What follows belongs to an exercise in optimizing a design on an open flow for small area and a short achievable clock period; a production flow would make more cautious choices.
Where RTL was checked, it was by simulation tests only, not by an equivalence proof against the original.
Not every run is shown, and edits may drop behaviour that the tests do not exercise.
Only the layout flow was run in run 13; the RTL was not checked for function there.

==> design/flow/design.v <==
`timescale 1 ns / 1 ns
module DF_Fir_Tree (clk, clk_enable, reset, filter_in, filter_out);
  input clk;
  input clk_enable;
  input reset;
  input signed [15:0] filter_in;
  output signed [32:0] filter_out;
  reg signed [15:0] d0, d1, d2, d3, d4, d5, d6, d7;
  reg signed [16:0] pa, pb;
  reg signed [32:0] output_register;
  reg [32:0] Rs, Rc;
  wire signed [16:0] pa_n = (d0 + d4);
  wire signed [16:0] pb_n = (d1 + d3);
  wire t_1 = pb[1] ^ d3[0];
  wire t_2 = pb[1] & d3[0];
  wire t_3, t_4;
  fir_fa ut_3 (.a(pb[2]), .b(pb[0]), .c(d3[1]), .s(t_3), .co(t_4));
  wire t_5, t_6;
  fir_fa ut_5 (.a(~d7[0]), .b(pa[1]), .c(t_2), .s(t_5), .co(t_6));
  wire t_7 = pa[2] ^ d7[1];
  wire t_8 = pa[2] | d7[1];
  wire t_9, t_10;
  fir_fa ut_9 (.a(d0[0]), .b(pa[0]), .c(pb[3]), .s(t_9), .co(t_10));
  wire t_11, t_12;
  fir_fa ut_11 (.a(pb[1]), .b(d3[2]), .c(d6[0]), .s(t_11), .co(t_12));
  wire t_13, t_14;
  fir_fa ut_13 (.a(~pa[1]), .b(t_7), .c(t_4), .s(t_13), .co(t_14));
  wire t_15, t_16;
  fir_fa ut_15 (.a(t_9), .b(t_11), .c(t_6), .s(t_15), .co(t_16));
  wire t_17 = d0[1] ^ pa[1];
  wire t_18 = d0[1] | pa[1];
  wire t_19, t_20;
  fir_fa ut_19 (.a(pb[4]), .b(pb[2]), .c(d3[3]), .s(t_19), .co(t_20));
  wire t_21, t_22;
  fir_fa ut_21 (.a(pa[3]), .b(pb[0]), .c(d7[2]), .s(t_21), .co(t_22));
  wire t_23, t_24;
  fir_fa ut_23 (.a(d6[1]), .b(d7[0]), .c(~t_8), .s(t_23), .co(t_24));
  wire t_25, t_26;
  fir_fa ut_25 (.a(t_10), .b(t_12), .c(t_19), .s(t_25), .co(t_26));
  wire t_27, t_28;
  fir_fa ut_27 (.a(~t_21), .b(t_23), .c(t_14), .s(t_27), .co(t_28));
  wire t_29, t_30;
  fir_fa ut_29 (.a(~t_17), .b(t_25), .c(t_16), .s(t_29), .co(t_30));
  wire t_31 = pa[4] ^ pb[1];
  wire t_32 = pa[4] | pb[1];
  wire t_33, t_34;
  fir_fa ut_33 (.a(d0[2]), .b(pa[2]), .c(pa[0]), .s(t_33), .co(t_34));
  wire t_35, t_36;
  fir_fa ut_35 (.a(pb[5]), .b(pb[3]), .c(d3[4]), .s(t_35), .co(t_36));
  wire t_37, t_38;
  fir_fa ut_37 (.a(d3[0]), .b(d6[2]), .c(d7[1]), .s(t_37), .co(t_38));
  wire t_39, t_40;
  fir_fa ut_39 (.a(~d7[3]), .b(t_31), .c(t_20), .s(t_39), .co(t_40));
  wire t_41, t_42;
  fir_fa ut_41 (.a(t_33), .b(t_35), .c(t_37), .s(t_41), .co(t_42));
  wire t_43, t_44;
  fir_fa ut_43 (.a(~t_22), .b(t_18), .c(t_24), .s(t_43), .co(t_44));
  wire t_45, t_46;
  fir_fa ut_45 (.a(t_26), .b(t_39), .c(t_41), .s(t_45), .co(t_46));
  wire t_47, t_48;
  fir_fa ut_47 (.a(t_43), .b(t_28), .c(t_45), .s(t_47), .co(t_48));
  wire t_49, t_50;
  fir_fa ut_49 (.a(pa[3]), .b(pa[1]), .c(pb[6]), .s(t_49), .co(t_50));
  wire t_51, t_52;
  fir_fa ut_51 (.a(pa[5]), .b(pb[2]), .c(pb[0]), .s(t_51), .co(t_52));
  wire t_53, t_54;
  fir_fa ut_53 (.a(pb[4]), .b(d3[5]), .c(d3[1]), .s(t_53), .co(t_54));
  wire t_55, t_56;
  fir_fa ut_55 (.a(d6[3]), .b(~d7[4]), .c(d7[2]), .s(t_55), .co(t_56));
  wire t_57, t_58;
  fir_fa ut_57 (.a(t_34), .b(t_36), .c(t_38), .s(t_57), .co(t_58));
  wire t_59, t_60;
  fir_fa ut_59 (.a(d0[3]), .b(t_32), .c(t_51), .s(t_59), .co(t_60));
  wire t_61, t_62;
  fir_fa ut_61 (.a(t_49), .b(t_53), .c(t_55), .s(t_61), .co(t_62));
  wire t_63, t_64;
  fir_fa ut_63 (.a(t_40), .b(t_42), .c(t_57), .s(t_63), .co(t_64));
  wire t_65, t_66;
  fir_fa ut_65 (.a(~t_59), .b(t_61), .c(t_44), .s(t_65), .co(t_66));
  wire t_67, t_68;
  fir_fa ut_67 (.a(t_46), .b(t_63), .c(t_65), .s(t_67), .co(t_68));
  wire t_69, t_70;
  fir_fa ut_69 (.a(d0[4]), .b(pa[4]), .c(pa[2]), .s(t_69), .co(t_70));
  wire t_71, t_72;
  fir_fa ut_71 (.a(pa[6]), .b(pb[3]), .c(pb[1]), .s(t_71), .co(t_72));
  wire t_73, t_74;
  fir_fa ut_73 (.a(pb[7]), .b(pb[5]), .c(d3[6]), .s(t_73), .co(t_74));
  wire t_75, t_76;
  fir_fa ut_75 (.a(d3[2]), .b(d6[4]), .c(d7[3]), .s(t_75), .co(t_76));
  wire t_77, t_78;
  fir_fa ut_77 (.a(d0[3]), .b(t_50), .c(t_54), .s(t_77), .co(t_78));
  wire t_79, t_80;
  fir_fa ut_79 (.a(d7[5]), .b(t_52), .c(t_71), .s(t_79), .co(t_80));
  wire t_81, t_82;
  fir_fa ut_81 (.a(t_56), .b(t_69), .c(t_73), .s(t_81), .co(t_82));
  wire t_83, t_84;
  fir_fa ut_83 (.a(t_75), .b(t_58), .c(t_77), .s(t_83), .co(t_84));
  wire t_85, t_86;
  fir_fa ut_85 (.a(~t_60), .b(t_62), .c(t_81), .s(t_85), .co(t_86));
  wire t_87, t_88;
  fir_fa ut_87 (.a(~t_79), .b(t_64), .c(t_83), .s(t_87), .co(t_88));
  wire t_89, t_90;
  fir_fa ut_89 (.a(t_85), .b(t_66), .c(t_87), .s(t_89), .co(t_90));
  wire t_91, t_92;
  fir_fa ut_91 (.a(d0[5]), .b(pa[5]), .c(pa[3]), .s(t_91), .co(t_92));
  wire t_93, t_94;
  fir_fa ut_93 (.a(pa[7]), .b(pb[4]), .c(pb[2]), .s(t_93), .co(t_94));
  wire t_95, t_96;
  fir_fa ut_95 (.a(pa[0]), .b(pb[8]), .c(pb[6]), .s(t_95), .co(t_96));
  wire t_97, t_98;
  fir_fa ut_97 (.a(d3[7]), .b(d3[3]), .c(d6[5]), .s(t_97), .co(t_98));
  wire t_99, t_100;
  fir_fa ut_99 (.a(~d7[6]), .b(d7[4]), .c(d7[0]), .s(t_99), .co(t_100));
  wire t_101, t_102;
  fir_fa ut_101 (.a(t_70), .b(t_74), .c(t_76), .s(t_101), .co(t_102));
  wire t_103, t_104;
  fir_fa ut_103 (.a(t_91), .b(t_95), .c(t_97), .s(t_103), .co(t_104));
  wire t_105, t_106;
  fir_fa ut_105 (.a(t_72), .b(t_93), .c(~t_99), .s(t_105), .co(t_106));
  wire t_107, t_108;
  fir_fa ut_107 (.a(t_78), .b(t_82), .c(t_101), .s(t_107), .co(t_108));
  wire t_109, t_110;
  fir_fa ut_109 (.a(t_80), .b(~t_103), .c(t_105), .s(t_109), .co(t_110));
  wire t_111, t_112;
  fir_fa ut_111 (.a(t_84), .b(t_86), .c(t_107), .s(t_111), .co(t_112));
  wire t_113, t_114;
  fir_fa ut_113 (.a(~t_109), .b(t_88), .c(t_111), .s(t_113), .co(t_114));
  wire t_115, t_116;
  fir_fa ut_115 (.a(d0[6]), .b(pa[6]), .c(pa[4]), .s(t_115), .co(t_116));
  wire t_117, t_118;
  fir_fa ut_117 (.a(d0[0]), .b(pa[8]), .c(pb[5]), .s(t_117), .co(t_118));
  wire t_119, t_120;
  fir_fa ut_119 (.a(pa[1]), .b(pb[9]), .c(pb[7]), .s(t_119), .co(t_120));
  wire t_121, t_122;
  fir_fa ut_121 (.a(pb[0]), .b(d3[8]), .c(d3[4]), .s(t_121), .co(t_122));
  wire t_123, t_124;
  fir_fa ut_123 (.a(pb[3]), .b(d6[0]), .c(d7[7]), .s(t_123), .co(t_124));
  wire t_125, t_126;
  fir_fa ut_125 (.a(d6[6]), .b(d7[5]), .c(d7[1]), .s(t_125), .co(t_126));
  wire t_127, t_128;
  fir_fa ut_127 (.a(t_92), .b(t_96), .c(t_98), .s(t_127), .co(t_128));
  wire t_129, t_130;
  fir_fa ut_129 (.a(t_100), .b(t_115), .c(t_119), .s(t_129), .co(t_130));
  wire t_131, t_132;
  fir_fa ut_131 (.a(t_94), .b(t_117), .c(t_123), .s(t_131), .co(t_132));
  wire t_133, t_134;
  fir_fa ut_133 (.a(t_121), .b(t_125), .c(t_102), .s(t_133), .co(t_134));
  wire t_135, t_136;
  fir_fa ut_135 (.a(t_104), .b(t_127), .c(t_129), .s(t_135), .co(t_136));
  wire t_137, t_138;
  fir_fa ut_137 (.a(~t_131), .b(t_108), .c(t_133), .s(t_137), .co(t_138));
  wire t_139, t_140;
  fir_fa ut_139 (.a(t_106), .b(~t_135), .c(t_110), .s(t_139), .co(t_140));
  wire t_141, t_142;
  fir_fa ut_141 (.a(t_112), .b(t_137), .c(~t_139), .s(t_141), .co(t_142));
  wire t_143 = d0[1] ^ pa[9];
  wire t_144 = d0[1] | pa[9];
  wire t_145, t_146;
  fir_fa ut_145 (.a(d0[7]), .b(pa[7]), .c(pa[5]), .s(t_145), .co(t_146));
  wire t_147, t_148;
  fir_fa ut_147 (.a(pa[2]), .b(pb[10]), .c(pb[8]), .s(t_147), .co(t_148));
  wire t_149, t_150;
  fir_fa ut_149 (.a(pb[6]), .b(pb[4]), .c(d3[0]), .s(t_149), .co(t_150));
  wire t_151, t_152;
  fir_fa ut_151 (.a(pb[1]), .b(d3[9]), .c(d3[5]), .s(t_151), .co(t_152));
  wire t_153, t_154;
  fir_fa ut_153 (.a(d6[7]), .b(d7[6]), .c(d7[2]), .s(t_153), .co(t_154));
  wire t_155, t_156;
  fir_fa ut_155 (.a(d6[1]), .b(d7[8]), .c(~t_143), .s(t_155), .co(t_156));
  wire t_157, t_158;
  fir_fa ut_157 (.a(t_116), .b(t_120), .c(t_122), .s(t_157), .co(t_158));
  wire t_159, t_160;
  fir_fa ut_159 (.a(t_118), .b(t_124), .c(t_149), .s(t_159), .co(t_160));
  wire t_161, t_162;
  fir_fa ut_161 (.a(t_126), .b(t_145), .c(t_147), .s(t_161), .co(t_162));
  wire t_163, t_164;
  fir_fa ut_163 (.a(t_151), .b(t_153), .c(t_128), .s(t_163), .co(t_164));
  wire t_165, t_166;
  fir_fa ut_165 (.a(~t_155), .b(t_130), .c(t_157), .s(t_165), .co(t_166));
  wire t_167, t_168;
  fir_fa ut_167 (.a(t_132), .b(t_159), .c(~t_161), .s(t_167), .co(t_168));
  wire t_169, t_170;
  fir_fa ut_169 (.a(t_134), .b(t_163), .c(t_136), .s(t_169), .co(t_170));
  wire t_171, t_172;
  fir_fa ut_171 (.a(t_165), .b(~t_167), .c(t_138), .s(t_171), .co(t_172));
  wire t_173, t_174;
  fir_fa ut_173 (.a(t_169), .b(~t_140), .c(t_171), .s(t_173), .co(t_174));
  wire t_175, t_176;
  fir_fa ut_175 (.a(pa[8]), .b(pa[6]), .c(pa[3]), .s(t_175), .co(t_176));
  wire t_177, t_178;
  fir_fa ut_177 (.a(d0[2]), .b(pa[10]), .c(pb[7]), .s(t_177), .co(t_178));
  wire t_179, t_180;
  fir_fa ut_179 (.a(pa[0]), .b(pb[11]), .c(pb[9]), .s(t_179), .co(t_180));
  wire t_181, t_182;
  fir_fa ut_181 (.a(pb[2]), .b(d3[10]), .c(d3[6]), .s(t_181), .co(t_182));
  wire t_183, t_184;
  fir_fa ut_183 (.a(pb[5]), .b(d3[1]), .c(d6[2]), .s(t_183), .co(t_184));
  wire t_185, t_186;
  fir_fa ut_185 (.a(d6[8]), .b(d7[7]), .c(d7[3]), .s(t_185), .co(t_186));
  wire t_187, t_188;
  fir_fa ut_187 (.a(d7[9]), .b(d0[8]), .c(t_144), .s(t_187), .co(t_188));
  wire t_189, t_190;
  fir_fa ut_189 (.a(t_146), .b(t_148), .c(t_152), .s(t_189), .co(t_190));
  wire t_191, t_192;
  fir_fa ut_191 (.a(t_154), .b(t_175), .c(t_179), .s(t_191), .co(t_192));
  wire t_193, t_194;
  fir_fa ut_193 (.a(t_150), .b(t_177), .c(t_183), .s(t_193), .co(t_194));
  wire t_195, t_196;
  fir_fa ut_195 (.a(~t_181), .b(t_187), .c(t_156), .s(t_195), .co(t_196));
  wire t_197, t_198;
  fir_fa ut_197 (.a(t_185), .b(t_158), .c(t_162), .s(t_197), .co(t_198));
  wire t_199, t_200;
  fir_fa ut_199 (.a(~t_160), .b(t_189), .c(t_191), .s(t_199), .co(t_200));
  wire t_201, t_202;
  fir_fa ut_201 (.a(t_193), .b(~t_164), .c(t_195), .s(t_201), .co(t_202));
  wire t_203, t_204;
  fir_fa ut_203 (.a(t_166), .b(t_197), .c(t_199), .s(t_203), .co(t_204));
  wire t_205, t_206;
  fir_fa ut_205 (.a(t_168), .b(~t_170), .c(t_201), .s(t_205), .co(t_206));
  wire t_207, t_208;
  fir_fa ut_207 (.a(t_203), .b(t_172), .c(~t_205), .s(t_207), .co(t_208));
  wire t_209 = d0[9] ^ pa[9];
  wire t_210 = d0[9] | pa[9];
  wire t_211, t_212;
  fir_fa ut_211 (.a(pa[7]), .b(pa[4]), .c(pa[1]), .s(t_211), .co(t_212));
  wire t_213, t_214;
  fir_fa ut_213 (.a(d0[3]), .b(pa[11]), .c(pb[8]), .s(t_213), .co(t_214));
  wire t_215, t_216;
  fir_fa ut_215 (.a(pb[12]), .b(pb[10]), .c(pb[3]), .s(t_215), .co(t_216));
  wire t_217, t_218;
  fir_fa ut_217 (.a(pb[6]), .b(d3[2]), .c(d3[0]), .s(t_217), .co(t_218));
  wire t_219, t_220;
  fir_fa ut_219 (.a(d3[11]), .b(d3[7]), .c(d6[9]), .s(t_219), .co(t_220));
  wire t_221, t_222;
  fir_fa ut_221 (.a(d7[8]), .b(d7[4]), .c(d0[8]), .s(t_221), .co(t_222));
  wire t_223, t_224;
  fir_fa ut_223 (.a(d6[3]), .b(d7[10]), .c(t_178), .s(t_223), .co(t_224));
  wire t_225, t_226;
  fir_fa ut_225 (.a(t_176), .b(t_180), .c(t_182), .s(t_225), .co(t_226));
  wire t_227, t_228;
  fir_fa ut_227 (.a(t_184), .b(t_213), .c(t_217), .s(t_227), .co(t_228));
  wire t_229, t_230;
  fir_fa ut_229 (.a(t_186), .b(t_211), .c(t_215), .s(t_229), .co(t_230));
  wire t_231, t_232;
  fir_fa ut_231 (.a(~t_219), .b(t_209), .c(t_188), .s(t_231), .co(t_232));
  wire t_233, t_234;
  fir_fa ut_233 (.a(t_221), .b(t_190), .c(t_192), .s(t_233), .co(t_234));
  wire t_235, t_236;
  fir_fa ut_235 (.a(t_194), .b(t_223), .c(t_227), .s(t_235), .co(t_236));
  wire t_237, t_238;
  fir_fa ut_237 (.a(~t_225), .b(t_231), .c(t_196), .s(t_237), .co(t_238));
  wire t_239, t_240;
  fir_fa ut_239 (.a(t_229), .b(t_198), .c(t_200), .s(t_239), .co(t_240));
  wire t_241, t_242;
  fir_fa ut_241 (.a(~t_233), .b(t_235), .c(t_237), .s(t_241), .co(t_242));
  wire t_243, t_244;
  fir_fa ut_243 (.a(~t_202), .b(t_204), .c(t_239), .s(t_243), .co(t_244));
  wire t_245, t_246;
  fir_fa ut_245 (.a(t_241), .b(t_206), .c(~t_243), .s(t_245), .co(t_246));
  wire t_247 = d0[10] ^ pa[10];
  wire t_248 = d0[10] | pa[10];
  wire t_249, t_250;
  fir_fa ut_249 (.a(d0[4]), .b(pa[12]), .c(pa[0]), .s(t_249), .co(t_250));
  wire t_251, t_252;
  fir_fa ut_251 (.a(pa[8]), .b(pa[5]), .c(pa[2]), .s(t_251), .co(t_252));
  wire t_253, t_254;
  fir_fa ut_253 (.a(pb[13]), .b(pb[11]), .c(pb[4]), .s(t_253), .co(t_254));
  wire t_255, t_256;
  fir_fa ut_255 (.a(pb[9]), .b(pb[7]), .c(d3[3]), .s(t_255), .co(t_256));
  wire t_257, t_258;
  fir_fa ut_257 (.a(d3[12]), .b(d3[8]), .c(d6[10]), .s(t_257), .co(t_258));
  wire t_259, t_260;
  fir_fa ut_259 (.a(d3[1]), .b(d6[4]), .c(d7[11]), .s(t_259), .co(t_260));
  wire t_261, t_262;
  fir_fa ut_261 (.a(d7[9]), .b(d7[5]), .c(t_212), .s(t_261), .co(t_262));
  wire t_263, t_264;
  fir_fa ut_263 (.a(t_216), .b(t_220), .c(t_222), .s(t_263), .co(t_264));
  wire t_265, t_266;
  fir_fa ut_265 (.a(t_214), .b(t_218), .c(t_249), .s(t_265), .co(t_266));
  wire t_267, t_268;
  fir_fa ut_267 (.a(t_251), .b(t_253), .c(t_257), .s(t_267), .co(t_268));
  wire t_269, t_270;
  fir_fa ut_269 (.a(t_255), .b(t_259), .c(t_247), .s(t_269), .co(t_270));
  wire t_271, t_272;
  fir_fa ut_271 (.a(t_210), .b(t_226), .c(t_230), .s(t_271), .co(t_272));
  wire t_273, t_274;
  fir_fa ut_273 (.a(~t_224), .b(t_261), .c(t_263), .s(t_273), .co(t_274));
  wire t_275, t_276;
  fir_fa ut_275 (.a(t_228), .b(t_265), .c(~t_267), .s(t_275), .co(t_276));
  wire t_277, t_278;
  fir_fa ut_277 (.a(t_232), .b(t_269), .c(t_236), .s(t_277), .co(t_278));
  wire t_279, t_280;
  fir_fa ut_279 (.a(t_234), .b(t_271), .c(t_273), .s(t_279), .co(t_280));
  wire t_281, t_282;
  fir_fa ut_281 (.a(t_275), .b(t_238), .c(t_277), .s(t_281), .co(t_282));
  wire t_283, t_284;
  fir_fa ut_283 (.a(t_240), .b(t_279), .c(~t_242), .s(t_283), .co(t_284));
  wire t_285, t_286;
  fir_fa ut_285 (.a(t_244), .b(~t_281), .c(t_283), .s(t_285), .co(t_286));
  wire t_287, t_288;
  fir_fa ut_287 (.a(d0[11]), .b(pa[11]), .c(pa[9]), .s(t_287), .co(t_288));
  wire t_289, t_290;
  fir_fa ut_289 (.a(d0[5]), .b(pa[13]), .c(pa[1]), .s(t_289), .co(t_290));
  wire t_291, t_292;
  fir_fa ut_291 (.a(pa[6]), .b(pa[3]), .c(pb[14]), .s(t_291), .co(t_292));
  wire t_293, t_294;
  fir_fa ut_293 (.a(pb[12]), .b(pb[5]), .c(d3[13]), .s(t_293), .co(t_294));
  wire t_295, t_296;
  fir_fa ut_295 (.a(pb[10]), .b(pb[8]), .c(pb[0]), .s(t_295), .co(t_296));
  wire t_297, t_298;
  fir_fa ut_297 (.a(d3[4]), .b(d3[2]), .c(d3[0]), .s(t_297), .co(t_298));
  wire t_299, t_300;
  fir_fa ut_299 (.a(d3[9]), .b(d6[11]), .c(d7[10]), .s(t_299), .co(t_300));
  wire t_301, t_302;
  fir_fa ut_301 (.a(d6[5]), .b(d7[12]), .c(~d7[6]), .s(t_301), .co(t_302));
  wire t_303, t_304;
  fir_fa ut_303 (.a(t_250), .b(t_256), .c(t_260), .s(t_303), .co(t_304));
  wire t_305, t_306;
  fir_fa ut_305 (.a(t_252), .b(t_254), .c(t_258), .s(t_305), .co(t_306));
  wire t_307, t_308;
  fir_fa ut_307 (.a(t_287), .b(t_291), .c(t_293), .s(t_307), .co(t_308));
  wire t_309, t_310;
  fir_fa ut_309 (.a(t_289), .b(t_295), .c(t_297), .s(t_309), .co(t_310));
  wire t_311, t_312;
  fir_fa ut_311 (.a(t_299), .b(~t_301), .c(t_248), .s(t_311), .co(t_312));
  wire t_313, t_314;
  fir_fa ut_313 (.a(t_262), .b(t_264), .c(t_268), .s(t_313), .co(t_314));
  wire t_315, t_316;
  fir_fa ut_315 (.a(t_266), .b(t_303), .c(t_309), .s(t_315), .co(t_316));
  wire t_317, t_318;
  fir_fa ut_317 (.a(t_305), .b(t_307), .c(~t_270), .s(t_317), .co(t_318));
  wire t_319, t_320;
  fir_fa ut_319 (.a(t_311), .b(t_272), .c(t_274), .s(t_319), .co(t_320));
  wire t_321, t_322;
  fir_fa ut_321 (.a(~t_313), .b(t_276), .c(t_315), .s(t_321), .co(t_322));
  wire t_323, t_324;
  fir_fa ut_323 (.a(t_317), .b(t_280), .c(t_319), .s(t_323), .co(t_324));
  wire t_325, t_326;
  fir_fa ut_325 (.a(t_278), .b(t_321), .c(t_282), .s(t_325), .co(t_326));
  wire t_327, t_328;
  fir_fa ut_327 (.a(t_323), .b(t_284), .c(~t_325), .s(t_327), .co(t_328));
  wire t_329 = d0[12] ^ pa[12];
  wire t_330 = d0[12] | pa[12];
  wire t_331, t_332;
  fir_fa ut_331 (.a(d0[6]), .b(pa[14]), .c(pa[2]), .s(t_331), .co(t_332));
  wire t_333, t_334;
  fir_fa ut_333 (.a(pa[10]), .b(pa[7]), .c(pa[4]), .s(t_333), .co(t_334));
  wire t_335, t_336;
  fir_fa ut_335 (.a(pb[15]), .b(pb[13]), .c(pb[6]), .s(t_335), .co(t_336));
  wire t_337, t_338;
  fir_fa ut_337 (.a(pb[11]), .b(pb[9]), .c(pb[1]), .s(t_337), .co(t_338));
  wire t_339, t_340;
  fir_fa ut_339 (.a(d3[14]), .b(d3[10]), .c(d6[12]), .s(t_339), .co(t_340));
  wire t_341, t_342;
  fir_fa ut_341 (.a(d3[5]), .b(d3[3]), .c(d3[1]), .s(t_341), .co(t_342));
  wire t_343, t_344;
  fir_fa ut_343 (.a(d6[6]), .b(d7[13]), .c(~d7[11]), .s(t_343), .co(t_344));
  wire t_345, t_346;
  fir_fa ut_345 (.a(d7[7]), .b(t_288), .c(t_292), .s(t_345), .co(t_346));
  wire t_347, t_348;
  fir_fa ut_347 (.a(t_290), .b(t_296), .c(t_298), .s(t_347), .co(t_348));
  wire t_349, t_350;
  fir_fa ut_349 (.a(t_294), .b(t_300), .c(t_333), .s(t_349), .co(t_350));
  wire t_351, t_352;
  fir_fa ut_351 (.a(t_302), .b(t_331), .c(t_337), .s(t_351), .co(t_352));
  wire t_353, t_354;
  fir_fa ut_353 (.a(t_335), .b(t_339), .c(~t_341), .s(t_353), .co(t_354));
  wire t_355, t_356;
  fir_fa ut_355 (.a(t_343), .b(t_329), .c(t_304), .s(t_355), .co(t_356));
  wire t_357, t_358;
  fir_fa ut_357 (.a(t_306), .b(t_308), .c(t_345), .s(t_357), .co(t_358));
  wire t_359, t_360;
  fir_fa ut_359 (.a(t_310), .b(t_347), .c(t_351), .s(t_359), .co(t_360));
  wire t_361, t_362;
  fir_fa ut_361 (.a(t_349), .b(t_312), .c(t_353), .s(t_361), .co(t_362));
  wire t_363, t_364;
  fir_fa ut_363 (.a(~t_314), .b(t_355), .c(t_316), .s(t_363), .co(t_364));
  wire t_365, t_366;
  fir_fa ut_365 (.a(t_357), .b(t_318), .c(t_361), .s(t_365), .co(t_366));
  wire t_367, t_368;
  fir_fa ut_367 (.a(t_359), .b(t_322), .c(t_363), .s(t_367), .co(t_368));
  wire t_369, t_370;
  fir_fa ut_369 (.a(t_320), .b(t_365), .c(t_324), .s(t_369), .co(t_370));
  wire t_371, t_372;
  fir_fa ut_371 (.a(t_367), .b(t_326), .c(~t_369), .s(t_371), .co(t_372));
  wire t_373, t_374;
  fir_fa ut_373 (.a(d0[13]), .b(pa[13]), .c(pa[11]), .s(t_373), .co(t_374));
  wire t_375, t_376;
  fir_fa ut_375 (.a(d0[7]), .b(pa[15]), .c(pa[3]), .s(t_375), .co(t_376));
  wire t_377, t_378;
  fir_fa ut_377 (.a(pa[8]), .b(pa[5]), .c(pb[14]), .s(t_377), .co(t_378));
  wire t_379, t_380;
  fir_fa ut_379 (.a(pb[16]), .b(pb[12]), .c(pb[10]), .s(t_379), .co(t_380));
  wire t_381, t_382;
  fir_fa ut_381 (.a(pb[2]), .b(d3[15]), .c(d3[6]), .s(t_381), .co(t_382));
  wire t_383, t_384;
  fir_fa ut_383 (.a(pb[7]), .b(d3[11]), .c(d6[13]), .s(t_383), .co(t_384));
  wire t_385, t_386;
  fir_fa ut_385 (.a(d3[4]), .b(d3[2]), .c(d6[7]), .s(t_385), .co(t_386));
  wire t_387, t_388;
  fir_fa ut_387 (.a(~d7[14]), .b(d7[12]), .c(d7[8]), .s(t_387), .co(t_388));
  wire t_389, t_390;
  fir_fa ut_389 (.a(t_332), .b(t_338), .c(t_342), .s(t_389), .co(t_390));
  wire t_391, t_392;
  fir_fa ut_391 (.a(t_334), .b(t_336), .c(t_340), .s(t_391), .co(t_392));
  wire t_393, t_394;
  fir_fa ut_393 (.a(t_344), .b(t_375), .c(t_379), .s(t_393), .co(t_394));
  wire t_395, t_396;
  fir_fa ut_395 (.a(t_373), .b(t_377), .c(t_383), .s(t_395), .co(t_396));
  wire t_397, t_398;
  fir_fa ut_397 (.a(~t_381), .b(t_387), .c(t_330), .s(t_397), .co(t_398));
  wire t_399, t_400;
  fir_fa ut_399 (.a(t_385), .b(t_348), .c(t_352), .s(t_399), .co(t_400));
  wire t_401, t_402;
  fir_fa ut_401 (.a(t_346), .b(t_350), .c(t_391), .s(t_401), .co(t_402));
  wire t_403, t_404;
  fir_fa ut_403 (.a(~t_389), .b(t_354), .c(t_395), .s(t_403), .co(t_404));
  wire t_405, t_406;
  fir_fa ut_405 (.a(t_393), .b(~t_397), .c(t_356), .s(t_405), .co(t_406));
  wire t_407, t_408;
  fir_fa ut_407 (.a(~t_358), .b(t_360), .c(t_399), .s(t_407), .co(t_408));
  wire t_409, t_410;
  fir_fa ut_409 (.a(t_401), .b(t_362), .c(t_403), .s(t_409), .co(t_410));
  wire t_411, t_412;
  fir_fa ut_411 (.a(t_405), .b(t_364), .c(t_407), .s(t_411), .co(t_412));
  wire t_413, t_414;
  fir_fa ut_413 (.a(t_366), .b(t_409), .c(~t_368), .s(t_413), .co(t_414));
  wire t_415, t_416;
  fir_fa ut_415 (.a(~t_411), .b(t_370), .c(t_413), .s(t_415), .co(t_416));
  wire t_417, t_418;
  fir_fa ut_417 (.a(pa[16]), .b(pa[14]), .c(pa[12]), .s(t_417), .co(t_418));
  wire t_419, t_420;
  fir_fa ut_419 (.a(d0[8]), .b(pa[4]), .c(pb[13]), .s(t_419), .co(t_420));
  wire t_421, t_422;
  fir_fa ut_421 (.a(pa[9]), .b(pa[6]), .c(pb[15]), .s(t_421), .co(t_422));
  wire t_423, t_424;
  fir_fa ut_423 (.a(pb[11]), .b(pb[3]), .c(d3[7]), .s(t_423), .co(t_424));
  wire t_425, t_426;
  fir_fa ut_425 (.a(pb[8]), .b(d3[12]), .c(d6[14]), .s(t_425), .co(t_426));
  wire t_427, t_428;
  fir_fa ut_427 (.a(d3[5]), .b(d3[3]), .c(d6[8]), .s(t_427), .co(t_428));
  wire t_429, t_430;
  fir_fa ut_429 (.a(d7[15]), .b(d7[13]), .c(d7[9]), .s(t_429), .co(t_430));
  wire t_431, t_432;
  fir_fa ut_431 (.a(d0[14]), .b(t_376), .c(t_380), .s(t_431), .co(t_432));
  wire t_433, t_434;
  fir_fa ut_433 (.a(t_374), .b(t_378), .c(t_384), .s(t_433), .co(t_434));
  wire t_435, t_436;
  fir_fa ut_435 (.a(t_382), .b(t_386), .c(t_419), .s(t_435), .co(t_436));
  wire t_437, t_438;
  fir_fa ut_437 (.a(t_388), .b(t_417), .c(t_421), .s(t_437), .co(t_438));
  wire t_439, t_440;
  fir_fa ut_439 (.a(t_423), .b(~t_425), .c(t_427), .s(t_439), .co(t_440));
  wire t_441, t_442;
  fir_fa ut_441 (.a(t_429), .b(t_392), .c(t_396), .s(t_441), .co(t_442));
  wire t_443, t_444;
  fir_fa ut_443 (.a(t_390), .b(t_394), .c(t_431), .s(t_443), .co(t_444));
  wire t_445, t_446;
  fir_fa ut_445 (.a(t_433), .b(t_437), .c(t_398), .s(t_445), .co(t_446));
  wire t_447, t_448;
  fir_fa ut_447 (.a(t_435), .b(t_439), .c(t_400), .s(t_447), .co(t_448));
  wire t_449, t_450;
  fir_fa ut_449 (.a(t_402), .b(t_404), .c(t_441), .s(t_449), .co(t_450));
  wire t_451, t_452;
  fir_fa ut_451 (.a(t_443), .b(~t_445), .c(t_406), .s(t_451), .co(t_452));
  wire t_453, t_454;
  fir_fa ut_453 (.a(~t_408), .b(t_410), .c(t_449), .s(t_453), .co(t_454));
  wire t_455, t_456;
  fir_fa ut_455 (.a(t_447), .b(t_451), .c(t_412), .s(t_455), .co(t_456));
  wire t_457, t_458;
  fir_fa ut_457 (.a(t_453), .b(t_414), .c(~t_455), .s(t_457), .co(t_458));
  wire t_459, t_460;
  fir_fa ut_459 (.a(pa[15]), .b(pa[13]), .c(pa[10]), .s(t_459), .co(t_460));
  wire t_461, t_462;
  fir_fa ut_461 (.a(d0[9]), .b(pa[5]), .c(pb[16]), .s(t_461), .co(t_462));
  wire t_463, t_464;
  fir_fa ut_463 (.a(pa[7]), .b(pb[9]), .c(d3[13]), .s(t_463), .co(t_464));
  wire t_465, t_466;
  fir_fa ut_465 (.a(pb[14]), .b(pb[12]), .c(pb[4]), .s(t_465), .co(t_466));
  wire t_467, t_468;
  fir_fa ut_467 (.a(d3[8]), .b(d3[6]), .c(d3[4]), .s(t_467), .co(t_468));
  wire t_469, t_470;
  fir_fa ut_469 (.a(d7[14]), .b(d7[10]), .c(d0[14]), .s(t_469), .co(t_470));
  wire t_471, t_472;
  fir_fa ut_471 (.a(d6[15]), .b(d6[9]), .c(~d0[15]), .s(t_471), .co(t_472));
  wire t_473, t_474;
  fir_fa ut_473 (.a(t_418), .b(t_422), .c(t_426), .s(t_473), .co(t_474));
  wire t_475, t_476;
  fir_fa ut_475 (.a(t_420), .b(t_424), .c(t_428), .s(t_475), .co(t_476));
  wire t_477, t_478;
  fir_fa ut_477 (.a(t_430), .b(t_459), .c(t_463), .s(t_477), .co(t_478));
  wire t_479, t_480;
  fir_fa ut_479 (.a(t_461), .b(t_465), .c(t_467), .s(t_479), .co(t_480));
  wire t_481, t_482;
  fir_fa ut_481 (.a(~t_469), .b(t_471), .c(t_432), .s(t_481), .co(t_482));
  wire t_483, t_484;
  fir_fa ut_483 (.a(t_434), .b(t_438), .c(t_473), .s(t_483), .co(t_484));
  wire t_485, t_486;
  fir_fa ut_485 (.a(t_436), .b(t_475), .c(t_440), .s(t_485), .co(t_486));
  wire t_487, t_488;
  fir_fa ut_487 (.a(t_479), .b(t_444), .c(t_481), .s(t_487), .co(t_488));
  wire t_489, t_490;
  fir_fa ut_489 (.a(t_477), .b(t_442), .c(t_483), .s(t_489), .co(t_490));
  wire t_491, t_492;
  fir_fa ut_491 (.a(~t_446), .b(t_485), .c(t_448), .s(t_491), .co(t_492));
  wire t_493, t_494;
  fir_fa ut_493 (.a(t_450), .b(~t_487), .c(t_489), .s(t_493), .co(t_494));
  wire t_495, t_496;
  fir_fa ut_495 (.a(t_452), .b(t_491), .c(~t_454), .s(t_495), .co(t_496));
  wire t_497, t_498;
  fir_fa ut_497 (.a(~t_493), .b(t_456), .c(t_495), .s(t_497), .co(t_498));
  wire t_499, t_500;
  fir_fa ut_499 (.a(pa[16]), .b(pa[6]), .c(pb[15]), .s(t_499), .co(t_500));
  wire t_501, t_502;
  fir_fa ut_501 (.a(pa[14]), .b(pa[11]), .c(pa[8]), .s(t_501), .co(t_502));
  wire t_503, t_504;
  fir_fa ut_503 (.a(pb[13]), .b(pb[5]), .c(d3[9]), .s(t_503), .co(t_504));
  wire t_505, t_506;
  fir_fa ut_505 (.a(d3[7]), .b(d3[5]), .c(d6[10]), .s(t_505), .co(t_506));
  wire t_507, t_508;
  fir_fa ut_507 (.a(pb[10]), .b(d3[14]), .c(d7[11]), .s(t_507), .co(t_508));
  wire t_509, t_510;
  fir_fa ut_509 (.a(d7[15]), .b(d0[15]), .c(~d0[10]), .s(t_509), .co(t_510));
  wire t_511, t_512;
  fir_fa ut_511 (.a(t_460), .b(t_464), .c(t_470), .s(t_511), .co(t_512));
  wire t_513, t_514;
  fir_fa ut_513 (.a(t_462), .b(t_466), .c(t_468), .s(t_513), .co(t_514));
  wire t_515, t_516;
  fir_fa ut_515 (.a(t_472), .b(t_499), .c(t_503), .s(t_515), .co(t_516));
  wire t_517, t_518;
  fir_fa ut_517 (.a(t_501), .b(~t_505), .c(t_507), .s(t_517), .co(t_518));
  wire t_519, t_520;
  fir_fa ut_519 (.a(t_509), .b(t_476), .c(t_480), .s(t_519), .co(t_520));
  wire t_521, t_522;
  fir_fa ut_521 (.a(t_474), .b(t_478), .c(t_511), .s(t_521), .co(t_522));
  wire t_523, t_524;
  fir_fa ut_523 (.a(t_513), .b(t_515), .c(~t_517), .s(t_523), .co(t_524));
  wire t_525, t_526;
  fir_fa ut_525 (.a(t_482), .b(t_486), .c(t_519), .s(t_525), .co(t_526));
  wire t_527, t_528;
  fir_fa ut_527 (.a(t_484), .b(t_521), .c(~t_523), .s(t_527), .co(t_528));
  wire t_529, t_530;
  fir_fa ut_529 (.a(t_488), .b(~t_490), .c(t_525), .s(t_529), .co(t_530));
  wire t_531, t_532;
  fir_fa ut_531 (.a(~t_492), .b(t_527), .c(t_494), .s(t_531), .co(t_532));
  wire t_533, t_534;
  fir_fa ut_533 (.a(t_529), .b(t_496), .c(~t_531), .s(t_533), .co(t_534));
  wire t_535, t_536;
  fir_fa ut_535 (.a(pa[15]), .b(pa[12]), .c(pa[9]), .s(t_535), .co(t_536));
  wire t_537, t_538;
  fir_fa ut_537 (.a(pa[7]), .b(pb[14]), .c(pb[6]), .s(t_537), .co(t_538));
  wire t_539, t_540;
  fir_fa ut_539 (.a(d3[15]), .b(d3[10]), .c(d3[8]), .s(t_539), .co(t_540));
  wire t_541, t_542;
  fir_fa ut_541 (.a(pb[16]), .b(pb[11]), .c(d7[12]), .s(t_541), .co(t_542));
  wire t_543, t_544;
  fir_fa ut_543 (.a(d3[6]), .b(d6[11]), .c(d0[10]), .s(t_543), .co(t_544));
  wire t_545, t_546;
  fir_fa ut_545 (.a(d0[11]), .b(t_502), .c(t_508), .s(t_545), .co(t_546));
  wire t_547, t_548;
  fir_fa ut_547 (.a(t_500), .b(t_504), .c(t_506), .s(t_547), .co(t_548));
  wire t_549, t_550;
  fir_fa ut_549 (.a(t_510), .b(t_537), .c(t_539), .s(t_549), .co(t_550));
  wire t_551, t_552;
  fir_fa ut_551 (.a(t_535), .b(t_541), .c(~t_543), .s(t_551), .co(t_552));
  wire t_553, t_554;
  fir_fa ut_553 (.a(t_514), .b(t_516), .c(t_547), .s(t_553), .co(t_554));
  wire t_555, t_556;
  fir_fa ut_555 (.a(t_512), .b(t_545), .c(t_518), .s(t_555), .co(t_556));
  wire t_557, t_558;
  fir_fa ut_557 (.a(t_549), .b(~t_551), .c(t_520), .s(t_557), .co(t_558));
  wire t_559, t_560;
  fir_fa ut_559 (.a(t_522), .b(~t_553), .c(t_555), .s(t_559), .co(t_560));
  wire t_561, t_562;
  fir_fa ut_561 (.a(t_524), .b(t_526), .c(t_557), .s(t_561), .co(t_562));
  wire t_563, t_564;
  fir_fa ut_563 (.a(~t_559), .b(t_530), .c(t_561), .s(t_563), .co(t_564));
  wire t_565, t_566;
  fir_fa ut_565 (.a(t_528), .b(t_532), .c(~t_563), .s(t_565), .co(t_566));
  wire t_567, t_568;
  fir_fa ut_567 (.a(d0[12]), .b(pa[16]), .c(pa[8]), .s(t_567), .co(t_568));
  wire t_569, t_570;
  fir_fa ut_569 (.a(pa[13]), .b(pa[10]), .c(pb[12]), .s(t_569), .co(t_570));
  wire t_571, t_572;
  fir_fa ut_571 (.a(pb[15]), .b(pb[7]), .c(d3[11]), .s(t_571), .co(t_572));
  wire t_573, t_574;
  fir_fa ut_573 (.a(d3[9]), .b(d3[7]), .c(d6[12]), .s(t_573), .co(t_574));
  wire t_575, t_576;
  fir_fa ut_575 (.a(d7[13]), .b(t_536), .c(t_542), .s(t_575), .co(t_576));
  wire t_577, t_578;
  fir_fa ut_577 (.a(d0[11]), .b(t_538), .c(t_540), .s(t_577), .co(t_578));
  wire t_579, t_580;
  fir_fa ut_579 (.a(t_544), .b(t_567), .c(t_571), .s(t_579), .co(t_580));
  wire t_581, t_582;
  fir_fa ut_581 (.a(t_569), .b(~t_573), .c(t_546), .s(t_581), .co(t_582));
  wire t_583, t_584;
  fir_fa ut_583 (.a(t_548), .b(t_550), .c(t_577), .s(t_583), .co(t_584));
  wire t_585, t_586;
  fir_fa ut_585 (.a(t_575), .b(t_552), .c(~t_579), .s(t_585), .co(t_586));
  wire t_587, t_588;
  fir_fa ut_587 (.a(~t_554), .b(t_581), .c(t_556), .s(t_587), .co(t_588));
  wire t_589, t_590;
  fir_fa ut_589 (.a(t_583), .b(~t_585), .c(t_558), .s(t_589), .co(t_590));
  wire t_591, t_592;
  fir_fa ut_591 (.a(~t_560), .b(t_562), .c(t_589), .s(t_591), .co(t_592));
  wire t_593, t_594;
  fir_fa ut_593 (.a(~t_587), .b(t_564), .c(t_591), .s(t_593), .co(t_594));
  wire t_595, t_596;
  fir_fa ut_595 (.a(pa[14]), .b(pa[11]), .c(pb[16]), .s(t_595), .co(t_596));
  wire t_597, t_598;
  fir_fa ut_597 (.a(pa[9]), .b(pb[8]), .c(d3[12]), .s(t_597), .co(t_598));
  wire t_599, t_600;
  fir_fa ut_599 (.a(pb[13]), .b(d7[14]), .c(d0[13]), .s(t_599), .co(t_600));
  wire t_601, t_602;
  fir_fa ut_601 (.a(d3[10]), .b(d3[8]), .c(d6[13]), .s(t_601), .co(t_602));
  wire t_603, t_604;
  fir_fa ut_603 (.a(t_568), .b(t_572), .c(t_574), .s(t_603), .co(t_604));
  wire t_605, t_606;
  fir_fa ut_605 (.a(t_570), .b(t_595), .c(t_599), .s(t_605), .co(t_606));
  wire t_607, t_608;
  fir_fa ut_607 (.a(t_597), .b(t_601), .c(t_578), .s(t_607), .co(t_608));
  wire t_609, t_610;
  fir_fa ut_609 (.a(~t_576), .b(t_580), .c(t_603), .s(t_609), .co(t_610));
  wire t_611, t_612;
  fir_fa ut_611 (.a(~t_605), .b(t_584), .c(t_607), .s(t_611), .co(t_612));
  wire t_613, t_614;
  fir_fa ut_613 (.a(t_582), .b(~t_609), .c(t_586), .s(t_613), .co(t_614));
  wire t_615, t_616;
  fir_fa ut_615 (.a(t_588), .b(~t_611), .c(t_613), .s(t_615), .co(t_616));
  wire t_617, t_618;
  fir_fa ut_617 (.a(t_590), .b(~t_615), .c(t_592), .s(t_617), .co(t_618));
  wire t_619, t_620;
  fir_fa ut_619 (.a(pa[15]), .b(pa[12]), .c(pb[14]), .s(t_619), .co(t_620));
  wire t_621, t_622;
  fir_fa ut_621 (.a(pa[10]), .b(pb[9]), .c(d3[13]), .s(t_621), .co(t_622));
  wire t_623, t_624;
  fir_fa ut_623 (.a(d3[11]), .b(d3[9]), .c(d6[14]), .s(t_623), .co(t_624));
  wire t_625, t_626;
  fir_fa ut_625 (.a(d7[15]), .b(d0[13]), .c(~d0[14]), .s(t_625), .co(t_626));
  wire t_627, t_628;
  fir_fa ut_627 (.a(t_596), .b(t_600), .c(t_619), .s(t_627), .co(t_628));
  wire t_629, t_630;
  fir_fa ut_629 (.a(t_598), .b(t_602), .c(t_621), .s(t_629), .co(t_630));
  wire t_631, t_632;
  fir_fa ut_631 (.a(t_623), .b(t_625), .c(t_604), .s(t_631), .co(t_632));
  wire t_633, t_634;
  fir_fa ut_633 (.a(t_606), .b(t_627), .c(~t_629), .s(t_633), .co(t_634));
  wire t_635, t_636;
  fir_fa ut_635 (.a(t_608), .b(t_610), .c(t_631), .s(t_635), .co(t_636));
  wire t_637, t_638;
  fir_fa ut_637 (.a(~t_633), .b(t_612), .c(t_635), .s(t_637), .co(t_638));
  wire t_639, t_640;
  fir_fa ut_639 (.a(t_614), .b(~t_637), .c(t_616), .s(t_639), .co(t_640));
  wire t_641, t_642;
  fir_fa ut_641 (.a(pa[16]), .b(pa[11]), .c(pb[10]), .s(t_641), .co(t_642));
  wire t_643, t_644;
  fir_fa ut_643 (.a(pa[13]), .b(pb[15]), .c(d6[15]), .s(t_643), .co(t_644));
  wire t_645, t_646;
  fir_fa ut_645 (.a(d3[14]), .b(d3[12]), .c(d3[10]), .s(t_645), .co(t_646));
  wire t_647, t_648;
  fir_fa ut_647 (.a(d0[14]), .b(d0[15]), .c(t_622), .s(t_647), .co(t_648));
  wire t_649, t_650;
  fir_fa ut_649 (.a(t_624), .b(t_626), .c(t_641), .s(t_649), .co(t_650));
  wire t_651, t_652;
  fir_fa ut_651 (.a(t_620), .b(t_643), .c(~t_645), .s(t_651), .co(t_652));
  wire t_653, t_654;
  fir_fa ut_653 (.a(t_630), .b(t_647), .c(t_649), .s(t_653), .co(t_654));
  wire t_655, t_656;
  fir_fa ut_655 (.a(t_628), .b(t_651), .c(~t_632), .s(t_655), .co(t_656));
  wire t_657, t_658;
  fir_fa ut_657 (.a(~t_634), .b(t_653), .c(t_636), .s(t_657), .co(t_658));
  wire t_659, t_660;
  fir_fa ut_659 (.a(~t_655), .b(t_638), .c(t_657), .s(t_659), .co(t_660));
  wire t_661, t_662;
  fir_fa ut_661 (.a(pa[12]), .b(pb[16]), .c(pb[11]), .s(t_661), .co(t_662));
  wire t_663, t_664;
  fir_fa ut_663 (.a(d3[13]), .b(d3[11]), .c(pa[14]), .s(t_663), .co(t_664));
  wire t_665, t_666;
  fir_fa ut_665 (.a(d3[15]), .b(d0[15]), .c(t_644), .s(t_665), .co(t_666));
  wire t_667, t_668;
  fir_fa ut_667 (.a(t_642), .b(t_646), .c(t_661), .s(t_667), .co(t_668));
  wire t_669, t_670;
  fir_fa ut_669 (.a(t_663), .b(t_648), .c(t_650), .s(t_669), .co(t_670));
  wire t_671, t_672;
  fir_fa ut_671 (.a(t_665), .b(t_652), .c(~t_667), .s(t_671), .co(t_672));
  wire t_673, t_674;
  fir_fa ut_673 (.a(t_654), .b(t_669), .c(~t_671), .s(t_673), .co(t_674));
  wire t_675, t_676;
  fir_fa ut_675 (.a(~t_656), .b(t_673), .c(t_658), .s(t_675), .co(t_676));
  wire t_677, t_678;
  fir_fa ut_677 (.a(pa[13]), .b(pb[12]), .c(d3[14]), .s(t_677), .co(t_678));
  wire t_679, t_680;
  fir_fa ut_679 (.a(d3[12]), .b(~pa[14]), .c(pa[15]), .s(t_679), .co(t_680));
  wire t_681, t_682;
  fir_fa ut_681 (.a(t_662), .b(t_664), .c(t_677), .s(t_681), .co(t_682));
  wire t_683, t_684;
  fir_fa ut_683 (.a(t_679), .b(~t_666), .c(t_668), .s(t_683), .co(t_684));
  wire t_685, t_686;
  fir_fa ut_685 (.a(t_681), .b(t_670), .c(t_683), .s(t_685), .co(t_686));
  wire t_687, t_688;
  fir_fa ut_687 (.a(~t_672), .b(t_685), .c(t_674), .s(t_687), .co(t_688));
  wire t_689, t_690;
  fir_fa ut_689 (.a(pa[16]), .b(pa[14]), .c(pb[13]), .s(t_689), .co(t_690));
  wire t_691, t_692;
  fir_fa ut_691 (.a(d3[15]), .b(~d3[13]), .c(pa[15]), .s(t_691), .co(t_692));
  wire t_693, t_694;
  fir_fa ut_693 (.a(t_678), .b(t_680), .c(t_689), .s(t_693), .co(t_694));
  wire t_695, t_696;
  fir_fa ut_695 (.a(~t_691), .b(t_682), .c(t_693), .s(t_695), .co(t_696));
  wire t_697, t_698;
  fir_fa ut_697 (.a(t_684), .b(t_695), .c(t_686), .s(t_697), .co(t_698));
  wire t_699, t_700;
  fir_fa ut_699 (.a(pa[15]), .b(pb[14]), .c(d3[14]), .s(t_699), .co(t_700));
  wire t_701, t_702;
  fir_fa ut_701 (.a(t_690), .b(~t_692), .c(t_699), .s(t_701), .co(t_702));
  wire t_703, t_704;
  fir_fa ut_703 (.a(t_694), .b(t_701), .c(t_696), .s(t_703), .co(t_704));
  wire t_705, t_706;
  fir_fa ut_705 (.a(pb[15]), .b(~d3[15]), .c(pa[16]), .s(t_705), .co(t_706));
  wire t_707, t_708;
  fir_fa ut_707 (.a(t_700), .b(t_705), .c(t_702), .s(t_707), .co(t_708));
  wire t_709, t_710;
  fir_fa ut_709 (.a(~pa[16]), .b(pb[16]), .c(t_706), .s(t_709), .co(t_710));
  wire [32:0] ns = {1'b1, pb[16], t_709, t_707, t_703, t_697, t_687, t_660, t_659, t_639, t_594, t_593, t_534, t_498, t_458, t_416, t_372, t_328, t_286, t_246, t_208, t_174, t_142, t_114, t_90, t_68, t_48, t_30, t_27, t_13, t_3, pa[0], 1'b1};
  wire [32:0] nc = {1'b0, t_710, t_708, t_704, t_698, t_688, t_676, t_675, t_640, t_618, t_617, t_566, t_565, t_533, t_497, t_457, t_415, t_371, t_327, t_285, t_245, t_207, t_173, t_141, t_113, t_89, t_67, t_47, t_29, t_15, t_5, t_1, pb[0]};
  wire tb_1 = d0[0] ^ Rs[2];
  wire tb_2 = d0[0] & ~Rs[2];
  wire tb_3, tb_4;
  fir_fa utb_3 (.a(~d0[1]), .b(Rs[3]), .c(Rc[3]), .s(tb_3), .co(tb_4));
  wire tb_5 = d0[0] ^ Rs[4];
  wire tb_6 = d0[0] & Rs[4];
  wire tb_7, tb_8;
  fir_fa utb_7 (.a(~d0[2]), .b(Rc[4]), .c(tb_5), .s(tb_7), .co(tb_8));
  wire tb_9, tb_10;
  fir_fa utb_9 (.a(d0[1]), .b(Rs[5]), .c(Rc[5]), .s(tb_9), .co(tb_10));
  wire tb_11, tb_12;
  fir_fa utb_11 (.a(~d0[3]), .b(tb_6), .c(tb_9), .s(tb_11), .co(tb_12));
  wire tb_13, tb_14;
  fir_fa utb_13 (.a(d0[2]), .b(Rs[6]), .c(Rc[6]), .s(tb_13), .co(tb_14));
  wire tb_15, tb_16;
  fir_fa utb_15 (.a(~d0[4]), .b(tb_10), .c(tb_13), .s(tb_15), .co(tb_16));
  wire tb_17, tb_18;
  fir_fa utb_17 (.a(d0[3]), .b(Rs[7]), .c(Rc[7]), .s(tb_17), .co(tb_18));
  wire tb_19, tb_20;
  fir_fa utb_19 (.a(~d0[5]), .b(tb_14), .c(tb_17), .s(tb_19), .co(tb_20));
  wire tb_21 = d0[4] ^ d0[0];
  wire tb_22 = d0[4] & d0[0];
  wire tb_23, tb_24;
  fir_fa utb_23 (.a(~d0[6]), .b(Rs[8]), .c(Rc[8]), .s(tb_23), .co(tb_24));
  wire tb_25, tb_26;
  fir_fa utb_25 (.a(tb_21), .b(tb_18), .c(tb_23), .s(tb_25), .co(tb_26));
  wire tb_27, tb_28;
  fir_fa utb_27 (.a(d0[5]), .b(d0[1]), .c(Rs[9]), .s(tb_27), .co(tb_28));
  wire tb_29, tb_30;
  fir_fa utb_29 (.a(~d0[7]), .b(Rc[9]), .c(tb_22), .s(tb_29), .co(tb_30));
  wire tb_31, tb_32;
  fir_fa utb_31 (.a(tb_24), .b(tb_27), .c(tb_29), .s(tb_31), .co(tb_32));
  wire tb_33, tb_34;
  fir_fa utb_33 (.a(d0[6]), .b(d0[2]), .c(Rs[10]), .s(tb_33), .co(tb_34));
  wire tb_35, tb_36;
  fir_fa utb_35 (.a(~d0[8]), .b(Rc[10]), .c(tb_28), .s(tb_35), .co(tb_36));
  wire tb_37, tb_38;
  fir_fa utb_37 (.a(tb_33), .b(tb_30), .c(tb_35), .s(tb_37), .co(tb_38));
  wire tb_39, tb_40;
  fir_fa utb_39 (.a(d0[7]), .b(d0[3]), .c(Rs[11]), .s(tb_39), .co(tb_40));
  wire tb_41, tb_42;
  fir_fa utb_41 (.a(~d0[9]), .b(Rc[11]), .c(tb_34), .s(tb_41), .co(tb_42));
  wire tb_43, tb_44;
  fir_fa utb_43 (.a(tb_39), .b(tb_36), .c(tb_41), .s(tb_43), .co(tb_44));
  wire tb_45, tb_46;
  fir_fa utb_45 (.a(d0[8]), .b(d0[4]), .c(Rs[12]), .s(tb_45), .co(tb_46));
  wire tb_47, tb_48;
  fir_fa utb_47 (.a(d0[10]), .b(Rc[12]), .c(~tb_40), .s(tb_47), .co(tb_48));
  wire tb_49, tb_50;
  fir_fa utb_49 (.a(tb_45), .b(tb_42), .c(~tb_47), .s(tb_49), .co(tb_50));
  wire tb_51, tb_52;
  fir_fa utb_51 (.a(d0[9]), .b(d0[5]), .c(Rc[13]), .s(tb_51), .co(tb_52));
  wire tb_53, tb_54;
  fir_fa utb_53 (.a(d0[11]), .b(Rs[13]), .c(~tb_46), .s(tb_53), .co(tb_54));
  wire tb_55, tb_56;
  fir_fa utb_55 (.a(~tb_51), .b(tb_48), .c(tb_53), .s(tb_55), .co(tb_56));
  wire tb_57, tb_58;
  fir_fa utb_57 (.a(d0[10]), .b(d0[6]), .c(Rs[14]), .s(tb_57), .co(tb_58));
  wire tb_59, tb_60;
  fir_fa utb_59 (.a(~d0[12]), .b(Rc[14]), .c(tb_52), .s(tb_59), .co(tb_60));
  wire tb_61, tb_62;
  fir_fa utb_61 (.a(tb_57), .b(~tb_54), .c(tb_59), .s(tb_61), .co(tb_62));
  wire tb_63, tb_64;
  fir_fa utb_63 (.a(d0[11]), .b(d0[7]), .c(Rs[15]), .s(tb_63), .co(tb_64));
  wire tb_65, tb_66;
  fir_fa utb_65 (.a(d0[13]), .b(Rc[15]), .c(~tb_58), .s(tb_65), .co(tb_66));
  wire tb_67, tb_68;
  fir_fa utb_67 (.a(tb_63), .b(tb_60), .c(~tb_65), .s(tb_67), .co(tb_68));
  wire tb_69, tb_70;
  fir_fa utb_69 (.a(d0[12]), .b(d0[8]), .c(Rc[16]), .s(tb_69), .co(tb_70));
  wire tb_71, tb_72;
  fir_fa utb_71 (.a(d0[14]), .b(Rs[16]), .c(~tb_64), .s(tb_71), .co(tb_72));
  wire tb_73, tb_74;
  fir_fa utb_73 (.a(~tb_69), .b(tb_66), .c(tb_71), .s(tb_73), .co(tb_74));
  wire tb_75, tb_76;
  fir_fa utb_75 (.a(d0[13]), .b(d0[9]), .c(Rs[17]), .s(tb_75), .co(tb_76));
  wire tb_77, tb_78;
  fir_fa utb_77 (.a(Rc[17]), .b(~d0[15]), .c(tb_70), .s(tb_77), .co(tb_78));
  wire tb_79, tb_80;
  fir_fa utb_79 (.a(tb_75), .b(~tb_72), .c(tb_77), .s(tb_79), .co(tb_80));
  wire tb_81, tb_82;
  fir_fa utb_81 (.a(d0[10]), .b(Rs[18]), .c(d0[15]), .s(tb_81), .co(tb_82));
  wire tb_83, tb_84;
  fir_fa utb_83 (.a(Rc[18]), .b(d0[14]), .c(~tb_76), .s(tb_83), .co(tb_84));
  wire tb_85, tb_86;
  fir_fa utb_85 (.a(tb_81), .b(tb_78), .c(~tb_83), .s(tb_85), .co(tb_86));
  wire tb_87, tb_88;
  fir_fa utb_87 (.a(d0[15]), .b(Rs[19]), .c(Rc[19]), .s(tb_87), .co(tb_88));
  wire tb_89, tb_90;
  fir_fa utb_89 (.a(d0[11]), .b(d0[14]), .c(tb_82), .s(tb_89), .co(tb_90));
  wire tb_91, tb_92;
  fir_fa utb_91 (.a(tb_87), .b(tb_84), .c(~tb_89), .s(tb_91), .co(tb_92));
  wire tb_93, tb_94;
  fir_fa utb_93 (.a(Rs[20]), .b(~Rc[20]), .c(d0[12]), .s(tb_93), .co(tb_94));
  wire tb_95, tb_96;
  fir_fa utb_95 (.a(tb_88), .b(tb_93), .c(~tb_90), .s(tb_95), .co(tb_96));
  wire tb_97, tb_98;
  fir_fa utb_97 (.a(~Rs[21]), .b(Rc[21]), .c(d0[12]), .s(tb_97), .co(tb_98));
  wire tb_99, tb_100;
  fir_fa utb_99 (.a(d0[13]), .b(tb_94), .c(~tb_97), .s(tb_99), .co(tb_100));
  wire tb_101, tb_102;
  fir_fa utb_101 (.a(Rs[22]), .b(Rc[22]), .c(d0[14]), .s(tb_101), .co(tb_102));
  wire tb_103, tb_104;
  fir_fa utb_103 (.a(d0[13]), .b(tb_98), .c(~tb_101), .s(tb_103), .co(tb_104));
  wire tb_105, tb_106;
  fir_fa utb_105 (.a(d0[15]), .b(~Rs[23]), .c(Rc[23]), .s(tb_105), .co(tb_106));
  wire tb_107, tb_108;
  fir_fa utb_107 (.a(~d0[14]), .b(tb_102), .c(tb_105), .s(tb_107), .co(tb_108));
  wire tb_109, tb_110;
  fir_fa utb_109 (.a(Rc[24]), .b(Rs[24]), .c(~tb_106), .s(tb_109), .co(tb_110));
  wire tb_111, tb_112;
  fir_fa utb_111 (.a(Rc[25]), .b(Rs[24]), .c(~Rs[25]), .s(tb_111), .co(tb_112));
  wire tb_113, tb_114;
  fir_fa utb_113 (.a(Rc[26]), .b(Rs[25]), .c(~Rs[26]), .s(tb_113), .co(tb_114));
  wire tb_115, tb_116;
  fir_fa utb_115 (.a(Rc[27]), .b(Rs[26]), .c(~Rs[27]), .s(tb_115), .co(tb_116));
  wire tb_117, tb_118;
  fir_fa utb_117 (.a(Rc[28]), .b(Rs[27]), .c(~Rs[28]), .s(tb_117), .co(tb_118));
  wire tb_119, tb_120;
  fir_fa utb_119 (.a(Rc[29]), .b(Rs[28]), .c(~Rs[29]), .s(tb_119), .co(tb_120));
  wire tb_121, tb_122;
  fir_fa utb_121 (.a(Rc[30]), .b(Rs[29]), .c(~Rs[30]), .s(tb_121), .co(tb_122));
  wire tb_123, tb_124;
  fir_fa utb_123 (.a(Rc[31]), .b(Rs[30]), .c(Rs[31]), .s(tb_123), .co(tb_124));
  wire [32:0] n0 = {Rs[31], ~tb_122, ~tb_120, ~tb_118, ~tb_116, ~tb_114, ~tb_112, ~tb_111, ~tb_108, tb_104, ~tb_100, ~tb_99, ~tb_92, tb_86, tb_80, ~tb_74, tb_68, tb_62, ~tb_56, tb_50, tb_44, tb_38, tb_32, tb_26, tb_20, tb_16, tb_12, tb_8, tb_4, tb_3, Rc[2], ~Rs[1], 1'b0};
  wire [32:0] n1 = {~tb_124, ~tb_123, ~tb_121, ~tb_119, ~tb_117, ~tb_115, ~tb_113, tb_110, tb_109, ~tb_107, tb_103, ~tb_96, ~tb_95, ~tb_91, tb_85, tb_79, ~tb_73, tb_67, tb_61, ~tb_55, tb_49, tb_43, tb_37, tb_31, tb_25, tb_19, tb_15, tb_11, tb_7, ~tb_2, tb_1, Rc[1], Rc[0]};
  wire [32:0] nsum = n0 + n1 + 33'd1;
  wire [32:0] sum = ~nsum;
  always @(posedge clk or posedge reset)
    if (reset) begin
      d0 <= 0; d1 <= 0; d2 <= 0; d3 <= 0; d4 <= 0; d5 <= 0; d6 <= 0; d7 <= 0;
      pa <= 0; pb <= 0;
      Rs <= 33'd6414442825;
      Rc <= 33'd2027188;
      output_register <= 0;
    end else if (clk_enable) begin
      d0 <= filter_in; d1 <= d0; d2 <= d1; d3 <= d2; d4 <= d3; d5 <= d4; d6 <= d5; d7 <= d6;
      pa <= pa_n; pb <= pb_n;
      Rs <= ns;
      Rc <= nc;
      output_register <= sum;
    end
  assign filter_out = output_register;
endmodule
module fir_fa (a, b, c, s, co);
  input a, b, c;
  output s, co;
  assign s = a ^ b ^ c;
  assign co = (a & b) | (a & c) | (b & c);
endmodule
module fir_ha (a, b, s, co);
  input a, b;
  output s, co;
  assign s = a ^ b;
  assign co = a & b;
endmodule
==> design/flow/run.sh <==
#!/bin/bash
# synth_recipe.tcl (not shown) runs the flow's synth.tcl, then flattens the netlist and writes it again
# the make line also repeats each setting of config.mk as NAME=value (left out here)
make -C /OpenROAD-flow-scripts/flow DESIGN_CONFIG=/design/flow/config.mk WORK_HOME=/design/flow/orfs CLKGATE_MAP_FILE= SYNTH_SCRIPT=/design/flow/synth_recipe.tcl finish
==> design/flow/config.mk <==
export PLATFORM = sky130hd
export DESIGN_NAME = DF_Fir_Tree
export DESIGN_NICKNAME = DF_Fir_Tree
export VERILOG_FILES = /design/flow/design.v
export SDC_FILE = /design/flow/constraint.sdc
export NUM_CORES = 4
export LEC_CHECK = 0
export CAP_MARGIN = 20
export CORE_MARGIN = 2
export CORE_UTILIZATION = 40
export PLACE_DENSITY = 0.6
export SLEW_MARGIN = 60
export SYNTH_HIERARCHICAL = 1
export SYNTH_MINIMUM_KEEP_SIZE = 0
==> design/flow/constraint.sdc <==
create_clock -name core_clock -period 13.0 [get_ports {clk}]
set_input_delay 2.6000 -clock core_clock [delete_from_list [all_inputs] [get_ports {clk}]]
set_output_delay 2.6000 -clock core_clock [all_outputs]
set_load 0.01 [all_outputs]
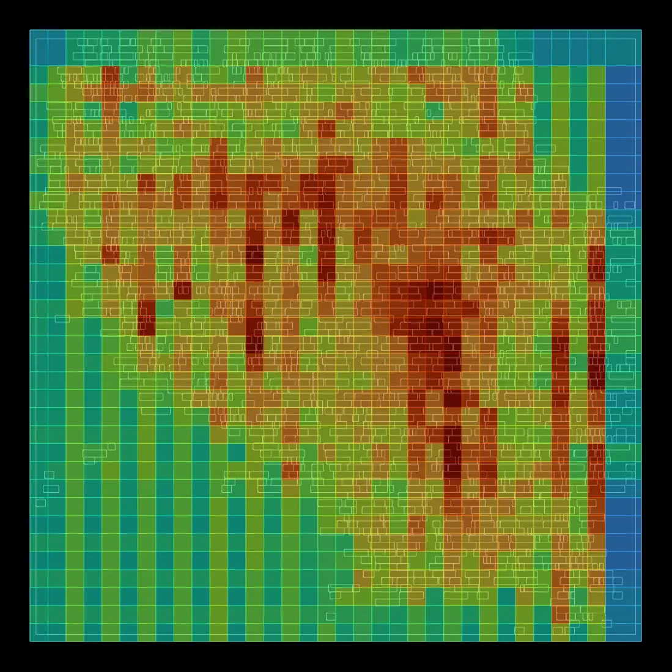
(run_1/congestion_map.png)
Total GRT Usage: 20.9%
fin util: 45.7%
grt met3 use: 3.04%

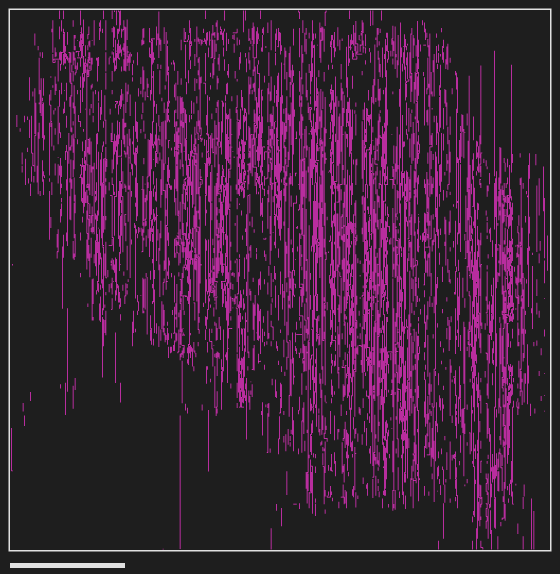
(run_1/m2.png)
Scale bar: 50 um.
- main direction: vertical
- wire length on this layer: 26.3 mm
- nets with wire on the layer: 1907
- share of all routed wire: 49%
met2 GRT Util: 34.6%
Vias: 12700
Total Wirelength: 53.7 mm

==> flow_summary.json, run 1 <==
{
  "top_usage_layer": "met2",
  "setup_tns_ns": 0,
  "final_cell_mix": "fa_1 (409), inv_1 (202), dfrtp_1 (182)",
  "start_kind": "flip-flop",
  "finalInstanceArea_sq_um": 24000,
  "htreeDepth": 2,
  "synth_top_area_cell": "fa_1",
  "synth_xor_area_share_pct": 1.90,
  "post_cts_resized": 0,
  "fill_cells": 4770,
  "crit_path_end": "output_register[27]",
  "synth_flop_cell": "dfrtp_1",
  "routed-wl-met3_mm": 2.78,
  "clock_area_share_pct": 4.88,
  "cts_setup_buffers": 0,
  "yosys.cell_count.top_type": "fa_1",
  "cts_made_buffers": 35,
  "max_slew_margin_pct": 62.0,
  "syn_area_sq_um": 21300,
  "required_ns": 13.43,
  "syn_inst": 1627,
  "tightest_slew_ns": 0.569,
  "finalCritPeriodShare_pct": 35.2,
  "yosys-top-cells-count": "fa_1 (409), dfrtp_1 (230), inv_1 (203)",
  "nNonClkBuffers": 67,
  "die_area_sq_um": 55000,
  "fin_skew_ns": 0.0350,
  "gp_congestion": 0.933,
  "slew_viol_final": 0,
  "hold_depth": 1,
  "mostFrequentLayoutCell": "fa_1",
  "hold_viol": 0,
  "status": "finished clean",
  "place_area_sq_um": 22700,
  "grt_max_degree": 90,
  "whs_ns": 0.483,
  "cp.depth": 14,
  "path_cells": "fa_1 > inv_1 > fa_1 > fa_1 > inv_1 > ha_1 > and3_1 > and2_1 > a221oi_1 > o21ai_2 > a21oi_2 > a31oi_2 > xnor2_1 > mux2_2",
  "first_iter_violations": 784,
  "cts_buffer_depth": 3,
  "n_sequential_cell": 258,
  "startpoint": "d0[4]",
  "overflow": 0,
  "cp-end-kind": "flip-flop",
  "largest_register_ffs": 33,
  "r2r.worst_path.cells": 14,
  "use_met1_pct": 28.6,
  "ys_ff_latch": 258,
  "stdcell_count": 2406,
  "portBuffers": 51
}
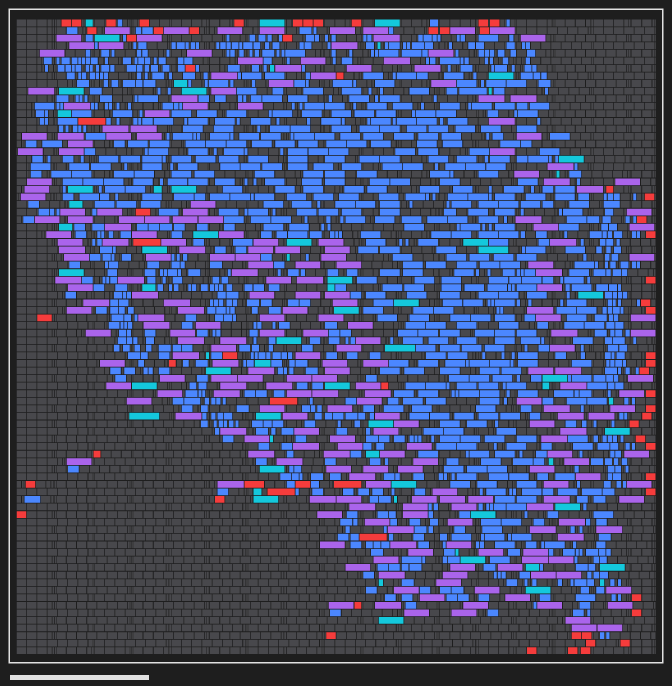
(run_1/class_map.png)
Scale bar: 50 um. Fill, decap, tap and diode cells in grey.
- blue: remaining logic cells (cells 1329)
- purple: registers (cells 258)
- cyan: clock drivers and dummy loads (cells 64)
- red: remaining buffers and delay cells (cells 67)
sequential share of cell area: 27.3%
core area: 52600 sq um

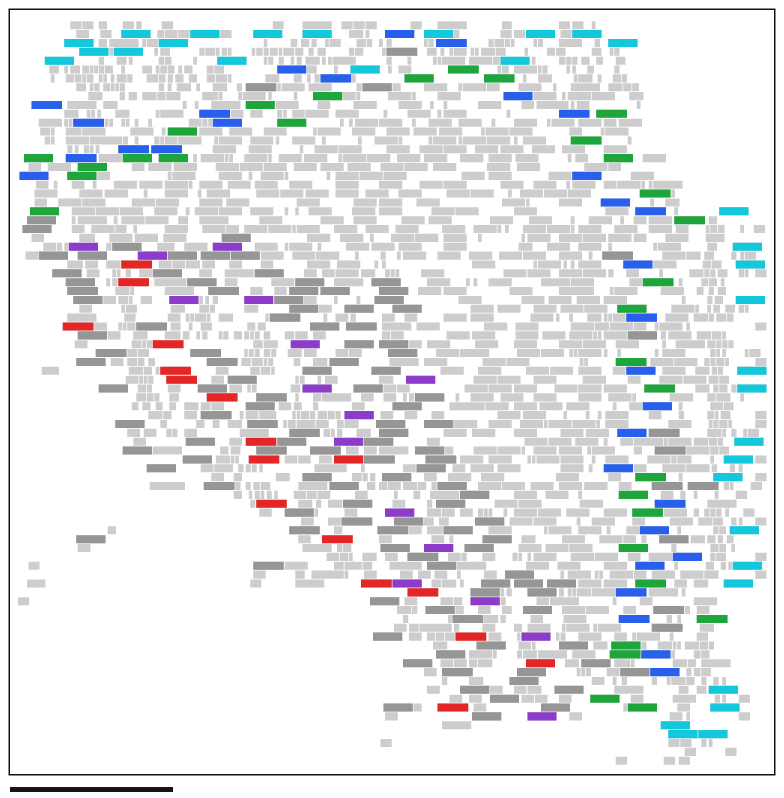
(run_1/ff_map.png)
Scale bar: 50 um.
- green: Rc (flops 32; where widely spread)
- purple: d4 (flops 16)
- blue: Rs (flops 31; where widely spread)
- cyan: output_register (flops 33; where widely spread)
- red: pb (flops 17)
- not coloured: 129
Storage cell area: 6550 sq um

==> run_1/pinout.png <==
Pins as bars across the die edge, other pins in grey.
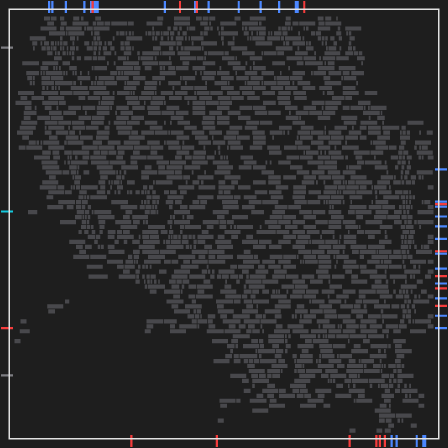

## Run 2: what changed since run 1
--- a/design/flow/config.mk
+++ b/design/flow/config.mk
@@ -9,4 +9,6 @@
 export CORE_MARGIN = 2
 export CORE_UTILIZATION = 40
+export CTS_CLUSTER_DIAMETER = 70
+export CTS_CLUSTER_SIZE = 26
 export PLACE_DENSITY = 0.6
 export SLEW_MARGIN = 60
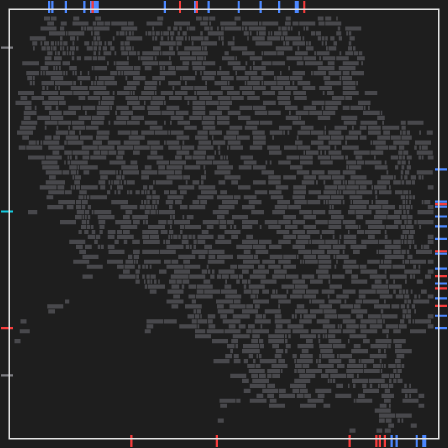
(run_2/pinout.png)
Pins as bars across the die edge, other pins in grey.
- blue: filter_out (pins 33; direction output; edge 16 top, 12 right, 5 bottom)
- red: filter_in (pins 16; direction input; edge 6 bottom, 5 right, 4 top, 1 left)
- cyan: clk_enable (pins 1; direction input; edge left)
Die Y: 235 um
buffers added on ports: 51
Die W: 235 um

==> run 2 against run 1 <==
  * Global-route usage decreased by 0.24 points
  * Maximum frequency down 1.2%
  * First-iteration DRC count up 0.51%
  * Non-clock buffer count stayed put
  * Cell count down 0.83%
  * Area after synthesis stayed put
  * Via count shrank 0.64%
  * Wire length is 0.67% lower
  * Clock skew is 0.013 ns lower
  * Highest routed layer unchanged
==> flow_summary.json, run 2 <==
{
  "path_cells": "fa_1 > inv_1 > fa_1 > fa_1 > inv_1 > ha_1 > and3_1 > and2_1 > a221oi_1 > o21ai_2 > a21oi_2 > a31oi_2 > xnor2_1 > mux2_2",
  "synth_flop_cell": "dfrtp_1",
  "drive_above_1_share_pct": 19.4,
  "fin_ws_ns": 8.38,
  "grt_use_met3_pct": 2.53,
  "synthMuxAreaShare_pct": 9.52,
  "status": "finished clean",
  "die_area_sq_um": 55000,
  "hold_viol": 0,
  "start_kind": "flip-flop",
  "startpoint": "d0[4]",
  "n_sequential_cell": 258,
  "finalCritPeriodShare_pct": 35.6,
  "use_met1_pct": 28.9,
  "htreeDepth": 1,
  "largest_register_ffs": 33,
  "synth_top_cell_area_share_pct": 38.5,
  "place_area_sq_um": 22700,
  "clock_area_share_pct": 3.76,
  "hold_depth": 2,
  "fill_cells": 4797,
  "whs_ns": 0.488,
  "cts_buffer_depth": 3,
  "stdcell_count": 2386,
  "yosys-top-cells-count": "fa_1 (409), dfrtp_1 (230), inv_1 (203)",
  "multi_input_area_share_pct": 58.4,
  "tritoncts": "done",
  "grt_pass1_vias": 14200,
  "final_cell_mix": "fa_1 (409), inv_1 (202), dfrtp_1 (181)",
  "max_slew_margin_pct": 61.9,
  "critical_path_class": "flip-flop to flip-flop",
  "setup_tns_ns": 0,
  "synth-compound-area-share_pct": 6.68,
  "gr-usage-all-layers_pct": 20.7,
  "first_iter_violations": 788,
  "r2r.worst_path.cells": 14,
  "hold_path.class": "flip-flop to flip-flop",
  "cp-end-kind": "flip-flop",
  "top_usage_layer": "met2",
  "num_vias": 12600,
  "rr_endpoint": "output_register[27]",
  "post_cts_resized": 0,
  "crit_path_end": "output_register[27]",
  "cts_made_buffers": 24,
  "wirelength_mm": 53.3,
  "synth_nets": 2129,
  "cts_setup_buffers": 0,
  "cp_common_cell": "fa_1",
  "syn_inst": 1627,
  "area_growth_pct": 11.7,
  "syn_area_sq_um": 21300,
  "mostFrequentLayoutCell": "fa_1",
  "nNonClkBuffers": 67,
  "clk_latency_ns": 0.58,
  "cp.depth": 14,
  "overflow": 0,
  "final-seq-area_sq_um": 6550,
  "tightest_slew_ns": 0.571,
  "gr-usage-met2_pct": 34.4,
  "slew_viol_final": 0,
  "synth_xor_area_share_pct": 1.90,
  "crit_buf_inv": 2,
  "avgSynthCellArea_sq_um": 13.1,
  "drv_cap": 0,
  "ys_ff_latch": 258,
  "gp_congestion": 0.933,
  "routed-wl-met3_mm": 2.45,
  "core-area_sq_um": 52600,
  "antenna_found_initial": 0,
  "yosys.cell_count.top_type": "fa_1",
  "synth_top_area_cell": "fa_1",
  "fin_skew_ns": 0.0220,
  "required_ns": 13.46,
  "grt_max_degree": 90
}
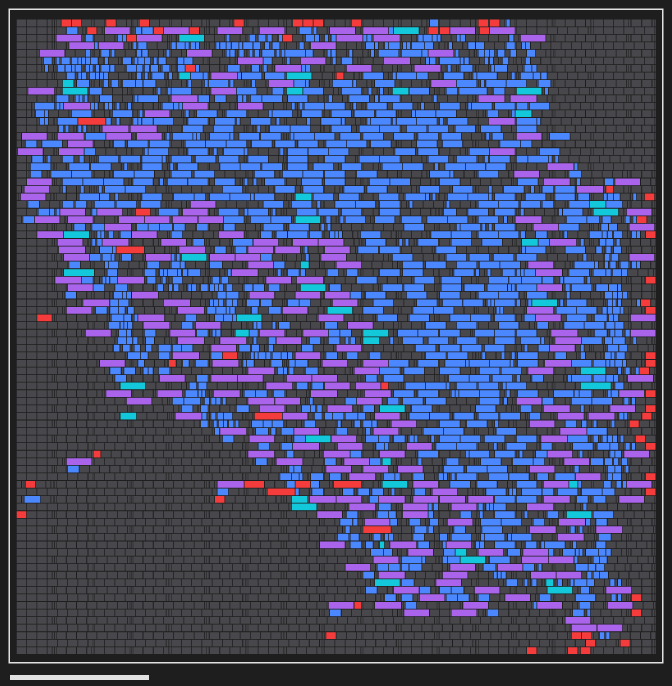
(run_2/class_map.png)
Scale bar: 50 um. Fill, decap, tap and diode cells in grey.
- purple: registers (cells 258)
- cyan: clock drivers and dummy loads (cells 44)
- red: remaining buffers and delay cells (cells 67)
- blue: remaining logic cells (cells 1329)
fin util: 45.2%
# rows: 84
post-route cell area: 23700 sq um
sequential share of cell area: 27.6%

## Run 3: what changed since run 2
--- a/design/flow/config.mk
+++ b/design/flow/config.mk
@@ -9,6 +9,6 @@
 export CORE_MARGIN = 2
 export CORE_UTILIZATION = 40
-export CTS_CLUSTER_DIAMETER = 70
-export CTS_CLUSTER_SIZE = 26
+export CTS_CLUSTER_DIAMETER = 100
+export CTS_CLUSTER_SIZE = 20
 export PLACE_DENSITY = 0.6
 export SLEW_MARGIN = 60
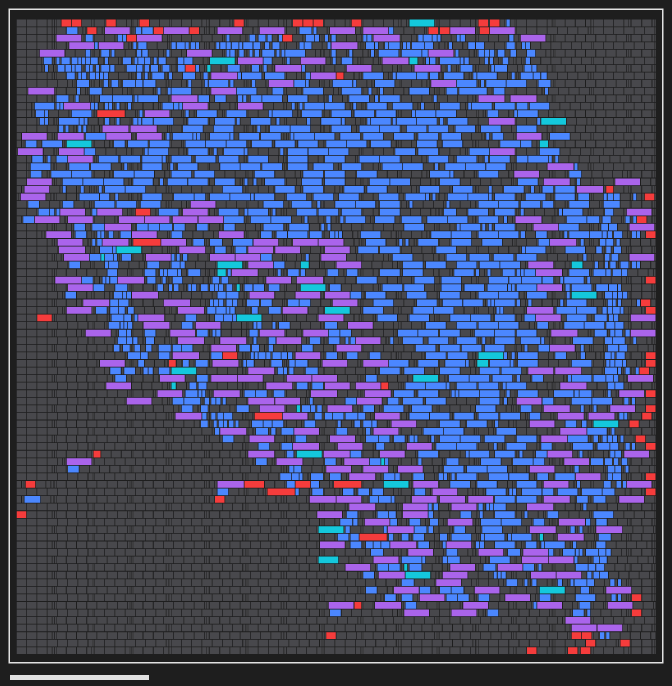
(run_3/class_map.png)
Scale bar: 50 um. Fill, decap, tap and diode cells in grey.
- red: remaining buffers and delay cells (cells 67)
- blue: remaining logic cells (cells 1329)
- cyan: clock drivers and dummy loads (cells 34)
- purple: registers (cells 258)
sequential share of cell area: 28.0%
fin util: 44.6%

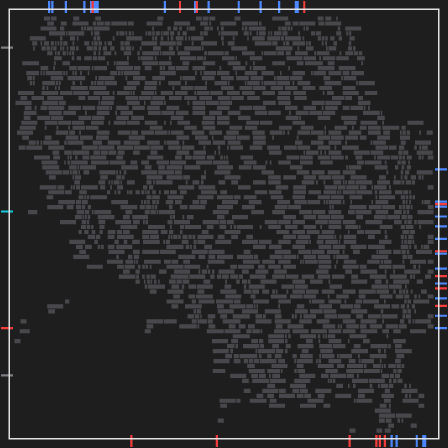
(run_3/pinout.png)
Pins as bars across the die edge, other pins in grey.
- cyan: clk_enable (pins 1; direction input; edge left)
- blue: filter_out (pins 33; direction output; edge 16 top, 12 right, 5 bottom)
- red: filter_in (pins 16; direction input; edge 6 bottom, 5 right, 4 top, 1 left)
- all pins by edge: 20 top, 17 right, 11 bottom, 4 left

==> run 3 against run 2 <==
  * Worst setup slack improved by 0.0077 ns
  * Non-clock buffer count unchanged
  * Global-route usage decreased by 0.077 points
  * Sequential share of layout area increased by 0.36 points
  * Cell count decreased by 0.42%
  * Area after synthesis unchanged
  * Hold slack improved by 0.0024 ns
  * Largest cell class unchanged
  * Highest routed layer unchanged
==> flow_summary.json, run 3 <==
{
  "cp_common_cell": "fa_1",
  "finalCritPeriodShare_pct": 35.5,
  "synth_top_area_cell": "fa_1",
  "mostFrequentLayoutCell": "fa_1",
  "synth-compound-area-share_pct": 6.68,
  "yosys-top-cells-count": "fa_1 (409), dfrtp_1 (230), inv_1 (203)",
  "fin_ws_ns": 8.38,
  "antenna_found_initial": 0,
  "drive_above_1_share_pct": 18.5,
  "wirelength_mm": 53.2,
  "hold_path.class": "flip-flop to flip-flop",
  "start_kind": "flip-flop",
  "rr_endpoint": "output_register[27]",
  "gr-usage-met2_pct": 34.4,
  "gp_congestion": 0.933,
  "syn_inst": 1627,
  "hold_viol": 0,
  "synth_flop_cell": "dfrtp_1",
  "grt_max_degree": 90,
  "ys_ff_latch": 258,
  "slew_viol_final": 0,
  "area_growth_pct": 10.3,
  "fp.dieW_um": 235,
  "final_cell_mix": "fa_1 (409), inv_1 (202), dfrtp_1 (182)",
  "n_sequential_cell": 258,
  "required_ns": 13.42,
  "top_usage_layer": "met2",
  "use_met1_pct": 28.8,
  "tightest_slew_ns": 0.575,
  "syn_area_sq_um": 21300,
  "grt_pass1_vias": 14200,
  "portBuffers": 51,
  "fin_skew_ns": 0.0412,
  "drv_cap": 0,
  "cp-end-kind": "flip-flop",
  "post_cts_resized": 0,
  "stdcell_count": 2376,
  "gr-usage-all-layers_pct": 20.6,
  "cp.depth": 14,
  "nNonClkBuffers": 67,
  "cts_setup_buffers": 0,
  "cts_made_buffers": 19,
  "status": "finished clean",
  "die_y_um": 235,
  "setup_tns_ns": 0,
  "fill_cells": 4838,
  "crit_path_end": "output_register[27]",
  "yosys.cell_count.top_type": "fa_1",
  "place_area_sq_um": 22700,
  "synth_top_cell_area_share_pct": 38.5
}
## Run 4: what changed since run 3
==> design/flow/flow/run.sh (new file) <==
#!/bin/bash
# Standard ORFS layout with two changes to how it is optimised:
#  - port buffers use buf_2 instead of the resizer's default pick;
#  - repair_timing aims for extra setup slack on the worst endpoints.
# Everything else (synthesis, floorplan, CTS, routing) is standard.sh.
set -euo pipefail
bash standard.sh \
  "BUFFER_PORTS_ARGS=-buffer_cell sky130_fd_sc_hd__buf_2" \
  SETUP_SLACK_MARGIN=8.9 \
  TNS_END_PERCENT=10 \
  finish > standard_make.log 2>&1
==> design/flow/standard.sh (new file) <==
#!/bin/bash
# synth_recipe.tcl (not shown) runs the flow's synth.tcl, then flattens the netlist and writes it again
# the make line also repeats each setting of config.mk as NAME=value (left out here)
make -C /OpenROAD-flow-scripts/flow DESIGN_CONFIG=/design/flow/config.mk WORK_HOME=/design/flow/orfs CLKGATE_MAP_FILE= SYNTH_SCRIPT=/design/flow/synth_recipe.tcl "${@:-finish}"
--- a/design/flow/config.mk
+++ b/design/flow/config.mk
@@ -12,5 +12,5 @@
 export CTS_CLUSTER_SIZE = 20
 export PLACE_DENSITY = 0.6
-export SLEW_MARGIN = 60
+export SLEW_MARGIN = 40
 export SYNTH_HIERARCHICAL = 1
 export SYNTH_MINIMUM_KEEP_SIZE = 0
removed: design/flow/run.sh
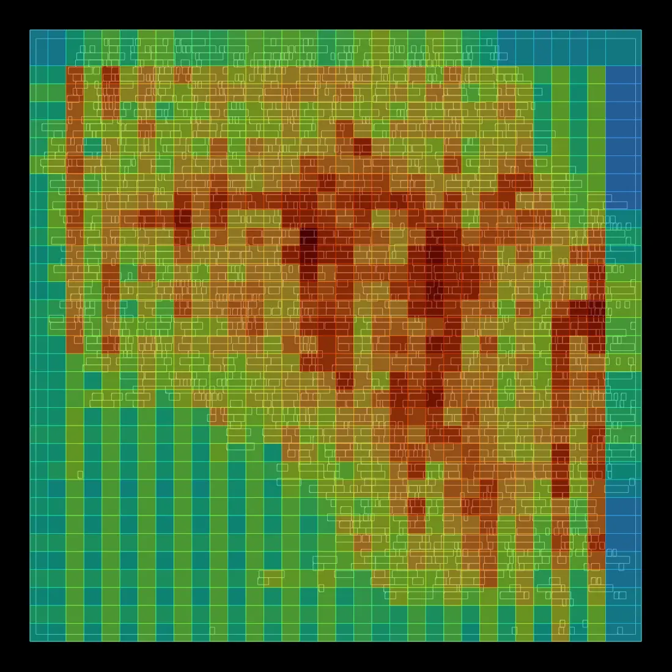
(run_4/congestion_map.png)
fin util: 46.4%
met2 GRT Util: 36.5%
M1 GR Usage: 29.1%
WL/cell: 23.2 um

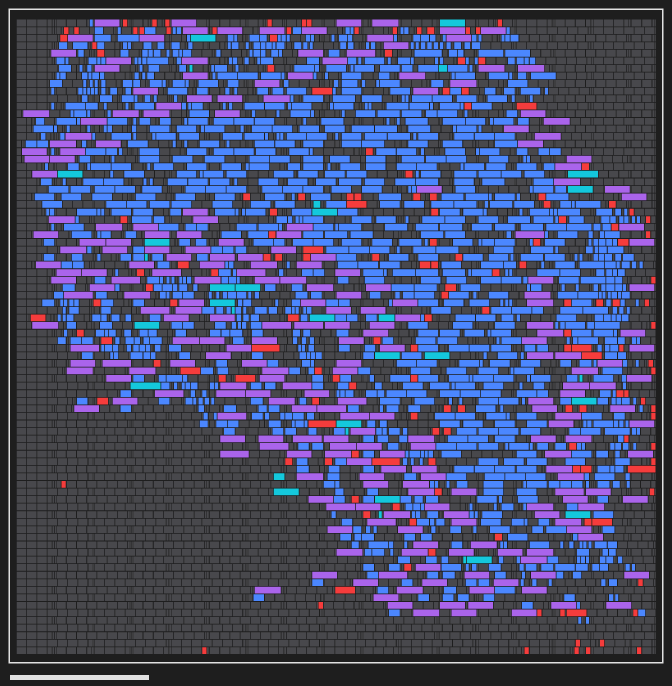
(run_4/class_map.png)
Scale bar: 50 um. Fill, decap, tap and diode cells in grey.
- red: remaining buffers and delay cells (cells 159)
- blue: remaining logic cells (cells 1329)
- purple: registers (cells 258)
- cyan: clock drivers and dummy loads (cells 32)
post-route cell area: 24400 sq um
sequential share of cell area: 27.2%

==> run 4 against run 3 <==
  * Wire length up 7.7%
  * Core utilization up 1.8 points
  * Hold slack worse by 0.011 ns
  * Critical path depth down 5
  * Flip-flop and latch count unchanged
  * Highest routed layer unchanged
==> flow_summary.json, run 4 <==
{
  "cp_common_cell": "fa_1",
  "path_cells": "fa_1 > fa_1 > fa_1 > fa_2 > fa_1 > inv_1 > fa_1 > fa_1 > mux2_2",
  "finalCritPeriodShare_pct": 32.1,
  "core-area_sq_um": 52600,
  "fp.dieW_um": 235,
  "multi_input_area_share_pct": 58.2,
  "stdcell_count": 2466,
  "critical_path_class": "flip-flop to flip-flop",
  "start_kind": "flip-flop",
  "n_sequential_cell": 258,
  "grt_pass1_wl_mm": 88.6,
  "synth-compound-area-share_pct": 6.68,
  "first_iter_violations": 865,
  "num_vias": 13100,
  "largest_register_ffs": 33,
  "synth_nets": 2129,
  "r2r.worst_path.cells": 9,
  "synth_xor_area_share_pct": 1.90,
  "crit_buf_inv": 1,
  "cts_buffer_depth": 3,
  "grt_max_degree": 113,
  "final-seq-area_sq_um": 6640,
  "fin_skew_ns": 0.0355,
  "status": "finished clean",
  "hold_path.class": "flip-flop to flip-flop",
  "required_ns": 13.47,
  "tightest_slew_ns": 0.673,
  "rows": 84,
  "ys_ff_latch": 258,
  "gr-usage-all-layers_pct": 21.8,
  "max_slew_margin_pct": 55.1,
  "place_area_sq_um": 22400,
  "synthMuxAreaShare_pct": 9.52,
  "fill_cells": 4721,
  "portBuffers": 51,
  "antenna_found_initial": 0,
  "top_usage_layer": "met2",
  "n_antenna_cell": 0,
  "cts_setup_buffers": 72,
  "drv_cap": 0,
  "tritoncts": "done",
  "wirelength_mm": 57.2,
  "synth_flop_cell": "dfrtp_1",
  "die_y_um": 235,
  "crit_path_end": "Rc[18]",
  "yosys-top-cells-count": "fa_1 (409), dfrtp_1 (230), inv_1 (203)",
  "fin_ws_ns": 8.82,
  "area_growth_pct": 14.8,
  "whs_ns": 0.479,
  "grt_use_met3_pct": 3.08,
  "setup_tns_ns": 0,
  "yosys.cell_count.top_type": "fa_1",
  "avgSynthCellArea_sq_um": 13.1,
  "syn_inst": 1627,
  "routed-wl-met3_mm": 2.68,
  "cts_made_buffers": 18,
  "drive_above_1_share_pct": 30.5,
  "synth_top_area_cell": "fa_1",
  "final_cell_mix": "fa_1 (358), inv_1 (200), mux2_2 (177)",
  "slew_viol_final": 0,
  "clk_latency_ns": 0.54,
  "dr.pass1.iters": 5,
  "rr_endpoint": "Rc[18]",
  "hold_viol": 0,
  "post_cts_resized": 145,
  "cp.depth": 9
}
## Run 5: what changed since run 4
--- a/design/flow/config.mk
+++ b/design/flow/config.mk
@@ -12,5 +12,5 @@
 export CTS_CLUSTER_SIZE = 20
 export PLACE_DENSITY = 0.6
-export SLEW_MARGIN = 40
+export SLEW_MARGIN = 60
 export SYNTH_HIERARCHICAL = 1
 export SYNTH_MINIMUM_KEEP_SIZE = 0
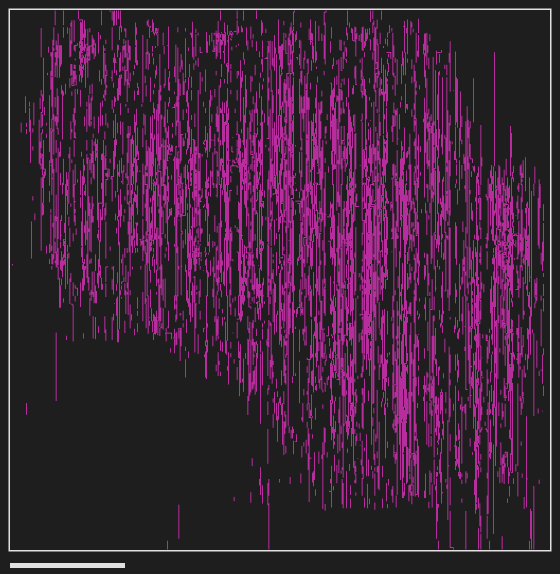
(run_5/m2.png)
Scale bar: 50 um.
- longest straight run: 96.9 um
- wire length on this layer: 27.6 mm
met2 GRT Util: 36.3%
Vias: 13100
Total Wirelength: 57.4 mm

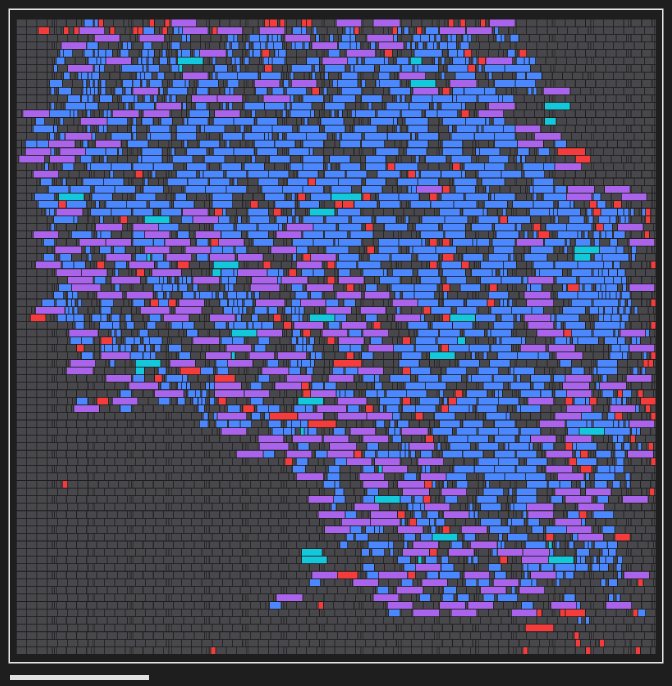
(run_5/class_map.png)
Scale bar: 50 um. Fill, decap, tap and diode cells in grey.
- cyan: clock drivers and dummy loads (cells 34)
- blue: remaining logic cells (cells 1329)
- red: remaining buffers and delay cells (cells 167)
- purple: registers (cells 258)
post-route cell area: 24400 sq um
sequential share of cell area: 27.2%

==> run 5 against run 4 <==
  * Critical path type unchanged
  * Core utilization about the same
  * Non-clock buffer count increased by 8
  * First-iteration DRC count increased by 2.9%
==> flow_summary.json, run 5 <==
{
  "overflow": 0,
  "fin_skew_ns": 0.0345,
  "rows": 84,
  "yosys-top-cells-count": "fa_1 (409), dfrtp_1 (230), inv_1 (203)",
  "critical_path_class": "flip-flop to flip-flop",
  "synth_nets": 2129,
  "cts_made_buffers": 19,
  "tightest_slew_ns": 0.498,
  "post_cts_resized": 97,
  "htreeDepth": 1,
  "fp.dieW_um": 235,
  "syn_area_sq_um": 21300,
  "drv_cap": 0,
  "status": "finished clean",
  "synth-edff-count": 0,
  "dr.pass1.iters": 5,
  "cp_common_cell": "fa_1",
  "rr_endpoint": "Rc[14]",
  "cp-end-kind": "flip-flop",
  "whs_ns": 0.496,
  "cts_setup_buffers": 67,
  "start_kind": "flip-flop",
  "max_slew_margin_pct": 66.4,
  "crit_buf_inv": 1,
  "synth_xor_area_share_pct": 1.90,
  "slew_viol_final": 0,
  "gp_congestion": 0.959,
  "gr-usage-all-layers_pct": 21.9,
  "synthMuxAreaShare_pct": 9.52,
  "synth_top_cell_area_share_pct": 38.5,
  "drive_above_1_share_pct": 31.4,
  "grt_pass1_wl_mm": 88.8,
  "fill_cells": 4744,
  "hold_path.class": "flip-flop to flip-flop",
  "finalCritPeriodShare_pct": 32.1,
  "wl_per_cell_um": 23.2,
  "n_antenna_cell": 0,
  "final-seq-area_sq_um": 6640,
  "multi_input_area_share_pct": 58.1,
  "r2r.worst_path.cells": 9,
  "grt_max_degree": 77,
  "clk_latency_ns": 0.55,
  "n_sequential_cell": 258,
  "cts_buffer_depth": 3,
  "top_usage_layer": "met2",
  "syn_inst": 1627,
  "fin_ws_ns": 8.83,
  "avgSynthCellArea_sq_um": 13.1,
  "mostFrequentLayoutCell": "fa_1",
  "synth_flop_cell": "dfrtp_1",
  "crit_path_end": "Rc[14]",
  "use_met1_pct": 29.6,
  "hold_viol": 0,
  "final_cell_mix": "fa_1 (349), inv_1 (199), mux2_2 (178)",
  "stdcell_count": 2476,
  "clk_pin_slew_ns": 0.09,
  "clock_area_share_pct": 2.52,
  "grt_pass1_vias": 14600,
  "tritoncts": "done",
  "required_ns": 13.47,
  "synth_top_area_cell": "fa_1",
  "area_growth_pct": 14.9,
  "largest_register_ffs": 33
}
## Run 6: what changed since run 5
--- a/design/flow/config.mk
+++ b/design/flow/config.mk
@@ -12,5 +12,5 @@
 export CTS_CLUSTER_SIZE = 20
 export PLACE_DENSITY = 0.6
-export SLEW_MARGIN = 60
+export SLEW_MARGIN = 20
 export SYNTH_HIERARCHICAL = 1
 export SYNTH_MINIMUM_KEEP_SIZE = 0
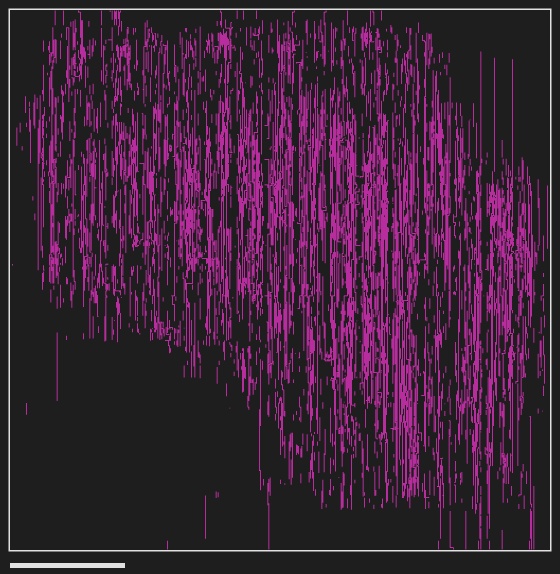
(run_6/m2.png)
Scale bar: 50 um.
- share of all routed wire: 48%
- wire length on this layer: 27.4 mm
- nets with wire on the layer: 2011
- longest straight run: 92.1 um
met2 GRT Util: 36.0%
Total Wirelength: 57.0 mm
Vias: 13100

==> run 6 against run 5 <==
  * Still clean on timing, DRC and antenna
  * Cell count decreased by 0.44%
  * Core utilization decreased by 0.42 points
  * Hold slack worse by 0.018 ns
  * Synthesized cell count stayed put
  * Clock skew down 0.0024 ns
  * First-iteration DRC count fell by 5.2%
  * Critical path depth is 1 higher
  * Worst setup slack lost 0.023 ns
  * Critical endpoint is now Rc[17]
==> flow_summary.json, run 6 <==
{
  "final-seq-area_sq_um": 6640,
  "antenna_found_initial": 1,
  "nNonClkBuffers": 156,
  "ys_ff_latch": 258,
  "grt_max_degree": 210,
  "largest_register_ffs": 33,
  "slew_viol_final": 0,
  "r2r.worst_path.cells": 10,
  "drive_above_1_share_pct": 31.0,
  "gp_congestion": 0.959,
  "die_area_sq_um": 55000,
  "synth_flop_cell": "dfrtp_1",
  "htreeDepth": 1,
  "die_y_um": 235,
  "place_area_sq_um": 22300,
  "dr.pass1.iters": 5,
  "hold_viol": 0,
  "finalInstanceArea_sq_um": 24200,
  "path_cells": "buf_4 > fa_2 > fa_2 > fa_2 > fa_1 > fa_2 > fa_1 > inv_1 > fa_1 > mux2_2",
  "synthMuxAreaShare_pct": 9.52,
  "clock_area_share_pct": 2.47,
  "first_iter_violations": 844,
  "crit_buf_inv": 2,
  "setup_tns_ns": 0,
  "rows": 84,
  "critical_path_class": "flip-flop to flip-flop",
  "clk_pin_slew_ns": 0.09,
  "mostFrequentLayoutCell": "fa_1",
  "routed-wl-met3_mm": 2.66,
  "syn_area_sq_um": 21300,
  "yosys.cell_count.top_type": "fa_1",
  "synth_nets": 2129,
  "cp_common_cell": "fa_2",
  "grt_pass1_wl_mm": 88.3,
  "crit_path_end": "Rc[17]",
  "avgSynthCellArea_sq_um": 13.1,
  "stdcell_count": 2465,
  "hold_depth": 1,
  "synth_top_cell_area_share_pct": 38.5,
  "cts_setup_buffers": 67,
  "synth-edff-count": 0,
  "n_antenna_cell": 0,
  "sh_seq_area_pct": 27.4,
  "core-area_sq_um": 52600,
  "gr-usage-all-layers_pct": 21.7,
  "clk_latency_ns": 0.55,
  "wl_per_cell_um": 23.1,
  "cp-end-kind": "flip-flop",
  "portBuffers": 51,
  "status": "finished clean",
  "tritoncts": "done",
  "fin_skew_ns": 0.0321,
  "area_growth_pct": 13.9,
  "multi_input_area_share_pct": 58.7,
  "final_core_util_pct": 46.1,
  "grt_pass1_vias": 14400,
  "start_kind": "flip-flop",
  "overflow": 0,
  "startpoint": "d0[6]",
  "fin_ws_ns": 8.81
}
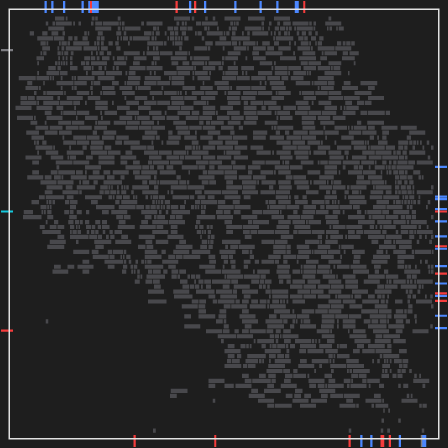
(run_6/pinout.png)
Pins as bars across the die edge, other pins in grey.
- red: filter_in (pins 16; direction input; edge 6 bottom, 5 right, 4 top, 1 left)
- cyan: clk_enable (pins 1; direction input; edge left)
- blue: filter_out (pins 33; direction output; edge 16 top, 12 right, 5 bottom)
- all pins by edge: 20 top, 17 right, 12 bottom, 3 left

## Run 7: what changed since run 6
--- a/design/flow/flow/run.sh
+++ b/design/flow/flow/run.sh
@@ -8,4 +8,4 @@
   "BUFFER_PORTS_ARGS=-buffer_cell sky130_fd_sc_hd__buf_2" \
   SETUP_SLACK_MARGIN=8.9 \
-  TNS_END_PERCENT=10 \
+  TNS_END_PERCENT=100 \
   finish > standard_make.log 2>&1
==> run 7 against run 6 <==
  * Critical endpoint is now Rc[18]
  * Hold slack better by 0.0043 ns
  * Critical path depth down 1
  * Area after synthesis unchanged
==> flow_summary.json, run 7 <==
{
  "first_iter_violations": 884,
  "cts_buffer_depth": 3,
  "n_antenna_cell": 0,
  "gp_congestion": 0.959,
  "core-area_sq_um": 52600,
  "htreeDepth": 1,
  "area_growth_pct": 16.0,
  "grt_pass1_vias": 14600,
  "avgSynthCellArea_sq_um": 13.1,
  "routed-wl-met3_mm": 3.13,
  "crit_path_end": "Rc[18]",
  "wl_per_cell_um": 23.2,
  "place_area_sq_um": 22300,
  "tightest_slew_ns": 1.06,
  "required_ns": 13.48,
  "stdcell_count": 2490,
  "max_slew_margin_pct": 29.0,
  "r2r.worst_path.cells": 9,
  "rows": 84,
  "final_cell_mix": "fa_1 (321), inv_1 (193), mux2_2 (173)",
  "tritoncts": "done",
  "largest_register_ffs": 33,
  "hold_depth": 1,
  "start_kind": "flip-flop",
  "status": "finished clean",
  "cts_made_buffers": 19,
  "cp_common_cell": "fa_2",
  "hold_viol": 0,
  "fin_ws_ns": 8.84,
  "synth_top_cell_area_share_pct": 38.5,
  "fp.dieW_um": 235,
  "dr.pass1.iters": 5,
  "finalCritPeriodShare_pct": 32.0,
  "slew_viol_final": 0,
  "clk_pin_slew_ns": 0.08,
  "grt_use_met3_pct": 3.28,
  "yosys.cell_count.top_type": "fa_1",
  "cts_setup_buffers": 83,
  "use_met1_pct": 29.6,
  "n_sequential_cell": 258,
  "synth_flop_cell": "dfrtp_1",
  "syn_inst": 1627,
  "fin_skew_ns": 0.0298,
  "top_usage_layer": "met2",
  "synth-compound-area-share_pct": 6.68,
  "clock_area_share_pct": 2.42,
  "drive_above_1_share_pct": 34.1,
  "die_area_sq_um": 55000,
  "critical_path_class": "flip-flop to flip-flop",
  "fill_cells": 4720
}
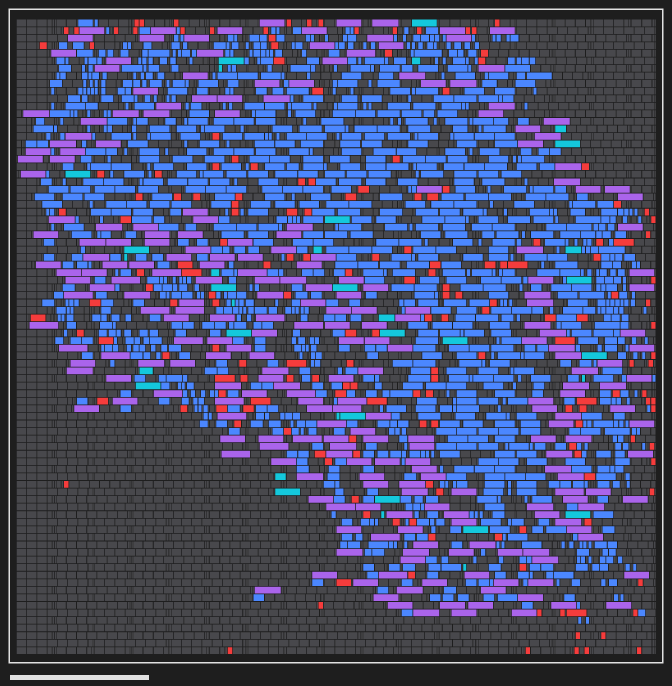
(run_7/class_map.png)
Scale bar: 50 um. Fill, decap, tap and diode cells in grey.
- blue: remaining logic cells (cells 1329)
- cyan: clock drivers and dummy loads (cells 34)
- purple: registers (cells 258)
- red: remaining buffers and delay cells (cells 181)
post-route cell area: 24700 sq um
fin util: 46.9%
sequential share of cell area: 26.9%

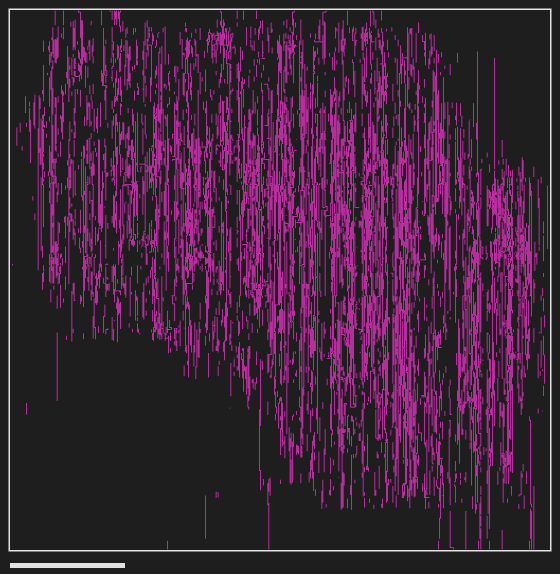
(run_7/m2.png)
Scale bar: 50 um.
- longest straight run: 92.3 um
- share of all routed wire: 48%
- main direction: vertical
- nets with wire on the layer: 2043
Total Wirelength: 57.8 mm
Vias: 13300
met2 GRT Util: 36.3%

## Run 8: what changed since run 7
--- a/design/flow/flow/run.sh
+++ b/design/flow/flow/run.sh
@@ -7,5 +7,5 @@
 bash standard.sh \
   "BUFFER_PORTS_ARGS=-buffer_cell sky130_fd_sc_hd__buf_2" \
-  SETUP_SLACK_MARGIN=8.9 \
-  TNS_END_PERCENT=100 \
+  SETUP_SLACK_MARGIN=9.0 \
+  TNS_END_PERCENT=25 \
   finish > standard_make.log 2>&1
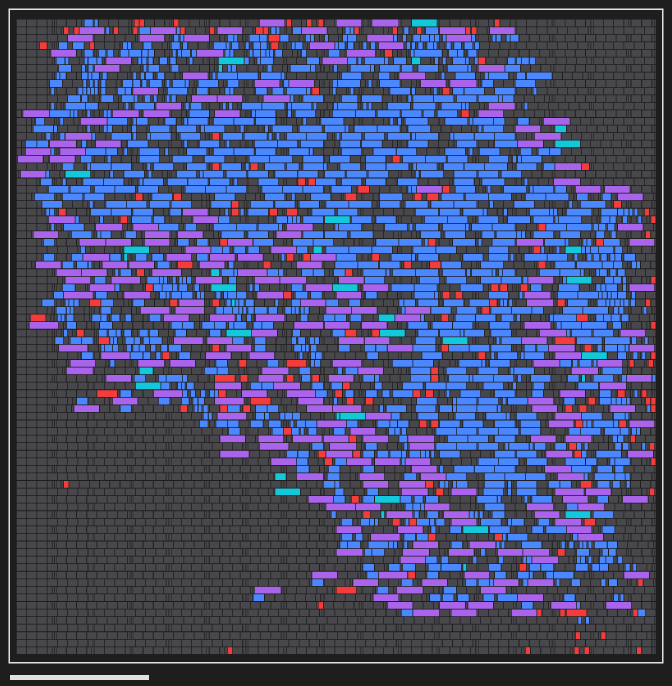
(run_8/class_map.png)
Scale bar: 50 um. Fill, decap, tap and diode cells in grey.
- cyan: clock drivers and dummy loads (cells 34)
- blue: remaining logic cells (cells 1329)
- red: remaining buffers and delay cells (cells 171)
- purple: registers (cells 258)
fin util: 46.5%
post-route cell area: 24400 sq um
sequential share of cell area: 27.2%

==> run 8 against run 7 <==
  * Via count down 0.54%
  * Cell count fell by 0.40%
  * Global-route usage increased by 0.12 points
  * Area after synthesis is the same
  * Largest cell class unchanged
  * Sequential share of layout area increased by 0.26 points
  * Non-clock buffer count shrank 10
  * Core utilization decreased by 0.44 points
  * Flip-flop and latch count unchanged
  * Synthesized cell count did not move
==> flow_summary.json, run 8 <==
{
  "final-seq-area_sq_um": 6640,
  "r2r.worst_path.cells": 10,
  "finalCritPeriodShare_pct": 32.2,
  "synth-compound-area-share_pct": 6.68,
  "cp-end-kind": "flip-flop",
  "grt_pass1_wl_mm": 89.4,
  "clk_latency_ns": 0.55,
  "routed-wl-met3_mm": 2.84,
  "n_antenna_cell": 0,
  "overflow": 0,
  "drive_above_1_share_pct": 32.6,
  "nWellTaps": 688,
  "crit_buf_inv": 2,
  "fin_ws_ns": 8.81,
  "fill_cells": 4749,
  "grt_max_degree": 210,
  "synth_flop_cell": "dfrtp_1",
  "top_usage_layer": "met2",
  "die_y_um": 235,
  "final_cell_mix": "fa_1 (335), inv_1 (198), mux2_2 (178)",
  "hold_path.class": "flip-flop to flip-flop",
  "num_vias": 13200,
  "tritoncts": "done",
  "status": "finished clean",
  "whs_ns": 0.482,
  "die_area_sq_um": 55000,
  "required_ns": 13.48,
  "synth_xor_area_share_pct": 1.90,
  "synth-edff-count": 0,
  "multi_input_cells": 1126,
  "cp_common_cell": "fa_1",
  "cts_setup_buffers": 82,
  "multi_input_area_share_pct": 58.4,
  "startpoint": "d0[3]",
  "first_iter_violations": 1009,
  "dr.pass1.iters": 5,
  "setup_tns_ns": 0,
  "gr-usage-all-layers_pct": 22.0,
  "mostFrequentLayoutCell": "fa_1",
  "gp_congestion": 0.959,
  "avgSynthCellArea_sq_um": 13.1,
  "post_cts_resized": 182,
  "clock_area_share_pct": 2.44,
  "synth_top_area_cell": "fa_1",
  "start_kind": "flip-flop",
  "stdcell_count": 2480,
  "antenna_found_initial": 0,
  "hold_viol": 0,
  "hold_depth": 1,
  "fp.dieW_um": 235,
  "syn_inst": 1627,
  "ys_ff_latch": 258,
  "portBuffers": 51,
  "tightest_slew_ns": 1.08,
  "final_antenna_net_count": 0,
  "yosys-top-cells-count": "fa_1 (409), dfrtp_1 (230), inv_1 (203)",
  "path_cells": "buf_4 > fa_1 > fa_1 > fa_2 > fa_1 > fa_2 > fa_1 > inv_1 > fa_1 > mux2_2",
  "n_sequential_cell": 258,
  "nNonClkBuffers": 171,
  "clk_pin_slew_ns": 0.09,
  "cts_buffer_depth": 3,
  "fin_skew_ns": 0.0288,
  "rr_endpoint": "Rc[14]",
  "crit_path_end": "Rc[14]",
  "synth_warnings": 7,
  "yosys.cell_count.top_type": "fa_1",
  "grt_pass1_vias": 14600,
  "place_area_sq_um": 22300,
  "core-area_sq_um": 52600
}
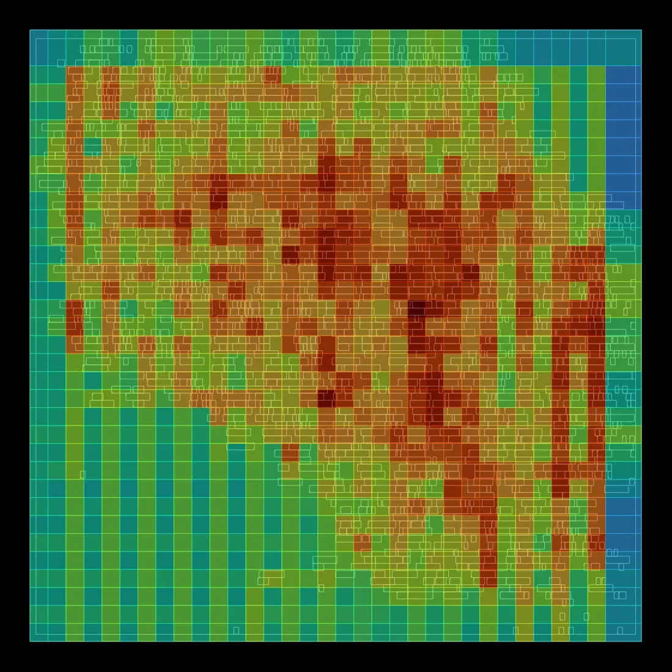
(run_8/congestion_map.png)
met2 GRT Util: 36.7%
M1 GR Usage: 29.8%
WL/cell: 23.3 um

## Run 9: what changed since run 8
--- a/design/flow/flow/run.sh
+++ b/design/flow/flow/run.sh
@@ -7,5 +7,5 @@
 bash standard.sh \
   "BUFFER_PORTS_ARGS=-buffer_cell sky130_fd_sc_hd__buf_2" \
-  SETUP_SLACK_MARGIN=9.0 \
-  TNS_END_PERCENT=25 \
+  SETUP_SLACK_MARGIN=8.9 \
+  TNS_END_PERCENT=10 \
   finish > standard_make.log 2>&1
--- a/design/flow/config.mk
+++ b/design/flow/config.mk
@@ -8,8 +8,8 @@
 export CAP_MARGIN = 20
 export CORE_MARGIN = 2
-export CORE_UTILIZATION = 40
+export CORE_UTILIZATION = 60
 export CTS_CLUSTER_DIAMETER = 100
 export CTS_CLUSTER_SIZE = 20
-export PLACE_DENSITY = 0.6
+export PLACE_DENSITY = 0.72
 export SLEW_MARGIN = 20
 export SYNTH_HIERARCHICAL = 1
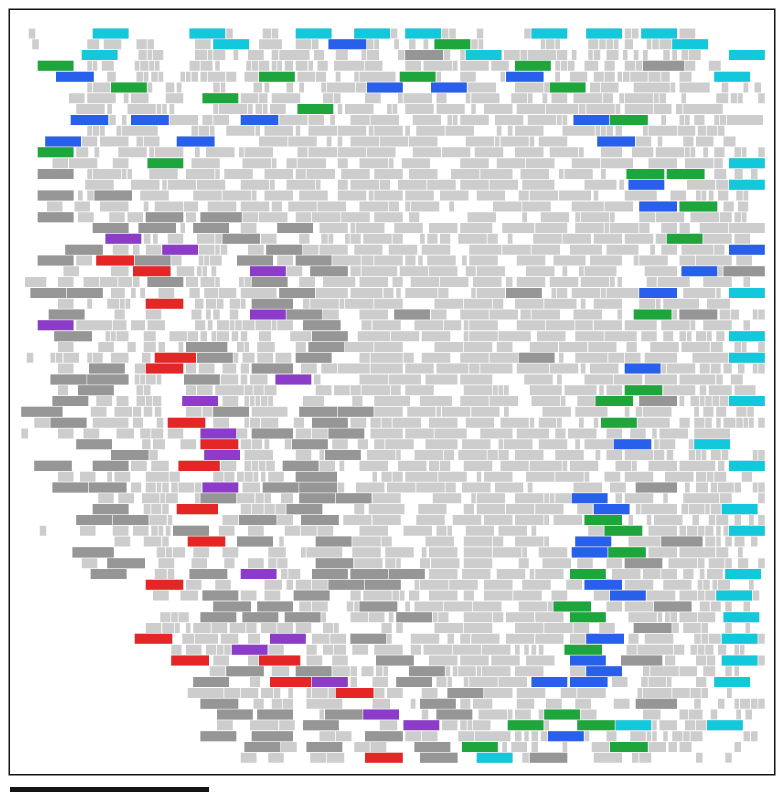
(run_9/ff_map.png)
Scale bar: 50 um.
- red: pb (flops 17)
- purple: d4 (flops 16)
- blue: Rs (flops 31; where widely spread)
- cyan: output_register (flops 33; where widely spread)
- green: Rc (flops 32; where widely spread)
- not coloured: 129
fin util: 69.3%

==> run 9 against run 8 <==
  * Largest cell class unchanged
  * Wire length decreased by 8.7%
  * Core utilization increased by 23 points
  * Clock skew decreased by 0.0021 ns
  * Global-route usage increased by 8.1 points
  * Non-clock buffer count increased by 12
  * First-iteration DRC count decreased by 1.2%
  * Area after synthesis unchanged
  * Critical path depth unchanged
  * Sequential share of layout area increased by 0.36 points
  * Cell count decreased by 9.0%
==> flow_summary.json, run 9 <==
{
  "whs_ns": 0.487,
  "path_cells": "buf_4 > fa_2 > fa_1 > fa_2 > fa_1 > fa_2 > fa_1 > inv_1 > fa_1 > mux2_2",
  "synth_flop_cell": "dfrtp_1",
  "fin_skew_ns": 0.0266,
  "top_usage_layer": "met2",
  "die_area_sq_um": 36900,
  "post_cts_resized": 113,
  "num_vias": 13300,
  "avgSynthCellArea_sq_um": 13.1,
  "hold_viol": 0,
  "gr-usage-all-layers_pct": 30.1,
  "yosys.cell_count.top_type": "fa_1",
  "cp-end-kind": "flip-flop",
  "cts_made_buffers": 17,
  "die_y_um": 192,
  "largest_register_ffs": 33,
  "cp_common_cell": "fa_1",
  "stdcell_count": 2257,
  "r2r.worst_path.cells": 10,
  "multi_input_area_share_pct": 59.1,
  "final_antenna_net_count": 0,
  "gr-usage-met2_pct": 47.6,
  "crit_path_end": "Rc[17]",
  "status": "finished clean",
  "mostFrequentLayoutCell": "fa_1",
  "final-seq-area_sq_um": 6630,
  "cp.depth": 10,
  "ys_ff_latch": 258,
  "final_cell_mix": "fa_1 (351), inv_1 (193), mux2_2 (176)",
  "grt_pass1_vias": 14200,
  "portBuffers": 51,
  "synth_nets": 2129,
  "required_ns": 13.46,
  "grt_pass1_wl_mm": 81.9,
  "synth-compound-area-share_pct": 6.68,
  "setup_tns_ns": 0,
  "clk_pin_slew_ns": 0.09,
  "multi_input_cells": 1126,
  "drv_cap": 0,
  "nNonClkBuffers": 183,
  "fin_ws_ns": 8.80,
  "gp_congestion": 0.964
}
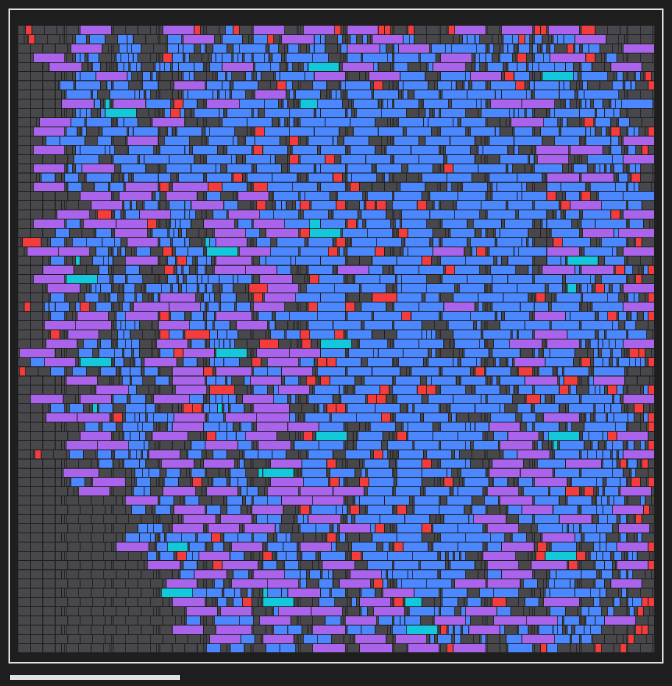
(run_9/class_map.png)
Scale bar: 50 um. Fill, decap, tap and diode cells in grey.
- cyan: clock drivers and dummy loads (cells 30)
- blue: remaining logic cells (cells 1330)
- purple: registers (cells 258)
- red: remaining buffers and delay cells (cells 183)
sequential share of cell area: 27.5%
# rows: 68
core area: 34700 sq um
post-route cell area: 24100 sq um

## Run 10: what changed since run 9
--- a/design/flow/config.mk
+++ b/design/flow/config.mk
@@ -8,8 +8,9 @@
 export CAP_MARGIN = 20
 export CORE_MARGIN = 2
-export CORE_UTILIZATION = 60
-export CTS_CLUSTER_DIAMETER = 100
-export CTS_CLUSTER_SIZE = 20
-export PLACE_DENSITY = 0.72
+export CORE_UTILIZATION = 40
+export CTS_BUF_LIST = sky130_fd_sc_hd__clkbuf_8
+export CTS_CLUSTER_DIAMETER = 80
+export CTS_CLUSTER_SIZE = 15
+export PLACE_DENSITY = 0.6
 export SLEW_MARGIN = 20
 export SYNTH_HIERARCHICAL = 1
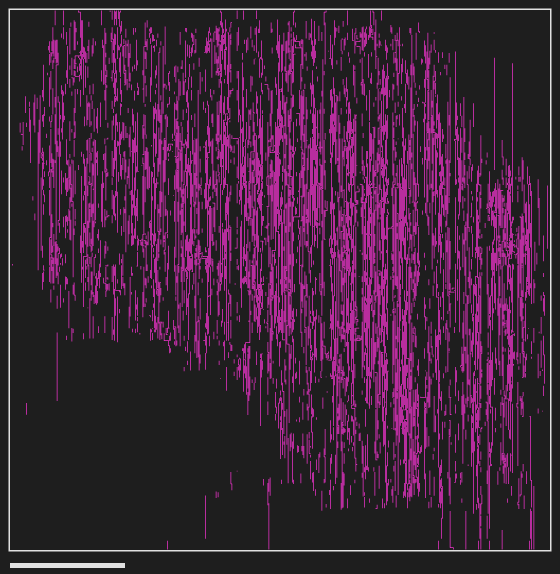
(run_10/m2.png)
Scale bar: 50 um.
- nets with wire on the layer: 2021
- wire length on this layer: 27.6 mm
- share of all routed wire: 48%
- main direction: vertical
met2 GRT Util: 36.0%
Total Wirelength: 57.2 mm
Vias: 13100

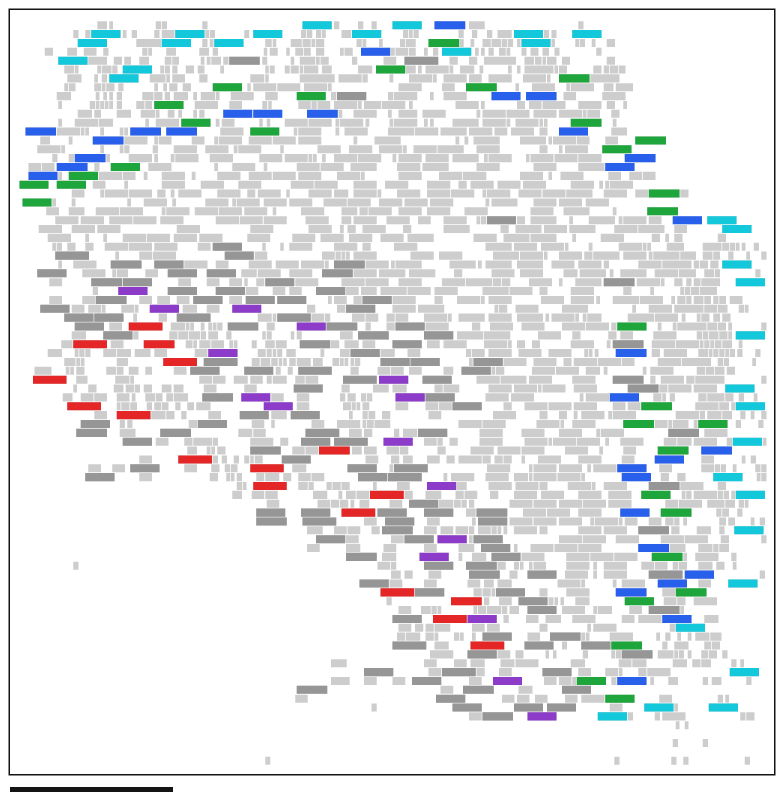
(run_10/ff_map.png)
Scale bar: 50 um.
- cyan: output_register (flops 33; where widely spread)
- blue: Rs (flops 31; where widely spread)
- green: Rc (flops 32; where widely spread)
- red: pb (flops 17)
- purple: d4 (flops 16; where middle)
- not coloured: 129
fin util: 45.9%
Storage cell area: 6650 sq um
sequential share of cell area: 27.6%

==> run 10 against run 9 <==
  * Flip-flop and latch count is the same
  * Clock-buffer cell count shrank 3
  * Hold slack gained 0.0076 ns
  * Core utilization shrank 23 points
  * Still clean on timing, DRC and antenna
  * Clock skew grew 0.020 ns
  * Final area grew 0.24%
  * Die area grew 49%
  * Wire length grew 8.6%
  * First-iteration DRC count shrank 5.9%
==> flow_summary.json, run 10 <==
{
  "fill_cells": 4777,
  "synth_cell_types": 55,
  "synth-edff-count": 0,
  "synth_top_family_by_area": "adder cells",
  "tightest_slew_ns": 1.03,
  "drv_cap": 0,
  "cts_buffer_depth": 3,
  "crit_path_end": "Rc[19]",
  "nNonClkBuffers": 163,
  "portBuffers": 51,
  "slew_viol_final": 0,
  "grt_pass1_vias": 14400,
  "dr.pass1.iters": 4,
  "clock_area_share_pct": 1.96,
  "synthMuxAreaShare_pct": 9.52,
  "critical_path_class": "flip-flop to flip-flop",
  "first_iter_violations": 938,
  "drive_above_1_share_pct": 30.8,
  "clk_pin_slew_ns": 0.11,
  "rows": 84,
  "cp-end-kind": "flip-flop",
  "fin_skew_ns": 0.0466,
  "highest_layer": "met4",
  "cp.depth": 12,
  "final_cell_mix": "fa_1 (361), inv_1 (207), mux2_2 (178)",
  "synth_warnings": 7,
  "hold_path.class": "flip-flop to flip-flop",
  "ys_ff_latch": 258,
  "top_usage_layer": "met2",
  "fp.dieW_um": 235,
  "grt_max_degree": 210,
  "yosys-top-cells-count": "fa_1 (409), dfrtp_1 (230), inv_1 (203)",
  "tritoncts": "done",
  "met1Wirelength_mm": 24.7,
  "post_cts_resized": 143,
  "drc_errors": 0,
  "synth_flop_cell": "dfrtp_1",
  "wl_per_cell_um": 23.0,
  "startpoint": "d3[5]",
  "grt_pass1_wl_mm": 88.5,
  "mostFrequentLayoutCell": "fa_1",
  "rr_endpoint": "Rc[19]",
  "finalCritPeriodShare_pct": 32.3,
  "die_area_sq_um": 55000,
  "multi_input_area_share_pct": 58.7,
  "path_cells": "buf_4 > fa_1 > inv_1 > fa_1 > inv_1 > fa_1 > inv_1 > fa_1 > fa_1 > inv_1 > fa_1 > mux2_2",
  "cts_setup_buffers": 67,
  "core-area_sq_um": 52600,
  "syn_area_sq_um": 21300,
  "r2r.worst_path.cells": 12,
  "stdcell_count": 2481,
  "cts_made_buffers": 24,
  "area_growth_pct": 13.5,
  "required_ns": 13.56,
  "start_kind": "flip-flop",
  "synth_nets": 2129,
  "n_antenna_cell": 0,
  "yosys.cell_count.top_type": "fa_1",
  "max_slew_margin_pct": 31.5,
  "setup_tns_ns": 0,
  "gr-usage-all-layers_pct": 21.8,
  "hold_depth": 1,
  "fin_ws_ns": 8.80,
  "n_sequential_cell": 258,
  "multi_input_cells": 1126,
  "hold_buffers": 0,
  "clockRootBuffer": "clkbuf_8",
  "inverters": 203,
  "largestRegisters": "output_register: 33 flops, Rc: 32 flops, Rs: 31 flops",
  "syn_inst": 1627,
  "place_area_sq_um": 22300,
  "final_antenna_net_count": 0,
  "die_y_um": 235,
  "gp_congestion": 0.959,
  "use_met1_pct": 29.7,
  "finalInstanceArea_sq_um": 24100,
  "htreeDepth": 1,
  "antenna_found_initial": 0,
  "nWellTaps": 688,
  "synth_top_area_cell": "fa_1",
  "synth_top_cell_area_share_pct": 38.5,
  "min_from": "d2[5]",
  "synth_xor_area_share_pct": 1.90,
  "cp_common_cell": "fa_1",
  "avgSynthCellArea_sq_um": 13.1,
  "routed-wl-met3_mm": 2.99,
  "overflow": 0,
  "crit_buf_inv": 5,
  "setup_viol": 0,
  "grt_use_met3_pct": 3.21,
  "whs_ns": 0.495,
  "start_util_pct": 40.4,
  "status": "finished clean",
  "largest_register_ffs": 33,
  "clk_latency_ns": 0.64,
  "final_nets": 2278,
  "async_flop_share_pct": 100,
  "hold_viol": 0,
  "synth-compound-area-share_pct": 6.68
}
## Run 11: what changed since run 10
--- a/design/flow/flow/run.sh
+++ b/design/flow/flow/run.sh
@@ -6,5 +6,5 @@
 set -euo pipefail
 bash standard.sh \
-  "BUFFER_PORTS_ARGS=-buffer_cell sky130_fd_sc_hd__buf_2" \
+  "BUFFER_PORTS_ARGS=-buffer_cell sky130_fd_sc_hd__buf_1" \
   SETUP_SLACK_MARGIN=8.9 \
   TNS_END_PERCENT=10 \
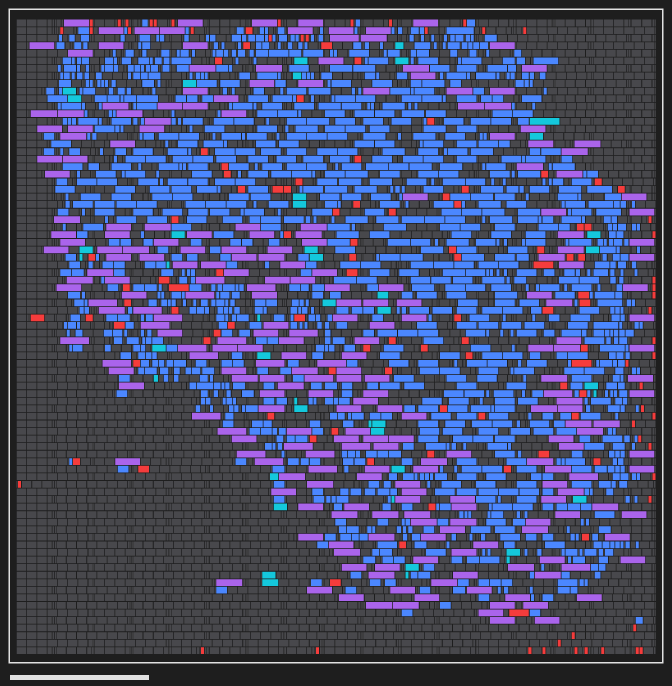
(run_11/class_map.png)
Scale bar: 50 um. Fill, decap, tap and diode cells in grey.
- cyan: clock drivers and dummy loads (cells 44)
- red: remaining buffers and delay cells (cells 135)
- purple: registers (cells 258)
- blue: remaining logic cells (cells 1329)
fin util: 45.4%
core area: 52600 sq um
post-route cell area: 23900 sq um
# rows: 84
sequential share of cell area: 27.8%

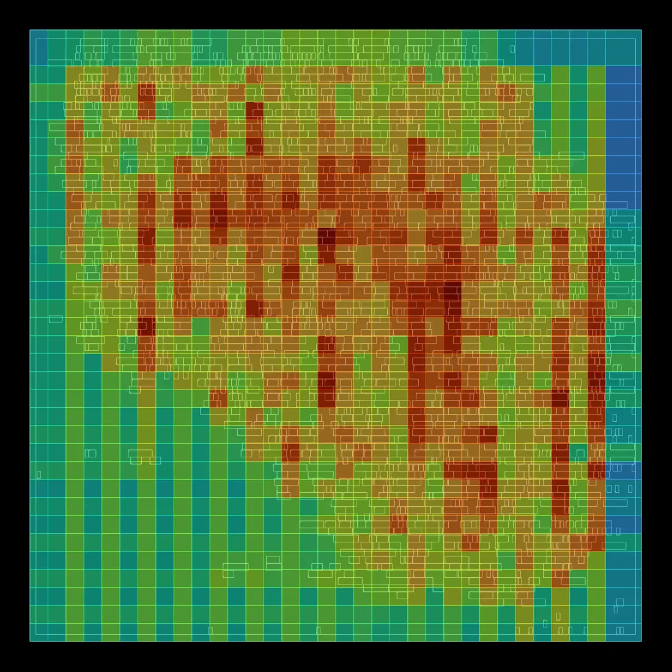
(run_11/congestion_map.png)
WL/cell: 22.7 um
M1 GR Usage: 29.6%
most used routing layer: met2
Total GRT Usage: 21.4%

==> run 11 against run 10 <==
  * First-iteration DRC count fell by 11%
  * Largest cell class unchanged
  * Still clean on timing, DRC and antenna
  * Highest routed layer unchanged
==> flow_summary.json, run 11 <==
{
  "n_sequential_cell": 258,
  "drive_above_1_share_pct": 26.8,
  "yosys-top-cells-count": "fa_1 (409), dfrtp_1 (230), inv_1 (203)",
  "whs_ns": 0.489,
  "path_cells": "buf_6 > fa_1 > fa_2 > fa_2 > fa_2 > fa_2 > fa_2 > inv_1 > fa_1 > nand2_1 > o21ai_1",
  "nNonClkBuffers": 135,
  "start_util_pct": 40.4,
  "drc_errors": 0,
  "slew_viol_final": 0,
  "grt_use_met3_pct": 2.60,
  "final_cell_mix": "fa_1 (358), inv_1 (208), mux2_2 (178)",
  "largest_register_ffs": 33,
  "num_vias": 12900,
  "crit_buf_inv": 2,
  "ys_ff_latch": 258,
  "setup_tns_ns": 0,
  "clk_pin_slew_ns": 0.10,
  "start_kind": "flip-flop",
  "cts_setup_buffers": 72,
  "place_area_sq_um": 22200,
  "synth_top_family_by_area": "adder cells",
  "htreeDepth": 1,
  "met1Wirelength_mm": 24.5,
  "clockRootBuffer": "clkbuf_8",
  "final_nets": 2250,
  "overflow": 0,
  "final_antenna_net_count": 0,
  "first_iter_violations": 836,
  "cp_common_cell": "fa_2",
  "cp-end-kind": "flip-flop",
  "synthMuxAreaShare_pct": 9.52,
  "highest_layer": "met4",
  "mostFrequentLayoutCell": "fa_1",
  "clock_area_share_pct": 2.13,
  "die_y_um": 235,
  "fp.dieW_um": 235,
  "portBuffers": 51,
  "avgSynthCellArea_sq_um": 13.1,
  "synth_warnings": 7,
  "synth_cell_types": 55,
  "status": "finished clean",
  "n_antenna_cell": 0,
  "gr-usage-met2_pct": 36.3,
  "rr_endpoint": "Rc[20]",
  "multi_input_cells": 1126,
  "syn_area_sq_um": 21300,
  "synth_nets": 2129,
  "syn_inst": 1627,
  "min_from": "d2[2]",
  "grt_pass1_wl_mm": 87.6,
  "routed-wl-met3_mm": 2.29,
  "dr.pass1.iters": 5,
  "multi_input_area_share_pct": 59.3,
  "startpoint": "pb[12]",
  "crit_path_end": "Rc[20]",
  "die_area_sq_um": 55000,
  "cts_buffer_depth": 3,
  "drv_cap": 0,
  "finalCritPeriodShare_pct": 32.5,
  "nWellTaps": 688,
  "tritoncts": "done",
  "cp.depth": 11,
  "yosys.cell_count.top_type": "fa_1",
  "inverters": 203,
  "synth_top_area_cell": "fa_1",
  "async_flop_share_pct": 100,
  "final-seq-area_sq_um": 6640,
  "required_ns": 13.55,
  "hold_depth": 1,
  "hold_path.class": "flip-flop to flip-flop"
}
## Run 12: what changed since run 11
--- a/design/flow/flow/run.sh
+++ b/design/flow/flow/run.sh
@@ -1,5 +1,5 @@
 #!/bin/bash
 # Standard ORFS layout with two changes to how it is optimised:
-#  - port buffers use buf_2 instead of the resizer's default pick;
+#  - port buffers use buf_1 instead of the resizer's default pick;
 #  - repair_timing aims for extra setup slack on the worst endpoints.
 # Everything else (synthesis, floorplan, CTS, routing) is standard.sh.
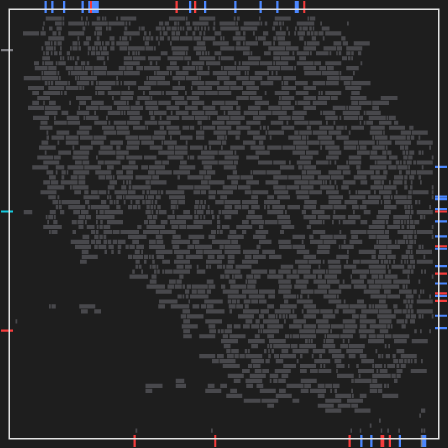
(run_12/pinout.png)
Pins as bars across the die edge, other pins in grey.
- blue: filter_out (pins 33; direction output; edge 16 top, 12 right, 5 bottom)
- cyan: clk_enable (pins 1; direction input; edge left)
- red: filter_in (pins 16; direction input; edge 6 bottom, 5 right, 4 top, 1 left)
- all pins by edge: 20 top, 17 right, 12 bottom, 3 left

==> run 12 against run 11 <==
  * Still clean
  * Maximum frequency stayed put
  * Area after synthesis is the same
  * Largest cell class unchanged
  * Wire length did not move
  * Highest routed layer unchanged
  * Critical path type unchanged
==> flow_summary.json, run 12 <==
{
  "finalInstanceArea_sq_um": 23900,
  "clk_latency_ns": 0.62,
  "post_cts_resized": 180,
  "final_cell_mix": "fa_1 (358), inv_1 (208), mux2_2 (178)",
  "grt_pass1_wl_mm": 87.6,
  "r2r.worst_path.cells": 11,
  "place_area_sq_um": 22200,
  "crit_path_end": "Rc[20]",
  "final-seq-area_sq_um": 6640,
  "synth_top_area_cell": "fa_1",
  "clock_area_share_pct": 2.13,
  "cts_made_buffers": 24,
  "min_from": "d2[2]",
  "sh_seq_area_pct": 27.8,
  "n_antenna_cell": 0,
  "fin_ws_ns": 8.77,
  "gp_congestion": 0.942,
  "hold_viol": 0,
  "startpoint": "pb[12]",
  "hold_path.class": "flip-flop to flip-flop",
  "tritoncts": "done",
  "async_flop_share_pct": 100,
  "max_slew_margin_pct": 35.1,
  "largestRegisters": "output_register: 33 flops, Rc: 32 flops, Rs: 31 flops",
  "path_cells": "buf_6 > fa_1 > fa_2 > fa_2 > fa_2 > fa_2 > fa_2 > inv_1 > fa_1 > nand2_1 > o21ai_1",
  "setup_viol": 0,
  "clockRootBuffer": "clkbuf_8",
  "drc_errors": 0,
  "routed-wl-met3_mm": 2.29,
  "setup_tns_ns": 0,
  "synth_xor_area_share_pct": 1.90,
  "rows": 84,
  "ys_ff_latch": 258,
  "final_antenna_net_count": 0,
  "syn_inst": 1627,
  "fp.dieW_um": 235,
  "start_kind": "flip-flop",
  "grt_use_met3_pct": 2.60,
  "synth-compound-area-share_pct": 6.68,
  "yosys.cell_count.top_type": "fa_1",
  "synth-edff-count": 0,
  "hold_buffers": 0,
  "overflow": 0,
  "yosys-top-cells-count": "fa_1 (409), dfrtp_1 (230), inv_1 (203)",
  "slew_viol_final": 0,
  "gr-usage-all-layers_pct": 21.4,
  "use_met1_pct": 29.6,
  "rr_endpoint": "Rc[20]",
  "vias_per_cell": 5.24,
  "antenna_found_initial": 0,
  "grt_max_degree": 166,
  "fin_skew_ns": 0.0437,
  "dr.pass1.iters": 5,
  "cp-end-kind": "flip-flop",
  "critical_path_class": "flip-flop to flip-flop",
  "cp_common_cell": "fa_2",
  "tightest_slew_ns": 0.974,
  "highest_layer": "met4",
  "clk_pin_slew_ns": 0.10,
  "die_y_um": 235,
  "cts_setup_buffers": 72,
  "die_area_sq_um": 55000,
  "synth_top_family_by_area": "adder cells",
  "mostFrequentLayoutCell": "fa_1",
  "synthMuxAreaShare_pct": 9.52,
  "grt_pass1_vias": 14300,
  "synth_top_cell_area_share_pct": 38.5,
  "core-area_sq_um": 52600,
  "cts_buffer_depth": 3,
  "wl_per_cell_um": 22.7,
  "synth_nets": 2129,
  "required_ns": 13.55,
  "crit_buf_inv": 2,
  "finalCritPeriodShare_pct": 32.5,
  "met1Wirelength_mm": 24.5,
  "synth_flop_cell": "dfrtp_1",
  "first_iter_violations": 836,
  "synth_cell_types": 55,
  "top_register": "output_register",
  "stdcell_count": 2454,
  "hold_depth": 1,
  "final_core_util_pct": 45.4,
  "drive_above_1_share_pct": 26.8,
  "nNonClkBuffers": 135,
  "drv_cap": 0,
  "worstHoldEndpoint": "d3[2]",
  "largest_register_ffs": 33,
  "final_nets": 2250,
  "start_util_pct": 40.4,
  "area_growth_pct": 12.2,
  "inverters": 203,
  "status": "finished clean",
  "synth_warnings": 7,
  "n_sequential_cell": 258,
  "reg2reg_slack_ns": 8.77,
  "whs_ns": 0.489,
  "multi_input_cells": 1126,
  "portBuffers": 51,
  "syn_area_sq_um": 21300,
  "htreeDepth": 1
}
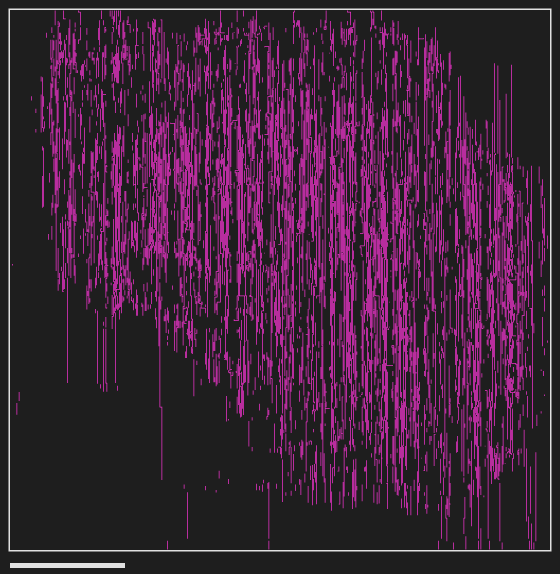
(run_12/m2.png)
Scale bar: 50 um.
- longest straight run: 87.0 um
- main direction: vertical
met2 GRT Util: 36.3%
Total Wirelength: 55.6 mm
Vias: 12900

## Run 13: what changed since run 12
--- a/design/flow/design.v
+++ b/design/flow/design.v
@@ -850,5 +850,6 @@
   wire [32:0] n0 = {Rs[31], ~tb_122, ~tb_120, ~tb_118, ~tb_116, ~tb_114, ~tb_112, ~tb_111, ~tb_108, tb_104, ~tb_100, ~tb_99, ~tb_92, tb_86, tb_80, ~tb_74, tb_68, tb_62, ~tb_56, tb_50, tb_44, tb_38, tb_32, tb_26, tb_20, tb_16, tb_12, tb_8, tb_4, tb_3, Rc[2], ~Rs[1], 1'b0};
   wire [32:0] n1 = {~tb_124, ~tb_123, ~tb_121, ~tb_119, ~tb_117, ~tb_115, ~tb_113, tb_110, tb_109, ~tb_107, tb_103, ~tb_96, ~tb_95, ~tb_91, tb_85, tb_79, ~tb_73, tb_67, tb_61, ~tb_55, tb_49, tb_43, tb_37, tb_31, tb_25, tb_19, tb_15, tb_11, tb_7, ~tb_2, tb_1, Rc[1], Rc[0]};
-  wire [32:0] nsum = n0 + n1 + 33'd1;
+  wire [32:0] nsum;
+  fir_add33 ucpa (.a(n0), .b(n1), .s(nsum));
   wire [32:0] sum = ~nsum;
   always @(posedge clk or posedge reset)
@@ -880,2 +881,7 @@
   assign co = a & b;
 endmodule
+module fir_add33 (a, b, s);
+  input [32:0] a, b;
+  output [32:0] s;
+  assign s = a + b + 33'd1;
+endmodule
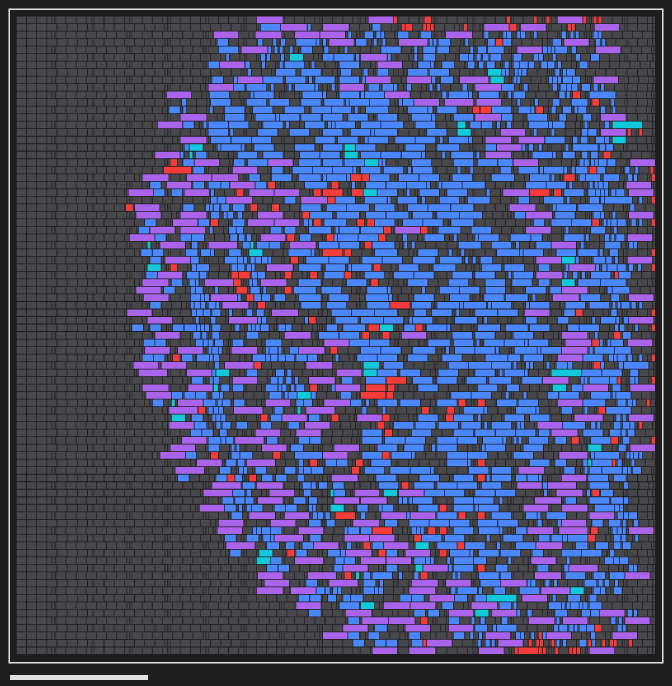
(run_13/class_map.png)
Scale bar: 50 um. Fill, decap, tap and diode cells in grey.
- blue: remaining logic cells (cells 1367)
- cyan: clock drivers and dummy loads (cells 44)
- red: remaining buffers and delay cells (cells 172)
- purple: registers (cells 258)
# rows: 85
core area: 53500 sq um

==> run 13 against run 12 <==
  * Core utilization up 0.49 points
  * Global-route usage down 0.98 points
==> flow_summary.json, run 13 <==
{
  "status": "finished clean",
  "grt_use_met3_pct": 2.29,
  "wirelength_mm": 56.0,
  "crit_path_end": "Rc[16]",
  "yosys.cell_count.top_type": "fa_1",
  "crit_buf_inv": 1,
  "die_area_sq_um": 55800,
  "drc_errors": 0,
  "max_slew_margin_pct": 39.1,
  "synth_flop_cell": "dfrtp_1",
  "setup_tns_ns": 0,
  "vias_per_cell": 5.25,
  "hold_path.class": "flip-flop to flip-flop",
  "synth_top_cell_area_share_pct": 38.0,
  "hold_buffers": 0,
  "multi_input_cells": 1165,
  "use_met1_pct": 28.0,
  "clk_pin_slew_ns": 0.11,
  "synthMuxAreaShare_pct": 9.14,
  "dr.pass1.iters": 5,
  "htreeDepth": 1,
  "highest_layer": "met4",
  "path_cells": "fa_1 > fa_1 > fa_2 > fa_2 > fa_2 > inv_2 > fa_1 > fa_1 > mux2_4",
  "antenna_found_initial": 1,
  "n_antenna_cell": 1,
  "gr-usage-all-layers_pct": 20.4,
  "grt_pass1_wl_mm": 87.2,
  "whs_ns": 0.486,
  "wl_per_cell_um": 22.1,
  "gr-usage-met2_pct": 34.4,
  "final_nets": 2326,
  "nNonClkBuffers": 172,
  "multi_input_area_share_pct": 58.8,
  "fill_cells": 4834,
  "drv_cap": 0,
  "final_cell_mix": "fa_1 (348), inv_1 (206), mux2_2 (172)",
  "first_iter_violations": 837,
  "met1Wirelength_mm": 24.5,
  "final_core_util_pct": 45.9,
  "inverters": 202,
  "start_kind": "flip-flop",
  "async_flop_share_pct": 100,
  "rr_endpoint": "Rc[16]",
  "final-seq-area_sq_um": 6650,
  "synth_nets": 2172,
  "portBuffers": 51,
  "synth-compound-area-share_pct": 7.58,
  "final_antenna_net_count": 0,
  "setup_viol": 0,
  "overflow": 0,
  "grt_pass1_vias": 14700,
  "gp_congestion": 0.921
}
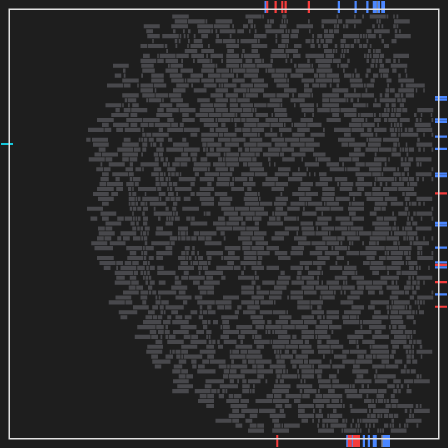
(run_13/pinout.png)
Pins as bars across the die edge, other pins in grey.
- red: filter_in (pins 16; direction input; edge 7 bottom, 5 top, 4 right)
- blue: filter_out (pins 33; direction output; edge 14 right, 10 bottom, 9 top)
- cyan: clk_enable (pins 1; direction input; edge left)
Die Y: 236 um
Die W: 236 um


## Gallery

I/O pins on the die edge.
Pins as bars across the die edge, other pins in grey.
panel A
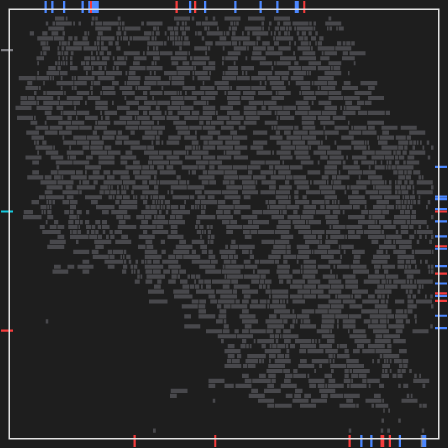
panel B
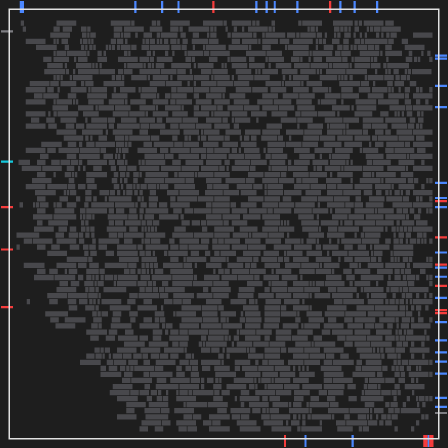
- panel B = run 9
- panel A = run 7


==> notes/layouts.md <==
Pictures saved along the way, in no particular order.

Track usage over the die.
image #1
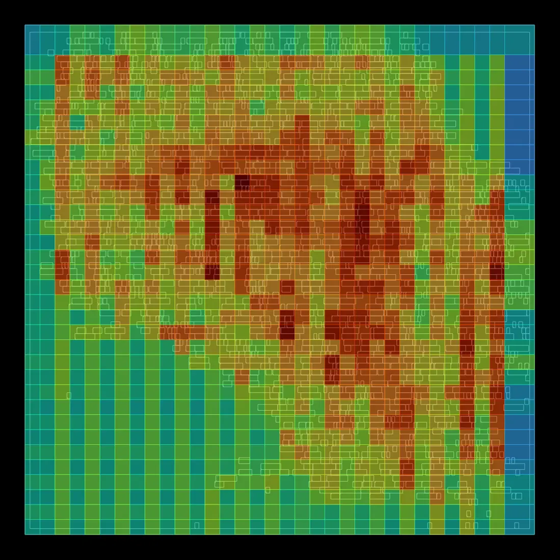
image #2
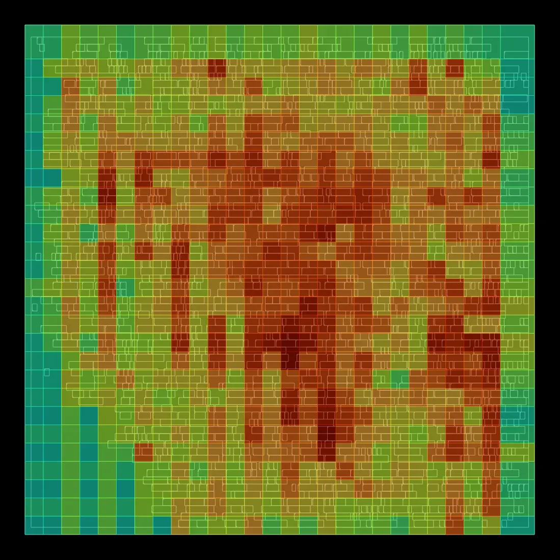
| picture | from |
|---|---|
| image #2 | run 9 |
| image #1 | run 10 |
Of these, highest utilization: image #2
Of these, highest track usage: image #2

-- static timing again, ports no longer ideal --
How much do the figures lean on ideal ports? The routed layouts below were timed once more, with nothing changed but the port constraints.
Step 1: set_driving_cell puts a clkbuf_16 on clk and a buf_2 on each other input, an assumption about the parent block.
Step 2 moves the port delays by t, midway between the first and last clock arrival at a register: inputs arrive t later, outputs are due t later. That takes back most of the time a late clock gives input paths.
Three values: ideal, step 1, step 2; two values: the first two.
| run | shift t [ns] | setup slack, ns | hold slack, ns | worst setup path after step 2 | worst register clock-pin slew, ns |
|---|---|---|---|---|---|
| run 1 | 0.610 | 8.430 / 8.430 / 8.430 | 0.483 / 0.483 / 0.483 | register to register | 0.06 / 0.06 |
| run 2 | 0.625 | 8.377 / 8.377 / 8.377 | 0.488 / 0.488 / 0.488 | register to register | 0.09 / 0.09 |
| run 3 | 0.591 | 8.384 / 8.384 / 8.384 | 0.490 / 0.490 / 0.490 | register to register | 0.09 / 0.09 |
| run 4 | 0.581 | 8.821 / 8.821 / 8.390 | 0.479 / 0.479 / 0.479 | input to register | 0.09 / 0.09 |
| run 5 | 0.594 | 8.831 / 8.831 / 8.391 | 0.496 / 0.496 / 0.496 | input to register | 0.10 / 0.10 |
| run 6 | 0.595 | 8.808 / 8.808 / 8.500 | 0.478 / 0.478 / 0.478 | input to register | 0.09 / 0.09 |
| run 7 | 0.594 | 8.837 / 8.837 / 8.528 | 0.483 / 0.483 / 0.483 | input to register | 0.09 / 0.09 |
| run 8 | 0.593 | 8.810 / 8.810 / 8.513 | 0.482 / 0.482 / 0.482 | input to register | 0.09 / 0.09 |
| run 9 | 0.569 | 8.803 / 8.803 / 8.355 | 0.487 / 0.487 / 0.487 | input to register | 0.09 / 0.09 |
| run 10 | 0.670 | 8.800 / 8.800 / 8.542 | 0.495 / 0.495 / 0.495 | input to register | 0.11 / 0.11 |
| run 11 | 0.657 | 8.771 / 8.771 / 8.518 | 0.489 / 0.489 / 0.489 | input to register | 0.11 / 0.11 |
| run 12 | 0.657 | 8.771 / 8.771 / 8.518 | 0.489 / 0.489 / 0.489 | input to register | 0.11 / 0.11 |
| run 13 | 0.663 | 8.811 / 8.811 / 8.260 | 0.486 / 0.486 / 0.486 | input to register | 0.11 / 0.11 |
After both steps setup and hold are still met in every run listed. The setup slack of run 13, which loses most, moves by 0.000 ns with the drivers and by -0.551 ns with both steps.
